Source: an optimization exercise on an open RTL-to-GDS flow (aim: small area and a short achievable clock period). Production flows keep margins and buffers that such runs may drop.
At most, simulation tests tie the RTL to the original design; equivalence was not proved.
Some runs may be left out. An edit can pass the tests and still lose a function that they never use.
Only the layout flow was run in runs 1 to 3 and 8 to 12; the RTL was not checked for function there.
Power and IR drop assume default switching activity.

[flow/design.v]
module pwl(
  input signed [13:0] x,
  input signed [13:0] x0,
  input signed [13:0] x1,
  input signed [13:0] x2,
  input signed [13:0] x3,
  input signed [13:0] x4,
  input signed [13:0] x5,
  input signed [13:0] x6,
  input signed [13:0] x7,
  input signed [13:0] x8,
  input signed [13:0] k0,
  input signed [13:0] k1,
  input signed [13:0] k2,
  input signed [13:0] k3,
  input signed [13:0] k4,
  input signed [13:0] k5,
  input signed [13:0] k6,
  input signed [13:0] k7,
  input signed [13:0] k8,
  input signed [13:0] k9,
  input signed [13:0] b0,
  input signed [13:0] b1,
  input signed [13:0] b2,
  input signed [13:0] b3,
  input signed [13:0] b4,
  input signed [13:0] b5,
  input signed [13:0] b6,
  input signed [13:0] b7,
  input signed [13:0] b8,
  input signed [13:0] b9,
  input clk,
  output reg signed [27:0] out
);
wire [8:0] ge;
wire [13:0] nx = ~x;
pwl_ge14 u_ge0(.nx(nx), .b(x0), .y(ge[0]));
pwl_ge14 u_ge1(.nx(nx), .b(x1), .y(ge[1]));
pwl_ge14 u_ge2(.nx(nx), .b(x2), .y(ge[2]));
pwl_ge14 u_ge3(.nx(nx), .b(x3), .y(ge[3]));
pwl_ge14 u_ge4(.nx(nx), .b(x4), .y(ge[4]));
pwl_ge14 u_ge5(.nx(nx), .b(x5), .y(ge[5]));
pwl_ge14 u_ge6(.nx(nx), .b(x6), .y(ge[6]));
pwl_ge14 u_ge7(.nx(nx), .b(x7), .y(ge[7]));
pwl_ge14 u_ge8(.nx(nx), .b(x8), .y(ge[8]));
wire [9:0] sel_k, sel_b;
pwl_dec u_dec_k(.ge(ge), .sel(sel_k));
pwl_dec u_dec_b(.ge(ge), .sel(sel_b));
wire [27:0] kb_sel;
genvar g;
generate for (g = 0; g < 28; g = g + 1) begin : selb
  wire [9:0] d;
  if (g < 14) begin : kk
    assign d = {k9[g], k8[g], k7[g], k6[g], k5[g], k4[g], k3[g], k2[g], k1[g], k0[g]};
  end else begin : bb
    assign d = {b9[g-14], b8[g-14], b7[g-14], b6[g-14], b5[g-14], b4[g-14], b3[g-14], b2[g-14], b1[g-14], b0[g-14]};
  end
  pwl_sel10 u_sel(.s(g < 14 ? sel_k : sel_b), .d(d), .y(kb_sel[g]));
end endgenerate
wire [14:0] xe = {x, 1'b0};
wire [6:0] one_d, two_d, neg_d;
generate for (g = 0; g < 7; g = g + 1) begin : enc
  assign one_d[g] = xe[2*g+1] ^ xe[2*g];
  assign two_d[g] = (xe[2*g+2] & ~xe[2*g+1] & ~xe[2*g]) | (~xe[2*g+2] & xe[2*g+1] & xe[2*g]);
  assign neg_d[g] = xe[2*g+2];
end endgenerate
reg [13:0] k_r, b_r;
reg [6:0] one_r, two_r, neg_r;
always @(posedge clk) begin
  k_r <= kb_sel[13:0]; b_r <= kb_sel[27:14];
  one_r <= one_d; two_r <= two_d; neg_r <= neg_d;
end
wire pp0_0;
wire pp0_1;
wire pp0_2;
wire pp0_3;
wire pp0_4;
wire pp0_5;
wire pp0_6;
wire pp0_7;
wire pp0_8;
wire pp0_9;
wire pp0_10;
wire pp0_11;
wire pp0_12;
wire pp0_13;
wire pp0_14;
wire pp1_0;
wire pp1_1;
wire pp1_2;
wire pp1_3;
wire pp1_4;
wire pp1_5;
wire pp1_6;
wire pp1_7;
wire pp1_8;
wire pp1_9;
wire pp1_10;
wire pp1_11;
wire pp1_12;
wire pp1_13;
wire pp1_14;
wire pp2_0;
wire pp2_1;
wire pp2_2;
wire pp2_3;
wire pp2_4;
wire pp2_5;
wire pp2_6;
wire pp2_7;
wire pp2_8;
wire pp2_9;
wire pp2_10;
wire pp2_11;
wire pp2_12;
wire pp2_13;
wire pp2_14;
wire pp3_0;
wire pp3_1;
wire pp3_2;
wire pp3_3;
wire pp3_4;
wire pp3_5;
wire pp3_6;
wire pp3_7;
wire pp3_8;
wire pp3_9;
wire pp3_10;
wire pp3_11;
wire pp3_12;
wire pp3_13;
wire pp3_14;
wire pp4_0;
wire pp4_1;
wire pp4_2;
wire pp4_3;
wire pp4_4;
wire pp4_5;
wire pp4_6;
wire pp4_7;
wire pp4_8;
wire pp4_9;
wire pp4_10;
wire pp4_11;
wire pp4_12;
wire pp4_13;
wire pp4_14;
wire pp5_0;
wire pp5_1;
wire pp5_2;
wire pp5_3;
wire pp5_4;
wire pp5_5;
wire pp5_6;
wire pp5_7;
wire pp5_8;
wire pp5_9;
wire pp5_10;
wire pp5_11;
wire pp5_12;
wire pp5_13;
wire pp5_14;
wire pp6_0;
wire pp6_1;
wire pp6_2;
wire pp6_3;
wire pp6_4;
wire pp6_5;
wire pp6_6;
wire pp6_7;
wire pp6_8;
wire pp6_9;
wire pp6_10;
wire pp6_11;
wire pp6_12;
wire pp6_13;
wire pp6_14;
wire b13n;
wire n1;
wire n2;
wire n3;
wire n4;
wire n5;
wire n6;
wire n7;
wire s8, c9;
wire s10, c11;
wire s12, c13;
wire s14, c15;
wire s16, c17;
wire s18, c19;
wire s20, c21;
wire s22, c23;
wire s24, c25;
wire s26, c27;
wire s28, c29;
wire s30, c31;
wire s32, c33;
wire s34, c35;
wire s36, c37;
wire s38, c39;
wire s40, c41;
wire s42, c43;
wire s44, c45;
wire s46, c47;
wire s48, c49;
wire s50, c51;
wire s52, c53;
wire s54, c55;
wire s56, c57;
wire s58, c59;
wire s60, c61;
wire s62, c63;
wire s64, c65;
wire s66, c67;
wire s68, c69;
wire s70, c71;
wire s72, c73;
wire s74, c75;
wire s76, c77;
wire s78, c79;
wire s80, c81;
wire s82, c83;
wire s84, c85;
wire s86, c87;
wire s88, c89;
wire s90, c91;
wire s92, c93;
wire s94, c95;
wire s96, c97;
wire s98, c99;
wire s100, c101;
wire s102, c103;
wire s104, c105;
wire s106, c107;
wire s108, c109;
wire s110, c111;
wire s112, c113;
wire s114, c115;
wire s116, c117;
wire s118, c119;
wire s120, c121;
wire s122, c123;
wire s124, c125;
wire s126, c127;
wire s128, c129;
wire s130, c131;
wire s132, c133;
wire s134, c135;
wire s136, c137;
wire s138, c139;
wire s140, c141;
wire s142, c143;
wire s144, c145;
wire s146, c147;
wire s148, c149;
wire s150, c151;
wire s152, c153;
wire s154, c155;
wire s156, c157;
wire s158, c159;
wire s160, c161;
wire s162, c163;
wire s164, c165;
wire s166, c167;
wire s168, c169;
wire s170, c171;
wire s172, c173;
wire s174, c175;
wire s176, c177;
wire s178, c179;
wire s180, c181;
wire s182, c183;
wire s184, c185;
wire s186, c187;
wire s188, c189;
wire s190, c191;
wire s192, c193;
wire s194, c195;
wire s196, c197;
wire s198, c199;
wire s200, c201;
wire s202, c203;
wire s204, c205;
wire s206, c207;
wire s208, c209;
wire s210, c211;
wire s212, c213;
wire s214, c215;
wire s216, c217;
pwl_bpp0 u_pp0_0(.k1(k_r[0]), .one(one_r[0]), .neg(neg_r[0]), .y(pp0_0));
pwl_bpp u_pp0_1(.k1(k_r[1]), .k0(k_r[0]), .one(one_r[0]), .two(two_r[0]), .neg(neg_r[0]), .y(pp0_1));
pwl_bpp u_pp0_2(.k1(k_r[2]), .k0(k_r[1]), .one(one_r[0]), .two(two_r[0]), .neg(neg_r[0]), .y(pp0_2));
pwl_bpp u_pp0_3(.k1(k_r[3]), .k0(k_r[2]), .one(one_r[0]), .two(two_r[0]), .neg(neg_r[0]), .y(pp0_3));
pwl_bpp u_pp0_4(.k1(k_r[4]), .k0(k_r[3]), .one(one_r[0]), .two(two_r[0]), .neg(neg_r[0]), .y(pp0_4));
pwl_bpp u_pp0_5(.k1(k_r[5]), .k0(k_r[4]), .one(one_r[0]), .two(two_r[0]), .neg(neg_r[0]), .y(pp0_5));
pwl_bpp u_pp0_6(.k1(k_r[6]), .k0(k_r[5]), .one(one_r[0]), .two(two_r[0]), .neg(neg_r[0]), .y(pp0_6));
pwl_bpp u_pp0_7(.k1(k_r[7]), .k0(k_r[6]), .one(one_r[0]), .two(two_r[0]), .neg(neg_r[0]), .y(pp0_7));
pwl_bpp u_pp0_8(.k1(k_r[8]), .k0(k_r[7]), .one(one_r[0]), .two(two_r[0]), .neg(neg_r[0]), .y(pp0_8));
pwl_bpp u_pp0_9(.k1(k_r[9]), .k0(k_r[8]), .one(one_r[0]), .two(two_r[0]), .neg(neg_r[0]), .y(pp0_9));
pwl_bpp u_pp0_10(.k1(k_r[10]), .k0(k_r[9]), .one(one_r[0]), .two(two_r[0]), .neg(neg_r[0]), .y(pp0_10));
pwl_bpp u_pp0_11(.k1(k_r[11]), .k0(k_r[10]), .one(one_r[0]), .two(two_r[0]), .neg(neg_r[0]), .y(pp0_11));
pwl_bpp u_pp0_12(.k1(k_r[12]), .k0(k_r[11]), .one(one_r[0]), .two(two_r[0]), .neg(neg_r[0]), .y(pp0_12));
pwl_bpp u_pp0_13(.k1(k_r[13]), .k0(k_r[12]), .one(one_r[0]), .two(two_r[0]), .neg(neg_r[0]), .y(pp0_13));
pwl_bppn u_pp0_14(.k1(k_r[13]), .k0(k_r[13]), .one(one_r[0]), .two(two_r[0]), .neg(neg_r[0]), .y(pp0_14));
pwl_bpp0 u_pp1_0(.k1(k_r[0]), .one(one_r[1]), .neg(neg_r[1]), .y(pp1_0));
pwl_bpp u_pp1_1(.k1(k_r[1]), .k0(k_r[0]), .one(one_r[1]), .two(two_r[1]), .neg(neg_r[1]), .y(pp1_1));
pwl_bpp u_pp1_2(.k1(k_r[2]), .k0(k_r[1]), .one(one_r[1]), .two(two_r[1]), .neg(neg_r[1]), .y(pp1_2));
pwl_bpp u_pp1_3(.k1(k_r[3]), .k0(k_r[2]), .one(one_r[1]), .two(two_r[1]), .neg(neg_r[1]), .y(pp1_3));
pwl_bpp u_pp1_4(.k1(k_r[4]), .k0(k_r[3]), .one(one_r[1]), .two(two_r[1]), .neg(neg_r[1]), .y(pp1_4));
pwl_bpp u_pp1_5(.k1(k_r[5]), .k0(k_r[4]), .one(one_r[1]), .two(two_r[1]), .neg(neg_r[1]), .y(pp1_5));
pwl_bpp u_pp1_6(.k1(k_r[6]), .k0(k_r[5]), .one(one_r[1]), .two(two_r[1]), .neg(neg_r[1]), .y(pp1_6));
pwl_bpp u_pp1_7(.k1(k_r[7]), .k0(k_r[6]), .one(one_r[1]), .two(two_r[1]), .neg(neg_r[1]), .y(pp1_7));
pwl_bpp u_pp1_8(.k1(k_r[8]), .k0(k_r[7]), .one(one_r[1]), .two(two_r[1]), .neg(neg_r[1]), .y(pp1_8));
pwl_bpp u_pp1_9(.k1(k_r[9]), .k0(k_r[8]), .one(one_r[1]), .two(two_r[1]), .neg(neg_r[1]), .y(pp1_9));
pwl_bpp u_pp1_10(.k1(k_r[10]), .k0(k_r[9]), .one(one_r[1]), .two(two_r[1]), .neg(neg_r[1]), .y(pp1_10));
pwl_bpp u_pp1_11(.k1(k_r[11]), .k0(k_r[10]), .one(one_r[1]), .two(two_r[1]), .neg(neg_r[1]), .y(pp1_11));
pwl_bpp u_pp1_12(.k1(k_r[12]), .k0(k_r[11]), .one(one_r[1]), .two(two_r[1]), .neg(neg_r[1]), .y(pp1_12));
pwl_bpp u_pp1_13(.k1(k_r[13]), .k0(k_r[12]), .one(one_r[1]), .two(two_r[1]), .neg(neg_r[1]), .y(pp1_13));
pwl_bppn u_pp1_14(.k1(k_r[13]), .k0(k_r[13]), .one(one_r[1]), .two(two_r[1]), .neg(neg_r[1]), .y(pp1_14));
pwl_bpp0 u_pp2_0(.k1(k_r[0]), .one(one_r[2]), .neg(neg_r[2]), .y(pp2_0));
pwl_bpp u_pp2_1(.k1(k_r[1]), .k0(k_r[0]), .one(one_r[2]), .two(two_r[2]), .neg(neg_r[2]), .y(pp2_1));
pwl_bpp u_pp2_2(.k1(k_r[2]), .k0(k_r[1]), .one(one_r[2]), .two(two_r[2]), .neg(neg_r[2]), .y(pp2_2));
pwl_bpp u_pp2_3(.k1(k_r[3]), .k0(k_r[2]), .one(one_r[2]), .two(two_r[2]), .neg(neg_r[2]), .y(pp2_3));
pwl_bpp u_pp2_4(.k1(k_r[4]), .k0(k_r[3]), .one(one_r[2]), .two(two_r[2]), .neg(neg_r[2]), .y(pp2_4));
pwl_bpp u_pp2_5(.k1(k_r[5]), .k0(k_r[4]), .one(one_r[2]), .two(two_r[2]), .neg(neg_r[2]), .y(pp2_5));
pwl_bpp u_pp2_6(.k1(k_r[6]), .k0(k_r[5]), .one(one_r[2]), .two(two_r[2]), .neg(neg_r[2]), .y(pp2_6));
pwl_bpp u_pp2_7(.k1(k_r[7]), .k0(k_r[6]), .one(one_r[2]), .two(two_r[2]), .neg(neg_r[2]), .y(pp2_7));
pwl_bpp u_pp2_8(.k1(k_r[8]), .k0(k_r[7]), .one(one_r[2]), .two(two_r[2]), .neg(neg_r[2]), .y(pp2_8));
pwl_bpp u_pp2_9(.k1(k_r[9]), .k0(k_r[8]), .one(one_r[2]), .two(two_r[2]), .neg(neg_r[2]), .y(pp2_9));
pwl_bpp u_pp2_10(.k1(k_r[10]), .k0(k_r[9]), .one(one_r[2]), .two(two_r[2]), .neg(neg_r[2]), .y(pp2_10));
pwl_bpp u_pp2_11(.k1(k_r[11]), .k0(k_r[10]), .one(one_r[2]), .two(two_r[2]), .neg(neg_r[2]), .y(pp2_11));
pwl_bpp u_pp2_12(.k1(k_r[12]), .k0(k_r[11]), .one(one_r[2]), .two(two_r[2]), .neg(neg_r[2]), .y(pp2_12));
pwl_bpp u_pp2_13(.k1(k_r[13]), .k0(k_r[12]), .one(one_r[2]), .two(two_r[2]), .neg(neg_r[2]), .y(pp2_13));
pwl_bppn u_pp2_14(.k1(k_r[13]), .k0(k_r[13]), .one(one_r[2]), .two(two_r[2]), .neg(neg_r[2]), .y(pp2_14));
pwl_bpp0 u_pp3_0(.k1(k_r[0]), .one(one_r[3]), .neg(neg_r[3]), .y(pp3_0));
pwl_bpp u_pp3_1(.k1(k_r[1]), .k0(k_r[0]), .one(one_r[3]), .two(two_r[3]), .neg(neg_r[3]), .y(pp3_1));
pwl_bpp u_pp3_2(.k1(k_r[2]), .k0(k_r[1]), .one(one_r[3]), .two(two_r[3]), .neg(neg_r[3]), .y(pp3_2));
pwl_bpp u_pp3_3(.k1(k_r[3]), .k0(k_r[2]), .one(one_r[3]), .two(two_r[3]), .neg(neg_r[3]), .y(pp3_3));
pwl_bpp u_pp3_4(.k1(k_r[4]), .k0(k_r[3]), .one(one_r[3]), .two(two_r[3]), .neg(neg_r[3]), .y(pp3_4));
pwl_bpp u_pp3_5(.k1(k_r[5]), .k0(k_r[4]), .one(one_r[3]), .two(two_r[3]), .neg(neg_r[3]), .y(pp3_5));
pwl_bpp u_pp3_6(.k1(k_r[6]), .k0(k_r[5]), .one(one_r[3]), .two(two_r[3]), .neg(neg_r[3]), .y(pp3_6));
pwl_bpp u_pp3_7(.k1(k_r[7]), .k0(k_r[6]), .one(one_r[3]), .two(two_r[3]), .neg(neg_r[3]), .y(pp3_7));
pwl_bpp u_pp3_8(.k1(k_r[8]), .k0(k_r[7]), .one(one_r[3]), .two(two_r[3]), .neg(neg_r[3]), .y(pp3_8));
pwl_bpp u_pp3_9(.k1(k_r[9]), .k0(k_r[8]), .one(one_r[3]), .two(two_r[3]), .neg(neg_r[3]), .y(pp3_9));
pwl_bpp u_pp3_10(.k1(k_r[10]), .k0(k_r[9]), .one(one_r[3]), .two(two_r[3]), .neg(neg_r[3]), .y(pp3_10));
pwl_bpp u_pp3_11(.k1(k_r[11]), .k0(k_r[10]), .one(one_r[3]), .two(two_r[3]), .neg(neg_r[3]), .y(pp3_11));
pwl_bpp u_pp3_12(.k1(k_r[12]), .k0(k_r[11]), .one(one_r[3]), .two(two_r[3]), .neg(neg_r[3]), .y(pp3_12));
pwl_bpp u_pp3_13(.k1(k_r[13]), .k0(k_r[12]), .one(one_r[3]), .two(two_r[3]), .neg(neg_r[3]), .y(pp3_13));
pwl_bppn u_pp3_14(.k1(k_r[13]), .k0(k_r[13]), .one(one_r[3]), .two(two_r[3]), .neg(neg_r[3]), .y(pp3_14));
pwl_bpp0 u_pp4_0(.k1(k_r[0]), .one(one_r[4]), .neg(neg_r[4]), .y(pp4_0));
pwl_bpp u_pp4_1(.k1(k_r[1]), .k0(k_r[0]), .one(one_r[4]), .two(two_r[4]), .neg(neg_r[4]), .y(pp4_1));
pwl_bpp u_pp4_2(.k1(k_r[2]), .k0(k_r[1]), .one(one_r[4]), .two(two_r[4]), .neg(neg_r[4]), .y(pp4_2));
pwl_bpp u_pp4_3(.k1(k_r[3]), .k0(k_r[2]), .one(one_r[4]), .two(two_r[4]), .neg(neg_r[4]), .y(pp4_3));
pwl_bpp u_pp4_4(.k1(k_r[4]), .k0(k_r[3]), .one(one_r[4]), .two(two_r[4]), .neg(neg_r[4]), .y(pp4_4));
pwl_bpp u_pp4_5(.k1(k_r[5]), .k0(k_r[4]), .one(one_r[4]), .two(two_r[4]), .neg(neg_r[4]), .y(pp4_5));
pwl_bpp u_pp4_6(.k1(k_r[6]), .k0(k_r[5]), .one(one_r[4]), .two(two_r[4]), .neg(neg_r[4]), .y(pp4_6));
pwl_bpp u_pp4_7(.k1(k_r[7]), .k0(k_r[6]), .one(one_r[4]), .two(two_r[4]), .neg(neg_r[4]), .y(pp4_7));
pwl_bpp u_pp4_8(.k1(k_r[8]), .k0(k_r[7]), .one(one_r[4]), .two(two_r[4]), .neg(neg_r[4]), .y(pp4_8));
pwl_bpp u_pp4_9(.k1(k_r[9]), .k0(k_r[8]), .one(one_r[4]), .two(two_r[4]), .neg(neg_r[4]), .y(pp4_9));
pwl_bpp u_pp4_10(.k1(k_r[10]), .k0(k_r[9]), .one(one_r[4]), .two(two_r[4]), .neg(neg_r[4]), .y(pp4_10));
pwl_bpp u_pp4_11(.k1(k_r[11]), .k0(k_r[10]), .one(one_r[4]), .two(two_r[4]), .neg(neg_r[4]), .y(pp4_11));
pwl_bpp u_pp4_12(.k1(k_r[12]), .k0(k_r[11]), .one(one_r[4]), .two(two_r[4]), .neg(neg_r[4]), .y(pp4_12));
pwl_bpp u_pp4_13(.k1(k_r[13]), .k0(k_r[12]), .one(one_r[4]), .two(two_r[4]), .neg(neg_r[4]), .y(pp4_13));
pwl_bppn u_pp4_14(.k1(k_r[13]), .k0(k_r[13]), .one(one_r[4]), .two(two_r[4]), .neg(neg_r[4]), .y(pp4_14));
pwl_bpp0 u_pp5_0(.k1(k_r[0]), .one(one_r[5]), .neg(neg_r[5]), .y(pp5_0));
pwl_bpp u_pp5_1(.k1(k_r[1]), .k0(k_r[0]), .one(one_r[5]), .two(two_r[5]), .neg(neg_r[5]), .y(pp5_1));
pwl_bpp u_pp5_2(.k1(k_r[2]), .k0(k_r[1]), .one(one_r[5]), .two(two_r[5]), .neg(neg_r[5]), .y(pp5_2));
pwl_bpp u_pp5_3(.k1(k_r[3]), .k0(k_r[2]), .one(one_r[5]), .two(two_r[5]), .neg(neg_r[5]), .y(pp5_3));
pwl_bpp u_pp5_4(.k1(k_r[4]), .k0(k_r[3]), .one(one_r[5]), .two(two_r[5]), .neg(neg_r[5]), .y(pp5_4));
pwl_bpp u_pp5_5(.k1(k_r[5]), .k0(k_r[4]), .one(one_r[5]), .two(two_r[5]), .neg(neg_r[5]), .y(pp5_5));
pwl_bpp u_pp5_6(.k1(k_r[6]), .k0(k_r[5]), .one(one_r[5]), .two(two_r[5]), .neg(neg_r[5]), .y(pp5_6));
pwl_bpp u_pp5_7(.k1(k_r[7]), .k0(k_r[6]), .one(one_r[5]), .two(two_r[5]), .neg(neg_r[5]), .y(pp5_7));
pwl_bpp u_pp5_8(.k1(k_r[8]), .k0(k_r[7]), .one(one_r[5]), .two(two_r[5]), .neg(neg_r[5]), .y(pp5_8));
pwl_bpp u_pp5_9(.k1(k_r[9]), .k0(k_r[8]), .one(one_r[5]), .two(two_r[5]), .neg(neg_r[5]), .y(pp5_9));
pwl_bpp u_pp5_10(.k1(k_r[10]), .k0(k_r[9]), .one(one_r[5]), .two(two_r[5]), .neg(neg_r[5]), .y(pp5_10));
pwl_bpp u_pp5_11(.k1(k_r[11]), .k0(k_r[10]), .one(one_r[5]), .two(two_r[5]), .neg(neg_r[5]), .y(pp5_11));
pwl_bpp u_pp5_12(.k1(k_r[12]), .k0(k_r[11]), .one(one_r[5]), .two(two_r[5]), .neg(neg_r[5]), .y(pp5_12));
pwl_bpp u_pp5_13(.k1(k_r[13]), .k0(k_r[12]), .one(one_r[5]), .two(two_r[5]), .neg(neg_r[5]), .y(pp5_13));
pwl_bppn u_pp5_14(.k1(k_r[13]), .k0(k_r[13]), .one(one_r[5]), .two(two_r[5]), .neg(neg_r[5]), .y(pp5_14));
pwl_bpp0 u_pp6_0(.k1(k_r[0]), .one(one_r[6]), .neg(neg_r[6]), .y(pp6_0));
pwl_bpp u_pp6_1(.k1(k_r[1]), .k0(k_r[0]), .one(one_r[6]), .two(two_r[6]), .neg(neg_r[6]), .y(pp6_1));
pwl_bpp u_pp6_2(.k1(k_r[2]), .k0(k_r[1]), .one(one_r[6]), .two(two_r[6]), .neg(neg_r[6]), .y(pp6_2));
pwl_bpp u_pp6_3(.k1(k_r[3]), .k0(k_r[2]), .one(one_r[6]), .two(two_r[6]), .neg(neg_r[6]), .y(pp6_3));
pwl_bpp u_pp6_4(.k1(k_r[4]), .k0(k_r[3]), .one(one_r[6]), .two(two_r[6]), .neg(neg_r[6]), .y(pp6_4));
pwl_bpp u_pp6_5(.k1(k_r[5]), .k0(k_r[4]), .one(one_r[6]), .two(two_r[6]), .neg(neg_r[6]), .y(pp6_5));
pwl_bpp u_pp6_6(.k1(k_r[6]), .k0(k_r[5]), .one(one_r[6]), .two(two_r[6]), .neg(neg_r[6]), .y(pp6_6));
pwl_bpp u_pp6_7(.k1(k_r[7]), .k0(k_r[6]), .one(one_r[6]), .two(two_r[6]), .neg(neg_r[6]), .y(pp6_7));
pwl_bpp u_pp6_8(.k1(k_r[8]), .k0(k_r[7]), .one(one_r[6]), .two(two_r[6]), .neg(neg_r[6]), .y(pp6_8));
pwl_bpp u_pp6_9(.k1(k_r[9]), .k0(k_r[8]), .one(one_r[6]), .two(two_r[6]), .neg(neg_r[6]), .y(pp6_9));
pwl_bpp u_pp6_10(.k1(k_r[10]), .k0(k_r[9]), .one(one_r[6]), .two(two_r[6]), .neg(neg_r[6]), .y(pp6_10));
pwl_bpp u_pp6_11(.k1(k_r[11]), .k0(k_r[10]), .one(one_r[6]), .two(two_r[6]), .neg(neg_r[6]), .y(pp6_11));
pwl_bpp u_pp6_12(.k1(k_r[12]), .k0(k_r[11]), .one(one_r[6]), .two(two_r[6]), .neg(neg_r[6]), .y(pp6_12));
pwl_bpp u_pp6_13(.k1(k_r[13]), .k0(k_r[12]), .one(one_r[6]), .two(two_r[6]), .neg(neg_r[6]), .y(pp6_13));
pwl_bppn u_pp6_14(.k1(k_r[13]), .k0(k_r[13]), .one(one_r[6]), .two(two_r[6]), .neg(neg_r[6]), .y(pp6_14));
assign b13n = ~b_r[13];
assign n1 = ~b13n;
assign n2 = ~pp6_3;
assign n3 = ~pp6_5;
assign n4 = ~pp6_7;
assign n5 = ~pp6_9;
assign n6 = ~pp6_11;
assign n7 = ~pp6_13;
pwl_ha u_s8(.a(pp0_8), .b(pp1_6), .s(s8), .co(c9));
pwl_ha u_s10(.a(pp0_9), .b(pp1_7), .s(s10), .co(c11));
pwl_fa u_s12(.a(pp0_10), .b(pp1_8), .c(pp2_6), .s(s12), .co(c13));
pwl_ha u_s14(.a(pp3_4), .b(pp4_2), .s(s14), .co(c15));
pwl_fa u_s16(.a(pp0_11), .b(pp1_9), .c(pp2_7), .s(s16), .co(c17));
pwl_ha u_s18(.a(pp3_5), .b(pp4_3), .s(s18), .co(c19));
pwl_fa u_s20(.a(pp0_12), .b(pp1_10), .c(pp2_8), .s(s20), .co(c21));
pwl_fa u_s22(.a(pp3_6), .b(pp4_4), .c(pp5_2), .s(s22), .co(c23));
pwl_ha u_s24(.a(pp6_0), .b(neg_r[6]), .s(s24), .co(c25));
pwl_fa u_s26(.a(pp0_13), .b(pp1_11), .c(pp2_9), .s(s26), .co(c27));
pwl_fa u_s28(.a(pp3_7), .b(pp4_5), .c(pp5_3), .s(s28), .co(c29));
pwl_ha u_s30(.a(pp6_1), .b(n1), .s(s30), .co(c31));
pwl_fa u_s32(.a(pp0_14), .b(pp1_12), .c(pp2_10), .s(s32), .co(c33));
pwl_fa u_s34(.a(pp3_8), .b(pp4_6), .c(pp5_4), .s(s34), .co(c35));
pwl_ha u_s36(.a(pp6_2), .b(b13n), .s(s36), .co(c37));
pwl_fa u_s38(.a(pp1_13), .b(pp2_11), .c(pp3_9), .s(s38), .co(c39));
pwl_ha u_s40(.a(pp4_7), .b(pp5_5), .s(s40), .co(c41));
pwl_fa u_s42(.a(pp1_14), .b(pp2_12), .c(pp3_10), .s(s42), .co(c43));
pwl_ha u_s44(.a(pp4_8), .b(pp5_6), .s(s44), .co(c45));
pwl_ha u_s46(.a(pp2_13), .b(pp3_11), .s(s46), .co(c47));
pwl_ha u_s48(.a(pp2_14), .b(pp3_12), .s(s48), .co(c49));
pwl_ha u_s50(.a(pp0_4), .b(pp1_2), .s(s50), .co(c51));
pwl_ha u_s52(.a(pp0_5), .b(pp1_3), .s(s52), .co(c53));
pwl_fa u_s54(.a(pp0_6), .b(pp1_4), .c(pp2_2), .s(s54), .co(c55));
pwl_ha u_s56(.a(pp3_0), .b(neg_r[3]), .s(s56), .co(c57));
pwl_fa u_s58(.a(pp0_7), .b(pp1_5), .c(pp2_3), .s(s58), .co(c59));
pwl_ha u_s60(.a(pp3_1), .b(b_r[7]), .s(s60), .co(c61));
pwl_fa u_s62(.a(s8), .b(pp2_4), .c(pp3_2), .s(s62), .co(c63));
pwl_fa u_s64(.a(pp4_0), .b(neg_r[4]), .c(b_r[8]), .s(s64), .co(c65));
pwl_fa u_s66(.a(c9), .b(s10), .c(pp2_5), .s(s66), .co(c67));
pwl_fa u_s68(.a(pp3_3), .b(pp4_1), .c(b_r[9]), .s(s68), .co(c69));
pwl_fa u_s70(.a(c11), .b(s12), .c(s14), .s(s70), .co(c71));
pwl_fa u_s72(.a(pp5_0), .b(neg_r[5]), .c(b_r[10]), .s(s72), .co(c73));
pwl_fa u_s74(.a(c13), .b(c15), .c(s16), .s(s74), .co(c75));
pwl_fa u_s76(.a(s18), .b(pp5_1), .c(b_r[11]), .s(s76), .co(c77));
pwl_fa u_s78(.a(c17), .b(c19), .c(s20), .s(s78), .co(c79));
pwl_fa u_s80(.a(s22), .b(s24), .c(b_r[12]), .s(s80), .co(c81));
pwl_fa u_s82(.a(c21), .b(c23), .c(c25), .s(s82), .co(c83));
pwl_fa u_s84(.a(s26), .b(s28), .c(s30), .s(s84), .co(c85));
pwl_fa u_s86(.a(c27), .b(c29), .c(c31), .s(s86), .co(c87));
pwl_fa u_s88(.a(s32), .b(s34), .c(s36), .s(s88), .co(c89));
pwl_fa u_s90(.a(c33), .b(c35), .c(c37), .s(s90), .co(c91));
pwl_fa u_s92(.a(s38), .b(s40), .c(n2), .s(s92), .co(c93));
pwl_fa u_s94(.a(c39), .b(c41), .c(s42), .s(s94), .co(c95));
pwl_fa u_s96(.a(s44), .b(pp6_4), .c(pp6_3), .s(s96), .co(c97));
pwl_fa u_s98(.a(c43), .b(c45), .c(s46), .s(s98), .co(c99));
pwl_fa u_s100(.a(pp4_9), .b(pp5_7), .c(n3), .s(s100), .co(c101));
pwl_fa u_s102(.a(c47), .b(s48), .c(pp4_10), .s(s102), .co(c103));
pwl_fa u_s104(.a(pp5_8), .b(pp6_6), .c(pp6_5), .s(s104), .co(c105));
pwl_fa u_s106(.a(c49), .b(pp3_13), .c(pp4_11), .s(s106), .co(c107));
pwl_ha u_s108(.a(pp5_9), .b(n4), .s(s108), .co(c109));
pwl_fa u_s110(.a(pp3_14), .b(pp4_12), .c(pp5_10), .s(s110), .co(c111));
pwl_ha u_s112(.a(pp6_8), .b(pp6_7), .s(s112), .co(c113));
pwl_ha u_s114(.a(pp4_13), .b(pp5_11), .s(s114), .co(c115));
pwl_ha u_s116(.a(pp4_14), .b(pp5_12), .s(s116), .co(c117));
pwl_ha u_s118(.a(pp0_2), .b(pp1_0), .s(s118), .co(c119));
pwl_ha u_s120(.a(pp0_3), .b(pp1_1), .s(s120), .co(c121));
pwl_fa u_s122(.a(s50), .b(pp2_0), .c(neg_r[2]), .s(s122), .co(c123));
pwl_fa u_s124(.a(c51), .b(s52), .c(pp2_1), .s(s124), .co(c125));
pwl_fa u_s126(.a(c53), .b(s54), .c(s56), .s(s126), .co(c127));
pwl_fa u_s128(.a(c55), .b(c57), .c(s58), .s(s128), .co(c129));
pwl_fa u_s130(.a(c59), .b(c61), .c(s62), .s(s130), .co(c131));
pwl_fa u_s132(.a(c63), .b(c65), .c(s66), .s(s132), .co(c133));
pwl_fa u_s134(.a(c67), .b(c69), .c(s70), .s(s134), .co(c135));
pwl_fa u_s136(.a(c71), .b(c73), .c(s74), .s(s136), .co(c137));
pwl_fa u_s138(.a(c75), .b(c77), .c(s78), .s(s138), .co(c139));
pwl_fa u_s140(.a(c79), .b(c81), .c(s82), .s(s140), .co(c141));
pwl_fa u_s142(.a(c83), .b(c85), .c(s86), .s(s142), .co(c143));
pwl_fa u_s144(.a(c87), .b(c89), .c(s90), .s(s144), .co(c145));
pwl_fa u_s146(.a(c91), .b(c93), .c(s94), .s(s146), .co(c147));
pwl_fa u_s148(.a(c95), .b(c97), .c(s98), .s(s148), .co(c149));
pwl_fa u_s150(.a(c99), .b(c101), .c(s102), .s(s150), .co(c151));
pwl_fa u_s152(.a(c103), .b(c105), .c(s106), .s(s152), .co(c153));
pwl_fa u_s154(.a(c107), .b(c109), .c(s110), .s(s154), .co(c155));
pwl_fa u_s156(.a(c111), .b(c113), .c(s114), .s(s156), .co(c157));
pwl_fa u_s158(.a(c115), .b(s116), .c(pp6_10), .s(s158), .co(c159));
pwl_ha u_s160(.a(c117), .b(pp5_13), .s(s160), .co(c161));
pwl_ha u_s162(.a(pp5_14), .b(pp6_12), .s(s162), .co(c163));
pwl_ha u_s164(.a(pp0_0), .b(neg_r[0]), .s(s164), .co(c165));
pwl_ha u_s166(.a(pp0_1), .b(b_r[1]), .s(s166), .co(c167));
pwl_fa u_s168(.a(s118), .b(neg_r[1]), .c(b_r[2]), .s(s168), .co(c169));
pwl_fa u_s170(.a(c119), .b(s120), .c(b_r[3]), .s(s170), .co(c171));
pwl_fa u_s172(.a(c121), .b(s122), .c(b_r[4]), .s(s172), .co(c173));
pwl_fa u_s174(.a(c123), .b(s124), .c(b_r[5]), .s(s174), .co(c175));
pwl_fa u_s176(.a(c125), .b(s126), .c(b_r[6]), .s(s176), .co(c177));
pwl_fa u_s178(.a(c127), .b(s128), .c(s60), .s(s178), .co(c179));
pwl_fa u_s180(.a(c129), .b(s130), .c(s64), .s(s180), .co(c181));
pwl_fa u_s182(.a(c131), .b(s132), .c(s68), .s(s182), .co(c183));
pwl_fa u_s184(.a(c133), .b(s134), .c(s72), .s(s184), .co(c185));
pwl_fa u_s186(.a(c135), .b(s136), .c(s76), .s(s186), .co(c187));
pwl_fa u_s188(.a(c137), .b(s138), .c(s80), .s(s188), .co(c189));
pwl_fa u_s190(.a(c139), .b(s140), .c(s84), .s(s190), .co(c191));
pwl_fa u_s192(.a(c141), .b(s142), .c(s88), .s(s192), .co(c193));
pwl_fa u_s194(.a(c143), .b(s144), .c(s92), .s(s194), .co(c195));
pwl_fa u_s196(.a(c145), .b(s146), .c(s96), .s(s196), .co(c197));
pwl_fa u_s198(.a(c147), .b(s148), .c(s100), .s(s198), .co(c199));
pwl_fa u_s200(.a(c149), .b(s150), .c(s104), .s(s200), .co(c201));
pwl_fa u_s202(.a(c151), .b(s152), .c(s108), .s(s202), .co(c203));
pwl_fa u_s204(.a(c153), .b(s154), .c(s112), .s(s204), .co(c205));
pwl_fa u_s206(.a(c155), .b(s156), .c(n5), .s(s206), .co(c207));
pwl_fa u_s208(.a(c157), .b(s158), .c(pp6_9), .s(s208), .co(c209));
pwl_fa u_s210(.a(c159), .b(s160), .c(n6), .s(s210), .co(c211));
pwl_fa u_s212(.a(c161), .b(s162), .c(pp6_11), .s(s212), .co(c213));
pwl_ha u_s214(.a(c163), .b(n7), .s(s214), .co(c215));
pwl_ha u_s216(.a(pp6_14), .b(pp6_13), .s(s216), .co(c217));
reg [54:0] r2;
always @(posedge clk) r2 <= {c217, s216, c215, s214, c213, s212, c211, s210, c209, s208, c207, s206, c205, s204, c203, s202, c201, s200, c199, s198, c197, s196, c195, s194, c193, s192, c191, s190, c189, s188, c187, s186, c185, s184, c183, s182, c181, s180, c179, s178, c177, s176, c175, s174, c173, s172, c171, s170, c169, s168, c167, s166, c165, b_r[0], s164};
wire [27:0] ca = {r2[54], r2[52], r2[50], r2[48], r2[46], r2[44], r2[42], r2[40], r2[38], r2[36], r2[34], r2[32], r2[30], r2[28], r2[26], r2[24], r2[22], r2[20], r2[18], r2[16], r2[14], r2[12], r2[10], r2[8], r2[6], r2[4], r2[2], r2[0]};
wire [27:0] cb = {1'b1, r2[53], r2[51], r2[49], r2[47], r2[45], r2[43], r2[41], r2[39], r2[37], r2[35], r2[33], r2[31], r2[29], r2[27], r2[25], r2[23], r2[21], r2[19], r2[17], r2[15], r2[13], r2[11], r2[9], r2[7], r2[5], r2[3], r2[1]};
wire [27:0] pg_g = ca & cb;
wire [27:0] pg_p = ca ^ cb;
wire G218 = pg_g[1] | (pg_p[1] & pg_g[0]);
wire P219 = pg_p[1] & pg_p[0];
wire G220 = pg_g[3] | (pg_p[3] & pg_g[2]);
wire P221 = pg_p[3] & pg_p[2];
wire G222 = pg_g[5] | (pg_p[5] & pg_g[4]);
wire P223 = pg_p[5] & pg_p[4];
wire G224 = pg_g[7] | (pg_p[7] & pg_g[6]);
wire P225 = pg_p[7] & pg_p[6];
wire G226 = pg_g[9] | (pg_p[9] & pg_g[8]);
wire P227 = pg_p[9] & pg_p[8];
wire G228 = pg_g[11] | (pg_p[11] & pg_g[10]);
wire P229 = pg_p[11] & pg_p[10];
wire G230 = pg_g[13] | (pg_p[13] & pg_g[12]);
wire P231 = pg_p[13] & pg_p[12];
wire G232 = pg_g[15] | (pg_p[15] & pg_g[14]);
wire P233 = pg_p[15] & pg_p[14];
wire G234 = pg_g[17] | (pg_p[17] & pg_g[16]);
wire P235 = pg_p[17] & pg_p[16];
wire G236 = pg_g[19] | (pg_p[19] & pg_g[18]);
wire P237 = pg_p[19] & pg_p[18];
wire G238 = pg_g[21] | (pg_p[21] & pg_g[20]);
wire P239 = pg_p[21] & pg_p[20];
wire G240 = pg_g[23] | (pg_p[23] & pg_g[22]);
wire P241 = pg_p[23] & pg_p[22];
wire G242 = pg_g[25] | (pg_p[25] & pg_g[24]);
wire P243 = pg_p[25] & pg_p[24];
wire G244 = pg_g[27] | (pg_p[27] & pg_g[26]);
wire P245 = pg_p[27] & pg_p[26];
wire G246 = pg_g[2] | (pg_p[2] & G218);
wire P247 = pg_p[2] & P219;
wire G248 = G220 | (P221 & G218);
wire P249 = P221 & P219;
wire G250 = pg_g[6] | (pg_p[6] & G222);
wire P251 = pg_p[6] & P223;
wire G252 = G224 | (P225 & G222);
wire P253 = P225 & P223;
wire G254 = pg_g[10] | (pg_p[10] & G226);
wire P255 = pg_p[10] & P227;
wire G256 = G228 | (P229 & G226);
wire P257 = P229 & P227;
wire G258 = pg_g[14] | (pg_p[14] & G230);
wire P259 = pg_p[14] & P231;
wire G260 = G232 | (P233 & G230);
wire P261 = P233 & P231;
wire G262 = pg_g[18] | (pg_p[18] & G234);
wire P263 = pg_p[18] & P235;
wire G264 = G236 | (P237 & G234);
wire P265 = P237 & P235;
wire G266 = pg_g[22] | (pg_p[22] & G238);
wire P267 = pg_p[22] & P239;
wire G268 = G240 | (P241 & G238);
wire P269 = P241 & P239;
wire G270 = pg_g[26] | (pg_p[26] & G242);
wire P271 = pg_p[26] & P243;
wire G272 = G244 | (P245 & G242);
wire P273 = P245 & P243;
wire G274 = pg_g[4] | (pg_p[4] & G248);
wire P275 = pg_p[4] & P249;
wire G276 = G222 | (P223 & G248);
wire P277 = P223 & P249;
wire G278 = G250 | (P251 & G248);
wire P279 = P251 & P249;
wire G280 = G252 | (P253 & G248);
wire P281 = P253 & P249;
wire G282 = pg_g[12] | (pg_p[12] & G256);
wire P283 = pg_p[12] & P257;
wire G284 = G230 | (P231 & G256);
wire P285 = P231 & P257;
wire G286 = G258 | (P259 & G256);
wire P287 = P259 & P257;
wire G288 = G260 | (P261 & G256);
wire P289 = P261 & P257;
wire G290 = pg_g[20] | (pg_p[20] & G264);
wire P291 = pg_p[20] & P265;
wire G292 = G238 | (P239 & G264);
wire P293 = P239 & P265;
wire G294 = G266 | (P267 & G264);
wire P295 = P267 & P265;
wire G296 = G268 | (P269 & G264);
wire P297 = P269 & P265;
wire G298 = pg_g[8] | (pg_p[8] & G280);
wire P299 = pg_p[8] & P281;
wire G300 = G226 | (P227 & G280);
wire P301 = P227 & P281;
wire G302 = G254 | (P255 & G280);
wire P303 = P255 & P281;
wire G304 = G256 | (P257 & G280);
wire P305 = P257 & P281;
wire G306 = G282 | (P283 & G280);
wire P307 = P283 & P281;
wire G308 = G284 | (P285 & G280);
wire P309 = P285 & P281;
wire G310 = G286 | (P287 & G280);
wire P311 = P287 & P281;
wire G312 = G288 | (P289 & G280);
wire P313 = P289 & P281;
wire G314 = pg_g[24] | (pg_p[24] & G296);
wire P315 = pg_p[24] & P297;
wire G316 = G242 | (P243 & G296);
wire P317 = P243 & P297;
wire G318 = G270 | (P271 & G296);
wire P319 = P271 & P297;
wire G320 = G272 | (P273 & G296);
wire P321 = P273 & P297;
wire G322 = pg_g[16] | (pg_p[16] & G312);
wire P323 = pg_p[16] & P313;
wire G324 = G234 | (P235 & G312);
wire P325 = P235 & P313;
wire G326 = G262 | (P263 & G312);
wire P327 = P263 & P313;
wire G328 = G264 | (P265 & G312);
wire P329 = P265 & P313;
wire G330 = G290 | (P291 & G312);
wire P331 = P291 & P313;
wire G332 = G292 | (P293 & G312);
wire P333 = P293 & P313;
wire G334 = G294 | (P295 & G312);
wire P335 = P295 & P313;
wire G336 = G296 | (P297 & G312);
wire P337 = P297 & P313;
wire G338 = G314 | (P315 & G312);
wire P339 = P315 & P313;
wire G340 = G316 | (P317 & G312);
wire P341 = P317 & P313;
wire G342 = G318 | (P319 & G312);
wire P343 = P319 & P313;
wire G344 = G320 | (P321 & G312);
wire P345 = P321 & P313;
wire [27:0] res = {(pg_p[27] ^ G342), (pg_p[26] ^ G340), (pg_p[25] ^ G338), (pg_p[24] ^ G336), (pg_p[23] ^ G334), (pg_p[22] ^ G332), (pg_p[21] ^ G330), (pg_p[20] ^ G328), (pg_p[19] ^ G326), (pg_p[18] ^ G324), (pg_p[17] ^ G322), (pg_p[16] ^ G312), (pg_p[15] ^ G310), (pg_p[14] ^ G308), (pg_p[13] ^ G306), (pg_p[12] ^ G304), (pg_p[11] ^ G302), (pg_p[10] ^ G300), (pg_p[9] ^ G298), (pg_p[8] ^ G280), (pg_p[7] ^ G278), (pg_p[6] ^ G276), (pg_p[5] ^ G274), (pg_p[4] ^ G248), (pg_p[3] ^ G246), (pg_p[2] ^ G218), (pg_p[1] ^ pg_g[0]), pg_p[0]};
always @(posedge clk) out <= res;
endmodule
module pwl_ge14(input [13:0] nx, input [13:0] b, output y);
  wire [13:0] g, p;
  genvar i;
  generate for (i = 0; i < 13; i = i + 1) begin : bl
    pwl_nor2 ug(.a(nx[i]), .b(b[i]), .y(g[i]));
    pwl_nand2 up(.a(nx[i]), .b(b[i]), .y(p[i]));
  end endgenerate
  pwl_and2 ug13(.a(nx[13]), .b(b[13]), .y(g[13]));
  pwl_or2 up13(.a(nx[13]), .b(b[13]), .y(p[13]));
  wire [6:0] gn1, pn1;
  pwl_a21oi l1g0(.a1(p[1]), .a2(p[0]), .b1(g[1]), .y(gn1[0]));
  generate for (i = 1; i < 7; i = i + 1) begin : l1
    pwl_a21oi ug(.a1(p[2*i+1]), .a2(g[2*i]), .b1(g[2*i+1]), .y(gn1[i]));
    pwl_nand2 up(.a(p[2*i+1]), .b(p[2*i]), .y(pn1[i]));
  end endgenerate
  wire [3:0] g2, p2;
  pwl_o21ai l2g0(.a1(pn1[1]), .a2(gn1[0]), .b1(gn1[1]), .y(g2[0]));
  pwl_o21ai l2g1(.a1(pn1[3]), .a2(gn1[2]), .b1(gn1[3]), .y(g2[1]));
  pwl_nor2  l2p1(.a(pn1[3]), .b(pn1[2]), .y(p2[1]));
  pwl_o21ai l2g2(.a1(pn1[5]), .a2(gn1[4]), .b1(gn1[5]), .y(g2[2]));
  pwl_nor2  l2p2(.a(pn1[5]), .b(pn1[4]), .y(p2[2]));
  pwl_inv   l2g3(.a(gn1[6]), .y(g2[3]));
  pwl_inv   l2p3(.a(pn1[6]), .y(p2[3]));
  wire gn3_0, gn3_1, pn3_1;
  pwl_a21oi l3g0(.a1(p2[1]), .a2(g2[0]), .b1(g2[1]), .y(gn3_0));
  pwl_a21oi l3g1(.a1(p2[3]), .a2(g2[2]), .b1(g2[3]), .y(gn3_1));
  pwl_nand2 l3p1(.a(p2[3]), .b(p2[2]), .y(pn3_1));
  pwl_o21ai l4(.a1(pn3_1), .a2(gn3_0), .b1(gn3_1), .y(y));
endmodule
module pwl_nor2(input a, input b, output y); assign y = ~(a | b); endmodule
module pwl_nand2(input a, input b, output y); assign y = ~(a & b); endmodule
module pwl_and2(input a, input b, output y); assign y = a & b; endmodule
module pwl_or2(input a, input b, output y); assign y = a | b; endmodule
module pwl_inv(input a, output y); assign y = ~a; endmodule
module pwl_a21oi(input a1, input a2, input b1, output y); assign y = ~((a1 & a2) | b1); endmodule
module pwl_o21ai(input a1, input a2, input b1, output y); assign y = ~((a1 | a2) & b1); endmodule
module pwl_dec(input [8:0] ge, output [9:0] sel);
  assign sel[0] = ~ge[8];
  genvar j;
  generate for (j = 1; j < 9; j = j + 1) begin : d
    assign sel[j] = ge[9-j] & ~ge[8-j];
  end endgenerate
  assign sel[9] = ge[0];
endmodule
module pwl_sel10(input [9:0] s, input [9:0] d, output y);
  wire n0, n1, n2, n3;
  pwl_aoi222 u0(.s(s[2:0]), .d(d[2:0]), .yn(n0));
  pwl_aoi222 u1(.s(s[5:3]), .d(d[5:3]), .yn(n1));
  pwl_aoi222 u2(.s(s[8:6]), .d(d[8:6]), .yn(n2));
  assign n3 = ~(s[9] & d[9]);
  assign y = ~(n0 & n1 & n2 & n3);
endmodule
module pwl_aoi222(input [2:0] s, input [2:0] d, output yn);
  assign yn = ~((s[0] & d[0]) | (s[1] & d[1]) | (s[2] & d[2]));
endmodule
module pwl_bpp(input k1, input k0, input one, input two, input neg, output y);
  assign y = ((one & k1) | (two & k0)) ^ neg;
endmodule
module pwl_bpp0(input k1, input one, input neg, output y);
  assign y = (one & k1) ^ neg;
endmodule
module pwl_bppn(input k1, input k0, input one, input two, input neg, output y);
  assign y = ~(((one & k1) | (two & k0)) ^ neg);
endmodule
module pwl_fa(input a, input b, input c, output s, output co);
  assign s = a ^ b ^ c;
  assign co = (a & b) | (a & c) | (b & c);
endmodule
module pwl_ha(input a, input b, output s, output co);
  assign s = a ^ b;
  assign co = a & b;
endmodule
module pwl_ha1(input a, input b, output s, output co);
  assign s = ~(a ^ b);
  assign co = a | b;
endmodule
module pwl_ha_nn(input a, input b, output s, output co);
  assign s = a ^ b;
  assign co = ~(a | b);
endmodule
module pwl_ha_pn(input a, input b, output s, output co);
  assign s = a ^ b;
  assign co = a & ~b;
endmodule
[flow/standard.sh]
#!/bin/bash
# synth_recipe.tcl (not shown) runs the flow's synth.tcl, then flattens the netlist and writes it again
# the make line also repeats each setting of config.mk as NAME=value (left out here)
make -C /OpenROAD-flow-scripts/flow DESIGN_CONFIG=/design/flow/config.mk WORK_HOME=/design/flow/orfs CLKGATE_MAP_FILE= SYNTH_SCRIPT=/design/flow/synth_recipe.tcl "${@:-finish}"
[flow/constraint.sdc]
create_clock -name core_clock -period 9.0 [get_ports {clk}]
set_input_delay 1.8000 -clock core_clock [delete_from_list [all_inputs] [get_ports {clk}]]
set_output_delay 1.8000 -clock core_clock [all_outputs]
set_load 0.01 [all_outputs]
[flow/flow/downsize.tcl]
# Replace each combinational cell with the smallest-area cell of the same function
# (same name stem, other drive strength). Registers, adders and tie cells are kept.
set n 0
set saved 0.0
foreach inst [get_cells *] {
  set cell [get_lib_cells -of_objects $inst]
  set ref [get_name $cell]
  if {![regexp {^(sky130_fd_sc_hd__[a-z0-9]+)_([0-9]+)$} $ref -> stem drive]} { continue }
  if {[regexp {__(df|dl|sdf|edf|fa|ha|conb|tap|clk|fill|decap|diode)} $stem]} { continue }
  set best $ref
  set best_area [get_property $cell area]
  foreach cand [get_lib_cells ${stem}_*] {
    set cname [get_name $cand]
    if {![regexp "^${stem}_\[0-9\]+\$" $cname]} { continue }
    set a [get_property $cand area]
    if {$a < $best_area - 1e-6} { set best $cname; set best_area $a }
  }
  if {$best ne $ref} {
    set saved [expr {$saved + [get_property $cell area] - $best_area}]
    replace_cell $inst $best
    incr n
  }
}
puts "downsize: replaced $n cells, saved [format %.1f $saved] um2"
[flow/flow/run.sh]
#!/bin/bash
# Standard ORFS layout (standard.sh) with these changes:
#  - port buffers use sky130_fd_sc_hd__buf_1 instead of the resizer's default choice;
#  - buffers left by synthesis are removed at floorplan (repair_design re-buffers as needed);
#  - before floorplan every combinational cell is swapped for the smallest-area cell of the
#    same function (flow/downsize.tcl); later timing/design repair upsizes where needed;
#  - clock tree synthesis adds no dummy loads;
#  - timing repair aims at a setup slack of 5.0 ns against the 9 ns clock.
set -euo pipefail
here=$(pwd)
cat >> config.mk <<EOC
export BUFFER_PORTS_ARGS = -buffer_cell sky130_fd_sc_hd__buf_1
export REMOVE_ABC_BUFFERS = 1
export CTS_ARGS = -sink_clustering_enable -repair_clock_nets -dont_use_dummy_load -buf_list "sky130_fd_sc_hd__clkbuf_4 sky130_fd_sc_hd__clkbuf_8"
export SETUP_SLACK_MARGIN = 5.0
export PRE_FLOORPLAN_TCL = $here/flow/downsize.tcl
EOC
bash standard.sh > standard_flow.log 2>&1
[flow/config.mk]
export PLATFORM = sky130hd
export DESIGN_NAME = pwl
export DESIGN_NICKNAME = pwl
export VERILOG_FILES = /design/flow/design.v
export SDC_FILE = /design/flow/constraint.sdc
export NUM_CORES = 4
export LEC_CHECK = 0
export CAP_MARGIN = 20
export CORE_MARGIN = 2
export CORE_UTILIZATION = 40
export CTS_BUF_LIST = sky130_fd_sc_hd__clkbuf_4 sky130_fd_sc_hd__clkbuf_8
export SLEW_MARGIN = 20
export SYNTH_HIERARCHICAL = 1
export BUFFER_PORTS_ARGS = -buffer_cell sky130_fd_sc_hd__buf_1
export REMOVE_ABC_BUFFERS = 1
export CTS_ARGS = -sink_clustering_enable -repair_clock_nets -dont_use_dummy_load -buf_list "sky130_fd_sc_hd__clkbuf_4 sky130_fd_sc_hd__clkbuf_8"
export SETUP_SLACK_MARGIN = 5.0
export PRE_FLOORPLAN_TCL = /design/flow/flow/downsize.tcl
==> results_dict.tcl, run 1 <==
set metrics [dict create \
    power.total_mw 3.861 \
    preCtsSetupSlack_ns 4.269 \
    crit_path_start "x[3]" \
    pwr-share-comb 0.633 \
    crit_required_ns 9.23 \
    swShare 0.4447 \
    first_global_vias 11390 \
    period_needed_ns 3.995 \
    clkPwrFrac 0.096 \
    cts_num_sinks 132 \
    max-cap-violations 0 \
    cts_tree "yes" \
    rsz0062_at_grt "yes" \
    hold_class "reg2reg" \
    drive_above_1_share 0.05518 \
    dr.max_layer_used "met5" \
    antenna_found_initial 6 \
    min_path_cells 0 \
    timing.final.crit_share 0.4439 \
    fin_nets 2353 \
    largest_reg_flops 55 \
    setup.worst_path.end "b_r[2]" \
    clockBufferDepth 2 \
    maxSlewViolCount 0 \
    status "no timing/DRC/antenna violations" \
    worst-path-buf-inv 4 \
    hold_violations 0 \
    cp.arrival_ns 4.23 \
    clk_pin_slew_worst_paths_ns 0.07 \
    worstSkewPairLatency_ns 0.45 \
    inv_count 69 \
    buf_share 0.1499 \
    track_usage 0.3019 \
    hold_path.startpoint "b_r[0]" \
    nFillCells 2683 \
    critPathSlowestCell "a222oi_1" \
    drcViolationCount 0 \
    die-area_um2 28390 \
    p_leak_nw 5.426 \
    met1_length_mm 19.02 \
    start_util 0.4050 \
    diodes 5 \
    crit_fanout 14 \
    top_power_group "combinational logic" \
    dp_hpwl_mm 34.94 \
    ctsResizeCount 18 \
    wl_met2_mm 19.98 \
    multi_input_area_um2 7983 \
    cts_setup_buffers 16 \
    pwr-share-seq 0.271 \
    dr_wl_met3_mm 5.013 \
    place_area_um2 13000 \
    firstDrtPassIters 8 \
    clk_share 0.01712 \
    syn_inst 1282 \
]
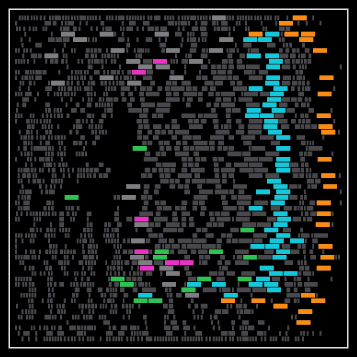
*Register map, names as in the netlist, run 1*
Scale: 2 px per um.
legend:
  `one_r`:
    color: magenta
    placed_flops: 7
  `b_r`:
    color: green
    placed_flops: 14
  `r2`:
    color: cyan
    placed_flops: 55
    where: a vertical strip on the right
  `out`:
    color: orange
    placed_flops: 28
not colored: 28
sequential cell area: 2643 um^2
final core utilization: 0.5115
Seq area share: 0.1933
Power Sequential: 1.05 mW

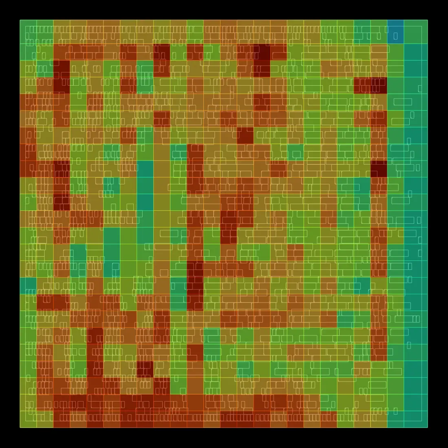
*Routing congestion, run 1*
met1 layer usage reported by global route: 0.4183
GRT Max-Usage Layer: met2
met3 Resource Use GR: 0.08768
grt met2 use: 0.4554

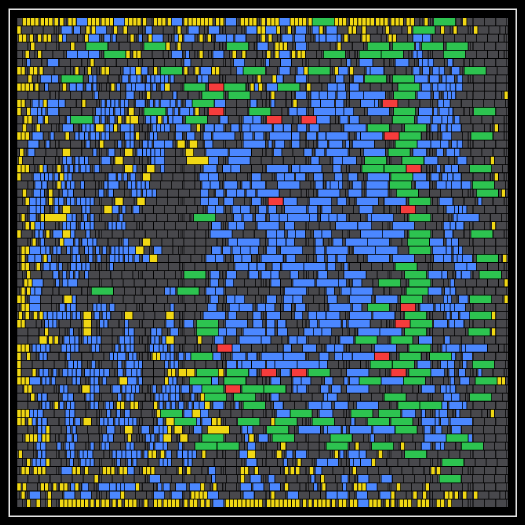
*Cell classes on the final placement, run 1*
Scale: 3 px per um. Fill, decap, tap and diode cells in gray.
legend:
  sequential cells:
    color: green
    cells: 132
    share_of_their_area: 20%
  remaining buffers and delay cells:
    color: yellow
    cells: 491
    share_of_their_area: 15%
  clock drivers:
    color: red
    cells: 17
    share_of_their_area: 1.8%
  combinational and other logic:
    color: blue
    cells: 1,154
    share_of_their_area: 63%
cell area after layout: 13,670 um^2
standard-cell rows: 60
core area: 26,730 um^2

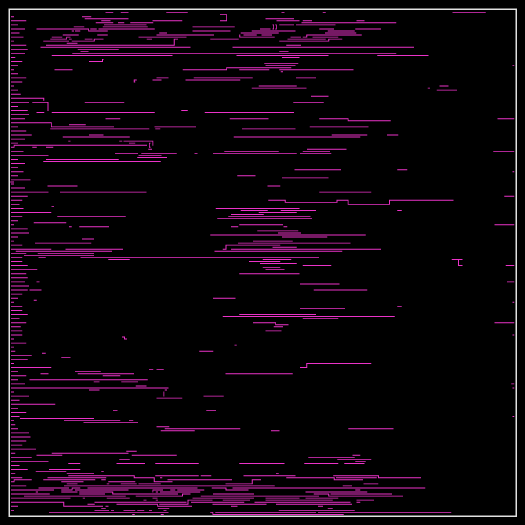
*The metal 3 layer, run 1*
Scale: 3 px per um.
longest straight run: 108 um
main direction: horizontal
wire length on this layer: 5,010 um

==> run 2, diff against run 1 <==
--- a/flow/design.v
+++ b/flow/design.v
@@ -646,38 +646,22 @@
 module pwl_ge14(input [13:0] nx, input [13:0] b, output y);
   wire [13:0] g, p;
-  genvar i;
-  generate for (i = 0; i < 13; i = i + 1) begin : bl
-    pwl_nor2 ug(.a(nx[i]), .b(b[i]), .y(g[i]));
-    pwl_nand2 up(.a(nx[i]), .b(b[i]), .y(p[i]));
-  end endgenerate
-  pwl_and2 ug13(.a(nx[13]), .b(b[13]), .y(g[13]));
-  pwl_or2 up13(.a(nx[13]), .b(b[13]), .y(p[13]));
-  wire [6:0] gn1, pn1;
-  pwl_a21oi l1g0(.a1(p[1]), .a2(p[0]), .b1(g[1]), .y(gn1[0]));
-  generate for (i = 1; i < 7; i = i + 1) begin : l1
-    pwl_a21oi ug(.a1(p[2*i+1]), .a2(g[2*i]), .b1(g[2*i+1]), .y(gn1[i]));
-    pwl_nand2 up(.a(p[2*i+1]), .b(p[2*i]), .y(pn1[i]));
-  end endgenerate
-  wire [3:0] g2, p2;
-  pwl_o21ai l2g0(.a1(pn1[1]), .a2(gn1[0]), .b1(gn1[1]), .y(g2[0]));
-  pwl_o21ai l2g1(.a1(pn1[3]), .a2(gn1[2]), .b1(gn1[3]), .y(g2[1]));
-  pwl_nor2  l2p1(.a(pn1[3]), .b(pn1[2]), .y(p2[1]));
-  pwl_o21ai l2g2(.a1(pn1[5]), .a2(gn1[4]), .b1(gn1[5]), .y(g2[2]));
-  pwl_nor2  l2p2(.a(pn1[5]), .b(pn1[4]), .y(p2[2]));
-  pwl_inv   l2g3(.a(gn1[6]), .y(g2[3]));
-  pwl_inv   l2p3(.a(pn1[6]), .y(p2[3]));
-  wire gn3_0, gn3_1, pn3_1;
-  pwl_a21oi l3g0(.a1(p2[1]), .a2(g2[0]), .b1(g2[1]), .y(gn3_0));
-  pwl_a21oi l3g1(.a1(p2[3]), .a2(g2[2]), .b1(g2[3]), .y(gn3_1));
-  pwl_nand2 l3p1(.a(p2[3]), .b(p2[2]), .y(pn3_1));
-  pwl_o21ai l4(.a1(pn3_1), .a2(gn3_0), .b1(gn3_1), .y(y));
+  assign g[12:0] = ~(nx[12:0] | b[12:0]);
+  assign p[12:0] = ~(nx[12:0] & b[12:0]);
+  assign g[13] = nx[13] & b[13];
+  assign p[13] = nx[13] | b[13];
+  wire g10 = g[1] | (p[1] & p[0]);
+  wire g32 = g[3] | (p[3] & g[2]);  wire p32 = p[3] & p[2];
+  wire g54 = g[5] | (p[5] & g[4]);  wire p54 = p[5] & p[4];
+  wire g76 = g[7] | (p[7] & g[6]);  wire p76 = p[7] & p[6];
+  wire g98 = g[9] | (p[9] & g[8]);  wire p98 = p[9] & p[8];
+  wire gba = g[11] | (p[11] & g[10]); wire pba = p[11] & p[10];
+  wire gdc = g[13] | (p[13] & g[12]); wire pdc = p[13] & p[12];
+  wire g3_0 = g32 | (p32 & g10);
+  wire g7_4 = g76 | (p76 & g54); wire p7_4 = p76 & p54;
+  wire gb_8 = gba | (pba & g98); wire pb_8 = pba & p98;
+  wire g7_0 = g7_4 | (p7_4 & g3_0);
+  wire gd_8 = gdc | (pdc & gb_8); wire pd_8 = pdc & pb_8;
+  assign y = gd_8 | (pd_8 & g7_0);
 endmodule
-module pwl_nor2(input a, input b, output y); assign y = ~(a | b); endmodule
-module pwl_nand2(input a, input b, output y); assign y = ~(a & b); endmodule
-module pwl_and2(input a, input b, output y); assign y = a & b; endmodule
-module pwl_or2(input a, input b, output y); assign y = a | b; endmodule
-module pwl_inv(input a, output y); assign y = ~a; endmodule
-module pwl_a21oi(input a1, input a2, input b1, output y); assign y = ~((a1 & a2) | b1); endmodule
-module pwl_o21ai(input a1, input a2, input b1, output y); assign y = ~((a1 | a2) & b1); endmodule
 module pwl_dec(input [8:0] ge, output [9:0] sel);
   assign sel[0] = ~ge[8];
--- a/flow/flow/run.sh
+++ b/flow/flow/run.sh
@@ -6,5 +6,5 @@
 #    same function (flow/downsize.tcl); later timing/design repair upsizes where needed;
 #  - clock tree synthesis adds no dummy loads;
-#  - timing repair aims at a setup slack of 5.0 ns against the 9 ns clock.
+#  - timing repair aims at a setup slack of 5.3 ns against the 9 ns clock.
 set -euo pipefail
 here=$(pwd)
@@ -13,5 +13,5 @@
 export REMOVE_ABC_BUFFERS = 1
 export CTS_ARGS = -sink_clustering_enable -repair_clock_nets -dont_use_dummy_load -buf_list "sky130_fd_sc_hd__clkbuf_4 sky130_fd_sc_hd__clkbuf_8"
-export SETUP_SLACK_MARGIN = 5.0
+export SETUP_SLACK_MARGIN = 5.3
 export PRE_FLOORPLAN_TCL = $here/flow/downsize.tcl
 EOC
--- a/flow/config.mk
+++ b/flow/config.mk
@@ -15,4 +15,4 @@
 export REMOVE_ABC_BUFFERS = 1
 export CTS_ARGS = -sink_clustering_enable -repair_clock_nets -dont_use_dummy_load -buf_list "sky130_fd_sc_hd__clkbuf_4 sky130_fd_sc_hd__clkbuf_8"
-export SETUP_SLACK_MARGIN = 5.0
+export SETUP_SLACK_MARGIN = 5.3
 export PRE_FLOORPLAN_TCL = /design/flow/flow/downsize.tcl
==> run 2 against run 1 <==
  * Register-to-register slack about the same
  * Clock skew down 0.019 ns
  * Maximum frequency up 4.9%
  * Combinational power up 8%
  * Critical endpoint is now k_r[2]
  * Highest routed layer is now met4
  * Final cell count down 5.8%
  * Utilization up 4.3 points
  * Routed wire length up 11%
==> results_dict.tcl, run 2 <==
set metrics [dict create \
    inv_count 52 \
    preCtsSetupSlack_ns 3.887 \
    use_met2 0.5253 \
    swShare 0.4461 \
    start_util 0.4067 \
    timing.final.crit_share 0.4233 \
    cts_setup_buffers 59 \
    design_area_um2 14440 \
    fp.coreArea_um2 26060 \
    status "no timing/DRC/antenna violations" \
    clk_share 0.01620 \
    rows 59 \
    p_leak_nw 5.285 \
    antenna_found_initial 5 \
    drcViolationCount 0 \
    multi_input_area_um2 8077 \
    dr_wl_met3_mm 5.293 \
    period_needed_ns 3.809 \
    crit_required_ns 9.28 \
    hold_path.startpoint "b_r[0]" \
    syn_inst 1102 \
    crit_fanout 9 \
    drtIter0Drc 1858 \
    cts_tree "yes" \
    cts_num_sinks 132 \
    clkPwrFrac 0.093 \
    power.total_mw 4.069 \
    first_global_vias 11980 \
    nFillCells 2480 \
    place_area_um2 12780 \
    met1_length_mm 20.06 \
    flops_and_latches 132 \
    grt_pass1_wl_mm 71.59 \
    worstSkewPairLatency_ns 0.45 \
    critPathSlowestCell "a222oi_1" \
    io_pins 449 \
    largest_reg_flops 55 \
    met1_usage 0.4515 \
    wl_met2_mm 22.40 \
    seq_area_um2 2643 \
    dr.max_layer_used "met4" \
    dp_hpwl_mm 35.80 \
    die-area_um2 27810 \
    grt-busiest-layer "met2" \
    setup.worst_path.end "k_r[2]" \
    fin_nets 2235 \
    crit_path_start "x[12]" \
    maxSlewViolCount 0 \
    pwr-share-seq 0.261 \
    hold_class "reg2reg" \
    max-cap-violations 0 \
    rsz0062_at_grt "yes" \
    track_usage 0.3345 \
    worst-path-buf-inv 4 \
    min_path_cells 0 \
    clockBufferDepth 2 \
    grt_use_met3 0.06488 \
]
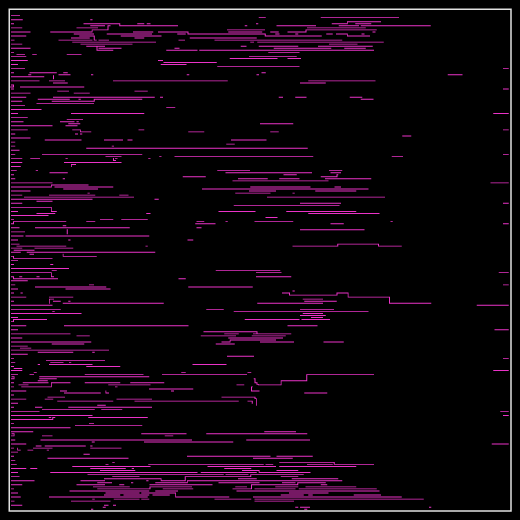
*The metal 3 layer, run 2*
Scale: 3 px per um.
main direction: horizontal
longest straight run: 73.6 um

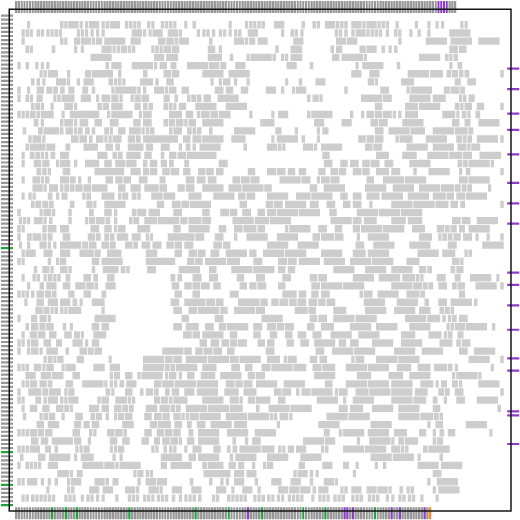
*Pin placement, run 2*
Scale: 3 px per um. Pins as bars across the die edge, other pins in gray.
legend:
  `b1`:
    color: green
    pins: 14
    direction: input
    edge: 10 bottom, 4 left
  `out`:
    color: purple
    pins: 28
    direction: output
    edge: 17 right, 7 bottom, 4 top
  `clk`:
    color: orange
    pins: 1
    direction: input
    edge: bottom
all pins by edge: 160 top, 151 bottom, 121 left, 17 right
Die Y: 166.8 um
port buffer count: 448

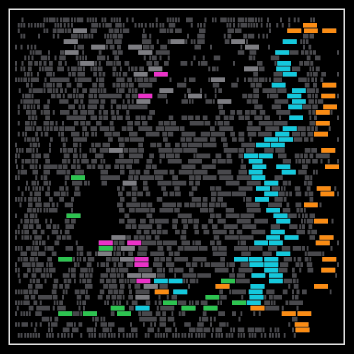
*Register map, names as in the netlist, run 2*
Scale: 2 px per um.
legend:
  `one_r`:
    color: magenta
    placed_flops: 7
  `out`:
    color: orange
    placed_flops: 28
  `b_r`:
    color: green
    placed_flops: 14
  `r2`:
    color: cyan
    placed_flops: 55
not colored: 28
final core utilization: 0.5542
Seq area share: 0.1830
Power Sequential: 1.06 mW

==> run 3, diff against run 2 <==
--- a/flow/design.v
+++ b/flow/design.v
@@ -44,7 +44,15 @@
 pwl_ge14 u_ge7(.nx(nx), .b(x7), .y(ge[7]));
 pwl_ge14 u_ge8(.nx(nx), .b(x8), .y(ge[8]));
-wire [9:0] sel_k, sel_b;
-pwl_dec u_dec_k(.ge(ge), .sel(sel_k));
-pwl_dec u_dec_b(.ge(ge), .sel(sel_b));
+wire [9:0] sel;
+assign sel[0] = ~ge[8];
+assign sel[1] = ge[8] & ~ge[7];
+assign sel[2] = ge[7] & ~ge[6];
+assign sel[3] = ge[6] & ~ge[5];
+assign sel[4] = ge[5] & ~ge[4];
+assign sel[5] = ge[4] & ~ge[3];
+assign sel[6] = ge[3] & ~ge[2];
+assign sel[7] = ge[2] & ~ge[1];
+assign sel[8] = ge[1] & ~ge[0];
+assign sel[9] = ge[0];
 wire [27:0] kb_sel;
 genvar g;
@@ -56,19 +64,17 @@
     assign d = {b9[g-14], b8[g-14], b7[g-14], b6[g-14], b5[g-14], b4[g-14], b3[g-14], b2[g-14], b1[g-14], b0[g-14]};
   end
-  pwl_sel10 u_sel(.s(g < 14 ? sel_k : sel_b), .d(d), .y(kb_sel[g]));
+  pwl_sel10 u_sel(.s(sel), .d(d), .y(kb_sel[g]));
 end endgenerate
-wire [14:0] xe = {x, 1'b0};
-wire [6:0] one_d, two_d, neg_d;
-generate for (g = 0; g < 7; g = g + 1) begin : enc
-  assign one_d[g] = xe[2*g+1] ^ xe[2*g];
-  assign two_d[g] = (xe[2*g+2] & ~xe[2*g+1] & ~xe[2*g]) | (~xe[2*g+2] & xe[2*g+1] & xe[2*g]);
-  assign neg_d[g] = xe[2*g+2];
-end endgenerate
-reg [13:0] k_r, b_r;
-reg [6:0] one_r, two_r, neg_r;
+reg [13:0] k_r, b_r, x_r;
 always @(posedge clk) begin
-  k_r <= kb_sel[13:0]; b_r <= kb_sel[27:14];
-  one_r <= one_d; two_r <= two_d; neg_r <= neg_d;
+  k_r <= kb_sel[13:0]; b_r <= kb_sel[27:14]; x_r <= x;
 end
+wire [14:0] xe = {x_r, 1'b0};
+wire [6:0] one_r, two_r, neg_r;
+generate for (g = 0; g < 7; g = g + 1) begin : enc
+  assign one_r[g] = xe[2*g+1] ^ xe[2*g];
+  assign two_r[g] = (xe[2*g+2] & ~xe[2*g+1] & ~xe[2*g]) | (~xe[2*g+2] & xe[2*g+1] & xe[2*g]);
+  assign neg_r[g] = xe[2*g+2];
+end endgenerate
 wire pp0_0;
 wire pp0_1;
@@ -664,12 +670,4 @@
   assign y = gd_8 | (pd_8 & g7_0);
 endmodule
-module pwl_dec(input [8:0] ge, output [9:0] sel);
-  assign sel[0] = ~ge[8];
-  genvar j;
-  generate for (j = 1; j < 9; j = j + 1) begin : d
-    assign sel[j] = ge[9-j] & ~ge[8-j];
-  end endgenerate
-  assign sel[9] = ge[0];
-endmodule
 module pwl_sel10(input [9:0] s, input [9:0] d, output y);
   wire n0, n1, n2, n3;
--- a/flow/flow/run.sh
+++ b/flow/flow/run.sh
@@ -6,5 +6,5 @@
 #    same function (flow/downsize.tcl); later timing/design repair upsizes where needed;
 #  - clock tree synthesis adds no dummy loads;
-#  - timing repair aims at a setup slack of 5.3 ns against the 9 ns clock.
+#  - timing repair aims at a setup slack of 5.5 ns against the 9 ns clock.
 set -euo pipefail
 here=$(pwd)
@@ -13,5 +13,5 @@
 export REMOVE_ABC_BUFFERS = 1
 export CTS_ARGS = -sink_clustering_enable -repair_clock_nets -dont_use_dummy_load -buf_list "sky130_fd_sc_hd__clkbuf_4 sky130_fd_sc_hd__clkbuf_8"
-export SETUP_SLACK_MARGIN = 5.3
+export SETUP_SLACK_MARGIN = 5.5
 export PRE_FLOORPLAN_TCL = $here/flow/downsize.tcl
 EOC
--- a/flow/config.mk
+++ b/flow/config.mk
@@ -15,4 +15,4 @@
 export REMOVE_ABC_BUFFERS = 1
 export CTS_ARGS = -sink_clustering_enable -repair_clock_nets -dont_use_dummy_load -buf_list "sky130_fd_sc_hd__clkbuf_4 sky130_fd_sc_hd__clkbuf_8"
-export SETUP_SLACK_MARGIN = 5.3
+export SETUP_SLACK_MARGIN = 5.5
 export PRE_FLOORPLAN_TCL = /design/flow/flow/downsize.tcl
==> run 3 against run 2 <==
  * Still clean on timing, DRC and antenna
  * Combinational power up 6%
  * Final cell count up 0.35%
  * Non-clock buffer count increased by 19
  * Register-to-register slack improved by 0.03 ns
  * Die area shrank 1.6%
  * Sequential share of layout area is 1.2 points lower
  * Synthesized cell count decreased by 1.7%
  * Sequential cell count down 7
  * Critical endpoint is now k_r[4]
  * Largest cell class unchanged
  * Largest power group unchanged
==> results_dict.tcl, run 3 <==
set metrics [dict create \
    status "no timing/DRC/antenna violations" \
    hold_path.startpoint "b_r[0]" \
    swShare 0.4518 \
    ctsResizeCount 113 \
    met1_length_mm 20.31 \
    worstSkewPairLatency_ns 0.46 \
    nFillCells 2370 \
    fp.coreArea_um2 25840 \
    drive_above_1_share 0.1435 \
    track_usage 0.3455 \
    period_needed_ns 3.684 \
    cts_num_sinks 125 \
    place_area_um2 12740 \
    maxSlewViolCount 0 \
    io_buffers 448 \
    utilization 0.5712 \
    die-area_um2 27360 \
    first_global_vias 11750 \
    met1_usage 0.4848 \
    crit_required_ns 9.28 \
    clkPwrFrac 0.092 \
    setup.worst_path.end "k_r[4]" \
    fin_nets 2238 \
    worst-path-buf-inv 3 \
    max-cap-violations 0 \
    timing.final.crit_share 0.4093 \
    dr.max_layer_used "met5" \
    clockBufferDepth 2 \
]
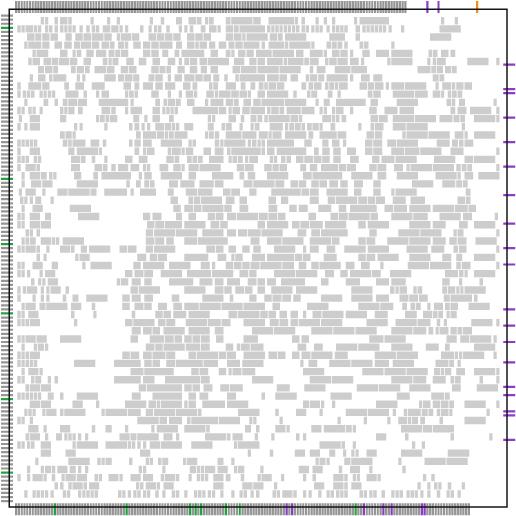
*Pin placement, run 3*
Scale: 3 px per um. Pins as bars across the die edge, other pins in gray.
legend:
  `out`:
    color: purple
    pins: 28
    direction: output
    edge: 19 right, 7 bottom, 2 top
  `clk`:
    color: orange
    pins: 1
    direction: input
    edge: top
  `b1`:
    color: green
    pins: 14
    direction: input
    edge: 8 bottom, 6 left
all pins by edge: 165 bottom, 145 top, 120 left, 19 right

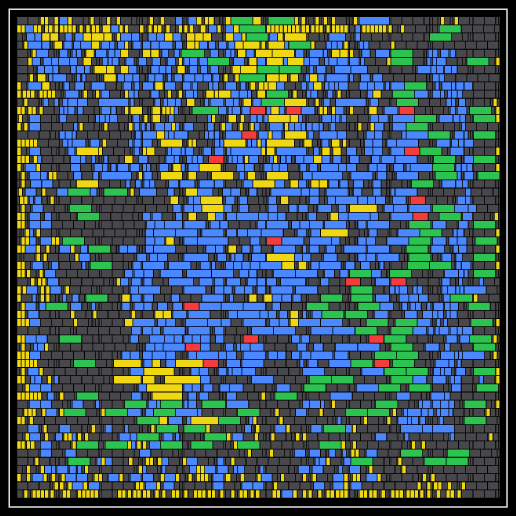
*Cell classes on the final placement, run 3*
Scale: 3 px per um. Fill, decap, tap and diode cells in gray.
legend:
  combinational and other logic:
    color: blue
    cells: 969
    share_of_their_area: 59%
  clock drivers:
    color: red
    cells: 17
    share_of_their_area: 1.6%
  sequential cells:
    color: green
    cells: 125
    share_of_their_area: 18%
  remaining buffers and delay cells:
    color: yellow
    cells: 568
    share_of_their_area: 22%

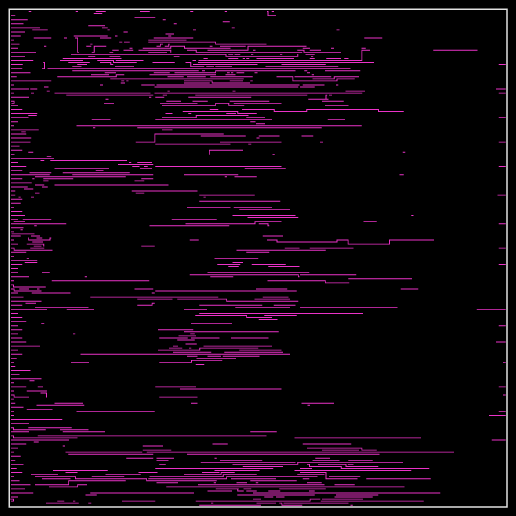
*The metal 3 layer, run 3*
Scale: 3 px per um.
wire length on this layer: 6,150 um
longest straight run: 102 um
nets with wire on the layer: 420
met3 Resource Use GR: 0.09391
routed via count: 12,720

==> run 4: a larger rewrite; changed files in full <==
==> flow/design.v <==
module pwl(
  input signed [13:0] x,
  input signed [13:0] x0,
  input signed [13:0] x1,
  input signed [13:0] x2,
  input signed [13:0] x3,
  input signed [13:0] x4,
  input signed [13:0] x5,
  input signed [13:0] x6,
  input signed [13:0] x7,
  input signed [13:0] x8,
  input signed [13:0] k0,
  input signed [13:0] k1,
  input signed [13:0] k2,
  input signed [13:0] k3,
  input signed [13:0] k4,
  input signed [13:0] k5,
  input signed [13:0] k6,
  input signed [13:0] k7,
  input signed [13:0] k8,
  input signed [13:0] k9,
  input signed [13:0] b0,
  input signed [13:0] b1,
  input signed [13:0] b2,
  input signed [13:0] b3,
  input signed [13:0] b4,
  input signed [13:0] b5,
  input signed [13:0] b6,
  input signed [13:0] b7,
  input signed [13:0] b8,
  input signed [13:0] b9,
  input clk,
  output reg signed [27:0] out
);
wire [8:0] ge;
wire [13:0] nx = ~x;
pwl_ge14 u_ge0(.nx(nx), .b(x0), .y(ge[0]));
pwl_ge14 u_ge1(.nx(nx), .b(x1), .y(ge[1]));
pwl_ge14 u_ge2(.nx(nx), .b(x2), .y(ge[2]));
pwl_ge14 u_ge3(.nx(nx), .b(x3), .y(ge[3]));
pwl_ge14 u_ge4(.nx(nx), .b(x4), .y(ge[4]));
pwl_ge14 u_ge5(.nx(nx), .b(x5), .y(ge[5]));
pwl_ge14 u_ge6(.nx(nx), .b(x6), .y(ge[6]));
pwl_ge14 u_ge7(.nx(nx), .b(x7), .y(ge[7]));
pwl_ge14 u_ge8(.nx(nx), .b(x8), .y(ge[8]));
wire [9:0] sel;
assign sel[0] = ~ge[8];
assign sel[1] = ge[8] & ~ge[7];
assign sel[2] = ge[7] & ~ge[6];
assign sel[3] = ge[6] & ~ge[5];
assign sel[4] = ge[5] & ~ge[4];
assign sel[5] = ge[4] & ~ge[3];
assign sel[6] = ge[3] & ~ge[2];
assign sel[7] = ge[2] & ~ge[1];
assign sel[8] = ge[1] & ~ge[0];
assign sel[9] = ge[0];
wire [27:0] kb_sel;
genvar g;
generate for (g = 0; g < 28; g = g + 1) begin : selb
  wire [9:0] d;
  if (g < 14) begin : kk
    assign d = {k9[g], k8[g], k7[g], k6[g], k5[g], k4[g], k3[g], k2[g], k1[g], k0[g]};
  end else begin : bb
    assign d = {b9[g-14], b8[g-14], b7[g-14], b6[g-14], b5[g-14], b4[g-14], b3[g-14], b2[g-14], b1[g-14], b0[g-14]};
  end
  pwl_sel10 u_sel(.s(sel), .d(d), .y(kb_sel[g]));
end endgenerate
wire [14:0] xe = {x, 1'b0};
wire [6:0] one_d, two_d, neg_d;
generate for (g = 0; g < 7; g = g + 1) begin : enc
  assign one_d[g] = xe[2*g+1] ^ xe[2*g];
  assign two_d[g] = (xe[2*g+2] & ~xe[2*g+1] & ~xe[2*g]) | (~xe[2*g+2] & xe[2*g+1] & xe[2*g]);
  assign neg_d[g] = xe[2*g+2];
end endgenerate
reg [13:0] k_r, b_r;
reg [6:0] one_r, two_r, neg_r;
always @(posedge clk) begin
  k_r <= kb_sel[13:0]; b_r <= kb_sel[27:14];
  one_r <= one_d; two_r <= two_d; neg_r <= neg_d;
end
wire pp0_0;
wire pp0_1;
wire pp0_2;
wire pp0_3;
wire pp0_4;
wire pp0_5;
wire pp0_6;
wire pp0_7;
wire pp0_8;
wire pp0_9;
wire pp0_10;
wire pp0_11;
wire pp0_12;
wire pp0_13;
wire pp0_14;
wire pp1_0;
wire pp1_1;
wire pp1_2;
wire pp1_3;
wire pp1_4;
wire pp1_5;
wire pp1_6;
wire pp1_7;
wire pp1_8;
wire pp1_9;
wire pp1_10;
wire pp1_11;
wire pp1_12;
wire pp1_13;
wire pp1_14;
wire pp2_0;
wire pp2_1;
wire pp2_2;
wire pp2_3;
wire pp2_4;
wire pp2_5;
wire pp2_6;
wire pp2_7;
wire pp2_8;
wire pp2_9;
wire pp2_10;
wire pp2_11;
wire pp2_12;
wire pp2_13;
wire pp2_14;
wire pp3_0;
wire pp3_1;
wire pp3_2;
wire pp3_3;
wire pp3_4;
wire pp3_5;
wire pp3_6;
wire pp3_7;
wire pp3_8;
wire pp3_9;
wire pp3_10;
wire pp3_11;
wire pp3_12;
wire pp3_13;
wire pp3_14;
wire pp4_0;
wire pp4_1;
wire pp4_2;
wire pp4_3;
wire pp4_4;
wire pp4_5;
wire pp4_6;
wire pp4_7;
wire pp4_8;
wire pp4_9;
wire pp4_10;
wire pp4_11;
wire pp4_12;
wire pp4_13;
wire pp4_14;
wire pp5_0;
wire pp5_1;
wire pp5_2;
wire pp5_3;
wire pp5_4;
wire pp5_5;
wire pp5_6;
wire pp5_7;
wire pp5_8;
wire pp5_9;
wire pp5_10;
wire pp5_11;
wire pp5_12;
wire pp5_13;
wire pp5_14;
wire pp6_0;
wire pp6_1;
wire pp6_2;
wire pp6_3;
wire pp6_4;
wire pp6_5;
wire pp6_6;
wire pp6_7;
wire pp6_8;
wire pp6_9;
wire pp6_10;
wire pp6_11;
wire pp6_12;
wire pp6_13;
wire pp6_14;
wire b13n;
wire n1;
wire n2;
wire n3;
wire n4;
wire n5;
wire n6;
wire n7;
wire s8, c9;
wire s10, c11;
wire s12, c13;
wire s14, c15;
wire s16, c17;
wire s18, c19;
wire s20, c21;
wire s22, c23;
wire s24, c25;
wire s26, c27;
wire s28, c29;
wire s30, c31;
wire s32, c33;
wire s34, c35;
wire s36, c37;
wire s38, c39;
wire s40, c41;
wire s42, c43;
wire s44, c45;
wire s46, c47;
wire s48, c49;
wire s50, c51;
wire s52, c53;
wire s54, c55;
wire s56, c57;
wire s58, c59;
wire s60, c61;
wire s62, c63;
wire s64, c65;
wire s66, c67;
wire s68, c69;
wire s70, c71;
wire s72, c73;
wire s74, c75;
wire s76, c77;
wire s78, c79;
wire s80, c81;
wire s82, c83;
wire s84, c85;
wire s86, c87;
wire s88, c89;
wire s90, c91;
wire s92, c93;
wire s94, c95;
wire s96, c97;
wire s98, c99;
wire s100, c101;
wire s102, c103;
wire s104, c105;
wire s106, c107;
wire s108, c109;
wire s110, c111;
wire s112, c113;
wire s114, c115;
wire s116, c117;
wire s118, c119;
wire s120, c121;
wire s122, c123;
wire s124, c125;
wire s126, c127;
wire s128, c129;
wire s130, c131;
wire s132, c133;
wire s134, c135;
wire s136, c137;
wire s138, c139;
wire s140, c141;
wire s142, c143;
wire s144, c145;
wire s146, c147;
wire s148, c149;
wire s150, c151;
wire s152, c153;
wire s154, c155;
wire s156, c157;
wire s158, c159;
wire s160, c161;
wire s162, c163;
wire s164, c165;
wire s166, c167;
wire s168, c169;
wire s170, c171;
wire s172, c173;
wire s174, c175;
wire s176, c177;
wire s178, c179;
wire s180, c181;
wire s182, c183;
wire s184, c185;
wire s186, c187;
wire s188, c189;
wire s190, c191;
wire s192, c193;
wire s194, c195;
wire s196, c197;
wire s198, c199;
wire s200, c201;
wire s202, c203;
wire s204, c205;
wire s206, c207;
wire s208, c209;
wire s210, c211;
wire s212, c213;
wire s214, c215;
wire s216, c217;
pwl_bpp0 u_pp0_0(.k1(k_r[0]), .one(one_r[0]), .neg(neg_r[0]), .y(pp0_0));
pwl_bpp u_pp0_1(.k1(k_r[1]), .k0(k_r[0]), .one(one_r[0]), .two(two_r[0]), .neg(neg_r[0]), .y(pp0_1));
pwl_bpp u_pp0_2(.k1(k_r[2]), .k0(k_r[1]), .one(one_r[0]), .two(two_r[0]), .neg(neg_r[0]), .y(pp0_2));
pwl_bpp u_pp0_3(.k1(k_r[3]), .k0(k_r[2]), .one(one_r[0]), .two(two_r[0]), .neg(neg_r[0]), .y(pp0_3));
pwl_bpp u_pp0_4(.k1(k_r[4]), .k0(k_r[3]), .one(one_r[0]), .two(two_r[0]), .neg(neg_r[0]), .y(pp0_4));
pwl_bpp u_pp0_5(.k1(k_r[5]), .k0(k_r[4]), .one(one_r[0]), .two(two_r[0]), .neg(neg_r[0]), .y(pp0_5));
pwl_bpp u_pp0_6(.k1(k_r[6]), .k0(k_r[5]), .one(one_r[0]), .two(two_r[0]), .neg(neg_r[0]), .y(pp0_6));
pwl_bpp u_pp0_7(.k1(k_r[7]), .k0(k_r[6]), .one(one_r[0]), .two(two_r[0]), .neg(neg_r[0]), .y(pp0_7));
pwl_bpp u_pp0_8(.k1(k_r[8]), .k0(k_r[7]), .one(one_r[0]), .two(two_r[0]), .neg(neg_r[0]), .y(pp0_8));
pwl_bpp u_pp0_9(.k1(k_r[9]), .k0(k_r[8]), .one(one_r[0]), .two(two_r[0]), .neg(neg_r[0]), .y(pp0_9));
pwl_bpp u_pp0_10(.k1(k_r[10]), .k0(k_r[9]), .one(one_r[0]), .two(two_r[0]), .neg(neg_r[0]), .y(pp0_10));
pwl_bpp u_pp0_11(.k1(k_r[11]), .k0(k_r[10]), .one(one_r[0]), .two(two_r[0]), .neg(neg_r[0]), .y(pp0_11));
pwl_bpp u_pp0_12(.k1(k_r[12]), .k0(k_r[11]), .one(one_r[0]), .two(two_r[0]), .neg(neg_r[0]), .y(pp0_12));
pwl_bpp u_pp0_13(.k1(k_r[13]), .k0(k_r[12]), .one(one_r[0]), .two(two_r[0]), .neg(neg_r[0]), .y(pp0_13));
pwl_bppn u_pp0_14(.k1(k_r[13]), .k0(k_r[13]), .one(one_r[0]), .two(two_r[0]), .neg(neg_r[0]), .y(pp0_14));
pwl_bpp0 u_pp1_0(.k1(k_r[0]), .one(one_r[1]), .neg(neg_r[1]), .y(pp1_0));
pwl_bpp u_pp1_1(.k1(k_r[1]), .k0(k_r[0]), .one(one_r[1]), .two(two_r[1]), .neg(neg_r[1]), .y(pp1_1));
pwl_bpp u_pp1_2(.k1(k_r[2]), .k0(k_r[1]), .one(one_r[1]), .two(two_r[1]), .neg(neg_r[1]), .y(pp1_2));
pwl_bpp u_pp1_3(.k1(k_r[3]), .k0(k_r[2]), .one(one_r[1]), .two(two_r[1]), .neg(neg_r[1]), .y(pp1_3));
pwl_bpp u_pp1_4(.k1(k_r[4]), .k0(k_r[3]), .one(one_r[1]), .two(two_r[1]), .neg(neg_r[1]), .y(pp1_4));
pwl_bpp u_pp1_5(.k1(k_r[5]), .k0(k_r[4]), .one(one_r[1]), .two(two_r[1]), .neg(neg_r[1]), .y(pp1_5));
pwl_bpp u_pp1_6(.k1(k_r[6]), .k0(k_r[5]), .one(one_r[1]), .two(two_r[1]), .neg(neg_r[1]), .y(pp1_6));
pwl_bpp u_pp1_7(.k1(k_r[7]), .k0(k_r[6]), .one(one_r[1]), .two(two_r[1]), .neg(neg_r[1]), .y(pp1_7));
pwl_bpp u_pp1_8(.k1(k_r[8]), .k0(k_r[7]), .one(one_r[1]), .two(two_r[1]), .neg(neg_r[1]), .y(pp1_8));
pwl_bpp u_pp1_9(.k1(k_r[9]), .k0(k_r[8]), .one(one_r[1]), .two(two_r[1]), .neg(neg_r[1]), .y(pp1_9));
pwl_bpp u_pp1_10(.k1(k_r[10]), .k0(k_r[9]), .one(one_r[1]), .two(two_r[1]), .neg(neg_r[1]), .y(pp1_10));
pwl_bpp u_pp1_11(.k1(k_r[11]), .k0(k_r[10]), .one(one_r[1]), .two(two_r[1]), .neg(neg_r[1]), .y(pp1_11));
pwl_bpp u_pp1_12(.k1(k_r[12]), .k0(k_r[11]), .one(one_r[1]), .two(two_r[1]), .neg(neg_r[1]), .y(pp1_12));
pwl_bpp u_pp1_13(.k1(k_r[13]), .k0(k_r[12]), .one(one_r[1]), .two(two_r[1]), .neg(neg_r[1]), .y(pp1_13));
pwl_bppn u_pp1_14(.k1(k_r[13]), .k0(k_r[13]), .one(one_r[1]), .two(two_r[1]), .neg(neg_r[1]), .y(pp1_14));
pwl_bpp0 u_pp2_0(.k1(k_r[0]), .one(one_r[2]), .neg(neg_r[2]), .y(pp2_0));
pwl_bpp u_pp2_1(.k1(k_r[1]), .k0(k_r[0]), .one(one_r[2]), .two(two_r[2]), .neg(neg_r[2]), .y(pp2_1));
pwl_bpp u_pp2_2(.k1(k_r[2]), .k0(k_r[1]), .one(one_r[2]), .two(two_r[2]), .neg(neg_r[2]), .y(pp2_2));
pwl_bpp u_pp2_3(.k1(k_r[3]), .k0(k_r[2]), .one(one_r[2]), .two(two_r[2]), .neg(neg_r[2]), .y(pp2_3));
pwl_bpp u_pp2_4(.k1(k_r[4]), .k0(k_r[3]), .one(one_r[2]), .two(two_r[2]), .neg(neg_r[2]), .y(pp2_4));
pwl_bpp u_pp2_5(.k1(k_r[5]), .k0(k_r[4]), .one(one_r[2]), .two(two_r[2]), .neg(neg_r[2]), .y(pp2_5));
pwl_bpp u_pp2_6(.k1(k_r[6]), .k0(k_r[5]), .one(one_r[2]), .two(two_r[2]), .neg(neg_r[2]), .y(pp2_6));
pwl_bpp u_pp2_7(.k1(k_r[7]), .k0(k_r[6]), .one(one_r[2]), .two(two_r[2]), .neg(neg_r[2]), .y(pp2_7));
pwl_bpp u_pp2_8(.k1(k_r[8]), .k0(k_r[7]), .one(one_r[2]), .two(two_r[2]), .neg(neg_r[2]), .y(pp2_8));
pwl_bpp u_pp2_9(.k1(k_r[9]), .k0(k_r[8]), .one(one_r[2]), .two(two_r[2]), .neg(neg_r[2]), .y(pp2_9));
pwl_bpp u_pp2_10(.k1(k_r[10]), .k0(k_r[9]), .one(one_r[2]), .two(two_r[2]), .neg(neg_r[2]), .y(pp2_10));
pwl_bpp u_pp2_11(.k1(k_r[11]), .k0(k_r[10]), .one(one_r[2]), .two(two_r[2]), .neg(neg_r[2]), .y(pp2_11));
pwl_bpp u_pp2_12(.k1(k_r[12]), .k0(k_r[11]), .one(one_r[2]), .two(two_r[2]), .neg(neg_r[2]), .y(pp2_12));
pwl_bpp u_pp2_13(.k1(k_r[13]), .k0(k_r[12]), .one(one_r[2]), .two(two_r[2]), .neg(neg_r[2]), .y(pp2_13));
pwl_bppn u_pp2_14(.k1(k_r[13]), .k0(k_r[13]), .one(one_r[2]), .two(two_r[2]), .neg(neg_r[2]), .y(pp2_14));
pwl_bpp0 u_pp3_0(.k1(k_r[0]), .one(one_r[3]), .neg(neg_r[3]), .y(pp3_0));
pwl_bpp u_pp3_1(.k1(k_r[1]), .k0(k_r[0]), .one(one_r[3]), .two(two_r[3]), .neg(neg_r[3]), .y(pp3_1));
pwl_bpp u_pp3_2(.k1(k_r[2]), .k0(k_r[1]), .one(one_r[3]), .two(two_r[3]), .neg(neg_r[3]), .y(pp3_2));
pwl_bpp u_pp3_3(.k1(k_r[3]), .k0(k_r[2]), .one(one_r[3]), .two(two_r[3]), .neg(neg_r[3]), .y(pp3_3));
pwl_bpp u_pp3_4(.k1(k_r[4]), .k0(k_r[3]), .one(one_r[3]), .two(two_r[3]), .neg(neg_r[3]), .y(pp3_4));
pwl_bpp u_pp3_5(.k1(k_r[5]), .k0(k_r[4]), .one(one_r[3]), .two(two_r[3]), .neg(neg_r[3]), .y(pp3_5));
pwl_bpp u_pp3_6(.k1(k_r[6]), .k0(k_r[5]), .one(one_r[3]), .two(two_r[3]), .neg(neg_r[3]), .y(pp3_6));
pwl_bpp u_pp3_7(.k1(k_r[7]), .k0(k_r[6]), .one(one_r[3]), .two(two_r[3]), .neg(neg_r[3]), .y(pp3_7));
pwl_bpp u_pp3_8(.k1(k_r[8]), .k0(k_r[7]), .one(one_r[3]), .two(two_r[3]), .neg(neg_r[3]), .y(pp3_8));
pwl_bpp u_pp3_9(.k1(k_r[9]), .k0(k_r[8]), .one(one_r[3]), .two(two_r[3]), .neg(neg_r[3]), .y(pp3_9));
pwl_bpp u_pp3_10(.k1(k_r[10]), .k0(k_r[9]), .one(one_r[3]), .two(two_r[3]), .neg(neg_r[3]), .y(pp3_10));
pwl_bpp u_pp3_11(.k1(k_r[11]), .k0(k_r[10]), .one(one_r[3]), .two(two_r[3]), .neg(neg_r[3]), .y(pp3_11));
pwl_bpp u_pp3_12(.k1(k_r[12]), .k0(k_r[11]), .one(one_r[3]), .two(two_r[3]), .neg(neg_r[3]), .y(pp3_12));
pwl_bpp u_pp3_13(.k1(k_r[13]), .k0(k_r[12]), .one(one_r[3]), .two(two_r[3]), .neg(neg_r[3]), .y(pp3_13));
pwl_bppn u_pp3_14(.k1(k_r[13]), .k0(k_r[13]), .one(one_r[3]), .two(two_r[3]), .neg(neg_r[3]), .y(pp3_14));
pwl_bpp0 u_pp4_0(.k1(k_r[0]), .one(one_r[4]), .neg(neg_r[4]), .y(pp4_0));
pwl_bpp u_pp4_1(.k1(k_r[1]), .k0(k_r[0]), .one(one_r[4]), .two(two_r[4]), .neg(neg_r[4]), .y(pp4_1));
pwl_bpp u_pp4_2(.k1(k_r[2]), .k0(k_r[1]), .one(one_r[4]), .two(two_r[4]), .neg(neg_r[4]), .y(pp4_2));
pwl_bpp u_pp4_3(.k1(k_r[3]), .k0(k_r[2]), .one(one_r[4]), .two(two_r[4]), .neg(neg_r[4]), .y(pp4_3));
pwl_bpp u_pp4_4(.k1(k_r[4]), .k0(k_r[3]), .one(one_r[4]), .two(two_r[4]), .neg(neg_r[4]), .y(pp4_4));
pwl_bpp u_pp4_5(.k1(k_r[5]), .k0(k_r[4]), .one(one_r[4]), .two(two_r[4]), .neg(neg_r[4]), .y(pp4_5));
pwl_bpp u_pp4_6(.k1(k_r[6]), .k0(k_r[5]), .one(one_r[4]), .two(two_r[4]), .neg(neg_r[4]), .y(pp4_6));
pwl_bpp u_pp4_7(.k1(k_r[7]), .k0(k_r[6]), .one(one_r[4]), .two(two_r[4]), .neg(neg_r[4]), .y(pp4_7));
pwl_bpp u_pp4_8(.k1(k_r[8]), .k0(k_r[7]), .one(one_r[4]), .two(two_r[4]), .neg(neg_r[4]), .y(pp4_8));
pwl_bpp u_pp4_9(.k1(k_r[9]), .k0(k_r[8]), .one(one_r[4]), .two(two_r[4]), .neg(neg_r[4]), .y(pp4_9));
pwl_bpp u_pp4_10(.k1(k_r[10]), .k0(k_r[9]), .one(one_r[4]), .two(two_r[4]), .neg(neg_r[4]), .y(pp4_10));
pwl_bpp u_pp4_11(.k1(k_r[11]), .k0(k_r[10]), .one(one_r[4]), .two(two_r[4]), .neg(neg_r[4]), .y(pp4_11));
pwl_bpp u_pp4_12(.k1(k_r[12]), .k0(k_r[11]), .one(one_r[4]), .two(two_r[4]), .neg(neg_r[4]), .y(pp4_12));
pwl_bpp u_pp4_13(.k1(k_r[13]), .k0(k_r[12]), .one(one_r[4]), .two(two_r[4]), .neg(neg_r[4]), .y(pp4_13));
pwl_bppn u_pp4_14(.k1(k_r[13]), .k0(k_r[13]), .one(one_r[4]), .two(two_r[4]), .neg(neg_r[4]), .y(pp4_14));
pwl_bpp0 u_pp5_0(.k1(k_r[0]), .one(one_r[5]), .neg(neg_r[5]), .y(pp5_0));
pwl_bpp u_pp5_1(.k1(k_r[1]), .k0(k_r[0]), .one(one_r[5]), .two(two_r[5]), .neg(neg_r[5]), .y(pp5_1));
pwl_bpp u_pp5_2(.k1(k_r[2]), .k0(k_r[1]), .one(one_r[5]), .two(two_r[5]), .neg(neg_r[5]), .y(pp5_2));
pwl_bpp u_pp5_3(.k1(k_r[3]), .k0(k_r[2]), .one(one_r[5]), .two(two_r[5]), .neg(neg_r[5]), .y(pp5_3));
pwl_bpp u_pp5_4(.k1(k_r[4]), .k0(k_r[3]), .one(one_r[5]), .two(two_r[5]), .neg(neg_r[5]), .y(pp5_4));
pwl_bpp u_pp5_5(.k1(k_r[5]), .k0(k_r[4]), .one(one_r[5]), .two(two_r[5]), .neg(neg_r[5]), .y(pp5_5));
pwl_bpp u_pp5_6(.k1(k_r[6]), .k0(k_r[5]), .one(one_r[5]), .two(two_r[5]), .neg(neg_r[5]), .y(pp5_6));
pwl_bpp u_pp5_7(.k1(k_r[7]), .k0(k_r[6]), .one(one_r[5]), .two(two_r[5]), .neg(neg_r[5]), .y(pp5_7));
pwl_bpp u_pp5_8(.k1(k_r[8]), .k0(k_r[7]), .one(one_r[5]), .two(two_r[5]), .neg(neg_r[5]), .y(pp5_8));
pwl_bpp u_pp5_9(.k1(k_r[9]), .k0(k_r[8]), .one(one_r[5]), .two(two_r[5]), .neg(neg_r[5]), .y(pp5_9));
pwl_bpp u_pp5_10(.k1(k_r[10]), .k0(k_r[9]), .one(one_r[5]), .two(two_r[5]), .neg(neg_r[5]), .y(pp5_10));
pwl_bpp u_pp5_11(.k1(k_r[11]), .k0(k_r[10]), .one(one_r[5]), .two(two_r[5]), .neg(neg_r[5]), .y(pp5_11));
pwl_bpp u_pp5_12(.k1(k_r[12]), .k0(k_r[11]), .one(one_r[5]), .two(two_r[5]), .neg(neg_r[5]), .y(pp5_12));
pwl_bpp u_pp5_13(.k1(k_r[13]), .k0(k_r[12]), .one(one_r[5]), .two(two_r[5]), .neg(neg_r[5]), .y(pp5_13));
pwl_bppn u_pp5_14(.k1(k_r[13]), .k0(k_r[13]), .one(one_r[5]), .two(two_r[5]), .neg(neg_r[5]), .y(pp5_14));
pwl_bpp0 u_pp6_0(.k1(k_r[0]), .one(one_r[6]), .neg(neg_r[6]), .y(pp6_0));
pwl_bpp u_pp6_1(.k1(k_r[1]), .k0(k_r[0]), .one(one_r[6]), .two(two_r[6]), .neg(neg_r[6]), .y(pp6_1));
pwl_bpp u_pp6_2(.k1(k_r[2]), .k0(k_r[1]), .one(one_r[6]), .two(two_r[6]), .neg(neg_r[6]), .y(pp6_2));
pwl_bpp u_pp6_3(.k1(k_r[3]), .k0(k_r[2]), .one(one_r[6]), .two(two_r[6]), .neg(neg_r[6]), .y(pp6_3));
pwl_bpp u_pp6_4(.k1(k_r[4]), .k0(k_r[3]), .one(one_r[6]), .two(two_r[6]), .neg(neg_r[6]), .y(pp6_4));
pwl_bpp u_pp6_5(.k1(k_r[5]), .k0(k_r[4]), .one(one_r[6]), .two(two_r[6]), .neg(neg_r[6]), .y(pp6_5));
pwl_bpp u_pp6_6(.k1(k_r[6]), .k0(k_r[5]), .one(one_r[6]), .two(two_r[6]), .neg(neg_r[6]), .y(pp6_6));
pwl_bpp u_pp6_7(.k1(k_r[7]), .k0(k_r[6]), .one(one_r[6]), .two(two_r[6]), .neg(neg_r[6]), .y(pp6_7));
pwl_bpp u_pp6_8(.k1(k_r[8]), .k0(k_r[7]), .one(one_r[6]), .two(two_r[6]), .neg(neg_r[6]), .y(pp6_8));
pwl_bpp u_pp6_9(.k1(k_r[9]), .k0(k_r[8]), .one(one_r[6]), .two(two_r[6]), .neg(neg_r[6]), .y(pp6_9));
pwl_bpp u_pp6_10(.k1(k_r[10]), .k0(k_r[9]), .one(one_r[6]), .two(two_r[6]), .neg(neg_r[6]), .y(pp6_10));
pwl_bpp u_pp6_11(.k1(k_r[11]), .k0(k_r[10]), .one(one_r[6]), .two(two_r[6]), .neg(neg_r[6]), .y(pp6_11));
pwl_bpp u_pp6_12(.k1(k_r[12]), .k0(k_r[11]), .one(one_r[6]), .two(two_r[6]), .neg(neg_r[6]), .y(pp6_12));
pwl_bpp u_pp6_13(.k1(k_r[13]), .k0(k_r[12]), .one(one_r[6]), .two(two_r[6]), .neg(neg_r[6]), .y(pp6_13));
pwl_bppn u_pp6_14(.k1(k_r[13]), .k0(k_r[13]), .one(one_r[6]), .two(two_r[6]), .neg(neg_r[6]), .y(pp6_14));
assign b13n = ~b_r[13];
assign n1 = ~b13n;
assign n2 = ~pp6_3;
assign n3 = ~pp6_5;
assign n4 = ~pp6_7;
assign n5 = ~pp6_9;
assign n6 = ~pp6_11;
assign n7 = ~pp6_13;
pwl_fa u_s8(.a(neg_r[0]), .b(b_r[0]), .c(pp0_0), .s(s8), .co(c9));
pwl_fa u_s10(.a(b_r[1]), .b(pp0_1), .c(c9), .s(s10), .co(c11));
pwl_fa u_s12(.a(neg_r[1]), .b(b_r[2]), .c(pp0_2), .s(s12), .co(c13));
pwl_fa u_s14(.a(pp1_0), .b(s12), .c(c11), .s(s14), .co(c15));
pwl_fa u_s16(.a(b_r[3]), .b(pp0_3), .c(pp1_1), .s(s16), .co(c17));
pwl_fa u_s18(.a(c13), .b(s16), .c(c15), .s(s18), .co(c19));
pwl_fa u_s20(.a(neg_r[2]), .b(b_r[4]), .c(pp0_4), .s(s20), .co(c21));
pwl_fa u_s22(.a(pp1_2), .b(pp2_0), .c(c17), .s(s22), .co(c23));
pwl_ha u_s24(.a(s20), .b(s22), .s(s24), .co(c25));
pwl_fa u_s26(.a(b_r[5]), .b(pp0_5), .c(pp1_3), .s(s26), .co(c27));
pwl_fa u_s28(.a(pp2_1), .b(c21), .c(s26), .s(s28), .co(c29));
pwl_fa u_s30(.a(c23), .b(s28), .c(c25), .s(s30), .co(c31));
pwl_fa u_s32(.a(neg_r[3]), .b(b_r[6]), .c(pp0_6), .s(s32), .co(c33));
pwl_fa u_s34(.a(pp1_4), .b(pp2_2), .c(pp3_0), .s(s34), .co(c35));
pwl_fa u_s36(.a(c27), .b(s32), .c(s34), .s(s36), .co(c37));
pwl_ha u_s38(.a(c29), .b(s36), .s(s38), .co(c39));
pwl_fa u_s40(.a(b_r[7]), .b(pp0_7), .c(pp1_5), .s(s40), .co(c41));
pwl_fa u_s42(.a(pp2_3), .b(pp3_1), .c(c33), .s(s42), .co(c43));
pwl_fa u_s44(.a(c35), .b(s40), .c(c37), .s(s44), .co(c45));
pwl_fa u_s46(.a(s42), .b(c39), .c(s44), .s(s46), .co(c47));
pwl_fa u_s48(.a(neg_r[4]), .b(b_r[8]), .c(pp0_8), .s(s48), .co(c49));
pwl_fa u_s50(.a(pp1_6), .b(pp2_4), .c(pp3_2), .s(s50), .co(c51));
pwl_fa u_s52(.a(pp4_0), .b(c41), .c(s48), .s(s52), .co(c53));
pwl_fa u_s54(.a(s50), .b(c43), .c(s52), .s(s54), .co(c55));
pwl_ha u_s56(.a(c45), .b(s54), .s(s56), .co(c57));
pwl_fa u_s58(.a(b_r[9]), .b(pp0_9), .c(pp1_7), .s(s58), .co(c59));
pwl_fa u_s60(.a(pp2_5), .b(pp3_3), .c(pp4_1), .s(s60), .co(c61));
pwl_fa u_s62(.a(c49), .b(c51), .c(s58), .s(s62), .co(c63));
pwl_fa u_s64(.a(s60), .b(c53), .c(s62), .s(s64), .co(c65));
pwl_ha u_s66(.a(c55), .b(s64), .s(s66), .co(c67));
pwl_fa u_s68(.a(neg_r[5]), .b(b_r[10]), .c(pp0_10), .s(s68), .co(c69));
pwl_fa u_s70(.a(pp1_8), .b(pp2_6), .c(pp3_4), .s(s70), .co(c71));
pwl_fa u_s72(.a(pp4_2), .b(pp5_0), .c(c59), .s(s72), .co(c73));
pwl_fa u_s74(.a(c61), .b(s68), .c(s70), .s(s74), .co(c75));
pwl_fa u_s76(.a(c63), .b(s72), .c(s74), .s(s76), .co(c77));
pwl_ha u_s78(.a(c65), .b(s76), .s(s78), .co(c79));
pwl_fa u_s80(.a(b_r[11]), .b(pp0_11), .c(pp1_9), .s(s80), .co(c81));
pwl_fa u_s82(.a(pp2_7), .b(pp3_5), .c(pp4_3), .s(s82), .co(c83));
pwl_fa u_s84(.a(pp5_1), .b(c69), .c(c71), .s(s84), .co(c85));
pwl_fa u_s86(.a(s80), .b(s82), .c(c73), .s(s86), .co(c87));
pwl_fa u_s88(.a(c75), .b(s84), .c(s86), .s(s88), .co(c89));
pwl_ha u_s90(.a(c77), .b(c79), .s(s90), .co(c91));
pwl_fa u_s92(.a(neg_r[6]), .b(b_r[12]), .c(pp0_12), .s(s92), .co(c93));
pwl_fa u_s94(.a(pp1_10), .b(pp2_8), .c(pp3_6), .s(s94), .co(c95));
pwl_fa u_s96(.a(pp4_4), .b(pp5_2), .c(pp6_0), .s(s96), .co(c97));
pwl_fa u_s98(.a(c81), .b(c83), .c(s92), .s(s98), .co(c99));
pwl_fa u_s100(.a(s94), .b(s96), .c(c85), .s(s100), .co(c101));
pwl_fa u_s102(.a(s98), .b(c87), .c(s100), .s(s102), .co(c103));
pwl_ha u_s104(.a(c89), .b(s102), .s(s104), .co(c105));
pwl_fa u_s106(.a(n1), .b(pp0_13), .c(pp1_11), .s(s106), .co(c107));
pwl_fa u_s108(.a(pp2_9), .b(pp3_7), .c(pp4_5), .s(s108), .co(c109));
pwl_fa u_s110(.a(pp5_3), .b(pp6_1), .c(c93), .s(s110), .co(c111));
pwl_fa u_s112(.a(c95), .b(c97), .c(s106), .s(s112), .co(c113));
pwl_fa u_s114(.a(s108), .b(c99), .c(s110), .s(s114), .co(c115));
pwl_fa u_s116(.a(s112), .b(c101), .c(s114), .s(s116), .co(c117));
pwl_ha u_s118(.a(c103), .b(s116), .s(s118), .co(c119));
pwl_fa u_s120(.a(b13n), .b(pp0_14), .c(pp1_12), .s(s120), .co(c121));
pwl_fa u_s122(.a(pp2_10), .b(pp3_8), .c(pp4_6), .s(s122), .co(c123));
pwl_fa u_s124(.a(pp5_4), .b(pp6_2), .c(c107), .s(s124), .co(c125));
pwl_fa u_s126(.a(c109), .b(s120), .c(s122), .s(s126), .co(c127));
pwl_fa u_s128(.a(c111), .b(c113), .c(s124), .s(s128), .co(c129));
pwl_fa u_s130(.a(s126), .b(c115), .c(s128), .s(s130), .co(c131));
pwl_ha u_s132(.a(c117), .b(s130), .s(s132), .co(c133));
pwl_fa u_s134(.a(pp1_13), .b(pp2_11), .c(pp3_9), .s(s134), .co(c135));
pwl_fa u_s136(.a(pp4_7), .b(pp5_5), .c(n2), .s(s136), .co(c137));
pwl_fa u_s138(.a(c121), .b(c123), .c(s134), .s(s138), .co(c139));
pwl_fa u_s140(.a(s136), .b(c125), .c(c127), .s(s140), .co(c141));
pwl_fa u_s142(.a(s138), .b(c129), .c(s140), .s(s142), .co(c143));
pwl_ha u_s144(.a(c131), .b(s142), .s(s144), .co(c145));
pwl_fa u_s146(.a(pp1_14), .b(pp2_12), .c(pp3_10), .s(s146), .co(c147));
pwl_fa u_s148(.a(pp4_8), .b(pp5_6), .c(pp6_4), .s(s148), .co(c149));
pwl_fa u_s150(.a(pp6_3), .b(c135), .c(s146), .s(s150), .co(c151));
pwl_fa u_s152(.a(s148), .b(c137), .c(c139), .s(s152), .co(c153));
pwl_fa u_s154(.a(s150), .b(c141), .c(s152), .s(s154), .co(c155));
pwl_ha u_s156(.a(c143), .b(s154), .s(s156), .co(c157));
pwl_fa u_s158(.a(pp2_13), .b(pp3_11), .c(pp4_9), .s(s158), .co(c159));
pwl_fa u_s160(.a(pp5_7), .b(n3), .c(c147), .s(s160), .co(c161));
pwl_fa u_s162(.a(c149), .b(s158), .c(c151), .s(s162), .co(c163));
pwl_fa u_s164(.a(s160), .b(c153), .c(s162), .s(s164), .co(c165));
pwl_ha u_s166(.a(c155), .b(s164), .s(s166), .co(c167));
pwl_fa u_s168(.a(pp2_14), .b(pp3_12), .c(pp4_10), .s(s168), .co(c169));
pwl_fa u_s170(.a(pp5_8), .b(pp6_6), .c(pp6_5), .s(s170), .co(c171));
pwl_fa u_s172(.a(c159), .b(s168), .c(s170), .s(s172), .co(c173));
pwl_fa u_s174(.a(c161), .b(s172), .c(c163), .s(s174), .co(c175));
pwl_ha u_s176(.a(c165), .b(s174), .s(s176), .co(c177));
pwl_fa u_s178(.a(pp3_13), .b(pp4_11), .c(pp5_9), .s(s178), .co(c179));
pwl_fa u_s180(.a(n4), .b(c169), .c(c171), .s(s180), .co(c181));
pwl_fa u_s182(.a(s178), .b(c173), .c(s180), .s(s182), .co(c183));
pwl_ha u_s184(.a(s182), .b(c175), .s(s184), .co(c185));
pwl_fa u_s186(.a(pp3_14), .b(pp4_12), .c(pp5_10), .s(s186), .co(c187));
pwl_fa u_s188(.a(pp6_8), .b(pp6_7), .c(c179), .s(s188), .co(c189));
pwl_fa u_s190(.a(s186), .b(c181), .c(s188), .s(s190), .co(c191));
pwl_ha u_s192(.a(c183), .b(s190), .s(s192), .co(c193));
pwl_fa u_s194(.a(pp4_13), .b(pp5_11), .c(n5), .s(s194), .co(c195));
pwl_fa u_s196(.a(c187), .b(s194), .c(c189), .s(s196), .co(c197));
pwl_ha u_s198(.a(c191), .b(s196), .s(s198), .co(c199));
pwl_fa u_s200(.a(pp4_14), .b(pp5_12), .c(pp6_10), .s(s200), .co(c201));
pwl_fa u_s202(.a(pp6_9), .b(s200), .c(c195), .s(s202), .co(c203));
pwl_ha u_s204(.a(s202), .b(c197), .s(s204), .co(c205));
pwl_fa u_s206(.a(pp5_13), .b(n6), .c(c201), .s(s206), .co(c207));
pwl_ha u_s208(.a(s206), .b(c203), .s(s208), .co(c209));
pwl_fa u_s210(.a(pp5_14), .b(pp6_12), .c(pp6_11), .s(s210), .co(c211));
pwl_fa u_s212(.a(s210), .b(c207), .c(c209), .s(s212), .co(c213));
pwl_ha u_s214(.a(n7), .b(c211), .s(s214), .co(c215));
pwl_fa u_s216(.a(pp6_14), .b(pp6_13), .c(c215), .s(s216), .co(c217));
reg [46:0] r2;
always @(posedge clk) r2 <= {c217, s216, s214, c213, s212, s208, c205, s204, c199, s198, c193, s192, c185, s184, c177, s176, c167, s166, c157, s156, c145, s144, c133, s132, c119, s118, c105, s104, c91, s90, s88, s78, c67, s66, c57, s56, c47, s46, s38, c31, s30, s24, c19, s18, s14, s10, s8};
wire cs226, cc227;
pwl_ha u_cs226(.a(r2[4]), .b(r2[5]), .s(cs226), .co(cc227));
wire cs230, cc231;
pwl_ha u_cs230(.a(r2[7]), .b(r2[8]), .s(cs230), .co(cc231));
wire cs232, cc233;
pwl_ha u_cs232(.a(r2[9]), .b(cc231), .s(cs232), .co(cc233));
wire cs234, cc235;
pwl_fa u_cs234(.a(r2[10]), .b(r2[11]), .c(cc233), .s(cs234), .co(cc235));
wire cs236, cc237;
pwl_fa u_cs236(.a(r2[12]), .b(r2[13]), .c(cc235), .s(cs236), .co(cc237));
wire cs238, cc239;
pwl_fa u_cs238(.a(r2[14]), .b(r2[15]), .c(cc237), .s(cs238), .co(cc239));
wire cin240 = cc227;
wire cin241 = cc239 | ((r2[6] & cs230 & cs232 & cs234 & cs236 & cs238) & cin240);
wire cs242, cc243;
pwl_ha u_cs242(.a(r2[16]), .b(r2[17]), .s(cs242), .co(cc243));
wire cs244, cc245;
pwl_fa u_cs244(.a(r2[18]), .b(r2[19]), .c(cc243), .s(cs244), .co(cc245));
wire cs246, cc247;
pwl_fa u_cs246(.a(r2[20]), .b(r2[21]), .c(cc245), .s(cs246), .co(cc247));
wire cs248, cc249;
pwl_fa u_cs248(.a(r2[22]), .b(r2[23]), .c(cc247), .s(cs248), .co(cc249));
wire cs250, cc251;
pwl_fa u_cs250(.a(r2[24]), .b(r2[25]), .c(cc249), .s(cs250), .co(cc251));
wire cs252, cc253;
pwl_fa u_cs252(.a(r2[26]), .b(r2[27]), .c(cc251), .s(cs252), .co(cc253));
wire cin254 = cin241;
wire cin255 = cc253 | ((cs242 & cs244 & cs246 & cs248 & cs250 & cs252) & cin254);
wire cs256, cc257;
pwl_ha u_cs256(.a(r2[28]), .b(r2[29]), .s(cs256), .co(cc257));
wire cs258, cc259;
pwl_fa u_cs258(.a(r2[30]), .b(r2[31]), .c(cc257), .s(cs258), .co(cc259));
wire cs260, cc261;
pwl_fa u_cs260(.a(r2[32]), .b(r2[33]), .c(cc259), .s(cs260), .co(cc261));
wire cs262, cc263;
pwl_fa u_cs262(.a(r2[34]), .b(r2[35]), .c(cc261), .s(cs262), .co(cc263));
wire cs264, cc265;
pwl_fa u_cs264(.a(r2[36]), .b(r2[37]), .c(cc263), .s(cs264), .co(cc265));
wire cs266, cc267;
pwl_fa u_cs266(.a(r2[38]), .b(r2[39]), .c(cc265), .s(cs266), .co(cc267));
wire cin268 = cin255;
wire cin269 = cc267 | ((cs256 & cs258 & cs260 & cs262 & cs264 & cs266) & cin268);
wire cs270, cc271;
pwl_ha u_cs270(.a(r2[40]), .b(r2[41]), .s(cs270), .co(cc271));
wire cs272, cc273;
pwl_ha u_cs272(.a(r2[42]), .b(cc271), .s(cs272), .co(cc273));
wire cs274, cc275;
pwl_fa u_cs274(.a(r2[43]), .b(r2[44]), .c(cc273), .s(cs274), .co(cc275));
wire cs276, cc277;
pwl_ha u_cs276(.a(r2[45]), .b(cc275), .s(cs276), .co(cc277));
wire cs278;
assign cs278 = ~(r2[46] ^ cc277);
wire cin280 = cin269;
wire cin281 = 1'b0 | ((cs270 & cs272 & cs274 & cs276 & cs278) & cin280);
wire [27:0] res = {(cs278 ^ (cin280 & cs270 & cs272 & cs274 & cs276)), (cs276 ^ (cin280 & cs270 & cs272 & cs274)), (cs274 ^ (cin280 & cs270 & cs272)), (cs272 ^ (cin280 & cs270)), (cs270 ^ (cin280)), (cs266 ^ (cin268 & cs256 & cs258 & cs260 & cs262 & cs264)), (cs264 ^ (cin268 & cs256 & cs258 & cs260 & cs262)), (cs262 ^ (cin268 & cs256 & cs258 & cs260)), (cs260 ^ (cin268 & cs256 & cs258)), (cs258 ^ (cin268 & cs256)), (cs256 ^ (cin268)), (cs252 ^ (cin254 & cs242 & cs244 & cs246 & cs248 & cs250)), (cs250 ^ (cin254 & cs242 & cs244 & cs246 & cs248)), (cs248 ^ (cin254 & cs242 & cs244 & cs246)), (cs246 ^ (cin254 & cs242 & cs244)), (cs244 ^ (cin254 & cs242)), (cs242 ^ (cin254)), (cs238 ^ (cin240 & r2[6] & cs230 & cs232 & cs234 & cs236)), (cs236 ^ (cin240 & r2[6] & cs230 & cs232 & cs234)), (cs234 ^ (cin240 & r2[6] & cs230 & cs232)), (cs232 ^ (cin240 & r2[6] & cs230)), (cs230 ^ (cin240 & r2[6])), (r2[6] ^ (cin240)), cs226, r2[3], r2[2], r2[1], r2[0]};
always @(posedge clk) out <= res;
endmodule
module pwl_ge14(input [13:0] nx, input [13:0] b, output y);
  wire [13:0] g, p;
  assign g[12:0] = ~(nx[12:0] | b[12:0]);
  assign p[12:0] = ~(nx[12:0] & b[12:0]);
  assign g[13] = nx[13] & b[13];
  assign p[13] = nx[13] | b[13];
  wire g10 = g[1] | (p[1] & p[0]);
  wire g32 = g[3] | (p[3] & g[2]);  wire p32 = p[3] & p[2];
  wire g54 = g[5] | (p[5] & g[4]);  wire p54 = p[5] & p[4];
  wire g76 = g[7] | (p[7] & g[6]);  wire p76 = p[7] & p[6];
  wire g98 = g[9] | (p[9] & g[8]);  wire p98 = p[9] & p[8];
  wire gba = g[11] | (p[11] & g[10]); wire pba = p[11] & p[10];
  wire gdc = g[13] | (p[13] & g[12]); wire pdc = p[13] & p[12];
  wire g3_0 = g32 | (p32 & g10);
  wire g7_4 = g76 | (p76 & g54); wire p7_4 = p76 & p54;
  wire gb_8 = gba | (pba & g98); wire pb_8 = pba & p98;
  wire g7_0 = g7_4 | (p7_4 & g3_0);
  wire gd_8 = gdc | (pdc & gb_8); wire pd_8 = pdc & pb_8;
  assign y = gd_8 | (pd_8 & g7_0);
endmodule
module pwl_sel10(input [9:0] s, input [9:0] d, output y);
  wire n0, n1, n2, n3;
  pwl_aoi222 u0(.s(s[2:0]), .d(d[2:0]), .yn(n0));
  pwl_aoi222 u1(.s(s[5:3]), .d(d[5:3]), .yn(n1));
  pwl_aoi222 u2(.s(s[8:6]), .d(d[8:6]), .yn(n2));
  assign n3 = ~(s[9] & d[9]);
  assign y = ~(n0 & n1 & n2 & n3);
endmodule
module pwl_aoi222(input [2:0] s, input [2:0] d, output yn);
  assign yn = ~((s[0] & d[0]) | (s[1] & d[1]) | (s[2] & d[2]));
endmodule
module pwl_bpp(input k1, input k0, input one, input two, input neg, output y);
  assign y = ((one & k1) | (two & k0)) ^ neg;
endmodule
module pwl_bpp0(input k1, input one, input neg, output y);
  assign y = (one & k1) ^ neg;
endmodule
module pwl_bppn(input k1, input k0, input one, input two, input neg, output y);
  assign y = ~(((one & k1) | (two & k0)) ^ neg);
endmodule
module pwl_fa(input a, input b, input c, output s, output co);
  assign s = a ^ b ^ c;
  assign co = (a & b) | (a & c) | (b & c);
endmodule
module pwl_ha(input a, input b, output s, output co);
  assign s = a ^ b;
  assign co = a & b;
endmodule
module pwl_ha1(input a, input b, output s, output co);
  assign s = ~(a ^ b);
  assign co = a | b;
endmodule
module pwl_ha_nn(input a, input b, output s, output co);
  assign s = a ^ b;
  assign co = ~(a | b);
endmodule
module pwl_ha_pn(input a, input b, output s, output co);
  assign s = a ^ b;
  assign co = a & ~b;
endmodule
==> flow/flow/run.sh <==
#!/bin/bash
# Standard ORFS layout (standard.sh) with these changes:
#  - port buffers use sky130_fd_sc_hd__buf_1 instead of the resizer's default choice;
#  - buffers left by synthesis are removed at floorplan (repair_design re-buffers as needed);
#  - before floorplan every combinational cell is swapped for the smallest-area cell of the
#    same function (flow/downsize.tcl); later timing/design repair upsizes where needed;
#  - clock tree synthesis adds no dummy loads.
set -euo pipefail
here=$(pwd)
cat >> config.mk <<EOC
export BUFFER_PORTS_ARGS = -buffer_cell sky130_fd_sc_hd__buf_1
export REMOVE_ABC_BUFFERS = 1
export CTS_ARGS = -sink_clustering_enable -repair_clock_nets -dont_use_dummy_load -buf_list "sky130_fd_sc_hd__clkbuf_4 sky130_fd_sc_hd__clkbuf_8"
export PRE_FLOORPLAN_TCL = $here/flow/downsize.tcl
EOC
bash standard.sh > standard_flow.log 2>&1
==> flow/config.mk <==
export PLATFORM = sky130hd
export DESIGN_NAME = pwl
export DESIGN_NICKNAME = pwl
export VERILOG_FILES = /design/flow/design.v
export SDC_FILE = /design/flow/constraint.sdc
export NUM_CORES = 4
export LEC_CHECK = 0
export CAP_MARGIN = 20
export CORE_MARGIN = 2
export CORE_UTILIZATION = 55
export CTS_BUF_LIST = sky130_fd_sc_hd__clkbuf_4 sky130_fd_sc_hd__clkbuf_8
export PLACE_DENSITY = 0.7
export SETUP_SLACK_MARGIN = 5
export SLEW_MARGIN = 20
export SYNTH_HIERARCHICAL = 1
export BUFFER_PORTS_ARGS = -buffer_cell sky130_fd_sc_hd__buf_1
export REMOVE_ABC_BUFFERS = 1
export CTS_ARGS = -sink_clustering_enable -repair_clock_nets -dont_use_dummy_load -buf_list "sky130_fd_sc_hd__clkbuf_4 sky130_fd_sc_hd__clkbuf_8"
export PRE_FLOORPLAN_TCL = /design/flow/flow/downsize.tcl
==> run 4 against run 3 <==
  * Clock power down 3%
  * Utilization up 19 points
  * Die area is 30% lower
  * Global-route usage rose by 22 points
  * Maximum frequency is 14% lower
  * Sequential share of layout area up 1.1 points
  * Synthesized cell count decreased by 10%
  * Via count up 5.5%
  * Routed wire length up 14%
  * Sequential cell count down 1
  * Register-to-register slack worse by 0.72 ns
  * Highest routed layer unchanged
==> results_dict.tcl, run 4 <==
set metrics [dict create \
    flops_and_latches 124 \
    cts_num_sinks 124 \
    met1_usage 0.6931 \
    drtIter0Drc 3412 \
    crit_path_start "x[7]" \
    hold_path.startpoint "r2[0]" \
    power.total_mw 4.409 \
    die-area_um2 19170 \
    antenna_found_initial 11 \
    worstSkewPairLatency_ns 0.46 \
    dp_hpwl_mm 41.05 \
    clk_pin_slew_worst_paths_ns 0.08 \
    met1_length_mm 18.91 \
    grt_pass1_wl_mm 79.68 \
    firstDrtPassIters 12 \
    p_seq_mw 1.04 \
    crit_fanout 7 \
    drcViolationCount 0 \
    clockBufferDepth 2 \
    grt_use_met3 0.3467 \
    cts_tree "yes" \
    seq_area_um2 2485 \
    design_area_um2 13660 \
    timing.final.crit_share 0.4764 \
    top_power_group "combinational logic" \
    period_needed_ns 4.287 \
    io_pins 449 \
    syn_inst 973 \
    cp.arrival_ns 4.57 \
    inv_count 36 \
    clk_share 0.01713 \
    track_usage 0.5631 \
    diodes 10 \
    wl_met2_mm 22.95 \
    start_util 0.5573 \
    max-cap-violations 0 \
    dr_wl_met3_mm 11.89 \
    use_met2 0.7754 \
    setup.worst_path.end "k_r[11]" \
    hold_class "reg2reg" \
    p_leak_nw 4.882 \
    vias 13420 \
    maxSlewViolCount 0 \
    multi_input_area_um2 7701 \
    io_buffers 448 \
    min_path_cells 0 \
    first_global_vias 12660 \
    grt-busiest-layer "met2" \
    hold_violations 0 \
    ctsResizeCount 81 \
    swShare 0.4733 \
    worst-path-buf-inv 3 \
    dr.max_layer_used "met5" \
    status "no timing/DRC/antenna violations" \
    largest_reg_flops 47 \
    pwr-share-seq 0.236 \
]
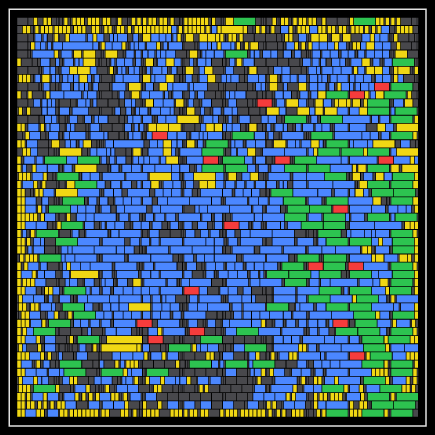
*Cell classes on the final placement, run 4*
Scale: 3 px per um. Fill, decap, tap and diode cells in gray.
legend:
  sequential cells:
    color: green
    cells: 124
    share_of_their_area: 19%
  combinational and other logic:
    color: blue
    cells: 863
    share_of_their_area: 59%
  clock drivers:
    color: red
    cells: 17
    share_of_their_area: 1.8%
  remaining buffers and delay cells:
    color: yellow
    cells: 543
    share_of_their_area: 20%
standard-cell rows: 49
final core utilization: 0.7656
Seq area share: 0.1819

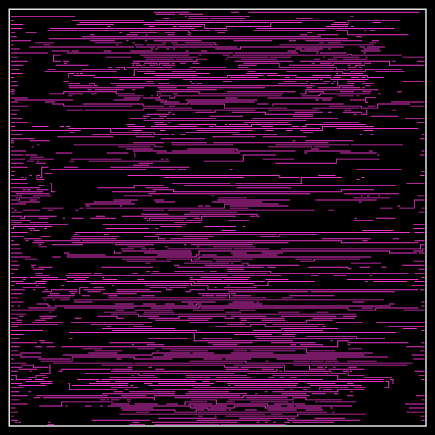
*The metal 3 layer, run 4*
Scale: 3 px per um.
wire length on this layer: 11,900 um
nets with wire on the layer: 654
share of all routed wire: 20%

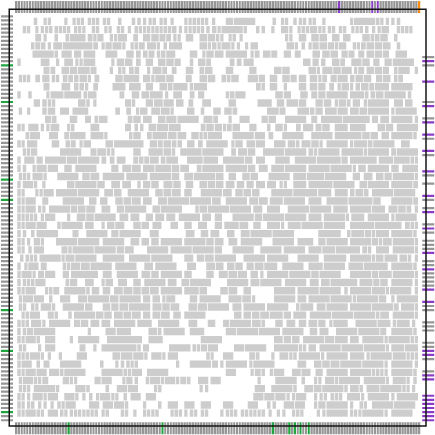
*Pin placement, run 4*
Scale: 3 px per um. Pins as bars across the die edge, other pins in gray.
legend:
  `b1`:
    color: green
    pins: 14
    direction: input
    edge: 7 left, 7 bottom
  `clk`:
    color: orange
    pins: 1
    direction: input
    edge: top
  `out`:
    color: purple
    pins: 28
    direction: output
    edge: 25 right, 3 top
all pins by edge: 147 bottom, 147 top, 100 left, 55 right
DIE WIDTH: 138.5 um
Die Y: 138.5 um

==> run 5, diff against run 4 <==
--- a/flow/config.mk
+++ b/flow/config.mk
@@ -8,7 +8,6 @@
 export CAP_MARGIN = 20
 export CORE_MARGIN = 2
-export CORE_UTILIZATION = 55
+export CORE_UTILIZATION = 40
 export CTS_BUF_LIST = sky130_fd_sc_hd__clkbuf_4 sky130_fd_sc_hd__clkbuf_8
-export PLACE_DENSITY = 0.7
 export SETUP_SLACK_MARGIN = 5
 export SLEW_MARGIN = 20
==> run 5 against run 4 <==
  * Still clean on timing, DRC and antenna
  * Power fell by 11%
  * Synthesized cell count unchanged
  * Sequential share of layout area is 0.91 points higher
  * Non-clock buffer count down 46
  * Clock skew rose by 0.0022 ns
  * Largest power group unchanged
==> results_dict.tcl, run 5 <==
set metrics [dict create \
    status "no timing/DRC/antenna violations" \
    rsz0062_at_grt "yes" \
    start_util 0.4076 \
    firstDrtPassIters 10 \
    period_needed_ns 4.059 \
    place_area_um2 12150 \
    p_leak_nw 4.542 \
    multi_input_area_um2 7530 \
    hold_path.startpoint "r2[1]" \
    drcViolationCount 0 \
    rows 57 \
    wl_met2_mm 21.67 \
    cts_num_sinks 124 \
    cts_tree "yes" \
    setup.worst_path.end "k_r[0]" \
    p_seq_mw 1.01 \
    drive_above_1_share 0.08957 \
    dp_hpwl_mm 38.86 \
    syn_inst 973 \
    first_global_vias 11170 \
    pwr-share-comb 0.649 \
    crit_required_ns 9.27 \
    drtIter0Drc 2015 \
    met1_usage 0.5080 \
    nFillCells 2364 \
    min_path_cells 0 \
    critPathSlowestCell "a222oi_1" \
    power.total_mw 3.928 \
    max-cap-violations 0 \
    die-area_um2 26130 \
]
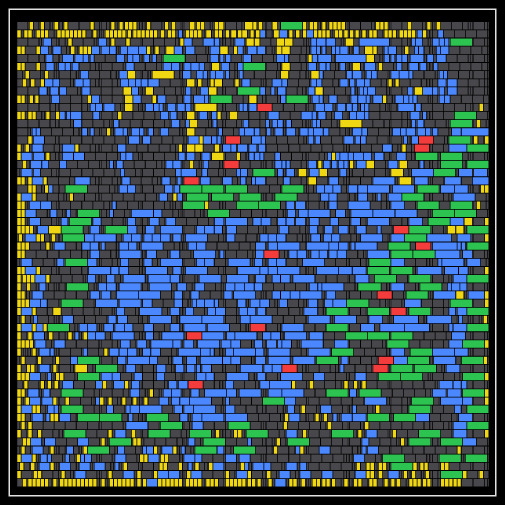
*Cell classes on the final placement, run 5*
Scale: 3 px per um. Fill, decap, tap and diode cells in gray.
legend:
  clock drivers:
    color: red
    cells: 17
    share_of_their_area: 1.9%
  sequential cells:
    color: green
    cells: 124
    share_of_their_area: 20%
  remaining buffers and delay cells:
    color: yellow
    cells: 497
    share_of_their_area: 17%
  combinational and other logic:
    color: blue
    cells: 858
    share_of_their_area: 62%
Seq area share: 0.1910
core area: 24,390 um^2
cell area after layout: 13,000 um^2

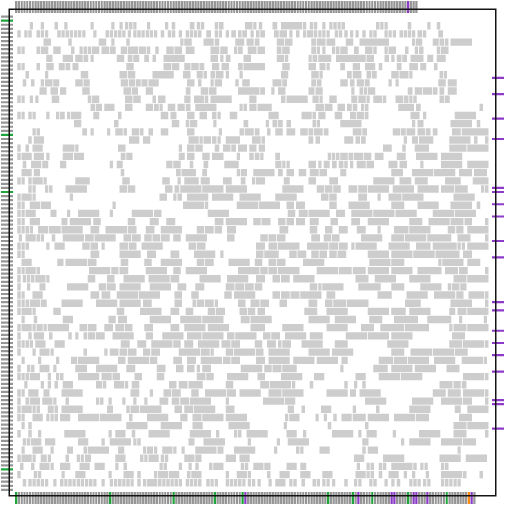
*Pin placement, run 5*
Scale: 3 px per um. Pins as bars across the die edge, other pins in gray.
legend:
  `clk`:
    color: orange
    pins: 1
    direction: input
    edge: bottom
  `out`:
    color: purple
    pins: 28
    direction: output
    edge: 19 right, 8 bottom, 1 top
  `b1`:
    color: green
    pins: 14
    direction: input
    edge: 10 bottom, 4 left
all pins by edge: 167 bottom, 146 top, 117 left, 19 right
DIE WIDTH: 161.7 um
Die Y: 161.7 um

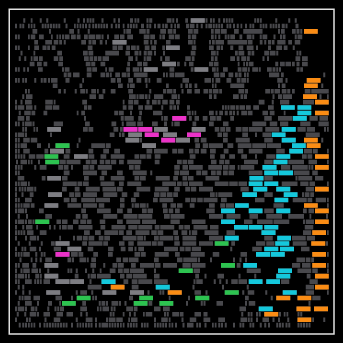
*Register map, names as in the netlist, run 5*
Scale: 2 px per um.
legend:
  `out`:
    color: orange
    placed_flops: 28
  `one_r`:
    color: magenta
    placed_flops: 7
    where: middle
  `r2`:
    color: cyan
    placed_flops: 47
  `b_r`:
    color: green
    placed_flops: 14

==> run 6, diff against run 5 <==
--- a/flow/flow/run.sh
+++ b/flow/flow/run.sh
@@ -5,5 +5,5 @@
 #  - before floorplan every combinational cell is swapped for the smallest-area cell of the
 #    same function (flow/downsize.tcl); later timing/design repair upsizes where needed;
-#  - clock tree synthesis adds no dummy loads.
+#  - clock tree synthesis adds no dummy loads and clusters up to 30 sinks per buffer.
 set -euo pipefail
 here=$(pwd)
@@ -11,5 +11,5 @@
 export BUFFER_PORTS_ARGS = -buffer_cell sky130_fd_sc_hd__buf_1
 export REMOVE_ABC_BUFFERS = 1
-export CTS_ARGS = -sink_clustering_enable -repair_clock_nets -dont_use_dummy_load -buf_list "sky130_fd_sc_hd__clkbuf_4 sky130_fd_sc_hd__clkbuf_8"
+export CTS_ARGS = -sink_clustering_enable -repair_clock_nets -dont_use_dummy_load -sink_clustering_size 30 -buf_list "sky130_fd_sc_hd__clkbuf_4 sky130_fd_sc_hd__clkbuf_8"
 export PRE_FLOORPLAN_TCL = $here/flow/downsize.tcl
 EOC
--- a/flow/config.mk
+++ b/flow/config.mk
@@ -15,4 +15,4 @@
 export BUFFER_PORTS_ARGS = -buffer_cell sky130_fd_sc_hd__buf_1
 export REMOVE_ABC_BUFFERS = 1
-export CTS_ARGS = -sink_clustering_enable -repair_clock_nets -dont_use_dummy_load -buf_list "sky130_fd_sc_hd__clkbuf_4 sky130_fd_sc_hd__clkbuf_8"
+export CTS_ARGS = -sink_clustering_enable -repair_clock_nets -dont_use_dummy_load -sink_clustering_size 30 -buf_list "sky130_fd_sc_hd__clkbuf_4 sky130_fd_sc_hd__clkbuf_8"
 export PRE_FLOORPLAN_TCL = /design/flow/flow/downsize.tcl
==> run 6 against run 5 <==
  * Clock skew did not move
  * Sequential share of layout area unchanged
  * Hold slack is the same
  * Non-clock buffer count unchanged
  * Via count is the same
  * Global-route usage is the same
  * Count of clock-buffer cells in the layout stayed put
  * Clock power is essentially flat
  * Sequential power about the same
  * Register-to-register slack about the same
  * Utilization is the same
==> results_dict.tcl, run 6 <==
set metrics [dict create \
    met1_length_mm 20.45 \
    syn_inst 973 \
    hold_violations 0 \
    cts_setup_buffers 19 \
    clk_share 0.01799 \
    crit_fanout 28 \
    place_area_um2 12150 \
    cts_num_sinks 124 \
    die-area_um2 26130 \
    firstDrtPassIters 10 \
    setup.worst_path.end "k_r[0]" \
    clockBufferDepth 2 \
    pwr-share-comb 0.649 \
    multi_input_area_um2 7530 \
    swShare 0.4516 \
    buf_share 0.1632 \
    io_buffers 448 \
    cp.arrival_ns 4.33 \
    seq_area_um2 2484 \
    drcViolationCount 0 \
    fp.coreArea_um2 24390 \
    dr.max_layer_used "met5" \
    nFillCells 2364 \
    critPathSlowestCell "a222oi_1" \
    min_path_cells 0 \
    dp_hpwl_mm 38.86 \
    crit_path_start "x[9]" \
    timing.final.crit_share 0.4510 \
    rsz0062_at_grt "yes" \
    first_global_vias 11170 \
    inv_count 33 \
    rows 57 \
    pwr-share-seq 0.258 \
    status "no timing/DRC/antenna violations" \
    design_area_um2 13000 \
    dr_wl_met3_mm 6.073 \
    p_seq_mw 1.01 \
    sh_seq_area 0.1910 \
    worst-path-buf-inv 5 \
    top_power_group "combinational logic" \
    hold_class "reg2reg" \
]
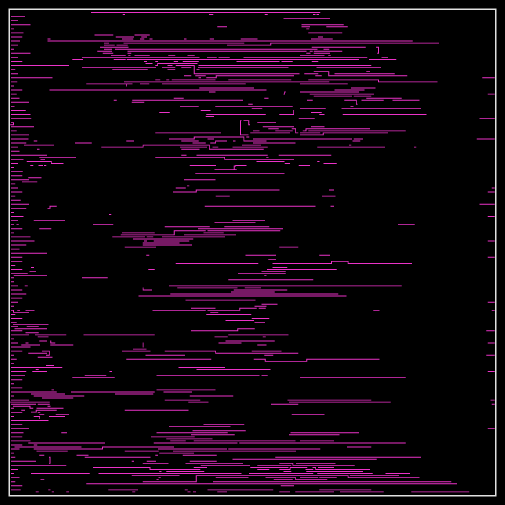
*The metal 3 layer, run 6*
Scale: 3 px per um.
share of all routed wire: 12%
longest straight run: 123 um
nets with wire on the layer: 412
wire length on this layer: 6,070 um
Total Wirelength: 50.00 mm
met3 Resource Use GR: 0.1093
routed via count: 11,720

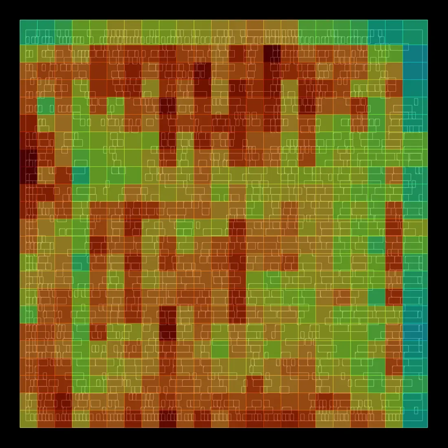
*Routing congestion, run 6*
met1 layer usage reported by global route: 0.5080
final core utilization: 0.5331
grt met2 use: 0.5484
drt wl/cell: 27.32 um
GRT Overall Usage: 0.3680

==> run 7, diff against run 6 <==
--- a/flow/design.v
+++ b/flow/design.v
@@ -519,4 +519,6 @@
 wire cs226, cc227;
 pwl_ha u_cs226(.a(r2[4]), .b(r2[5]), .s(cs226), .co(cc227));
+wire cs228, cc229;
+pwl_ha u_cs228(.a(r2[6]), .b(cc227), .s(cs228), .co(cc229));
 wire cs230, cc231;
 pwl_ha u_cs230(.a(r2[7]), .b(r2[8]), .s(cs230), .co(cc231));
@@ -529,10 +531,10 @@
 wire cs238, cc239;
 pwl_fa u_cs238(.a(r2[14]), .b(r2[15]), .c(cc237), .s(cs238), .co(cc239));
-wire cin240 = cc227;
-wire cin241 = cc239 | ((r2[6] & cs230 & cs232 & cs234 & cs236 & cs238) & cin240);
-wire cs242, cc243;
-pwl_ha u_cs242(.a(r2[16]), .b(r2[17]), .s(cs242), .co(cc243));
+wire cs240, cc241;
+pwl_fa u_cs240(.a(r2[16]), .b(r2[17]), .c(cc239), .s(cs240), .co(cc241));
+wire cin242 = cc229;
+wire cin243 = cc241 | ((cs230 & cs232 & cs234 & cs236 & cs238 & cs240) & cin242);
 wire cs244, cc245;
-pwl_fa u_cs244(.a(r2[18]), .b(r2[19]), .c(cc243), .s(cs244), .co(cc245));
+pwl_ha u_cs244(.a(r2[18]), .b(r2[19]), .s(cs244), .co(cc245));
 wire cs246, cc247;
 pwl_fa u_cs246(.a(r2[20]), .b(r2[21]), .c(cc245), .s(cs246), .co(cc247));
@@ -543,10 +545,10 @@
 wire cs252, cc253;
 pwl_fa u_cs252(.a(r2[26]), .b(r2[27]), .c(cc251), .s(cs252), .co(cc253));
-wire cin254 = cin241;
-wire cin255 = cc253 | ((cs242 & cs244 & cs246 & cs248 & cs250 & cs252) & cin254);
-wire cs256, cc257;
-pwl_ha u_cs256(.a(r2[28]), .b(r2[29]), .s(cs256), .co(cc257));
+wire cs254, cc255;
+pwl_fa u_cs254(.a(r2[28]), .b(r2[29]), .c(cc253), .s(cs254), .co(cc255));
+wire cin256 = cin243;
+wire cin257 = cc255 | ((cs244 & cs246 & cs248 & cs250 & cs252 & cs254) & cin256);
 wire cs258, cc259;
-pwl_fa u_cs258(.a(r2[30]), .b(r2[31]), .c(cc257), .s(cs258), .co(cc259));
+pwl_ha u_cs258(.a(r2[30]), .b(r2[31]), .s(cs258), .co(cc259));
 wire cs260, cc261;
 pwl_fa u_cs260(.a(r2[32]), .b(r2[33]), .c(cc259), .s(cs260), .co(cc261));
@@ -557,6 +559,6 @@
 wire cs266, cc267;
 pwl_fa u_cs266(.a(r2[38]), .b(r2[39]), .c(cc265), .s(cs266), .co(cc267));
-wire cin268 = cin255;
-wire cin269 = cc267 | ((cs256 & cs258 & cs260 & cs262 & cs264 & cs266) & cin268);
+wire cin268 = cin257;
+wire cin269 = cc267 | ((cs258 & cs260 & cs262 & cs264 & cs266) & cin268);
 wire cs270, cc271;
 pwl_ha u_cs270(.a(r2[40]), .b(r2[41]), .s(cs270), .co(cc271));
@@ -571,6 +573,11 @@
 wire cin280 = cin269;
 wire cin281 = 1'b0 | ((cs270 & cs272 & cs274 & cs276 & cs278) & cin280);
-wire [27:0] res = {(cs278 ^ (cin280 & cs270 & cs272 & cs274 & cs276)), (cs276 ^ (cin280 & cs270 & cs272 & cs274)), (cs274 ^ (cin280 & cs270 & cs272)), (cs272 ^ (cin280 & cs270)), (cs270 ^ (cin280)), (cs266 ^ (cin268 & cs256 & cs258 & cs260 & cs262 & cs264)), (cs264 ^ (cin268 & cs256 & cs258 & cs260 & cs262)), (cs262 ^ (cin268 & cs256 & cs258 & cs260)), (cs260 ^ (cin268 & cs256 & cs258)), (cs258 ^ (cin268 & cs256)), (cs256 ^ (cin268)), (cs252 ^ (cin254 & cs242 & cs244 & cs246 & cs248 & cs250)), (cs250 ^ (cin254 & cs242 & cs244 & cs246 & cs248)), (cs248 ^ (cin254 & cs242 & cs244 & cs246)), (cs246 ^ (cin254 & cs242 & cs244)), (cs244 ^ (cin254 & cs242)), (cs242 ^ (cin254)), (cs238 ^ (cin240 & r2[6] & cs230 & cs232 & cs234 & cs236)), (cs236 ^ (cin240 & r2[6] & cs230 & cs232 & cs234)), (cs234 ^ (cin240 & r2[6] & cs230 & cs232)), (cs232 ^ (cin240 & r2[6] & cs230)), (cs230 ^ (cin240 & r2[6])), (r2[6] ^ (cin240)), cs226, r2[3], r2[2], r2[1], r2[0]};
-always @(posedge clk) out <= res;
+reg [27:0] s_r;
+reg [3:0] ci_r;
+always @(posedge clk) begin
+  s_r <= {cs278, cs276, cs274, cs272, cs270, cs266, cs264, cs262, cs260, cs258, cs254, cs252, cs250, cs248, cs246, cs244, cs240, cs238, cs236, cs234, cs232, cs230, cs228, cs226, r2[3], r2[2], r2[1], r2[0]};
+  ci_r <= {cin280, cin268, cin256, cin242};
+end
+always @(*) out = {(s_r[27] ^ (ci_r[3] & s_r[23] & s_r[24] & s_r[25] & s_r[26])), (s_r[26] ^ (ci_r[3] & s_r[23] & s_r[24] & s_r[25])), (s_r[25] ^ (ci_r[3] & s_r[23] & s_r[24])), (s_r[24] ^ (ci_r[3] & s_r[23])), (s_r[23] ^ (ci_r[3])), (s_r[22] ^ (ci_r[2] & s_r[18] & s_r[19] & s_r[20] & s_r[21])), (s_r[21] ^ (ci_r[2] & s_r[18] & s_r[19] & s_r[20])), (s_r[20] ^ (ci_r[2] & s_r[18] & s_r[19])), (s_r[19] ^ (ci_r[2] & s_r[18])), (s_r[18] ^ (ci_r[2])), (s_r[17] ^ (ci_r[1] & s_r[12] & s_r[13] & s_r[14] & s_r[15] & s_r[16])), (s_r[16] ^ (ci_r[1] & s_r[12] & s_r[13] & s_r[14] & s_r[15])), (s_r[15] ^ (ci_r[1] & s_r[12] & s_r[13] & s_r[14])), (s_r[14] ^ (ci_r[1] & s_r[12] & s_r[13])), (s_r[13] ^ (ci_r[1] & s_r[12])), (s_r[12] ^ (ci_r[1])), (s_r[11] ^ (ci_r[0] & s_r[6] & s_r[7] & s_r[8] & s_r[9] & s_r[10])), (s_r[10] ^ (ci_r[0] & s_r[6] & s_r[7] & s_r[8] & s_r[9])), (s_r[9] ^ (ci_r[0] & s_r[6] & s_r[7] & s_r[8])), (s_r[8] ^ (ci_r[0] & s_r[6] & s_r[7])), (s_r[7] ^ (ci_r[0] & s_r[6])), (s_r[6] ^ (ci_r[0])), s_r[5], s_r[4], s_r[3], s_r[2], s_r[1], s_r[0]};
 endmodule
 module pwl_ge14(input [13:0] nx, input [13:0] b, output y);
==> flow/flow/run.sh (replaced) <==
#!/bin/bash
# Standard ORFS layout (standard.sh) with these changes:
#  - port buffers use sky130_fd_sc_hd__buf_1 instead of the resizer's default choice;
#  - buffers left by synthesis are removed at floorplan (repair_design re-buffers as needed);
#  - before floorplan every combinational cell is swapped for the smallest-area cell of the
#    same function (flow/downsize.tcl); later timing/design repair upsizes where needed;
#  - clock tree synthesis adds no dummy loads.
set -euo pipefail
here=$(pwd)
cat >> config.mk <<EOC
export BUFFER_PORTS_ARGS = -buffer_cell sky130_fd_sc_hd__buf_1
export REMOVE_ABC_BUFFERS = 1
export CTS_ARGS = -sink_clustering_enable -repair_clock_nets -dont_use_dummy_load -buf_list "sky130_fd_sc_hd__clkbuf_4 sky130_fd_sc_hd__clkbuf_8"
export PRE_FLOORPLAN_TCL = $here/flow/downsize.tcl
EOC
bash standard.sh > standard_flow.log 2>&1
--- a/flow/config.mk
+++ b/flow/config.mk
@@ -15,4 +15,4 @@
 export BUFFER_PORTS_ARGS = -buffer_cell sky130_fd_sc_hd__buf_1
 export REMOVE_ABC_BUFFERS = 1
-export CTS_ARGS = -sink_clustering_enable -repair_clock_nets -dont_use_dummy_load -sink_clustering_size 30 -buf_list "sky130_fd_sc_hd__clkbuf_4 sky130_fd_sc_hd__clkbuf_8"
+export CTS_ARGS = -sink_clustering_enable -repair_clock_nets -dont_use_dummy_load -buf_list "sky130_fd_sc_hd__clkbuf_4 sky130_fd_sc_hd__clkbuf_8"
 export PRE_FLOORPLAN_TCL = /design/flow/flow/downsize.tcl
==> run 7 against run 6 <==
  * Via count decreased by 0.16%
  * Still clean
  * Utilization decreased by 0.34 points
  * Sequential cell count increased by 4
  * Clock power increased by 2%
  * Maximum frequency increased by 1.6%
==> results_dict.tcl, run 7 <==
set metrics [dict create \
    status "no timing/DRC/antenna violations" \
    setup.worst_path.end "b_r[7]" \
    syn_inst 983 \
    first_global_vias 11350 \
    chipWidth_um 162.5 \
    clk_share 0.01806 \
    grt_use_met3 0.1054 \
    p_seq_mw 1.04 \
    die-area_um2 26390 \
    clkPwrFrac 0.098 \
    inv_count 32 \
    timing.final.crit_share 0.4440 \
    ctsResizeCount 31 \
    top_power_group "combinational logic" \
    hold_class "reg2reg" \
    pwr-share-comb 0.627 \
    start_util 0.4106 \
    crit_fanout 28 \
    fp.coreArea_um2 24460 \
    preCtsSetupSlack_ns 4.047 \
    dp_hpwl_mm 40.17 \
    multi_input_area_um2 7448 \
    power.total_mw 3.773 \
    clk_pin_slew_worst_paths_ns 0.06 \
    grt_pass1_wl_mm 73.17 \
    crit_required_ns 9.29 \
    maxSlewViolCount 0 \
    flops_and_latches 128 \
    dr.max_layer_used "met5" \
    track_usage 0.3795 \
    rsz0062_at_grt "no" \
    rows 57 \
    fp.dieH_um 162.5 \
    cts_tree "yes" \
    p_leak_nw 4.569 \
    max-cap-violations 0 \
    place_area_um2 12230 \
    buf_share 0.1613 \
    dr_wl_met3_mm 6.526 \
    vias 11700 \
    utilization 0.5297 \
    grt-busiest-layer "met1" \
    use_met2 0.5455 \
    cp.arrival_ns 4.28 \
    cts_setup_buffers 32 \
    drt_wl_total_mm 51.27 \
    io_buffers 448 \
]
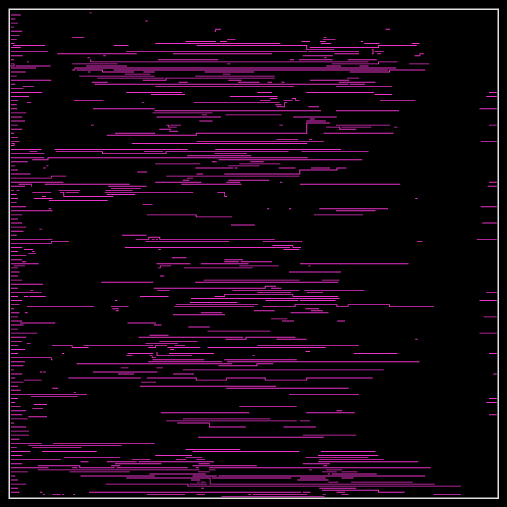
*The metal 3 layer, run 7*
Scale: 3 px per um.
nets with wire on the layer: 382
longest straight run: 107 um
share of all routed wire: 13%
main direction: horizontal
wire length on this layer: 6,530 um

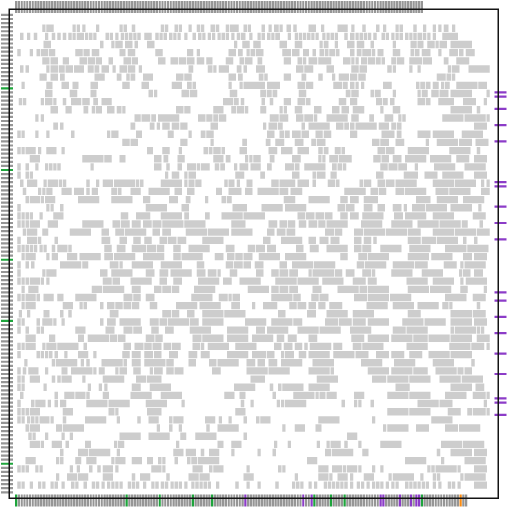
*Pin placement, run 7*
Scale: 3 px per um. Pins as bars across the die edge, other pins in gray.
legend:
  `out`:
    color: purple
    pins: 28
    direction: output
    edge: 19 right, 9 bottom
  `clk`:
    color: orange
    pins: 1
    direction: input
    edge: bottom
  `b1`:
    color: green
    pins: 14
    direction: input
    edge: 9 bottom, 5 left
all pins by edge: 164 bottom, 148 top, 118 left, 19 right

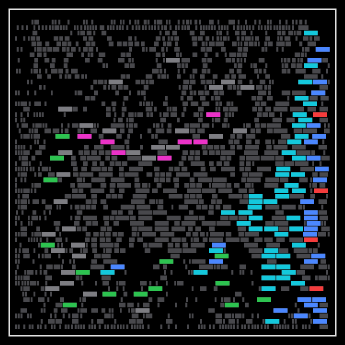
*Register map, names as in the netlist, run 7*
Scale: 2 px per um.
legend:
  `ci_r`:
    color: red
    placed_flops: 4
  `b_r`:
    color: green
    placed_flops: 14
  `one_r`:
    color: magenta
    placed_flops: 7
    where: middle
  `r2`:
    color: cyan
    placed_flops: 47
  `s_r`:
    color: blue
    placed_flops: 28
not colored: 28

==> run 8, diff against run 7 <==
--- a/flow/design.v
+++ b/flow/design.v
@@ -583,22 +583,38 @@
 module pwl_ge14(input [13:0] nx, input [13:0] b, output y);
   wire [13:0] g, p;
-  assign g[12:0] = ~(nx[12:0] | b[12:0]);
-  assign p[12:0] = ~(nx[12:0] & b[12:0]);
-  assign g[13] = nx[13] & b[13];
-  assign p[13] = nx[13] | b[13];
-  wire g10 = g[1] | (p[1] & p[0]);
-  wire g32 = g[3] | (p[3] & g[2]);  wire p32 = p[3] & p[2];
-  wire g54 = g[5] | (p[5] & g[4]);  wire p54 = p[5] & p[4];
-  wire g76 = g[7] | (p[7] & g[6]);  wire p76 = p[7] & p[6];
-  wire g98 = g[9] | (p[9] & g[8]);  wire p98 = p[9] & p[8];
-  wire gba = g[11] | (p[11] & g[10]); wire pba = p[11] & p[10];
-  wire gdc = g[13] | (p[13] & g[12]); wire pdc = p[13] & p[12];
-  wire g3_0 = g32 | (p32 & g10);
-  wire g7_4 = g76 | (p76 & g54); wire p7_4 = p76 & p54;
-  wire gb_8 = gba | (pba & g98); wire pb_8 = pba & p98;
-  wire g7_0 = g7_4 | (p7_4 & g3_0);
-  wire gd_8 = gdc | (pdc & gb_8); wire pd_8 = pdc & pb_8;
-  assign y = gd_8 | (pd_8 & g7_0);
+  genvar i;
+  generate for (i = 0; i < 13; i = i + 1) begin : bl
+    pwl_nor2 ug(.a(nx[i]), .b(b[i]), .y(g[i]));
+    pwl_nand2 up(.a(nx[i]), .b(b[i]), .y(p[i]));
+  end endgenerate
+  pwl_and2 ug13(.a(nx[13]), .b(b[13]), .y(g[13]));
+  pwl_or2 up13(.a(nx[13]), .b(b[13]), .y(p[13]));
+  wire [6:0] gn1, pn1;
+  pwl_a21oi l1g0(.a1(p[1]), .a2(p[0]), .b1(g[1]), .y(gn1[0]));
+  generate for (i = 1; i < 7; i = i + 1) begin : l1
+    pwl_a21oi ug(.a1(p[2*i+1]), .a2(g[2*i]), .b1(g[2*i+1]), .y(gn1[i]));
+    pwl_nand2 up(.a(p[2*i+1]), .b(p[2*i]), .y(pn1[i]));
+  end endgenerate
+  wire [3:0] g2, p2;
+  pwl_o21ai l2g0(.a1(pn1[1]), .a2(gn1[0]), .b1(gn1[1]), .y(g2[0]));
+  pwl_o21ai l2g1(.a1(pn1[3]), .a2(gn1[2]), .b1(gn1[3]), .y(g2[1]));
+  pwl_nor2  l2p1(.a(pn1[3]), .b(pn1[2]), .y(p2[1]));
+  pwl_o21ai l2g2(.a1(pn1[5]), .a2(gn1[4]), .b1(gn1[5]), .y(g2[2]));
+  pwl_nor2  l2p2(.a(pn1[5]), .b(pn1[4]), .y(p2[2]));
+  pwl_inv   l2g3(.a(gn1[6]), .y(g2[3]));
+  pwl_inv   l2p3(.a(pn1[6]), .y(p2[3]));
+  wire gn3_0, gn3_1, pn3_1;
+  pwl_a21oi l3g0(.a1(p2[1]), .a2(g2[0]), .b1(g2[1]), .y(gn3_0));
+  pwl_a21oi l3g1(.a1(p2[3]), .a2(g2[2]), .b1(g2[3]), .y(gn3_1));
+  pwl_nand2 l3p1(.a(p2[3]), .b(p2[2]), .y(pn3_1));
+  pwl_o21ai l4(.a1(pn3_1), .a2(gn3_0), .b1(gn3_1), .y(y));
 endmodule
+module pwl_nor2(input a, input b, output y); assign y = ~(a | b); endmodule
+module pwl_nand2(input a, input b, output y); assign y = ~(a & b); endmodule
+module pwl_and2(input a, input b, output y); assign y = a & b; endmodule
+module pwl_or2(input a, input b, output y); assign y = a | b; endmodule
+module pwl_inv(input a, output y); assign y = ~a; endmodule
+module pwl_a21oi(input a1, input a2, input b1, output y); assign y = ~((a1 & a2) | b1); endmodule
+module pwl_o21ai(input a1, input a2, input b1, output y); assign y = ~((a1 | a2) & b1); endmodule
 module pwl_sel10(input [9:0] s, input [9:0] d, output y);
   wire n0, n1, n2, n3;
--- a/flow/flow/run.sh
+++ b/flow/flow/run.sh
@@ -5,5 +5,6 @@
 #  - before floorplan every combinational cell is swapped for the smallest-area cell of the
 #    same function (flow/downsize.tcl); later timing/design repair upsizes where needed;
-#  - clock tree synthesis adds no dummy loads.
+#  - clock tree synthesis adds no dummy loads;
+#  - timing repair aims at a setup slack of 5.3 ns against the 9 ns clock.
 set -euo pipefail
 here=$(pwd)
@@ -12,4 +13,5 @@
 export REMOVE_ABC_BUFFERS = 1
 export CTS_ARGS = -sink_clustering_enable -repair_clock_nets -dont_use_dummy_load -buf_list "sky130_fd_sc_hd__clkbuf_4 sky130_fd_sc_hd__clkbuf_8"
+export SETUP_SLACK_MARGIN = 5.3
 export PRE_FLOORPLAN_TCL = $here/flow/downsize.tcl
 EOC
--- a/flow/config.mk
+++ b/flow/config.mk
@@ -10,5 +10,4 @@
 export CORE_UTILIZATION = 40
 export CTS_BUF_LIST = sky130_fd_sc_hd__clkbuf_4 sky130_fd_sc_hd__clkbuf_8
-export SETUP_SLACK_MARGIN = 5
 export SLEW_MARGIN = 20
 export SYNTH_HIERARCHICAL = 1
@@ -16,3 +15,4 @@
 export REMOVE_ABC_BUFFERS = 1
 export CTS_ARGS = -sink_clustering_enable -repair_clock_nets -dont_use_dummy_load -buf_list "sky130_fd_sc_hd__clkbuf_4 sky130_fd_sc_hd__clkbuf_8"
+export SETUP_SLACK_MARGIN = 5.3
 export PRE_FLOORPLAN_TCL = /design/flow/flow/downsize.tcl
==> run 8 against run 7 <==
  * Global-route usage shrank 0.96 points
  * Clock skew hardly changed
  * First-iteration DRC count down 11%
  * Count of clock-buffer cells in the layout did not move
  * Combinational power barely moved
  * Critical path type unchanged
  * Via count grew 3.3%
  * Non-clock buffer count increased by 48
  * Maximum frequency rose by 6.5%
  * Still clean
  * Critical path depth is 1 higher
  * Highest routed layer unchanged
  * Critical endpoint is now b_r[11]
  * Clock power up 2%
  * Power up 0.67%
  * Register-to-register slack gained 0.04 ns
==> results_dict.tcl, run 8 <==
set metrics [dict create \
    status "no timing/DRC/antenna violations" \
    drcViolationCount 0 \
    antenna_found_initial 17 \
    start_util 0.4078 \
    design_area_um2 14290 \
    inv_count 48 \
    hold_violations 0 \
    clk_pin_slew_worst_paths_ns 0.09 \
    ctsResizeCount 96 \
    rsz0062_at_grt "yes" \
    met1_usage 0.4735 \
    setup.worst_path.end "b_r[11]" \
    cts_tree "yes" \
    first_global_vias 11570 \
    fp.dieH_um 164.2 \
    cts_num_sinks 128 \
    dp_hpwl_mm 38.02 \
    wl_met2_mm 21.48 \
    seq_area_um2 2575 \
    period_needed_ns 3.752 \
    timing.final.crit_share 0.4169 \
    multi_input_area_um2 8025 \
    drtIter0Drc 1758 \
    p_seq_mw 1.07 \
    chipWidth_um 164.2 \
    firstDrtPassIters 10 \
]
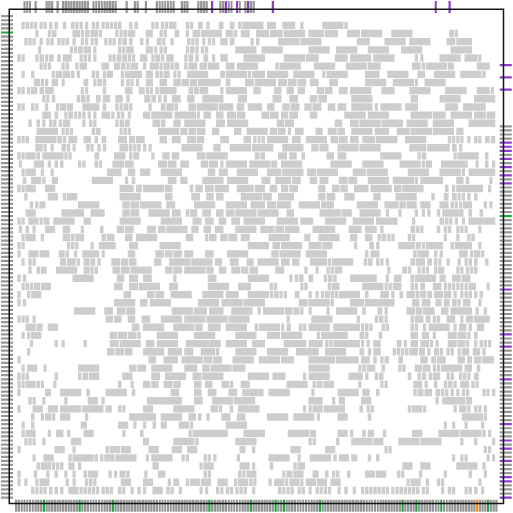
*Pin placement, run 8*
Scale: 3 px per um. Pins as bars across the die edge, other pins in gray.
legend:
  `b1`:
    color: green
    pins: 14
    direction: input
    edge: 12 bottom, 1 right, 1 left
  `out`:
    color: purple
    pins: 28
    direction: output
    edge: 21 right, 7 top
  `clk`:
    color: orange
    pins: 1
    direction: input
    edge: bottom
all pins by edge: 175 bottom, 119 left, 95 right, 60 top

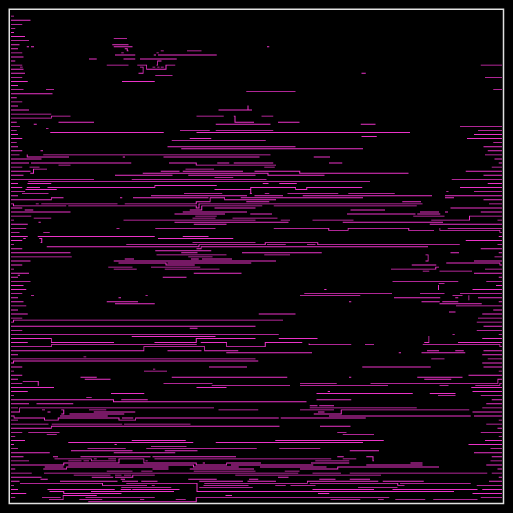
*The metal 3 layer, run 8*
Scale: 3 px per um.
wire length on this layer: 7,800 um
nets with wire on the layer: 446
main direction: horizontal
routed via count: 12,090
Total Wirelength: 51.50 mm
met3 Resource Use GR: 0.1917

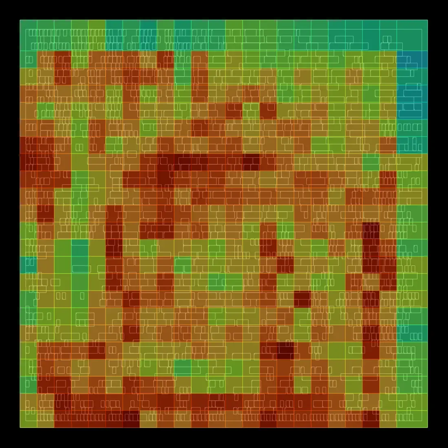
*Routing congestion, run 8*
drt wl/cell: 24.95 um
final core utilization: 0.5676
grt met2 use: 0.5276
GRT Overall Usage: 0.3700

==> run 9, diff against run 8 <==
--- a/flow/design.v
+++ b/flow/design.v
@@ -418,5 +418,5 @@
 pwl_fa u_s20(.a(neg_r[2]), .b(b_r[4]), .c(pp0_4), .s(s20), .co(c21));
 pwl_fa u_s22(.a(pp1_2), .b(pp2_0), .c(c17), .s(s22), .co(c23));
-pwl_ha u_s24(.a(s20), .b(s22), .s(s24), .co(c25));
+pwl_fa u_s24(.a(s20), .b(s22), .c(c19), .s(s24), .co(c25));
 pwl_fa u_s26(.a(b_r[5]), .b(pp0_5), .c(pp1_3), .s(s26), .co(c27));
 pwl_fa u_s28(.a(pp2_1), .b(c21), .c(s26), .s(s28), .co(c29));
@@ -434,5 +434,5 @@
 pwl_fa u_s52(.a(pp4_0), .b(c41), .c(s48), .s(s52), .co(c53));
 pwl_fa u_s54(.a(s50), .b(c43), .c(s52), .s(s54), .co(c55));
-pwl_ha u_s56(.a(c45), .b(s54), .s(s56), .co(c57));
+pwl_fa u_s56(.a(c45), .b(s54), .c(c47), .s(s56), .co(c57));
 pwl_fa u_s58(.a(b_r[9]), .b(pp0_9), .c(pp1_7), .s(s58), .co(c59));
 pwl_fa u_s60(.a(pp2_5), .b(pp3_3), .c(pp4_1), .s(s60), .co(c61));
@@ -445,5 +445,5 @@
 pwl_fa u_s74(.a(c61), .b(s68), .c(s70), .s(s74), .co(c75));
 pwl_fa u_s76(.a(c63), .b(s72), .c(s74), .s(s76), .co(c77));
-pwl_ha u_s78(.a(c65), .b(s76), .s(s78), .co(c79));
+pwl_fa u_s78(.a(c65), .b(s76), .c(c67), .s(s78), .co(c79));
 pwl_fa u_s80(.a(b_r[11]), .b(pp0_11), .c(pp1_9), .s(s80), .co(c81));
 pwl_fa u_s82(.a(pp2_7), .b(pp3_5), .c(pp4_3), .s(s82), .co(c83));
@@ -451,5 +451,5 @@
 pwl_fa u_s86(.a(s80), .b(s82), .c(c73), .s(s86), .co(c87));
 pwl_fa u_s88(.a(c75), .b(s84), .c(s86), .s(s88), .co(c89));
-pwl_ha u_s90(.a(c77), .b(c79), .s(s90), .co(c91));
+pwl_fa u_s90(.a(c77), .b(s88), .c(c79), .s(s90), .co(c91));
 pwl_fa u_s92(.a(neg_r[6]), .b(b_r[12]), .c(pp0_12), .s(s92), .co(c93));
 pwl_fa u_s94(.a(pp1_10), .b(pp2_8), .c(pp3_6), .s(s94), .co(c95));
@@ -465,5 +465,5 @@
 pwl_fa u_s114(.a(s108), .b(c99), .c(s110), .s(s114), .co(c115));
 pwl_fa u_s116(.a(s112), .b(c101), .c(s114), .s(s116), .co(c117));
-pwl_ha u_s118(.a(c103), .b(s116), .s(s118), .co(c119));
+pwl_fa u_s118(.a(c103), .b(s116), .c(c105), .s(s118), .co(c119));
 pwl_fa u_s120(.a(b13n), .b(pp0_14), .c(pp1_12), .s(s120), .co(c121));
 pwl_fa u_s122(.a(pp2_10), .b(pp3_8), .c(pp4_6), .s(s122), .co(c123));
@@ -478,5 +478,5 @@
 pwl_fa u_s140(.a(s136), .b(c125), .c(c127), .s(s140), .co(c141));
 pwl_fa u_s142(.a(s138), .b(c129), .c(s140), .s(s142), .co(c143));
-pwl_ha u_s144(.a(c131), .b(s142), .s(s144), .co(c145));
+pwl_fa u_s144(.a(c131), .b(s142), .c(c133), .s(s144), .co(c145));
 pwl_fa u_s146(.a(pp1_14), .b(pp2_12), .c(pp3_10), .s(s146), .co(c147));
 pwl_fa u_s148(.a(pp4_8), .b(pp5_6), .c(pp6_4), .s(s148), .co(c149));
@@ -489,5 +489,5 @@
 pwl_fa u_s162(.a(c149), .b(s158), .c(c151), .s(s162), .co(c163));
 pwl_fa u_s164(.a(s160), .b(c153), .c(s162), .s(s164), .co(c165));
-pwl_ha u_s166(.a(c155), .b(s164), .s(s166), .co(c167));
+pwl_fa u_s166(.a(c155), .b(s164), .c(c157), .s(s166), .co(c167));
 pwl_fa u_s168(.a(pp2_14), .b(pp3_12), .c(pp4_10), .s(s168), .co(c169));
 pwl_fa u_s170(.a(pp5_8), .b(pp6_6), .c(pp6_5), .s(s170), .co(c171));
@@ -498,5 +498,5 @@
 pwl_fa u_s180(.a(n4), .b(c169), .c(c171), .s(s180), .co(c181));
 pwl_fa u_s182(.a(s178), .b(c173), .c(s180), .s(s182), .co(c183));
-pwl_ha u_s184(.a(s182), .b(c175), .s(s184), .co(c185));
+pwl_fa u_s184(.a(s182), .b(c175), .c(c177), .s(s184), .co(c185));
 pwl_fa u_s186(.a(pp3_14), .b(pp4_12), .c(pp5_10), .s(s186), .co(c187));
 pwl_fa u_s188(.a(pp6_8), .b(pp6_7), .c(c179), .s(s188), .co(c189));
@@ -505,70 +505,66 @@
 pwl_fa u_s194(.a(pp4_13), .b(pp5_11), .c(n5), .s(s194), .co(c195));
 pwl_fa u_s196(.a(c187), .b(s194), .c(c189), .s(s196), .co(c197));
-pwl_ha u_s198(.a(c191), .b(s196), .s(s198), .co(c199));
+pwl_fa u_s198(.a(c191), .b(s196), .c(c193), .s(s198), .co(c199));
 pwl_fa u_s200(.a(pp4_14), .b(pp5_12), .c(pp6_10), .s(s200), .co(c201));
 pwl_fa u_s202(.a(pp6_9), .b(s200), .c(c195), .s(s202), .co(c203));
-pwl_ha u_s204(.a(s202), .b(c197), .s(s204), .co(c205));
+pwl_fa u_s204(.a(s202), .b(c197), .c(c199), .s(s204), .co(c205));
 pwl_fa u_s206(.a(pp5_13), .b(n6), .c(c201), .s(s206), .co(c207));
 pwl_ha u_s208(.a(s206), .b(c203), .s(s208), .co(c209));
 pwl_fa u_s210(.a(pp5_14), .b(pp6_12), .c(pp6_11), .s(s210), .co(c211));
 pwl_fa u_s212(.a(s210), .b(c207), .c(c209), .s(s212), .co(c213));
-pwl_ha u_s214(.a(n7), .b(c211), .s(s214), .co(c215));
+pwl_fa u_s214(.a(n7), .b(c211), .c(c213), .s(s214), .co(c215));
 pwl_fa u_s216(.a(pp6_14), .b(pp6_13), .c(c215), .s(s216), .co(c217));
-reg [46:0] r2;
-always @(posedge clk) r2 <= {c217, s216, s214, c213, s212, s208, c205, s204, c199, s198, c193, s192, c185, s184, c177, s176, c167, s166, c157, s156, c145, s144, c133, s132, c119, s118, c105, s104, c91, s90, s88, s78, c67, s66, c57, s56, c47, s46, s38, c31, s30, s24, c19, s18, s14, s10, s8};
-wire cs226, cc227;
-pwl_ha u_cs226(.a(r2[4]), .b(r2[5]), .s(cs226), .co(cc227));
-wire cs228, cc229;
-pwl_ha u_cs228(.a(r2[6]), .b(cc227), .s(cs228), .co(cc229));
+reg [35:0] r2;
+always @(posedge clk) r2 <= {c217, s216, s214, s212, s208, c205, s204, s198, s192, c185, s184, s176, c167, s166, s156, c145, s144, s132, c119, s118, s104, c91, s90, s78, s66, c57, s56, s46, s38, c31, s30, s24, s18, s14, s10, s8};
 wire cs230, cc231;
-pwl_ha u_cs230(.a(r2[7]), .b(r2[8]), .s(cs230), .co(cc231));
+pwl_ha u_cs230(.a(r2[6]), .b(r2[7]), .s(cs230), .co(cc231));
 wire cs232, cc233;
-pwl_ha u_cs232(.a(r2[9]), .b(cc231), .s(cs232), .co(cc233));
+pwl_ha u_cs232(.a(r2[8]), .b(cc231), .s(cs232), .co(cc233));
 wire cs234, cc235;
-pwl_fa u_cs234(.a(r2[10]), .b(r2[11]), .c(cc233), .s(cs234), .co(cc235));
+pwl_ha u_cs234(.a(r2[9]), .b(cc233), .s(cs234), .co(cc235));
 wire cs236, cc237;
-pwl_fa u_cs236(.a(r2[12]), .b(r2[13]), .c(cc235), .s(cs236), .co(cc237));
+pwl_fa u_cs236(.a(r2[10]), .b(r2[11]), .c(cc235), .s(cs236), .co(cc237));
 wire cs238, cc239;
-pwl_fa u_cs238(.a(r2[14]), .b(r2[15]), .c(cc237), .s(cs238), .co(cc239));
+pwl_ha u_cs238(.a(r2[12]), .b(cc237), .s(cs238), .co(cc239));
 wire cs240, cc241;
-pwl_fa u_cs240(.a(r2[16]), .b(r2[17]), .c(cc239), .s(cs240), .co(cc241));
-wire cin242 = cc229;
+pwl_ha u_cs240(.a(r2[13]), .b(cc239), .s(cs240), .co(cc241));
+wire cin242 = 1'b0;
 wire cin243 = cc241 | ((cs230 & cs232 & cs234 & cs236 & cs238 & cs240) & cin242);
 wire cs244, cc245;
-pwl_ha u_cs244(.a(r2[18]), .b(r2[19]), .s(cs244), .co(cc245));
+pwl_ha u_cs244(.a(r2[14]), .b(r2[15]), .s(cs244), .co(cc245));
 wire cs246, cc247;
-pwl_fa u_cs246(.a(r2[20]), .b(r2[21]), .c(cc245), .s(cs246), .co(cc247));
+pwl_ha u_cs246(.a(r2[16]), .b(cc245), .s(cs246), .co(cc247));
 wire cs248, cc249;
-pwl_fa u_cs248(.a(r2[22]), .b(r2[23]), .c(cc247), .s(cs248), .co(cc249));
+pwl_fa u_cs248(.a(r2[17]), .b(r2[18]), .c(cc247), .s(cs248), .co(cc249));
 wire cs250, cc251;
-pwl_fa u_cs250(.a(r2[24]), .b(r2[25]), .c(cc249), .s(cs250), .co(cc251));
+pwl_ha u_cs250(.a(r2[19]), .b(cc249), .s(cs250), .co(cc251));
 wire cs252, cc253;
-pwl_fa u_cs252(.a(r2[26]), .b(r2[27]), .c(cc251), .s(cs252), .co(cc253));
+pwl_fa u_cs252(.a(r2[20]), .b(r2[21]), .c(cc251), .s(cs252), .co(cc253));
 wire cs254, cc255;
-pwl_fa u_cs254(.a(r2[28]), .b(r2[29]), .c(cc253), .s(cs254), .co(cc255));
+pwl_ha u_cs254(.a(r2[22]), .b(cc253), .s(cs254), .co(cc255));
 wire cin256 = cin243;
 wire cin257 = cc255 | ((cs244 & cs246 & cs248 & cs250 & cs252 & cs254) & cin256);
 wire cs258, cc259;
-pwl_ha u_cs258(.a(r2[30]), .b(r2[31]), .s(cs258), .co(cc259));
+pwl_ha u_cs258(.a(r2[23]), .b(r2[24]), .s(cs258), .co(cc259));
 wire cs260, cc261;
-pwl_fa u_cs260(.a(r2[32]), .b(r2[33]), .c(cc259), .s(cs260), .co(cc261));
+pwl_ha u_cs260(.a(r2[25]), .b(cc259), .s(cs260), .co(cc261));
 wire cs262, cc263;
-pwl_fa u_cs262(.a(r2[34]), .b(r2[35]), .c(cc261), .s(cs262), .co(cc263));
+pwl_fa u_cs262(.a(r2[26]), .b(r2[27]), .c(cc261), .s(cs262), .co(cc263));
 wire cs264, cc265;
-pwl_fa u_cs264(.a(r2[36]), .b(r2[37]), .c(cc263), .s(cs264), .co(cc265));
+pwl_ha u_cs264(.a(r2[28]), .b(cc263), .s(cs264), .co(cc265));
 wire cs266, cc267;
-pwl_fa u_cs266(.a(r2[38]), .b(r2[39]), .c(cc265), .s(cs266), .co(cc267));
+pwl_ha u_cs266(.a(r2[29]), .b(cc265), .s(cs266), .co(cc267));
 wire cin268 = cin257;
 wire cin269 = cc267 | ((cs258 & cs260 & cs262 & cs264 & cs266) & cin268);
 wire cs270, cc271;
-pwl_ha u_cs270(.a(r2[40]), .b(r2[41]), .s(cs270), .co(cc271));
+pwl_ha u_cs270(.a(r2[30]), .b(r2[31]), .s(cs270), .co(cc271));
 wire cs272, cc273;
-pwl_ha u_cs272(.a(r2[42]), .b(cc271), .s(cs272), .co(cc273));
+pwl_ha u_cs272(.a(r2[32]), .b(cc271), .s(cs272), .co(cc273));
 wire cs274, cc275;
-pwl_fa u_cs274(.a(r2[43]), .b(r2[44]), .c(cc273), .s(cs274), .co(cc275));
+pwl_ha u_cs274(.a(r2[33]), .b(cc273), .s(cs274), .co(cc275));
 wire cs276, cc277;
-pwl_ha u_cs276(.a(r2[45]), .b(cc275), .s(cs276), .co(cc277));
+pwl_ha u_cs276(.a(r2[34]), .b(cc275), .s(cs276), .co(cc277));
 wire cs278;
-assign cs278 = ~(r2[46] ^ cc277);
+assign cs278 = ~(r2[35] ^ cc277);
 wire cin280 = cin269;
 wire cin281 = 1'b0 | ((cs270 & cs272 & cs274 & cs276 & cs278) & cin280);
@@ -576,5 +572,5 @@
 reg [3:0] ci_r;
 always @(posedge clk) begin
-  s_r <= {cs278, cs276, cs274, cs272, cs270, cs266, cs264, cs262, cs260, cs258, cs254, cs252, cs250, cs248, cs246, cs244, cs240, cs238, cs236, cs234, cs232, cs230, cs228, cs226, r2[3], r2[2], r2[1], r2[0]};
+  s_r <= {cs278, cs276, cs274, cs272, cs270, cs266, cs264, cs262, cs260, cs258, cs254, cs252, cs250, cs248, cs246, cs244, cs240, cs238, cs236, cs234, cs232, cs230, r2[5], r2[4], r2[3], r2[2], r2[1], r2[0]};
   ci_r <= {cin280, cin268, cin256, cin242};
 end
@@ -583,38 +579,22 @@
 module pwl_ge14(input [13:0] nx, input [13:0] b, output y);
   wire [13:0] g, p;
-  genvar i;
-  generate for (i = 0; i < 13; i = i + 1) begin : bl
-    pwl_nor2 ug(.a(nx[i]), .b(b[i]), .y(g[i]));
-    pwl_nand2 up(.a(nx[i]), .b(b[i]), .y(p[i]));
-  end endgenerate
-  pwl_and2 ug13(.a(nx[13]), .b(b[13]), .y(g[13]));
-  pwl_or2 up13(.a(nx[13]), .b(b[13]), .y(p[13]));
-  wire [6:0] gn1, pn1;
-  pwl_a21oi l1g0(.a1(p[1]), .a2(p[0]), .b1(g[1]), .y(gn1[0]));
-  generate for (i = 1; i < 7; i = i + 1) begin : l1
-    pwl_a21oi ug(.a1(p[2*i+1]), .a2(g[2*i]), .b1(g[2*i+1]), .y(gn1[i]));
-    pwl_nand2 up(.a(p[2*i+1]), .b(p[2*i]), .y(pn1[i]));
-  end endgenerate
-  wire [3:0] g2, p2;
-  pwl_o21ai l2g0(.a1(pn1[1]), .a2(gn1[0]), .b1(gn1[1]), .y(g2[0]));
-  pwl_o21ai l2g1(.a1(pn1[3]), .a2(gn1[2]), .b1(gn1[3]), .y(g2[1]));
-  pwl_nor2  l2p1(.a(pn1[3]), .b(pn1[2]), .y(p2[1]));
-  pwl_o21ai l2g2(.a1(pn1[5]), .a2(gn1[4]), .b1(gn1[5]), .y(g2[2]));
-  pwl_nor2  l2p2(.a(pn1[5]), .b(pn1[4]), .y(p2[2]));
-  pwl_inv   l2g3(.a(gn1[6]), .y(g2[3]));
-  pwl_inv   l2p3(.a(pn1[6]), .y(p2[3]));
-  wire gn3_0, gn3_1, pn3_1;
-  pwl_a21oi l3g0(.a1(p2[1]), .a2(g2[0]), .b1(g2[1]), .y(gn3_0));
-  pwl_a21oi l3g1(.a1(p2[3]), .a2(g2[2]), .b1(g2[3]), .y(gn3_1));
-  pwl_nand2 l3p1(.a(p2[3]), .b(p2[2]), .y(pn3_1));
-  pwl_o21ai l4(.a1(pn3_1), .a2(gn3_0), .b1(gn3_1), .y(y));
+  assign g[12:0] = ~(nx[12:0] | b[12:0]);
+  assign p[12:0] = ~(nx[12:0] & b[12:0]);
+  assign g[13] = nx[13] & b[13];
+  assign p[13] = nx[13] | b[13];
+  wire g10 = g[1] | (p[1] & p[0]);
+  wire g32 = g[3] | (p[3] & g[2]);  wire p32 = p[3] & p[2];
+  wire g54 = g[5] | (p[5] & g[4]);  wire p54 = p[5] & p[4];
+  wire g76 = g[7] | (p[7] & g[6]);  wire p76 = p[7] & p[6];
+  wire g98 = g[9] | (p[9] & g[8]);  wire p98 = p[9] & p[8];
+  wire gba = g[11] | (p[11] & g[10]); wire pba = p[11] & p[10];
+  wire gdc = g[13] | (p[13] & g[12]); wire pdc = p[13] & p[12];
+  wire g3_0 = g32 | (p32 & g10);
+  wire g7_4 = g76 | (p76 & g54); wire p7_4 = p76 & p54;
+  wire gb_8 = gba | (pba & g98); wire pb_8 = pba & p98;
+  wire g7_0 = g7_4 | (p7_4 & g3_0);
+  wire gd_8 = gdc | (pdc & gb_8); wire pd_8 = pdc & pb_8;
+  assign y = gd_8 | (pd_8 & g7_0);
 endmodule
-module pwl_nor2(input a, input b, output y); assign y = ~(a | b); endmodule
-module pwl_nand2(input a, input b, output y); assign y = ~(a & b); endmodule
-module pwl_and2(input a, input b, output y); assign y = a & b; endmodule
-module pwl_or2(input a, input b, output y); assign y = a | b; endmodule
-module pwl_inv(input a, output y); assign y = ~a; endmodule
-module pwl_a21oi(input a1, input a2, input b1, output y); assign y = ~((a1 & a2) | b1); endmodule
-module pwl_o21ai(input a1, input a2, input b1, output y); assign y = ~((a1 | a2) & b1); endmodule
 module pwl_sel10(input [9:0] s, input [9:0] d, output y);
   wire n0, n1, n2, n3;
--- a/flow/flow/run.sh
+++ b/flow/flow/run.sh
@@ -5,6 +5,5 @@
 #  - before floorplan every combinational cell is swapped for the smallest-area cell of the
 #    same function (flow/downsize.tcl); later timing/design repair upsizes where needed;
-#  - clock tree synthesis adds no dummy loads;
-#  - timing repair aims at a setup slack of 5.3 ns against the 9 ns clock.
+#  - clock tree synthesis adds no dummy loads.
 set -euo pipefail
 here=$(pwd)
@@ -13,5 +12,4 @@
 export REMOVE_ABC_BUFFERS = 1
 export CTS_ARGS = -sink_clustering_enable -repair_clock_nets -dont_use_dummy_load -buf_list "sky130_fd_sc_hd__clkbuf_4 sky130_fd_sc_hd__clkbuf_8"
-export SETUP_SLACK_MARGIN = 5.3
 export PRE_FLOORPLAN_TCL = $here/flow/downsize.tcl
 EOC
--- a/flow/config.mk
+++ b/flow/config.mk
@@ -10,4 +10,5 @@
 export CORE_UTILIZATION = 40
 export CTS_BUF_LIST = sky130_fd_sc_hd__clkbuf_4 sky130_fd_sc_hd__clkbuf_8
+export SETUP_SLACK_MARGIN = 5
 export SLEW_MARGIN = 20
 export SYNTH_HIERARCHICAL = 1
@@ -15,4 +16,3 @@
 export REMOVE_ABC_BUFFERS = 1
 export CTS_ARGS = -sink_clustering_enable -repair_clock_nets -dont_use_dummy_load -buf_list "sky130_fd_sc_hd__clkbuf_4 sky130_fd_sc_hd__clkbuf_8"
-export SETUP_SLACK_MARGIN = 5.3
 export PRE_FLOORPLAN_TCL = /design/flow/flow/downsize.tcl
==> run 9 against run 8 <==
  * Critical path depth shrank 1
  * Design area shrank 11%
  * Sequential power shrank 11%
  * Global-route usage grew 0.40 points
  * Via count shrank 4.0%
  * Hold slack lost 0.014 ns
  * Still clean
  * Count of clock-buffer cells in the layout is the same
  * Critical endpoint is now b_r[5]
==> results_dict.tcl, run 9 <==
set metrics [dict create \
    firstDrtPassIters 7 \
    worstSkewPairLatency_ns 0.44 \
    met1_usage 0.5244 \
    first_global_vias 10960 \
    drive_above_1_share 0.08710 \
    clk_pin_slew_worst_paths_ns 0.06 \
    dp_hpwl_mm 38.92 \
    p_leak_nw 4.458 \
    syn_inst 960 \
    io_buffers 448 \
    timing.final.crit_share 0.4515 \
    clkPwrFrac 0.090 \
    rows 56 \
    grt_use_met3 0.1231 \
    ctsResizeCount 27 \
    status "no timing/DRC/antenna violations" \
    inv_count 31 \
    met1_length_mm 20.14 \
    nFillCells 2303 \
    hold_path.startpoint "r2[5]" \
    rsz0062_at_grt "yes" \
    min_path_cells 0 \
    cp.arrival_ns 4.34 \
    flops_and_latches 116 \
    worst-path-buf-inv 4 \
    preCtsSetupSlack_ns 4.010 \
    fp.coreArea_um2 23610 \
    wl_met2_mm 20.93 \
    swShare 0.4557 \
    design_area_um2 12690 \
    cts_setup_buffers 26 \
    wl_per_cell_um 27.19 \
    hold_class "reg2reg" \
    clk_share 0.01843 \
    crit_required_ns 9.28 \
    place_area_um2 11840 \
    grt-busiest-layer "met2" \
    sh_seq_area 0.1833 \
    cts_num_sinks 116 \
    clockBufferDepth 2 \
    drcViolationCount 0 \
    diodes 13 \
    crit_fanout 24 \
    crit_path_start "x[10]" \
]
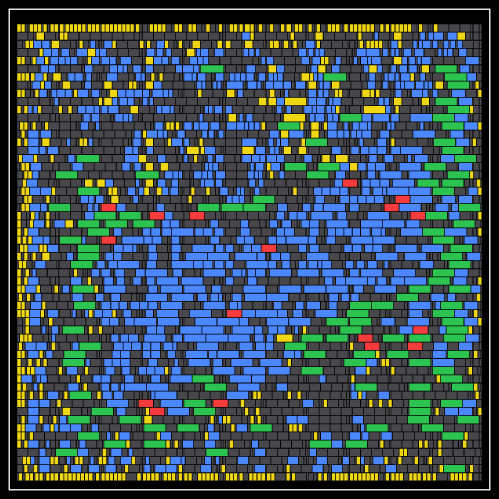
*Cell classes on the final placement, run 9*
Scale: 3 px per um. Fill, decap, tap and diode cells in gray.
legend:
  combinational and other logic:
    color: blue
    cells: 841
    share_of_their_area: 61%
  remaining buffers and delay cells:
    color: yellow
    cells: 507
    share_of_their_area: 18%
  clock drivers:
    color: red
    cells: 17
    share_of_their_area: 1.9%
  sequential cells:
    color: green
    cells: 116
    share_of_their_area: 19%

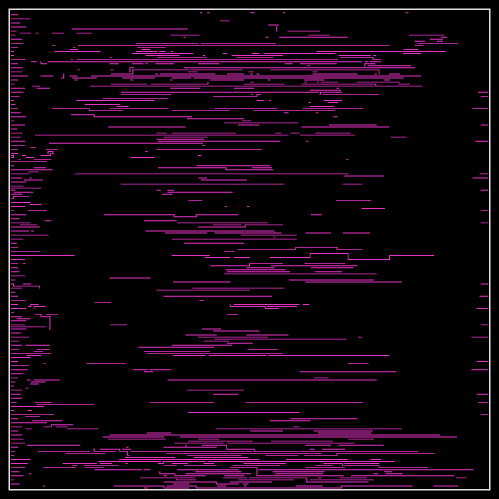
*The metal 3 layer, run 9*
Scale: 3 px per um.
main direction: horizontal
nets with wire on the layer: 420
share of all routed wire: 13%
longest straight run: 110 um

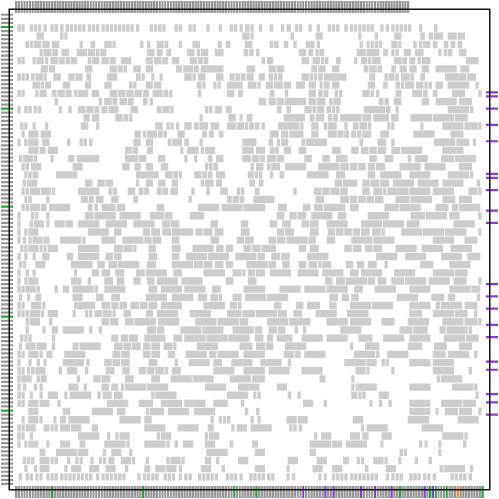
*Pin placement, run 9*
Scale: 3 px per um. Pins as bars across the die edge, other pins in gray.
legend:
  `clk`:
    color: orange
    pins: 1
    direction: input
    edge: bottom
  `out`:
    color: purple
    pins: 28
    direction: output
    edge: 20 right, 8 bottom
  `b1`:
    color: green
    pins: 14
    direction: input
    edge: 9 bottom, 5 left
Die Y: 159.7 um
DIE WIDTH: 159.7 um

==> run 10, diff against run 9 <==
--- a/flow/design.v
+++ b/flow/design.v
@@ -421,23 +421,23 @@
 pwl_fa u_s26(.a(b_r[5]), .b(pp0_5), .c(pp1_3), .s(s26), .co(c27));
 pwl_fa u_s28(.a(pp2_1), .b(c21), .c(s26), .s(s28), .co(c29));
-pwl_fa u_s30(.a(c23), .b(s28), .c(c25), .s(s30), .co(c31));
+pwl_ha u_s30(.a(c23), .b(s28), .s(s30), .co(c31));
 pwl_fa u_s32(.a(neg_r[3]), .b(b_r[6]), .c(pp0_6), .s(s32), .co(c33));
 pwl_fa u_s34(.a(pp1_4), .b(pp2_2), .c(pp3_0), .s(s34), .co(c35));
 pwl_fa u_s36(.a(c27), .b(s32), .c(s34), .s(s36), .co(c37));
-pwl_ha u_s38(.a(c29), .b(s36), .s(s38), .co(c39));
+pwl_fa u_s38(.a(c29), .b(s36), .c(c31), .s(s38), .co(c39));
 pwl_fa u_s40(.a(b_r[7]), .b(pp0_7), .c(pp1_5), .s(s40), .co(c41));
 pwl_fa u_s42(.a(pp2_3), .b(pp3_1), .c(c33), .s(s42), .co(c43));
 pwl_fa u_s44(.a(c35), .b(s40), .c(c37), .s(s44), .co(c45));
-pwl_fa u_s46(.a(s42), .b(c39), .c(s44), .s(s46), .co(c47));
+pwl_fa u_s46(.a(s42), .b(s44), .c(c39), .s(s46), .co(c47));
 pwl_fa u_s48(.a(neg_r[4]), .b(b_r[8]), .c(pp0_8), .s(s48), .co(c49));
 pwl_fa u_s50(.a(pp1_6), .b(pp2_4), .c(pp3_2), .s(s50), .co(c51));
 pwl_fa u_s52(.a(pp4_0), .b(c41), .c(s48), .s(s52), .co(c53));
 pwl_fa u_s54(.a(s50), .b(c43), .c(s52), .s(s54), .co(c55));
-pwl_fa u_s56(.a(c45), .b(s54), .c(c47), .s(s56), .co(c57));
+pwl_ha u_s56(.a(c45), .b(s54), .s(s56), .co(c57));
 pwl_fa u_s58(.a(b_r[9]), .b(pp0_9), .c(pp1_7), .s(s58), .co(c59));
 pwl_fa u_s60(.a(pp2_5), .b(pp3_3), .c(pp4_1), .s(s60), .co(c61));
 pwl_fa u_s62(.a(c49), .b(c51), .c(s58), .s(s62), .co(c63));
 pwl_fa u_s64(.a(s60), .b(c53), .c(s62), .s(s64), .co(c65));
-pwl_ha u_s66(.a(c55), .b(s64), .s(s66), .co(c67));
+pwl_fa u_s66(.a(c55), .b(s64), .c(c57), .s(s66), .co(c67));
 pwl_fa u_s68(.a(neg_r[5]), .b(b_r[10]), .c(pp0_10), .s(s68), .co(c69));
 pwl_fa u_s70(.a(pp1_8), .b(pp2_6), .c(pp3_4), .s(s70), .co(c71));
@@ -445,5 +445,5 @@
 pwl_fa u_s74(.a(c61), .b(s68), .c(s70), .s(s74), .co(c75));
 pwl_fa u_s76(.a(c63), .b(s72), .c(s74), .s(s76), .co(c77));
-pwl_fa u_s78(.a(c65), .b(s76), .c(c67), .s(s78), .co(c79));
+pwl_ha u_s78(.a(c65), .b(s76), .s(s78), .co(c79));
 pwl_fa u_s80(.a(b_r[11]), .b(pp0_11), .c(pp1_9), .s(s80), .co(c81));
 pwl_fa u_s82(.a(pp2_7), .b(pp3_5), .c(pp4_3), .s(s82), .co(c83));
@@ -451,5 +451,5 @@
 pwl_fa u_s86(.a(s80), .b(s82), .c(c73), .s(s86), .co(c87));
 pwl_fa u_s88(.a(c75), .b(s84), .c(s86), .s(s88), .co(c89));
-pwl_fa u_s90(.a(c77), .b(s88), .c(c79), .s(s90), .co(c91));
+pwl_ha u_s90(.a(c77), .b(c79), .s(s90), .co(c91));
 pwl_fa u_s92(.a(neg_r[6]), .b(b_r[12]), .c(pp0_12), .s(s92), .co(c93));
 pwl_fa u_s94(.a(pp1_10), .b(pp2_8), .c(pp3_6), .s(s94), .co(c95));
@@ -465,5 +465,5 @@
 pwl_fa u_s114(.a(s108), .b(c99), .c(s110), .s(s114), .co(c115));
 pwl_fa u_s116(.a(s112), .b(c101), .c(s114), .s(s116), .co(c117));
-pwl_fa u_s118(.a(c103), .b(s116), .c(c105), .s(s118), .co(c119));
+pwl_ha u_s118(.a(c103), .b(s116), .s(s118), .co(c119));
 pwl_fa u_s120(.a(b13n), .b(pp0_14), .c(pp1_12), .s(s120), .co(c121));
 pwl_fa u_s122(.a(pp2_10), .b(pp3_8), .c(pp4_6), .s(s122), .co(c123));
@@ -478,5 +478,5 @@
 pwl_fa u_s140(.a(s136), .b(c125), .c(c127), .s(s140), .co(c141));
 pwl_fa u_s142(.a(s138), .b(c129), .c(s140), .s(s142), .co(c143));
-pwl_fa u_s144(.a(c131), .b(s142), .c(c133), .s(s144), .co(c145));
+pwl_ha u_s144(.a(c131), .b(s142), .s(s144), .co(c145));
 pwl_fa u_s146(.a(pp1_14), .b(pp2_12), .c(pp3_10), .s(s146), .co(c147));
 pwl_fa u_s148(.a(pp4_8), .b(pp5_6), .c(pp6_4), .s(s148), .co(c149));
@@ -489,5 +489,5 @@
 pwl_fa u_s162(.a(c149), .b(s158), .c(c151), .s(s162), .co(c163));
 pwl_fa u_s164(.a(s160), .b(c153), .c(s162), .s(s164), .co(c165));
-pwl_fa u_s166(.a(c155), .b(s164), .c(c157), .s(s166), .co(c167));
+pwl_ha u_s166(.a(c155), .b(s164), .s(s166), .co(c167));
 pwl_fa u_s168(.a(pp2_14), .b(pp3_12), .c(pp4_10), .s(s168), .co(c169));
 pwl_fa u_s170(.a(pp5_8), .b(pp6_6), .c(pp6_5), .s(s170), .co(c171));
@@ -498,5 +498,5 @@
 pwl_fa u_s180(.a(n4), .b(c169), .c(c171), .s(s180), .co(c181));
 pwl_fa u_s182(.a(s178), .b(c173), .c(s180), .s(s182), .co(c183));
-pwl_fa u_s184(.a(s182), .b(c175), .c(c177), .s(s184), .co(c185));
+pwl_ha u_s184(.a(s182), .b(c175), .s(s184), .co(c185));
 pwl_fa u_s186(.a(pp3_14), .b(pp4_12), .c(pp5_10), .s(s186), .co(c187));
 pwl_fa u_s188(.a(pp6_8), .b(pp6_7), .c(c179), .s(s188), .co(c189));
@@ -508,69 +508,65 @@
 pwl_fa u_s200(.a(pp4_14), .b(pp5_12), .c(pp6_10), .s(s200), .co(c201));
 pwl_fa u_s202(.a(pp6_9), .b(s200), .c(c195), .s(s202), .co(c203));
-pwl_fa u_s204(.a(s202), .b(c197), .c(c199), .s(s204), .co(c205));
+pwl_ha u_s204(.a(s202), .b(c197), .s(s204), .co(c205));
 pwl_fa u_s206(.a(pp5_13), .b(n6), .c(c201), .s(s206), .co(c207));
-pwl_ha u_s208(.a(s206), .b(c203), .s(s208), .co(c209));
+pwl_fa u_s208(.a(s206), .b(c203), .c(c205), .s(s208), .co(c209));
 pwl_fa u_s210(.a(pp5_14), .b(pp6_12), .c(pp6_11), .s(s210), .co(c211));
-pwl_fa u_s212(.a(s210), .b(c207), .c(c209), .s(s212), .co(c213));
+pwl_ha u_s212(.a(s210), .b(c207), .s(s212), .co(c213));
 pwl_fa u_s214(.a(n7), .b(c211), .c(c213), .s(s214), .co(c215));
 pwl_fa u_s216(.a(pp6_14), .b(pp6_13), .c(c215), .s(s216), .co(c217));
-reg [35:0] r2;
-always @(posedge clk) r2 <= {c217, s216, s214, s212, s208, c205, s204, s198, s192, c185, s184, s176, c167, s166, s156, c145, s144, s132, c119, s118, s104, c91, s90, s78, s66, c57, s56, s46, s38, c31, s30, s24, s18, s14, s10, s8};
-wire cs230, cc231;
-pwl_ha u_cs230(.a(r2[6]), .b(r2[7]), .s(cs230), .co(cc231));
-wire cs232, cc233;
-pwl_ha u_cs232(.a(r2[8]), .b(cc231), .s(cs232), .co(cc233));
+reg [42:0] r2;
+always @(posedge clk) r2 <= {c217, s216, s214, s212, c209, s208, s204, c199, s198, s192, c185, s184, c177, s176, c167, s166, c157, s156, c145, s144, c133, s132, c119, s118, c105, s104, c91, s90, s88, s78, c67, s66, s56, c47, s46, s38, s30, c25, s24, s18, s14, s10, s8};
+wire cs228, cc229;
+pwl_ha u_cs228(.a(r2[5]), .b(r2[6]), .s(cs228), .co(cc229));
 wire cs234, cc235;
-pwl_ha u_cs234(.a(r2[9]), .b(cc233), .s(cs234), .co(cc235));
+pwl_ha u_cs234(.a(r2[9]), .b(r2[10]), .s(cs234), .co(cc235));
 wire cs236, cc237;
-pwl_fa u_cs236(.a(r2[10]), .b(r2[11]), .c(cc235), .s(cs236), .co(cc237));
+pwl_ha u_cs236(.a(r2[11]), .b(cc235), .s(cs236), .co(cc237));
 wire cs238, cc239;
-pwl_ha u_cs238(.a(r2[12]), .b(cc237), .s(cs238), .co(cc239));
+pwl_fa u_cs238(.a(r2[12]), .b(r2[13]), .c(cc237), .s(cs238), .co(cc239));
 wire cs240, cc241;
-pwl_ha u_cs240(.a(r2[13]), .b(cc239), .s(cs240), .co(cc241));
-wire cin242 = 1'b0;
-wire cin243 = cc241 | ((cs230 & cs232 & cs234 & cs236 & cs238 & cs240) & cin242);
+pwl_fa u_cs240(.a(r2[14]), .b(r2[15]), .c(cc239), .s(cs240), .co(cc241));
+wire cin242 = cc229;
+wire cin243 = cc241 | ((r2[7] & r2[8] & cs234 & cs236 & cs238 & cs240) & cin242);
 wire cs244, cc245;
-pwl_ha u_cs244(.a(r2[14]), .b(r2[15]), .s(cs244), .co(cc245));
+pwl_ha u_cs244(.a(r2[16]), .b(r2[17]), .s(cs244), .co(cc245));
 wire cs246, cc247;
-pwl_ha u_cs246(.a(r2[16]), .b(cc245), .s(cs246), .co(cc247));
+pwl_fa u_cs246(.a(r2[18]), .b(r2[19]), .c(cc245), .s(cs246), .co(cc247));
 wire cs248, cc249;
-pwl_fa u_cs248(.a(r2[17]), .b(r2[18]), .c(cc247), .s(cs248), .co(cc249));
+pwl_fa u_cs248(.a(r2[20]), .b(r2[21]), .c(cc247), .s(cs248), .co(cc249));
 wire cs250, cc251;
-pwl_ha u_cs250(.a(r2[19]), .b(cc249), .s(cs250), .co(cc251));
+pwl_fa u_cs250(.a(r2[22]), .b(r2[23]), .c(cc249), .s(cs250), .co(cc251));
 wire cs252, cc253;
-pwl_fa u_cs252(.a(r2[20]), .b(r2[21]), .c(cc251), .s(cs252), .co(cc253));
+pwl_fa u_cs252(.a(r2[24]), .b(r2[25]), .c(cc251), .s(cs252), .co(cc253));
 wire cs254, cc255;
-pwl_ha u_cs254(.a(r2[22]), .b(cc253), .s(cs254), .co(cc255));
+pwl_fa u_cs254(.a(r2[26]), .b(r2[27]), .c(cc253), .s(cs254), .co(cc255));
 wire cin256 = cin243;
 wire cin257 = cc255 | ((cs244 & cs246 & cs248 & cs250 & cs252 & cs254) & cin256);
 wire cs258, cc259;
-pwl_ha u_cs258(.a(r2[23]), .b(r2[24]), .s(cs258), .co(cc259));
+pwl_ha u_cs258(.a(r2[28]), .b(r2[29]), .s(cs258), .co(cc259));
 wire cs260, cc261;
-pwl_ha u_cs260(.a(r2[25]), .b(cc259), .s(cs260), .co(cc261));
+pwl_fa u_cs260(.a(r2[30]), .b(r2[31]), .c(cc259), .s(cs260), .co(cc261));
 wire cs262, cc263;
-pwl_fa u_cs262(.a(r2[26]), .b(r2[27]), .c(cc261), .s(cs262), .co(cc263));
+pwl_fa u_cs262(.a(r2[32]), .b(r2[33]), .c(cc261), .s(cs262), .co(cc263));
 wire cs264, cc265;
-pwl_ha u_cs264(.a(r2[28]), .b(cc263), .s(cs264), .co(cc265));
+pwl_ha u_cs264(.a(r2[34]), .b(cc263), .s(cs264), .co(cc265));
 wire cs266, cc267;
-pwl_ha u_cs266(.a(r2[29]), .b(cc265), .s(cs266), .co(cc267));
+pwl_fa u_cs266(.a(r2[35]), .b(r2[36]), .c(cc265), .s(cs266), .co(cc267));
 wire cin268 = cin257;
 wire cin269 = cc267 | ((cs258 & cs260 & cs262 & cs264 & cs266) & cin268);
-wire cs270, cc271;
-pwl_ha u_cs270(.a(r2[30]), .b(r2[31]), .s(cs270), .co(cc271));
 wire cs272, cc273;
-pwl_ha u_cs272(.a(r2[32]), .b(cc271), .s(cs272), .co(cc273));
+pwl_ha u_cs272(.a(r2[38]), .b(r2[39]), .s(cs272), .co(cc273));
 wire cs274, cc275;
-pwl_ha u_cs274(.a(r2[33]), .b(cc273), .s(cs274), .co(cc275));
+pwl_ha u_cs274(.a(r2[40]), .b(cc273), .s(cs274), .co(cc275));
 wire cs276, cc277;
-pwl_ha u_cs276(.a(r2[34]), .b(cc275), .s(cs276), .co(cc277));
+pwl_ha u_cs276(.a(r2[41]), .b(cc275), .s(cs276), .co(cc277));
 wire cs278;
-assign cs278 = ~(r2[35] ^ cc277);
+assign cs278 = ~(r2[42] ^ cc277);
 wire cin280 = cin269;
-wire cin281 = 1'b0 | ((cs270 & cs272 & cs274 & cs276 & cs278) & cin280);
+wire cin281 = 1'b0 | ((r2[37] & cs272 & cs274 & cs276 & cs278) & cin280);
 reg [27:0] s_r;
 reg [3:0] ci_r;
 always @(posedge clk) begin
-  s_r <= {cs278, cs276, cs274, cs272, cs270, cs266, cs264, cs262, cs260, cs258, cs254, cs252, cs250, cs248, cs246, cs244, cs240, cs238, cs236, cs234, cs232, cs230, r2[5], r2[4], r2[3], r2[2], r2[1], r2[0]};
+  s_r <= {cs278, cs276, cs274, cs272, r2[37], cs266, cs264, cs262, cs260, cs258, cs254, cs252, cs250, cs248, cs246, cs244, cs240, cs238, cs236, cs234, r2[8], r2[7], cs228, r2[4], r2[3], r2[2], r2[1], r2[0]};
   ci_r <= {cin280, cin268, cin256, cin242};
 end
==> run 10 against run 9 <==
  * Final cell count up 0.94%
  * Critical endpoint is now k_r[13]
  * Clock power rose by 2%
  * Critical path depth unchanged
  * Still clean on timing, DRC and antenna
  * Sequential share of layout area up 0.84 points
==> results_dict.tcl, run 10 <==
set metrics [dict create \
    hold_violations 0 \
    cts_setup_buffers 39 \
    swShare 0.4467 \
    buf_share 0.1675 \
    max-cap-violations 0 \
    grt_use_met3 0.1030 \
    inv_count 32 \
    fin_nets 2061 \
    p_leak_nw 4.559 \
    period_needed_ns 4.041 \
    drive_above_1_share 0.08690 \
    firstDrtPassIters 10 \
    crit_path_start "x[10]" \
    worst-path-buf-inv 4 \
    vias 11690 \
    antenna_found_initial 8 \
    largest_reg_flops 43 \
    start_util 0.4077 \
    drcViolationCount 0 \
    timing.final.crit_share 0.4490 \
    power.total_mw 3.707 \
    dr.max_layer_used "met5" \
    io_buffers 448 \
    cts_tree "yes" \
    dr_wl_met3_mm 6.002 \
    status "no timing/DRC/antenna violations" \
    p_seq_mw 1.01 \
    grt-busiest-layer "met2" \
    top_power_group "combinational logic" \
    clk_share 0.01807 \
    drtIter0Drc 1870 \
    seq_area_um2 2482 \
    drt_wl_total_mm 48.50 \
    nFillCells 2364 \
    syn_inst 975 \
    hold_path.startpoint "r2[37]" \
    wl_met2_mm 20.90 \
    met1_length_mm 20.32 \
    preCtsSetupSlack_ns 4.040 \
    grt_pass1_wl_mm 68.96 \
]
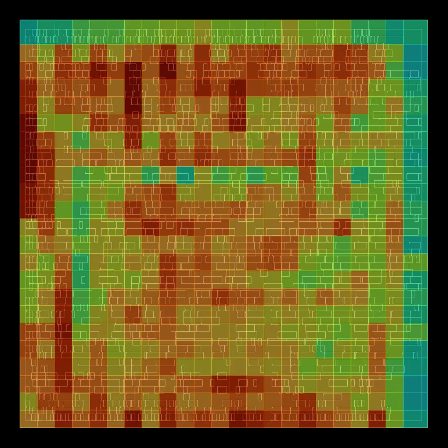
*Routing congestion, run 10*
drt wl/cell: 26.50 um
final core utilization: 0.5323
grt met2 use: 0.5223
met1 layer usage reported by global route: 0.5140

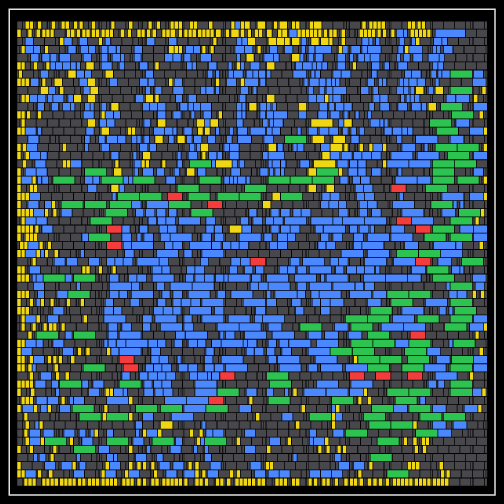
*Cell classes on the final placement, run 10*
Scale: 3 px per um. Fill, decap, tap and diode cells in gray.
legend:
  remaining buffers and delay cells:
    color: yellow
    cells: 503
    share_of_their_area: 17%
  clock drivers:
    color: red
    cells: 17
    share_of_their_area: 1.9%
  sequential cells:
    color: green
    cells: 124
    share_of_their_area: 20%
  combinational and other logic:
    color: blue
    cells: 852
    share_of_their_area: 61%
Seq area share: 0.1918
core area: 24,320 um^2
cell area after layout: 12,940 um^2
standard-cell rows: 57

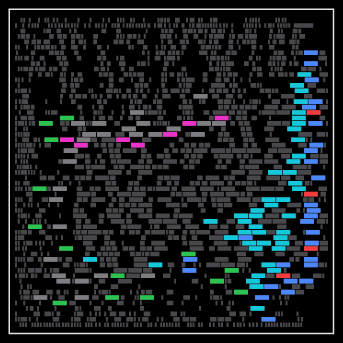
*Register map, names as in the netlist, run 10*
Scale: 2 px per um.
legend:
  `s_r`:
    color: blue
    placed_flops: 28
  `r2`:
    color: cyan
    placed_flops: 43
  `b_r`:
    color: green
    placed_flops: 14
  `ci_r`:
    color: red
    placed_flops: 4
  `one_r`:
    color: magenta
    placed_flops: 7
not colored: 28

==> run 11, diff against run 10 <==
--- a/flow/flow/run.sh
+++ b/flow/flow/run.sh
@@ -5,5 +5,6 @@
 #  - before floorplan every combinational cell is swapped for the smallest-area cell of the
 #    same function (flow/downsize.tcl); later timing/design repair upsizes where needed;
-#  - clock tree synthesis adds no dummy loads.
+#  - clock tree synthesis adds no dummy loads;
+#  - timing repair aims at a setup slack of 5.2 ns against the 9 ns clock.
 set -euo pipefail
 here=$(pwd)
@@ -12,4 +13,5 @@
 export REMOVE_ABC_BUFFERS = 1
 export CTS_ARGS = -sink_clustering_enable -repair_clock_nets -dont_use_dummy_load -buf_list "sky130_fd_sc_hd__clkbuf_4 sky130_fd_sc_hd__clkbuf_8"
+export SETUP_SLACK_MARGIN = 5.2
 export PRE_FLOORPLAN_TCL = $here/flow/downsize.tcl
 EOC
--- a/flow/config.mk
+++ b/flow/config.mk
@@ -10,5 +10,4 @@
 export CORE_UTILIZATION = 40
 export CTS_BUF_LIST = sky130_fd_sc_hd__clkbuf_4 sky130_fd_sc_hd__clkbuf_8
-export SETUP_SLACK_MARGIN = 5
 export SLEW_MARGIN = 20
 export SYNTH_HIERARCHICAL = 1
@@ -16,3 +15,4 @@
 export REMOVE_ABC_BUFFERS = 1
 export CTS_ARGS = -sink_clustering_enable -repair_clock_nets -dont_use_dummy_load -buf_list "sky130_fd_sc_hd__clkbuf_4 sky130_fd_sc_hd__clkbuf_8"
+export SETUP_SLACK_MARGIN = 5.2
 export PRE_FLOORPLAN_TCL = /design/flow/flow/downsize.tcl
==> run 11 against run 10 <==
  * Largest power group unchanged
  * Count of clock-buffer cells in the layout stayed put
  * Clock skew is 0.0027 ns higher
  * Synthesized cell count stayed put
  * Critical path depth stayed put
  * Routed wire length is 8.2% higher
  * Worst setup slack better by 0.035 ns
  * Sequential power hardly changed
  * Utilization is 3.7 points higher
  * Maximum frequency is 0.87% higher
  * Combinational power is 6% higher
  * Critical path type unchanged
==> results_dict.tcl, run 11 <==
set metrics [dict create \
    met1_length_mm 20.97 \
    crit_required_ns 9.27 \
    sh_seq_area 0.1792 \
    grt_pass1_wl_mm 69.30 \
    syn_inst 975 \
    hold_class "reg2reg" \
    cp.arrival_ns 4.28 \
    seq_area_um2 2482 \
    diodes 10 \
    multi_input_area_um2 7580 \
    die-area_um2 26060 \
    wl_per_cell_um 27.94 \
    clk_share 0.01689 \
    use_met2 0.5272 \
    max-cap-violations 0 \
    dp_hpwl_mm 37.72 \
    worst-path-buf-inv 4 \
    timing.final.crit_share 0.4451 \
    status "no timing/DRC/antenna violations" \
    fp.coreArea_um2 24320 \
    setup.worst_path.end "k_r[13]" \
    cts_tree "yes" \
    drtIter0Drc 1974 \
    min_path_cells 0 \
    drcViolationCount 0 \
    ctsResizeCount 75 \
    nFillCells 2274 \
]
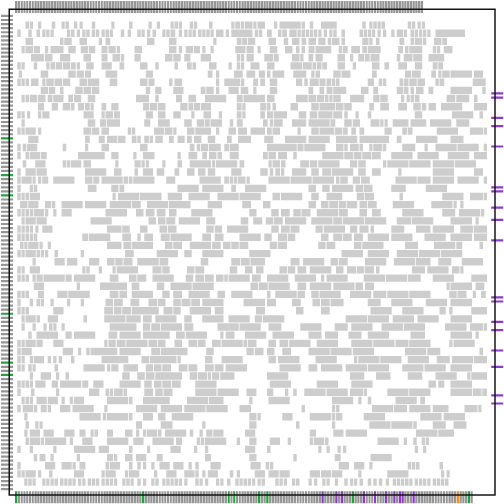
*Pin placement, run 11*
Scale: 3 px per um. Pins as bars across the die edge, other pins in gray.
legend:
  `clk`:
    color: orange
    pins: 1
    direction: input
    edge: bottom
  `out`:
    color: purple
    pins: 28
    direction: output
    edge: 18 right, 10 bottom
  `b1`:
    color: green
    pins: 14
    direction: input
    edge: 8 bottom, 6 left
all pins by edge: 166 bottom, 148 top, 117 left, 18 right
Die Y: 161.4 um
DIE WIDTH: 161.4 um

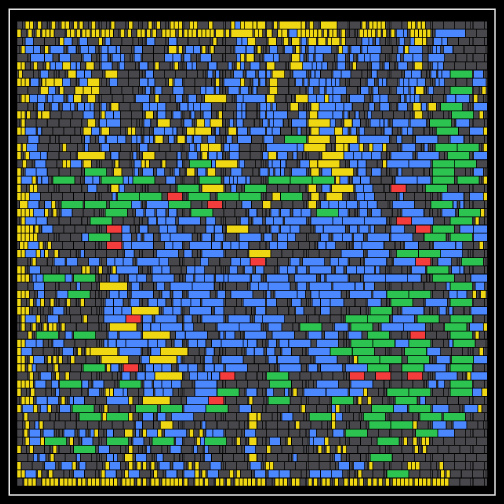
*Cell classes on the final placement, run 11*
Scale: 3 px per um. Fill, decap, tap and diode cells in gray.
legend:
  clock drivers:
    color: red
    cells: 17
    share_of_their_area: 1.7%
  sequential cells:
    color: green
    cells: 124
    share_of_their_area: 18%
  combinational and other logic:
    color: blue
    cells: 852
    share_of_their_area: 58%
  remaining buffers and delay cells:
    color: yellow
    cells: 551
    share_of_their_area: 22%

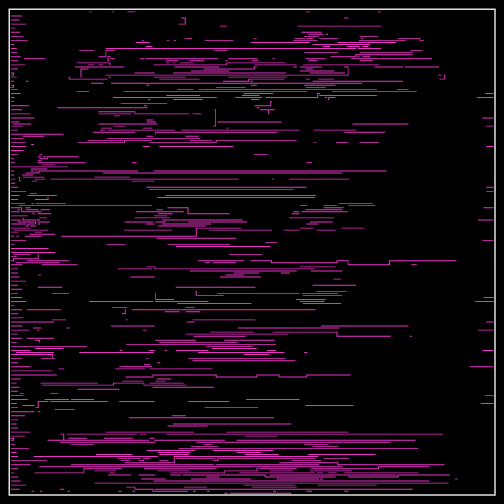
*The metal 3 layer, run 11*
Scale: 3 px per um.
nets with wire on the layer: 420
main direction: horizontal
Total Wirelength: 52.47 mm
routed via count: 12,140
met3 Resource Use GR: 0.09836

==> run 12, diff against run 11 <==
--- a/flow/design.v
+++ b/flow/design.v
@@ -594,13 +594,18 @@
 endmodule
 module pwl_sel10(input [9:0] s, input [9:0] d, output y);
-  wire n0, n1, n2, n3;
-  pwl_aoi222 u0(.s(s[2:0]), .d(d[2:0]), .yn(n0));
-  pwl_aoi222 u1(.s(s[5:3]), .d(d[5:3]), .yn(n1));
-  pwl_aoi222 u2(.s(s[8:6]), .d(d[8:6]), .yn(n2));
-  assign n3 = ~(s[9] & d[9]);
-  assign y = ~(n0 & n1 & n2 & n3);
+  wire [4:0] n;
+  genvar i;
+  generate for (i = 0; i < 5; i = i + 1) begin : g
+    pwl_aoi22 u(.a1(s[2*i]), .a2(d[2*i]), .b1(s[2*i+1]), .b2(d[2*i+1]), .y(n[i]));
+  end endgenerate
+  wire a;
+  pwl_and4 ua(.a(n[0]), .b(n[1]), .c(n[2]), .d(n[3]), .y(a));
+  assign y = ~(a & n[4]);
 endmodule
-module pwl_aoi222(input [2:0] s, input [2:0] d, output yn);
-  assign yn = ~((s[0] & d[0]) | (s[1] & d[1]) | (s[2] & d[2]));
+module pwl_aoi22(input a1, input a2, input b1, input b2, output y);
+  assign y = ~((a1 & a2) | (b1 & b2));
+endmodule
+module pwl_and4(input a, input b, input c, input d, output y);
+  assign y = a & b & c & d;
 endmodule
 module pwl_bpp(input k1, input k0, input one, input two, input neg, output y);
--- a/flow/flow/run.sh
+++ b/flow/flow/run.sh
@@ -6,5 +6,5 @@
 #    same function (flow/downsize.tcl); later timing/design repair upsizes where needed;
 #  - clock tree synthesis adds no dummy loads;
-#  - timing repair aims at a setup slack of 5.2 ns against the 9 ns clock.
+#  - timing repair aims at a setup slack of 5.1 ns against the 9 ns clock.
 set -euo pipefail
 here=$(pwd)
@@ -13,5 +13,5 @@
 export REMOVE_ABC_BUFFERS = 1
 export CTS_ARGS = -sink_clustering_enable -repair_clock_nets -dont_use_dummy_load -buf_list "sky130_fd_sc_hd__clkbuf_4 sky130_fd_sc_hd__clkbuf_8"
-export SETUP_SLACK_MARGIN = 5.2
+export SETUP_SLACK_MARGIN = 5.1
 export PRE_FLOORPLAN_TCL = $here/flow/downsize.tcl
 EOC
--- a/flow/config.mk
+++ b/flow/config.mk
@@ -15,4 +15,4 @@
 export REMOVE_ABC_BUFFERS = 1
 export CTS_ARGS = -sink_clustering_enable -repair_clock_nets -dont_use_dummy_load -buf_list "sky130_fd_sc_hd__clkbuf_4 sky130_fd_sc_hd__clkbuf_8"
-export SETUP_SLACK_MARGIN = 5.2
+export SETUP_SLACK_MARGIN = 5.1
 export PRE_FLOORPLAN_TCL = /design/flow/flow/downsize.tcl
==> run 12 against run 11 <==
  * Sequential cell count stayed put
  * Die area up 2.8%
  * Clock power rose by 1%
  * Critical path type unchanged
  * Highest routed layer unchanged
==> results_dict.tcl, run 12 <==
set metrics [dict create \
    status "no timing/DRC/antenna violations" \
    multi_input_area_um2 7782 \
    critPathSlowestCell "clkinvlp_4" \
    nFillCells 2436 \
    cp.arrival_ns 4.29 \
    power.total_mw 3.639 \
    worstSkewPairLatency_ns 0.46 \
    grt-busiest-layer "met2" \
    dr.max_layer_used "met5" \
    rows 58 \
    hold_class "reg2reg" \
    flops_and_latches 124 \
    drt_wl_total_mm 47.75 \
    ctsResizeCount 41 \
    inv_count 32 \
    start_util 0.4060 \
    timing.final.crit_share 0.4416 \
    buf_share 0.1688 \
    fp.dieH_um 163.6 \
    min_path_cells 0 \
    worst-path-buf-inv 4 \
    hold_violations 0 \
    io_buffers 448 \
    drcViolationCount 0 \
    drive_above_1_share 0.08980 \
    hold_path.startpoint "r2[1]" \
    fin_nets 2124 \
    seq_area_um2 2482 \
    die-area_um2 26780 \
    chipWidth_um 163.6 \
    clkPwrFrac 0.098 \
    dp_hpwl_mm 37.10 \
    rsz0062_at_grt "yes" \
    io_pins 449 \
    grt_pass1_wl_mm 67.39 \
    swShare 0.4391 \
    crit_fanout 9 \
    dr_wl_met3_mm 5.030 \
    cts_setup_buffers 32 \
    diodes 12 \
    maxSlewViolCount 0 \
]
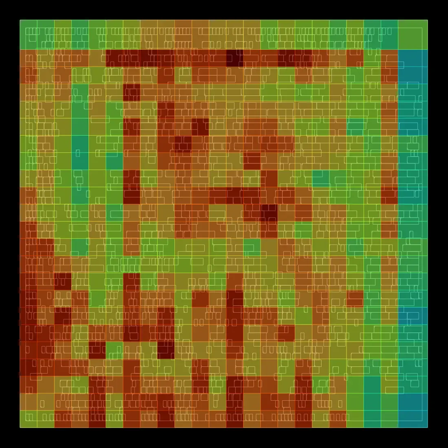
*Routing congestion, run 12*
grt met2 use: 0.5082
drt wl/cell: 25.12 um
met1 layer usage reported by global route: 0.4679
final core utilization: 0.5336
GRT Overall Usage: 0.3432

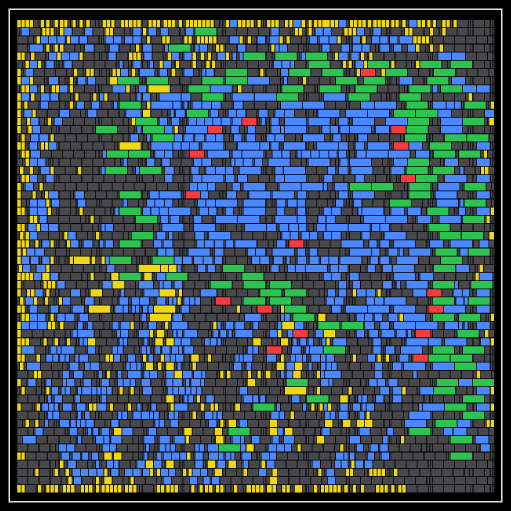
*Cell classes on the final placement, run 12*
Scale: 3 px per um. Fill, decap, tap and diode cells in gray.
legend:
  clock drivers:
    color: red
    cells: 17
    share_of_their_area: 1.8%
  remaining buffers and delay cells:
    color: yellow
    cells: 507
    share_of_their_area: 17%
  combinational and other logic:
    color: blue
    cells: 911
    share_of_their_area: 62%
  sequential cells:
    color: green
    cells: 124
    share_of_their_area: 19%
Seq area share: 0.1853
cell area after layout: 13,400 um^2

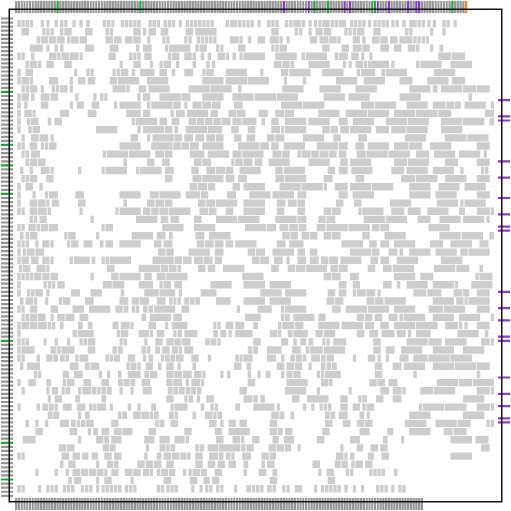
*Pin placement, run 12*
Scale: 3 px per um. Pins as bars across the die edge, other pins in gray.
legend:
  `clk`:
    color: orange
    pins: 1
    direction: input
    edge: top
  `out`:
    color: purple
    pins: 28
    direction: output
    edge: 19 right, 9 top
  `b1`:
    color: green
    pins: 14
    direction: input
    edge: 7 top, 7 left
all pins by edge: 164 top, 148 bottom, 118 left, 19 right

==> run 13, diff against run 12 <==
--- a/flow/design.v
+++ b/flow/design.v
@@ -451,5 +451,5 @@
 pwl_fa u_s86(.a(s80), .b(s82), .c(c73), .s(s86), .co(c87));
 pwl_fa u_s88(.a(c75), .b(s84), .c(s86), .s(s88), .co(c89));
-pwl_ha u_s90(.a(c77), .b(c79), .s(s90), .co(c91));
+pwl_fa u_s90(.a(c77), .b(c79), .c(s88), .s(s90), .co(c91));
 pwl_fa u_s92(.a(neg_r[6]), .b(b_r[12]), .c(pp0_12), .s(s92), .co(c93));
 pwl_fa u_s94(.a(pp1_10), .b(pp2_8), .c(pp3_6), .s(s94), .co(c95));
@@ -512,9 +512,9 @@
 pwl_fa u_s208(.a(s206), .b(c203), .c(c205), .s(s208), .co(c209));
 pwl_fa u_s210(.a(pp5_14), .b(pp6_12), .c(pp6_11), .s(s210), .co(c211));
-pwl_ha u_s212(.a(s210), .b(c207), .s(s212), .co(c213));
-pwl_fa u_s214(.a(n7), .b(c211), .c(c213), .s(s214), .co(c215));
+pwl_fa u_s212(.a(s210), .b(c207), .c(c209), .s(s212), .co(c213));
+pwl_ha u_s214(.a(n7), .b(c211), .s(s214), .co(c215));
 pwl_fa u_s216(.a(pp6_14), .b(pp6_13), .c(c215), .s(s216), .co(c217));
-reg [42:0] r2;
-always @(posedge clk) r2 <= {c217, s216, s214, s212, c209, s208, s204, c199, s198, s192, c185, s184, c177, s176, c167, s166, c157, s156, c145, s144, c133, s132, c119, s118, c105, s104, c91, s90, s88, s78, c67, s66, s56, c47, s46, s38, s30, c25, s24, s18, s14, s10, s8};
+reg [41:0] r2;
+always @(posedge clk) r2 <= {c217, s216, s214, c213, s212, s208, s204, c199, s198, s192, c185, s184, c177, s176, c167, s166, c157, s156, c145, s144, c133, s132, c119, s118, c105, s104, c91, s90, s78, c67, s66, s56, c47, s46, s38, s30, c25, s24, s18, s14, s10, s8};
 wire cs228, cc229;
 pwl_ha u_cs228(.a(r2[5]), .b(r2[6]), .s(cs228), .co(cc229));
@@ -526,47 +526,45 @@
 pwl_fa u_cs238(.a(r2[12]), .b(r2[13]), .c(cc237), .s(cs238), .co(cc239));
 wire cs240, cc241;
-pwl_fa u_cs240(.a(r2[14]), .b(r2[15]), .c(cc239), .s(cs240), .co(cc241));
+pwl_ha u_cs240(.a(r2[14]), .b(cc239), .s(cs240), .co(cc241));
 wire cin242 = cc229;
 wire cin243 = cc241 | ((r2[7] & r2[8] & cs234 & cs236 & cs238 & cs240) & cin242);
 wire cs244, cc245;
-pwl_ha u_cs244(.a(r2[16]), .b(r2[17]), .s(cs244), .co(cc245));
+pwl_ha u_cs244(.a(r2[15]), .b(r2[16]), .s(cs244), .co(cc245));
 wire cs246, cc247;
-pwl_fa u_cs246(.a(r2[18]), .b(r2[19]), .c(cc245), .s(cs246), .co(cc247));
+pwl_fa u_cs246(.a(r2[17]), .b(r2[18]), .c(cc245), .s(cs246), .co(cc247));
 wire cs248, cc249;
-pwl_fa u_cs248(.a(r2[20]), .b(r2[21]), .c(cc247), .s(cs248), .co(cc249));
+pwl_fa u_cs248(.a(r2[19]), .b(r2[20]), .c(cc247), .s(cs248), .co(cc249));
 wire cs250, cc251;
-pwl_fa u_cs250(.a(r2[22]), .b(r2[23]), .c(cc249), .s(cs250), .co(cc251));
+pwl_fa u_cs250(.a(r2[21]), .b(r2[22]), .c(cc249), .s(cs250), .co(cc251));
 wire cs252, cc253;
-pwl_fa u_cs252(.a(r2[24]), .b(r2[25]), .c(cc251), .s(cs252), .co(cc253));
+pwl_fa u_cs252(.a(r2[23]), .b(r2[24]), .c(cc251), .s(cs252), .co(cc253));
 wire cs254, cc255;
-pwl_fa u_cs254(.a(r2[26]), .b(r2[27]), .c(cc253), .s(cs254), .co(cc255));
+pwl_fa u_cs254(.a(r2[25]), .b(r2[26]), .c(cc253), .s(cs254), .co(cc255));
 wire cin256 = cin243;
 wire cin257 = cc255 | ((cs244 & cs246 & cs248 & cs250 & cs252 & cs254) & cin256);
 wire cs258, cc259;
-pwl_ha u_cs258(.a(r2[28]), .b(r2[29]), .s(cs258), .co(cc259));
+pwl_ha u_cs258(.a(r2[27]), .b(r2[28]), .s(cs258), .co(cc259));
 wire cs260, cc261;
-pwl_fa u_cs260(.a(r2[30]), .b(r2[31]), .c(cc259), .s(cs260), .co(cc261));
+pwl_fa u_cs260(.a(r2[29]), .b(r2[30]), .c(cc259), .s(cs260), .co(cc261));
 wire cs262, cc263;
-pwl_fa u_cs262(.a(r2[32]), .b(r2[33]), .c(cc261), .s(cs262), .co(cc263));
+pwl_fa u_cs262(.a(r2[31]), .b(r2[32]), .c(cc261), .s(cs262), .co(cc263));
 wire cs264, cc265;
-pwl_ha u_cs264(.a(r2[34]), .b(cc263), .s(cs264), .co(cc265));
+pwl_ha u_cs264(.a(r2[33]), .b(cc263), .s(cs264), .co(cc265));
 wire cs266, cc267;
-pwl_fa u_cs266(.a(r2[35]), .b(r2[36]), .c(cc265), .s(cs266), .co(cc267));
+pwl_fa u_cs266(.a(r2[34]), .b(r2[35]), .c(cc265), .s(cs266), .co(cc267));
 wire cin268 = cin257;
 wire cin269 = cc267 | ((cs258 & cs260 & cs262 & cs264 & cs266) & cin268);
-wire cs272, cc273;
-pwl_ha u_cs272(.a(r2[38]), .b(r2[39]), .s(cs272), .co(cc273));
 wire cs274, cc275;
-pwl_ha u_cs274(.a(r2[40]), .b(cc273), .s(cs274), .co(cc275));
+pwl_ha u_cs274(.a(r2[38]), .b(r2[39]), .s(cs274), .co(cc275));
 wire cs276, cc277;
-pwl_ha u_cs276(.a(r2[41]), .b(cc275), .s(cs276), .co(cc277));
+pwl_ha u_cs276(.a(r2[40]), .b(cc275), .s(cs276), .co(cc277));
 wire cs278;
-assign cs278 = ~(r2[42] ^ cc277);
+assign cs278 = ~(r2[41] ^ cc277);
 wire cin280 = cin269;
-wire cin281 = 1'b0 | ((r2[37] & cs272 & cs274 & cs276 & cs278) & cin280);
+wire cin281 = 1'b0 | ((r2[36] & r2[37] & cs274 & cs276 & cs278) & cin280);
 reg [27:0] s_r;
 reg [3:0] ci_r;
 always @(posedge clk) begin
-  s_r <= {cs278, cs276, cs274, cs272, r2[37], cs266, cs264, cs262, cs260, cs258, cs254, cs252, cs250, cs248, cs246, cs244, cs240, cs238, cs236, cs234, r2[8], r2[7], cs228, r2[4], r2[3], r2[2], r2[1], r2[0]};
+  s_r <= {cs278, cs276, cs274, r2[37], r2[36], cs266, cs264, cs262, cs260, cs258, cs254, cs252, cs250, cs248, cs246, cs244, cs240, cs238, cs236, cs234, r2[8], r2[7], cs228, r2[4], r2[3], r2[2], r2[1], r2[0]};
   ci_r <= {cin280, cin268, cin256, cin242};
 end
@@ -594,18 +592,13 @@
 endmodule
 module pwl_sel10(input [9:0] s, input [9:0] d, output y);
-  wire [4:0] n;
-  genvar i;
-  generate for (i = 0; i < 5; i = i + 1) begin : g
-    pwl_aoi22 u(.a1(s[2*i]), .a2(d[2*i]), .b1(s[2*i+1]), .b2(d[2*i+1]), .y(n[i]));
-  end endgenerate
-  wire a;
-  pwl_and4 ua(.a(n[0]), .b(n[1]), .c(n[2]), .d(n[3]), .y(a));
-  assign y = ~(a & n[4]);
+  wire n0, n1, n2, n3;
+  pwl_aoi222 u0(.s(s[2:0]), .d(d[2:0]), .yn(n0));
+  pwl_aoi222 u1(.s(s[5:3]), .d(d[5:3]), .yn(n1));
+  pwl_aoi222 u2(.s(s[8:6]), .d(d[8:6]), .yn(n2));
+  assign n3 = ~(s[9] & d[9]);
+  assign y = ~(n0 & n1 & n2 & n3);
 endmodule
-module pwl_aoi22(input a1, input a2, input b1, input b2, output y);
-  assign y = ~((a1 & a2) | (b1 & b2));
-endmodule
-module pwl_and4(input a, input b, input c, input d, output y);
-  assign y = a & b & c & d;
+module pwl_aoi222(input [2:0] s, input [2:0] d, output yn);
+  assign yn = ~((s[0] & d[0]) | (s[1] & d[1]) | (s[2] & d[2]));
 endmodule
 module pwl_bpp(input k1, input k0, input one, input two, input neg, output y);
--- a/flow/flow/run.sh
+++ b/flow/flow/run.sh
@@ -6,5 +6,5 @@
 #    same function (flow/downsize.tcl); later timing/design repair upsizes where needed;
 #  - clock tree synthesis adds no dummy loads;
-#  - timing repair aims at a setup slack of 5.1 ns against the 9 ns clock.
+#  - timing repair aims at a setup slack of 5.2 ns against the 9 ns clock.
 set -euo pipefail
 here=$(pwd)
@@ -13,5 +13,5 @@
 export REMOVE_ABC_BUFFERS = 1
 export CTS_ARGS = -sink_clustering_enable -repair_clock_nets -dont_use_dummy_load -buf_list "sky130_fd_sc_hd__clkbuf_4 sky130_fd_sc_hd__clkbuf_8"
-export SETUP_SLACK_MARGIN = 5.1
+export SETUP_SLACK_MARGIN = 5.2
 export PRE_FLOORPLAN_TCL = $here/flow/downsize.tcl
 EOC
--- a/flow/config.mk
+++ b/flow/config.mk
@@ -15,4 +15,4 @@
 export REMOVE_ABC_BUFFERS = 1
 export CTS_ARGS = -sink_clustering_enable -repair_clock_nets -dont_use_dummy_load -buf_list "sky130_fd_sc_hd__clkbuf_4 sky130_fd_sc_hd__clkbuf_8"
-export SETUP_SLACK_MARGIN = 5.1
+export SETUP_SLACK_MARGIN = 5.2
 export PRE_FLOORPLAN_TCL = /design/flow/flow/downsize.tcl
==> run 13 against run 12 <==
  * Hold slack improved by 0.0076 ns
  * Synthesized cell count decreased by 5.6%
  * Clock power increased by 4%
  * Non-clock buffer count decreased by 1
  * Still clean
  * Sequential cell count decreased by 1
  * Global-route usage increased by 2.1 points
  * Maximum frequency increased by 3.1%
  * Largest cell class unchanged
  * Worst setup slack improved by 0.12 ns
  * Die area decreased by 3.0%
  * Design area decreased by 0.56%
  * Combinational power increased by 7%
  * Clock skew about the same
==> results_dict.tcl, run 13 <==
set metrics [dict create \
    dp_hpwl_mm 38.17 \
    inv_count 32 \
    grt_use_met3 0.1115 \
    nFillCells 2315 \
    drtIter0Drc 1991 \
    min_path_cells 0 \
    wl_met2_mm 21.57 \
    p_seq_mw 1.00 \
    status "no timing/DRC/antenna violations" \
    fp.coreArea_um2 24320 \
    worstSkewPairLatency_ns 0.45 \
    track_usage 0.3640 \
    die-area_um2 25980 \
    power.total_mw 3.819 \
    io_buffers 448 \
    diodes 9 \
    largest_reg_flops 42 \
    met1_usage 0.5055 \
    crit_fanout 9 \
    dr.max_layer_used "met5" \
    crit_path_start "x[10]" \
    seq_area_um2 2465 \
    cts_setup_buffers 26 \
    pwr-share-comb 0.640 \
    swShare 0.4499 \
    hold_violations 0 \
    syn_inst 973 \
    multi_input_area_um2 7522 \
    met1_length_mm 20.50 \
    grt-busiest-layer "met2" \
    vias 11750 \
    critPathSlowestCell "a222oi_1" \
    max-cap-violations 0 \
    firstDrtPassIters 12 \
    design_area_um2 13320 \
    period_needed_ns 3.856 \
    dr_wl_met3_mm 6.485 \
    fp.dieH_um 161.2 \
    flops_and_latches 123 \
    cts_num_sinks 123 \
    hold_class "reg2reg" \
]
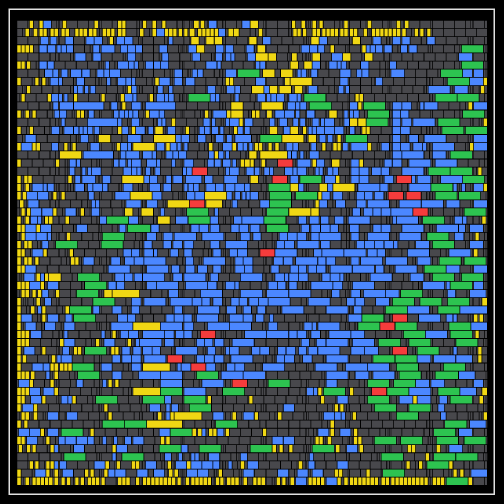
*Cell classes on the final placement, run 13*
Scale: 3 px per um. Fill, decap, tap and diode cells in gray.
legend:
  combinational and other logic:
    color: blue
    cells: 851
    share_of_their_area: 60%
  clock drivers:
    color: red
    cells: 17
    share_of_their_area: 1.8%
  remaining buffers and delay cells:
    color: yellow
    cells: 506
    share_of_their_area: 19%
  sequential cells:
    color: green
    cells: 123
    share_of_their_area: 19%
final core utilization: 0.5479
Seq area share: 0.1850

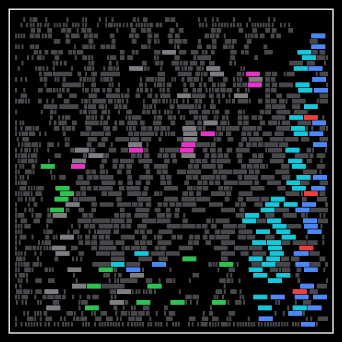
*Register map, names as in the netlist, run 13*
Scale: 2 px per um.
legend:
  `s_r`:
    color: blue
    placed_flops: 28
  `ci_r`:
    color: red
    placed_flops: 4
  `b_r`:
    color: green
    placed_flops: 14
  `r2`:
    color: cyan
    placed_flops: 42
  `one_r`:
    color: magenta
    placed_flops: 7
not colored: 28

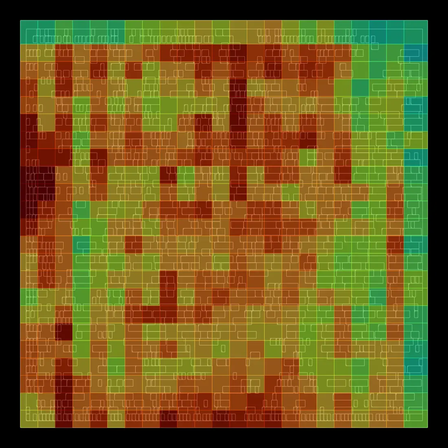
*Routing congestion, run 13*
drt wl/cell: 27.65 um
grt met2 use: 0.5431

==> run 14, diff against run 13 <==
--- a/flow/flow/run.sh
+++ b/flow/flow/run.sh
@@ -5,6 +5,5 @@
 #  - before floorplan every combinational cell is swapped for the smallest-area cell of the
 #    same function (flow/downsize.tcl); later timing/design repair upsizes where needed;
-#  - clock tree synthesis adds no dummy loads;
-#  - timing repair aims at a setup slack of 5.2 ns against the 9 ns clock.
+#  - clock tree synthesis adds no dummy loads.
 set -euo pipefail
 here=$(pwd)
@@ -13,5 +12,4 @@
 export REMOVE_ABC_BUFFERS = 1
 export CTS_ARGS = -sink_clustering_enable -repair_clock_nets -dont_use_dummy_load -buf_list "sky130_fd_sc_hd__clkbuf_4 sky130_fd_sc_hd__clkbuf_8"
-export SETUP_SLACK_MARGIN = 5.2
 export PRE_FLOORPLAN_TCL = $here/flow/downsize.tcl
 EOC
--- a/flow/config.mk
+++ b/flow/config.mk
@@ -10,4 +10,5 @@
 export CORE_UTILIZATION = 40
 export CTS_BUF_LIST = sky130_fd_sc_hd__clkbuf_4 sky130_fd_sc_hd__clkbuf_8
+export SETUP_SLACK_MARGIN = 5
 export SLEW_MARGIN = 20
 export SYNTH_HIERARCHICAL = 1
@@ -15,4 +16,3 @@
 export REMOVE_ABC_BUFFERS = 1
 export CTS_ARGS = -sink_clustering_enable -repair_clock_nets -dont_use_dummy_load -buf_list "sky130_fd_sc_hd__clkbuf_4 sky130_fd_sc_hd__clkbuf_8"
-export SETUP_SLACK_MARGIN = 5.2
 export PRE_FLOORPLAN_TCL = /design/flow/flow/downsize.tcl
==> run 14 against run 13 <==
  * Non-clock buffer count is 19 lower
  * Utilization is 2.3 points lower
  * Critical path type unchanged
  * Highest routed layer is now met4
  * Worst setup slack worse by 0.14 ns
  * First-iteration DRC count is 0.45% higher
  * Routed wire length is 4.1% lower
==> results_dict.tcl, run 14 <==
set metrics [dict create \
    hold_class "reg2reg" \
    wl_met2_mm 21.13 \
    grt_pass1_wl_mm 69.20 \
    nFillCells 2383 \
    io_buffers 448 \
    pwr-share-comb 0.633 \
    setup.worst_path.end "b_r[12]" \
    drtIter0Drc 2000 \
    start_util 0.4063 \
    crit_fanout 28 \
    fp.coreArea_um2 24320 \
    top_power_group "combinational logic" \
    status "no timing/DRC/antenna violations" \
    cts_setup_buffers 19 \
    vias 11510 \
    dp_hpwl_mm 38.17 \
    rows 57 \
    buf_share 0.1628 \
    multi_input_area_um2 7378 \
    diodes 8 \
    power.total_mw 3.737 \
    hold_path.startpoint "r2[2]" \
    hold_violations 0 \
    antenna_found_initial 7 \
    drcViolationCount 0 \
]
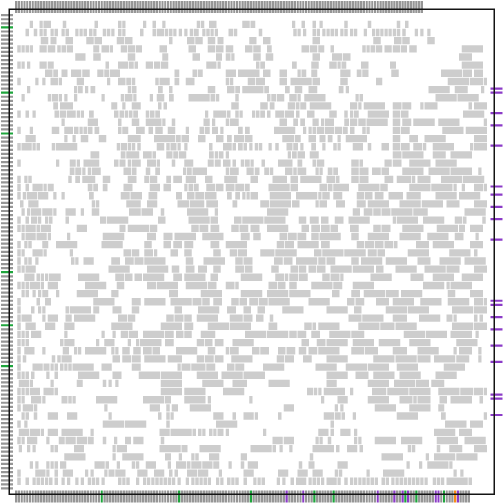
*Pin placement, run 14*
Scale: 3 px per um. Pins as bars across the die edge, other pins in gray.
legend:
  `b1`:
    color: green
    pins: 14
    direction: input
    edge: 8 bottom, 6 left
  `out`:
    color: purple
    pins: 28
    direction: output
    edge: 19 right, 9 bottom
  `clk`:
    color: orange
    pins: 1
    direction: input
    edge: bottom

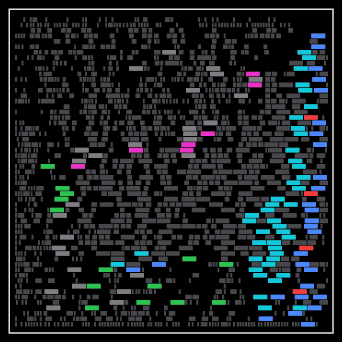
*Register map, names as in the netlist, run 14*
Scale: 2 px per um.
legend:
  `ci_r`:
    color: red
    placed_flops: 4
  `one_r`:
    color: magenta
    placed_flops: 7
  `s_r`:
    color: blue
    placed_flops: 28
  `b_r`:
    color: green
    placed_flops: 14
  `r2`:
    color: cyan
    placed_flops: 42
not colored: 28
Seq area share: 0.1928
sequential cell area: 2462 um^2
final core utilization: 0.5251

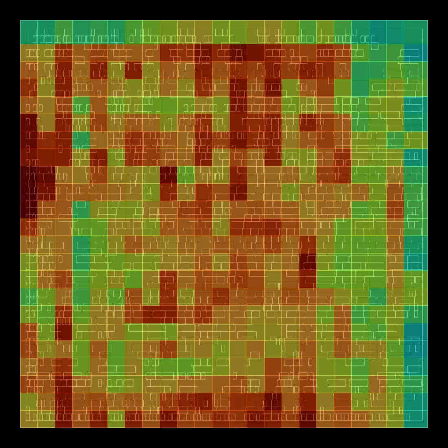
*Routing congestion, run 14*
GRT Overall Usage: 0.3591
grt met2 use: 0.5334
met3 Resource Use GR: 0.1153
met1 layer usage reported by global route: 0.4963
drt wl/cell: 26.82 um

==> run 15, diff against run 14 <==
--- a/flow/flow/run.sh
+++ b/flow/flow/run.sh
@@ -5,5 +5,6 @@
 #  - before floorplan every combinational cell is swapped for the smallest-area cell of the
 #    same function (flow/downsize.tcl); later timing/design repair upsizes where needed;
-#  - clock tree synthesis adds no dummy loads.
+#  - clock tree synthesis adds no dummy loads;
+#  - timing repair aims at a setup slack of 5.1 ns against the 9 ns clock.
 set -euo pipefail
 here=$(pwd)
@@ -12,4 +13,5 @@
 export REMOVE_ABC_BUFFERS = 1
 export CTS_ARGS = -sink_clustering_enable -repair_clock_nets -dont_use_dummy_load -buf_list "sky130_fd_sc_hd__clkbuf_4 sky130_fd_sc_hd__clkbuf_8"
+export SETUP_SLACK_MARGIN = 5.1
 export PRE_FLOORPLAN_TCL = $here/flow/downsize.tcl
 EOC
--- a/flow/config.mk
+++ b/flow/config.mk
@@ -10,5 +10,4 @@
 export CORE_UTILIZATION = 40
 export CTS_BUF_LIST = sky130_fd_sc_hd__clkbuf_4 sky130_fd_sc_hd__clkbuf_8
-export SETUP_SLACK_MARGIN = 5
 export SLEW_MARGIN = 20
 export SYNTH_HIERARCHICAL = 1
@@ -16,3 +15,4 @@
 export REMOVE_ABC_BUFFERS = 1
 export CTS_ARGS = -sink_clustering_enable -repair_clock_nets -dont_use_dummy_load -buf_list "sky130_fd_sc_hd__clkbuf_4 sky130_fd_sc_hd__clkbuf_8"
+export SETUP_SLACK_MARGIN = 5.1
 export PRE_FLOORPLAN_TCL = /design/flow/flow/downsize.tcl
==> run 15 against run 14 <==
  * Highest routed layer unchanged
  * First-iteration DRC count grew 2.0%
  * Via count rose by 0.67%
  * Critical path depth increased by 4
  * Combinational power about the same
  * Maximum frequency is 4.0% higher
  * Final cell count increased by 0.33%
  * Largest cell class unchanged
  * Power increased by 0.80%
  * Largest power group unchanged
  * Critical path type unchanged
  * Worst setup slack improved by 0.15 ns
  * Sequential power barely moved
  * Register-to-register slack gained 0.02 ns
==> results_dict.tcl, run 15 <==
set metrics [dict create \
    status "no timing/DRC/antenna violations" \
    critPathSlowestCell "a222oi_1" \
    clockBufferDepth 2 \
    min_path_cells 0 \
    swShare 0.4501 \
    antenna_found_initial 7 \
    cts_tree "yes" \
    hold_path.startpoint "r2[2]" \
    cts_setup_buffers 25 \
    pwr-share-seq 0.266 \
    timing.final.crit_share 0.4269 \
    rows 57 \
    die-area_um2 25980 \
    power.total_mw 3.766 \
    drtIter0Drc 2039 \
    clkPwrFrac 0.099 \
    p_leak_nw 4.533 \
    io_pins 449 \
    seq_area_um2 2464 \
    fin_nets 2048 \
    top_power_group "combinational logic" \
    place_area_um2 12060 \
    hold_class "reg2reg" \
    vias 11590 \
    dr.max_layer_used "met4" \
    cts_num_sinks 123 \
    cp.arrival_ns 4.14 \
    grt-busiest-layer "met2" \
    ctsResizeCount 38 \
    design_area_um2 12950 \
    worstSkewPairLatency_ns 0.46 \
    multi_input_area_um2 7422 \
    flops_and_latches 123 \
    met1_length_mm 20.09 \
    diodes 8 \
]
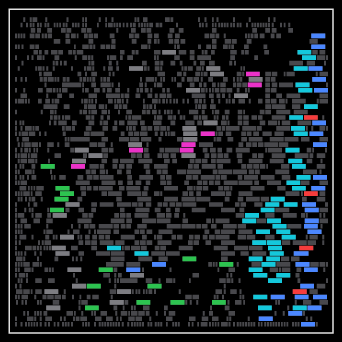
*Register map, names as in the netlist, run 15*
Scale: 2 px per um.
legend:
  `s_r`:
    color: blue
    placed_flops: 28
  `ci_r`:
    color: red
    placed_flops: 4
  `one_r`:
    color: magenta
    placed_flops: 7
  `r2`:
    color: cyan
    placed_flops: 42
  `b_r`:
    color: green
    placed_flops: 14
not colored: 28

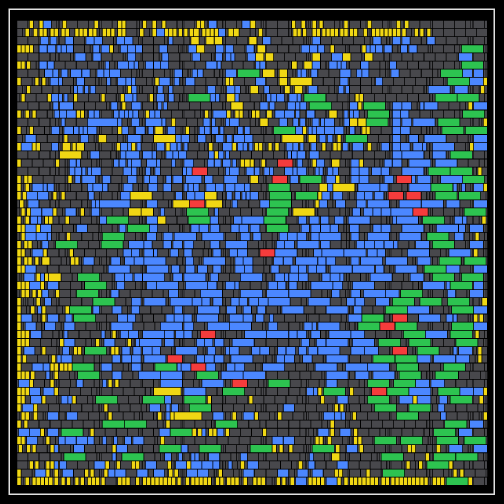
*Cell classes on the final placement, run 15*
Scale: 3 px per um. Fill, decap, tap and diode cells in gray.
legend:
  sequential cells:
    color: green
    cells: 123
    share_of_their_area: 20%
  combinational and other logic:
    color: blue
    cells: 851
    share_of_their_area: 61%
  remaining buffers and delay cells:
    color: yellow
    cells: 493
    share_of_their_area: 18%
  clock drivers:
    color: red
    cells: 17
    share_of_their_area: 1.9%
final core utilization: 0.5323
Seq area share: 0.1903

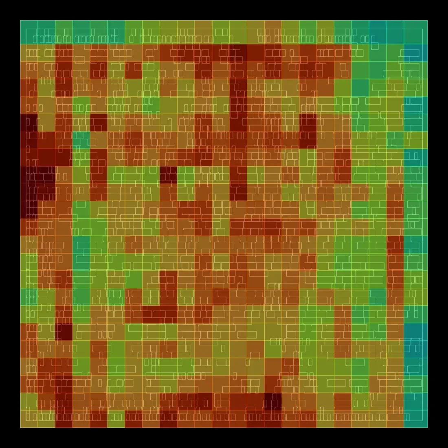
*Routing congestion, run 15*
drt wl/cell: 27.20 um
met1 layer usage reported by global route: 0.5016


==> layout pictures side by side <==
Pin placement.
Scale: 3 px per um. Pins as bars across the die edge, other pins in gray.
(a)
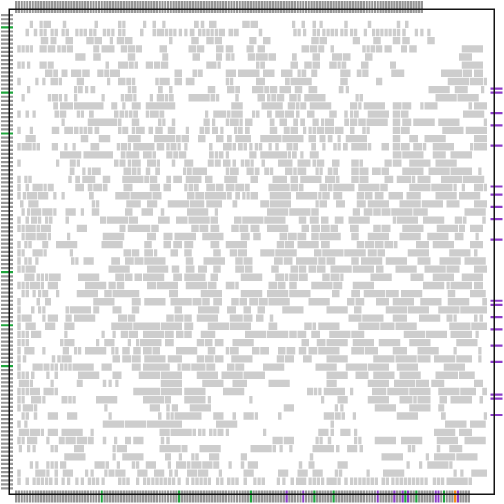
(b)
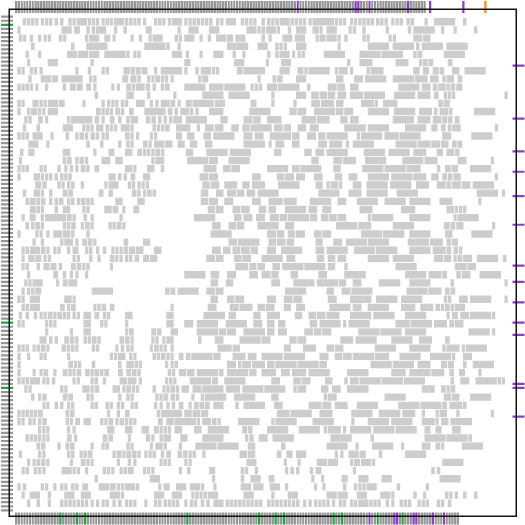
- (a) = run 13
- (b) = run 1

Key to (b):
legend:
  `b1`:
    color: green
    pins: 14
    direction: input
    edge: 11 bottom, 3 left
  `clk`:
    color: orange
    pins: 1
    direction: input
    edge: top
  `out`:
    color: purple
    pins: 28
    direction: output
    edge: 14 right, 7 bottom, 7 top
all pins by edge: 161 bottom, 152 top, 122 left, 14 right


==> notes/layouts.md <==
Pictures saved along the way, in no particular order.

Cell classes on the final placement.
Scale: 3 px per um. Fill, decap, tap and diode cells in gray.
panel A
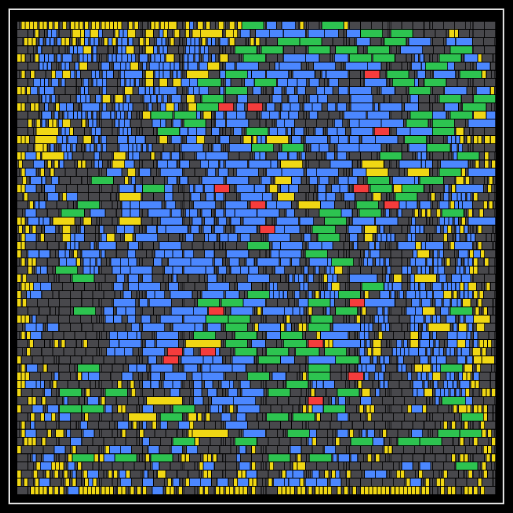
panel B
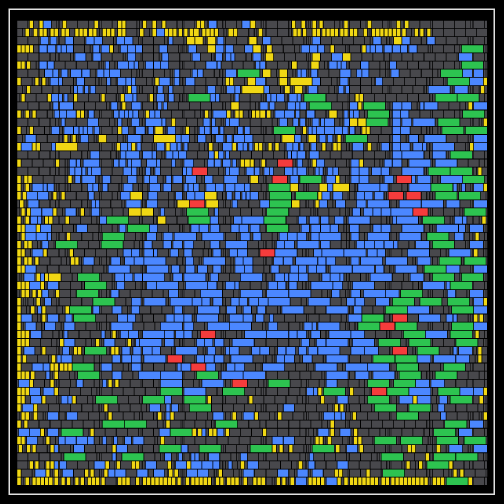
panel C
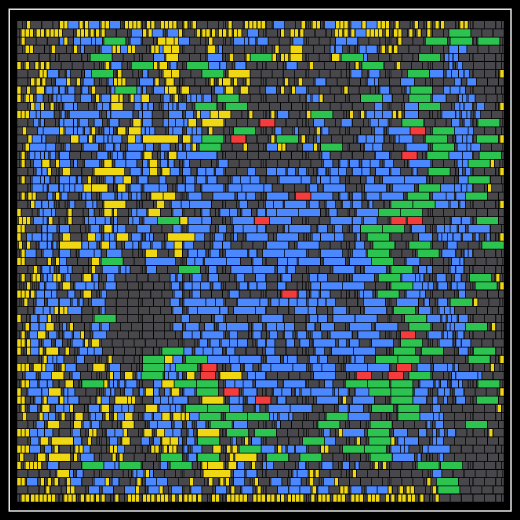
Run 14 is panel B.
Run 8 is panel A.
Run 2 is panel C.

-- re-timing with driven ports --
No port has a modelled driver above. Below, the same layouts with a new extraction and two added sets of constraints. Step 1 assumes that a clkbuf_16 drives the clock port and a buf_2 every other input. Step 2 times the ports against the registers' clock, not the clock port: input delays grow and output delays shrink by t, the midpoint of the rising clock arrivals with the driver on. Three values: no drivers, after step 1, after step 2; two values: the first two.
run | t, ns | setup WS [ns] | worst hold slack (ns) | latest minus earliest clock arrival (ns)
run 1 | 0.464 | 5.005 / 4.977 / 4.514 | 0.350 / 0.350 / 0.350 | 0.052 / 0.053
run 2 | 0.475 | 5.191 / 5.120 / 4.645 | 0.334 / 0.334 / 0.334 | 0.033 / 0.034
run 3 | 0.484 | 5.316 / 5.304 / 4.820 | 0.329 / 0.329 / 0.329 | 0.042 / 0.042
run 4 | 0.489 | 4.713 / 4.689 / 4.200 | 0.335 / 0.335 / 0.335 | 0.043 / 0.043
run 5 | 0.477 | 4.941 / 4.957 / 4.480 | 0.332 / 0.332 / 0.332 | 0.044 / 0.044
run 6 | 0.477 | 4.941 / 4.957 / 4.480 | 0.332 / 0.332 / 0.332 | 0.044 / 0.044
run 7 | 0.469 | 5.004 / 5.010 / 4.541 | 0.321 / 0.321 / 0.321 | 0.033 / 0.033
run 8 | 0.502 | 5.248 / 5.255 / 4.756 | 0.335 / 0.335 / 0.335 | 0.034 / 0.035
run 9 | 0.468 | 4.937 / 4.954 / 4.486 | 0.321 / 0.321 / 0.321 | 0.033 / 0.032
run 10 | 0.481 | 4.959 / 4.955 / 4.474 | 0.297 / 0.297 / 0.297 | 0.032 / 0.032
run 11 | 0.476 | 4.994 / 4.956 / 4.480 | 0.292 / 0.292 / 0.292 | 0.034 / 0.034
run 12 | 0.483 | 5.025 / 5.032 / 4.549 | 0.325 / 0.325 / 0.325 | 0.039 / 0.040
run 13 | 0.476 | 5.144 / 5.122 / 4.647 | 0.333 / 0.333 / 0.333 | 0.041 / 0.041
run 14 | 0.487 | 5.003 / 4.998 / 4.512 | 0.330 / 0.330 / 0.330 | 0.041 / 0.041
run 15 | 0.481 | 5.158 / 5.149 / 4.669 | 0.329 / 0.329 / 0.329 | 0.042 / 0.041
After both steps setup and hold are still met in every run listed. For run 2, which loses most, drivers alone change the setup slack by -0.071 ns; drivers and shift together by -0.546 ns.
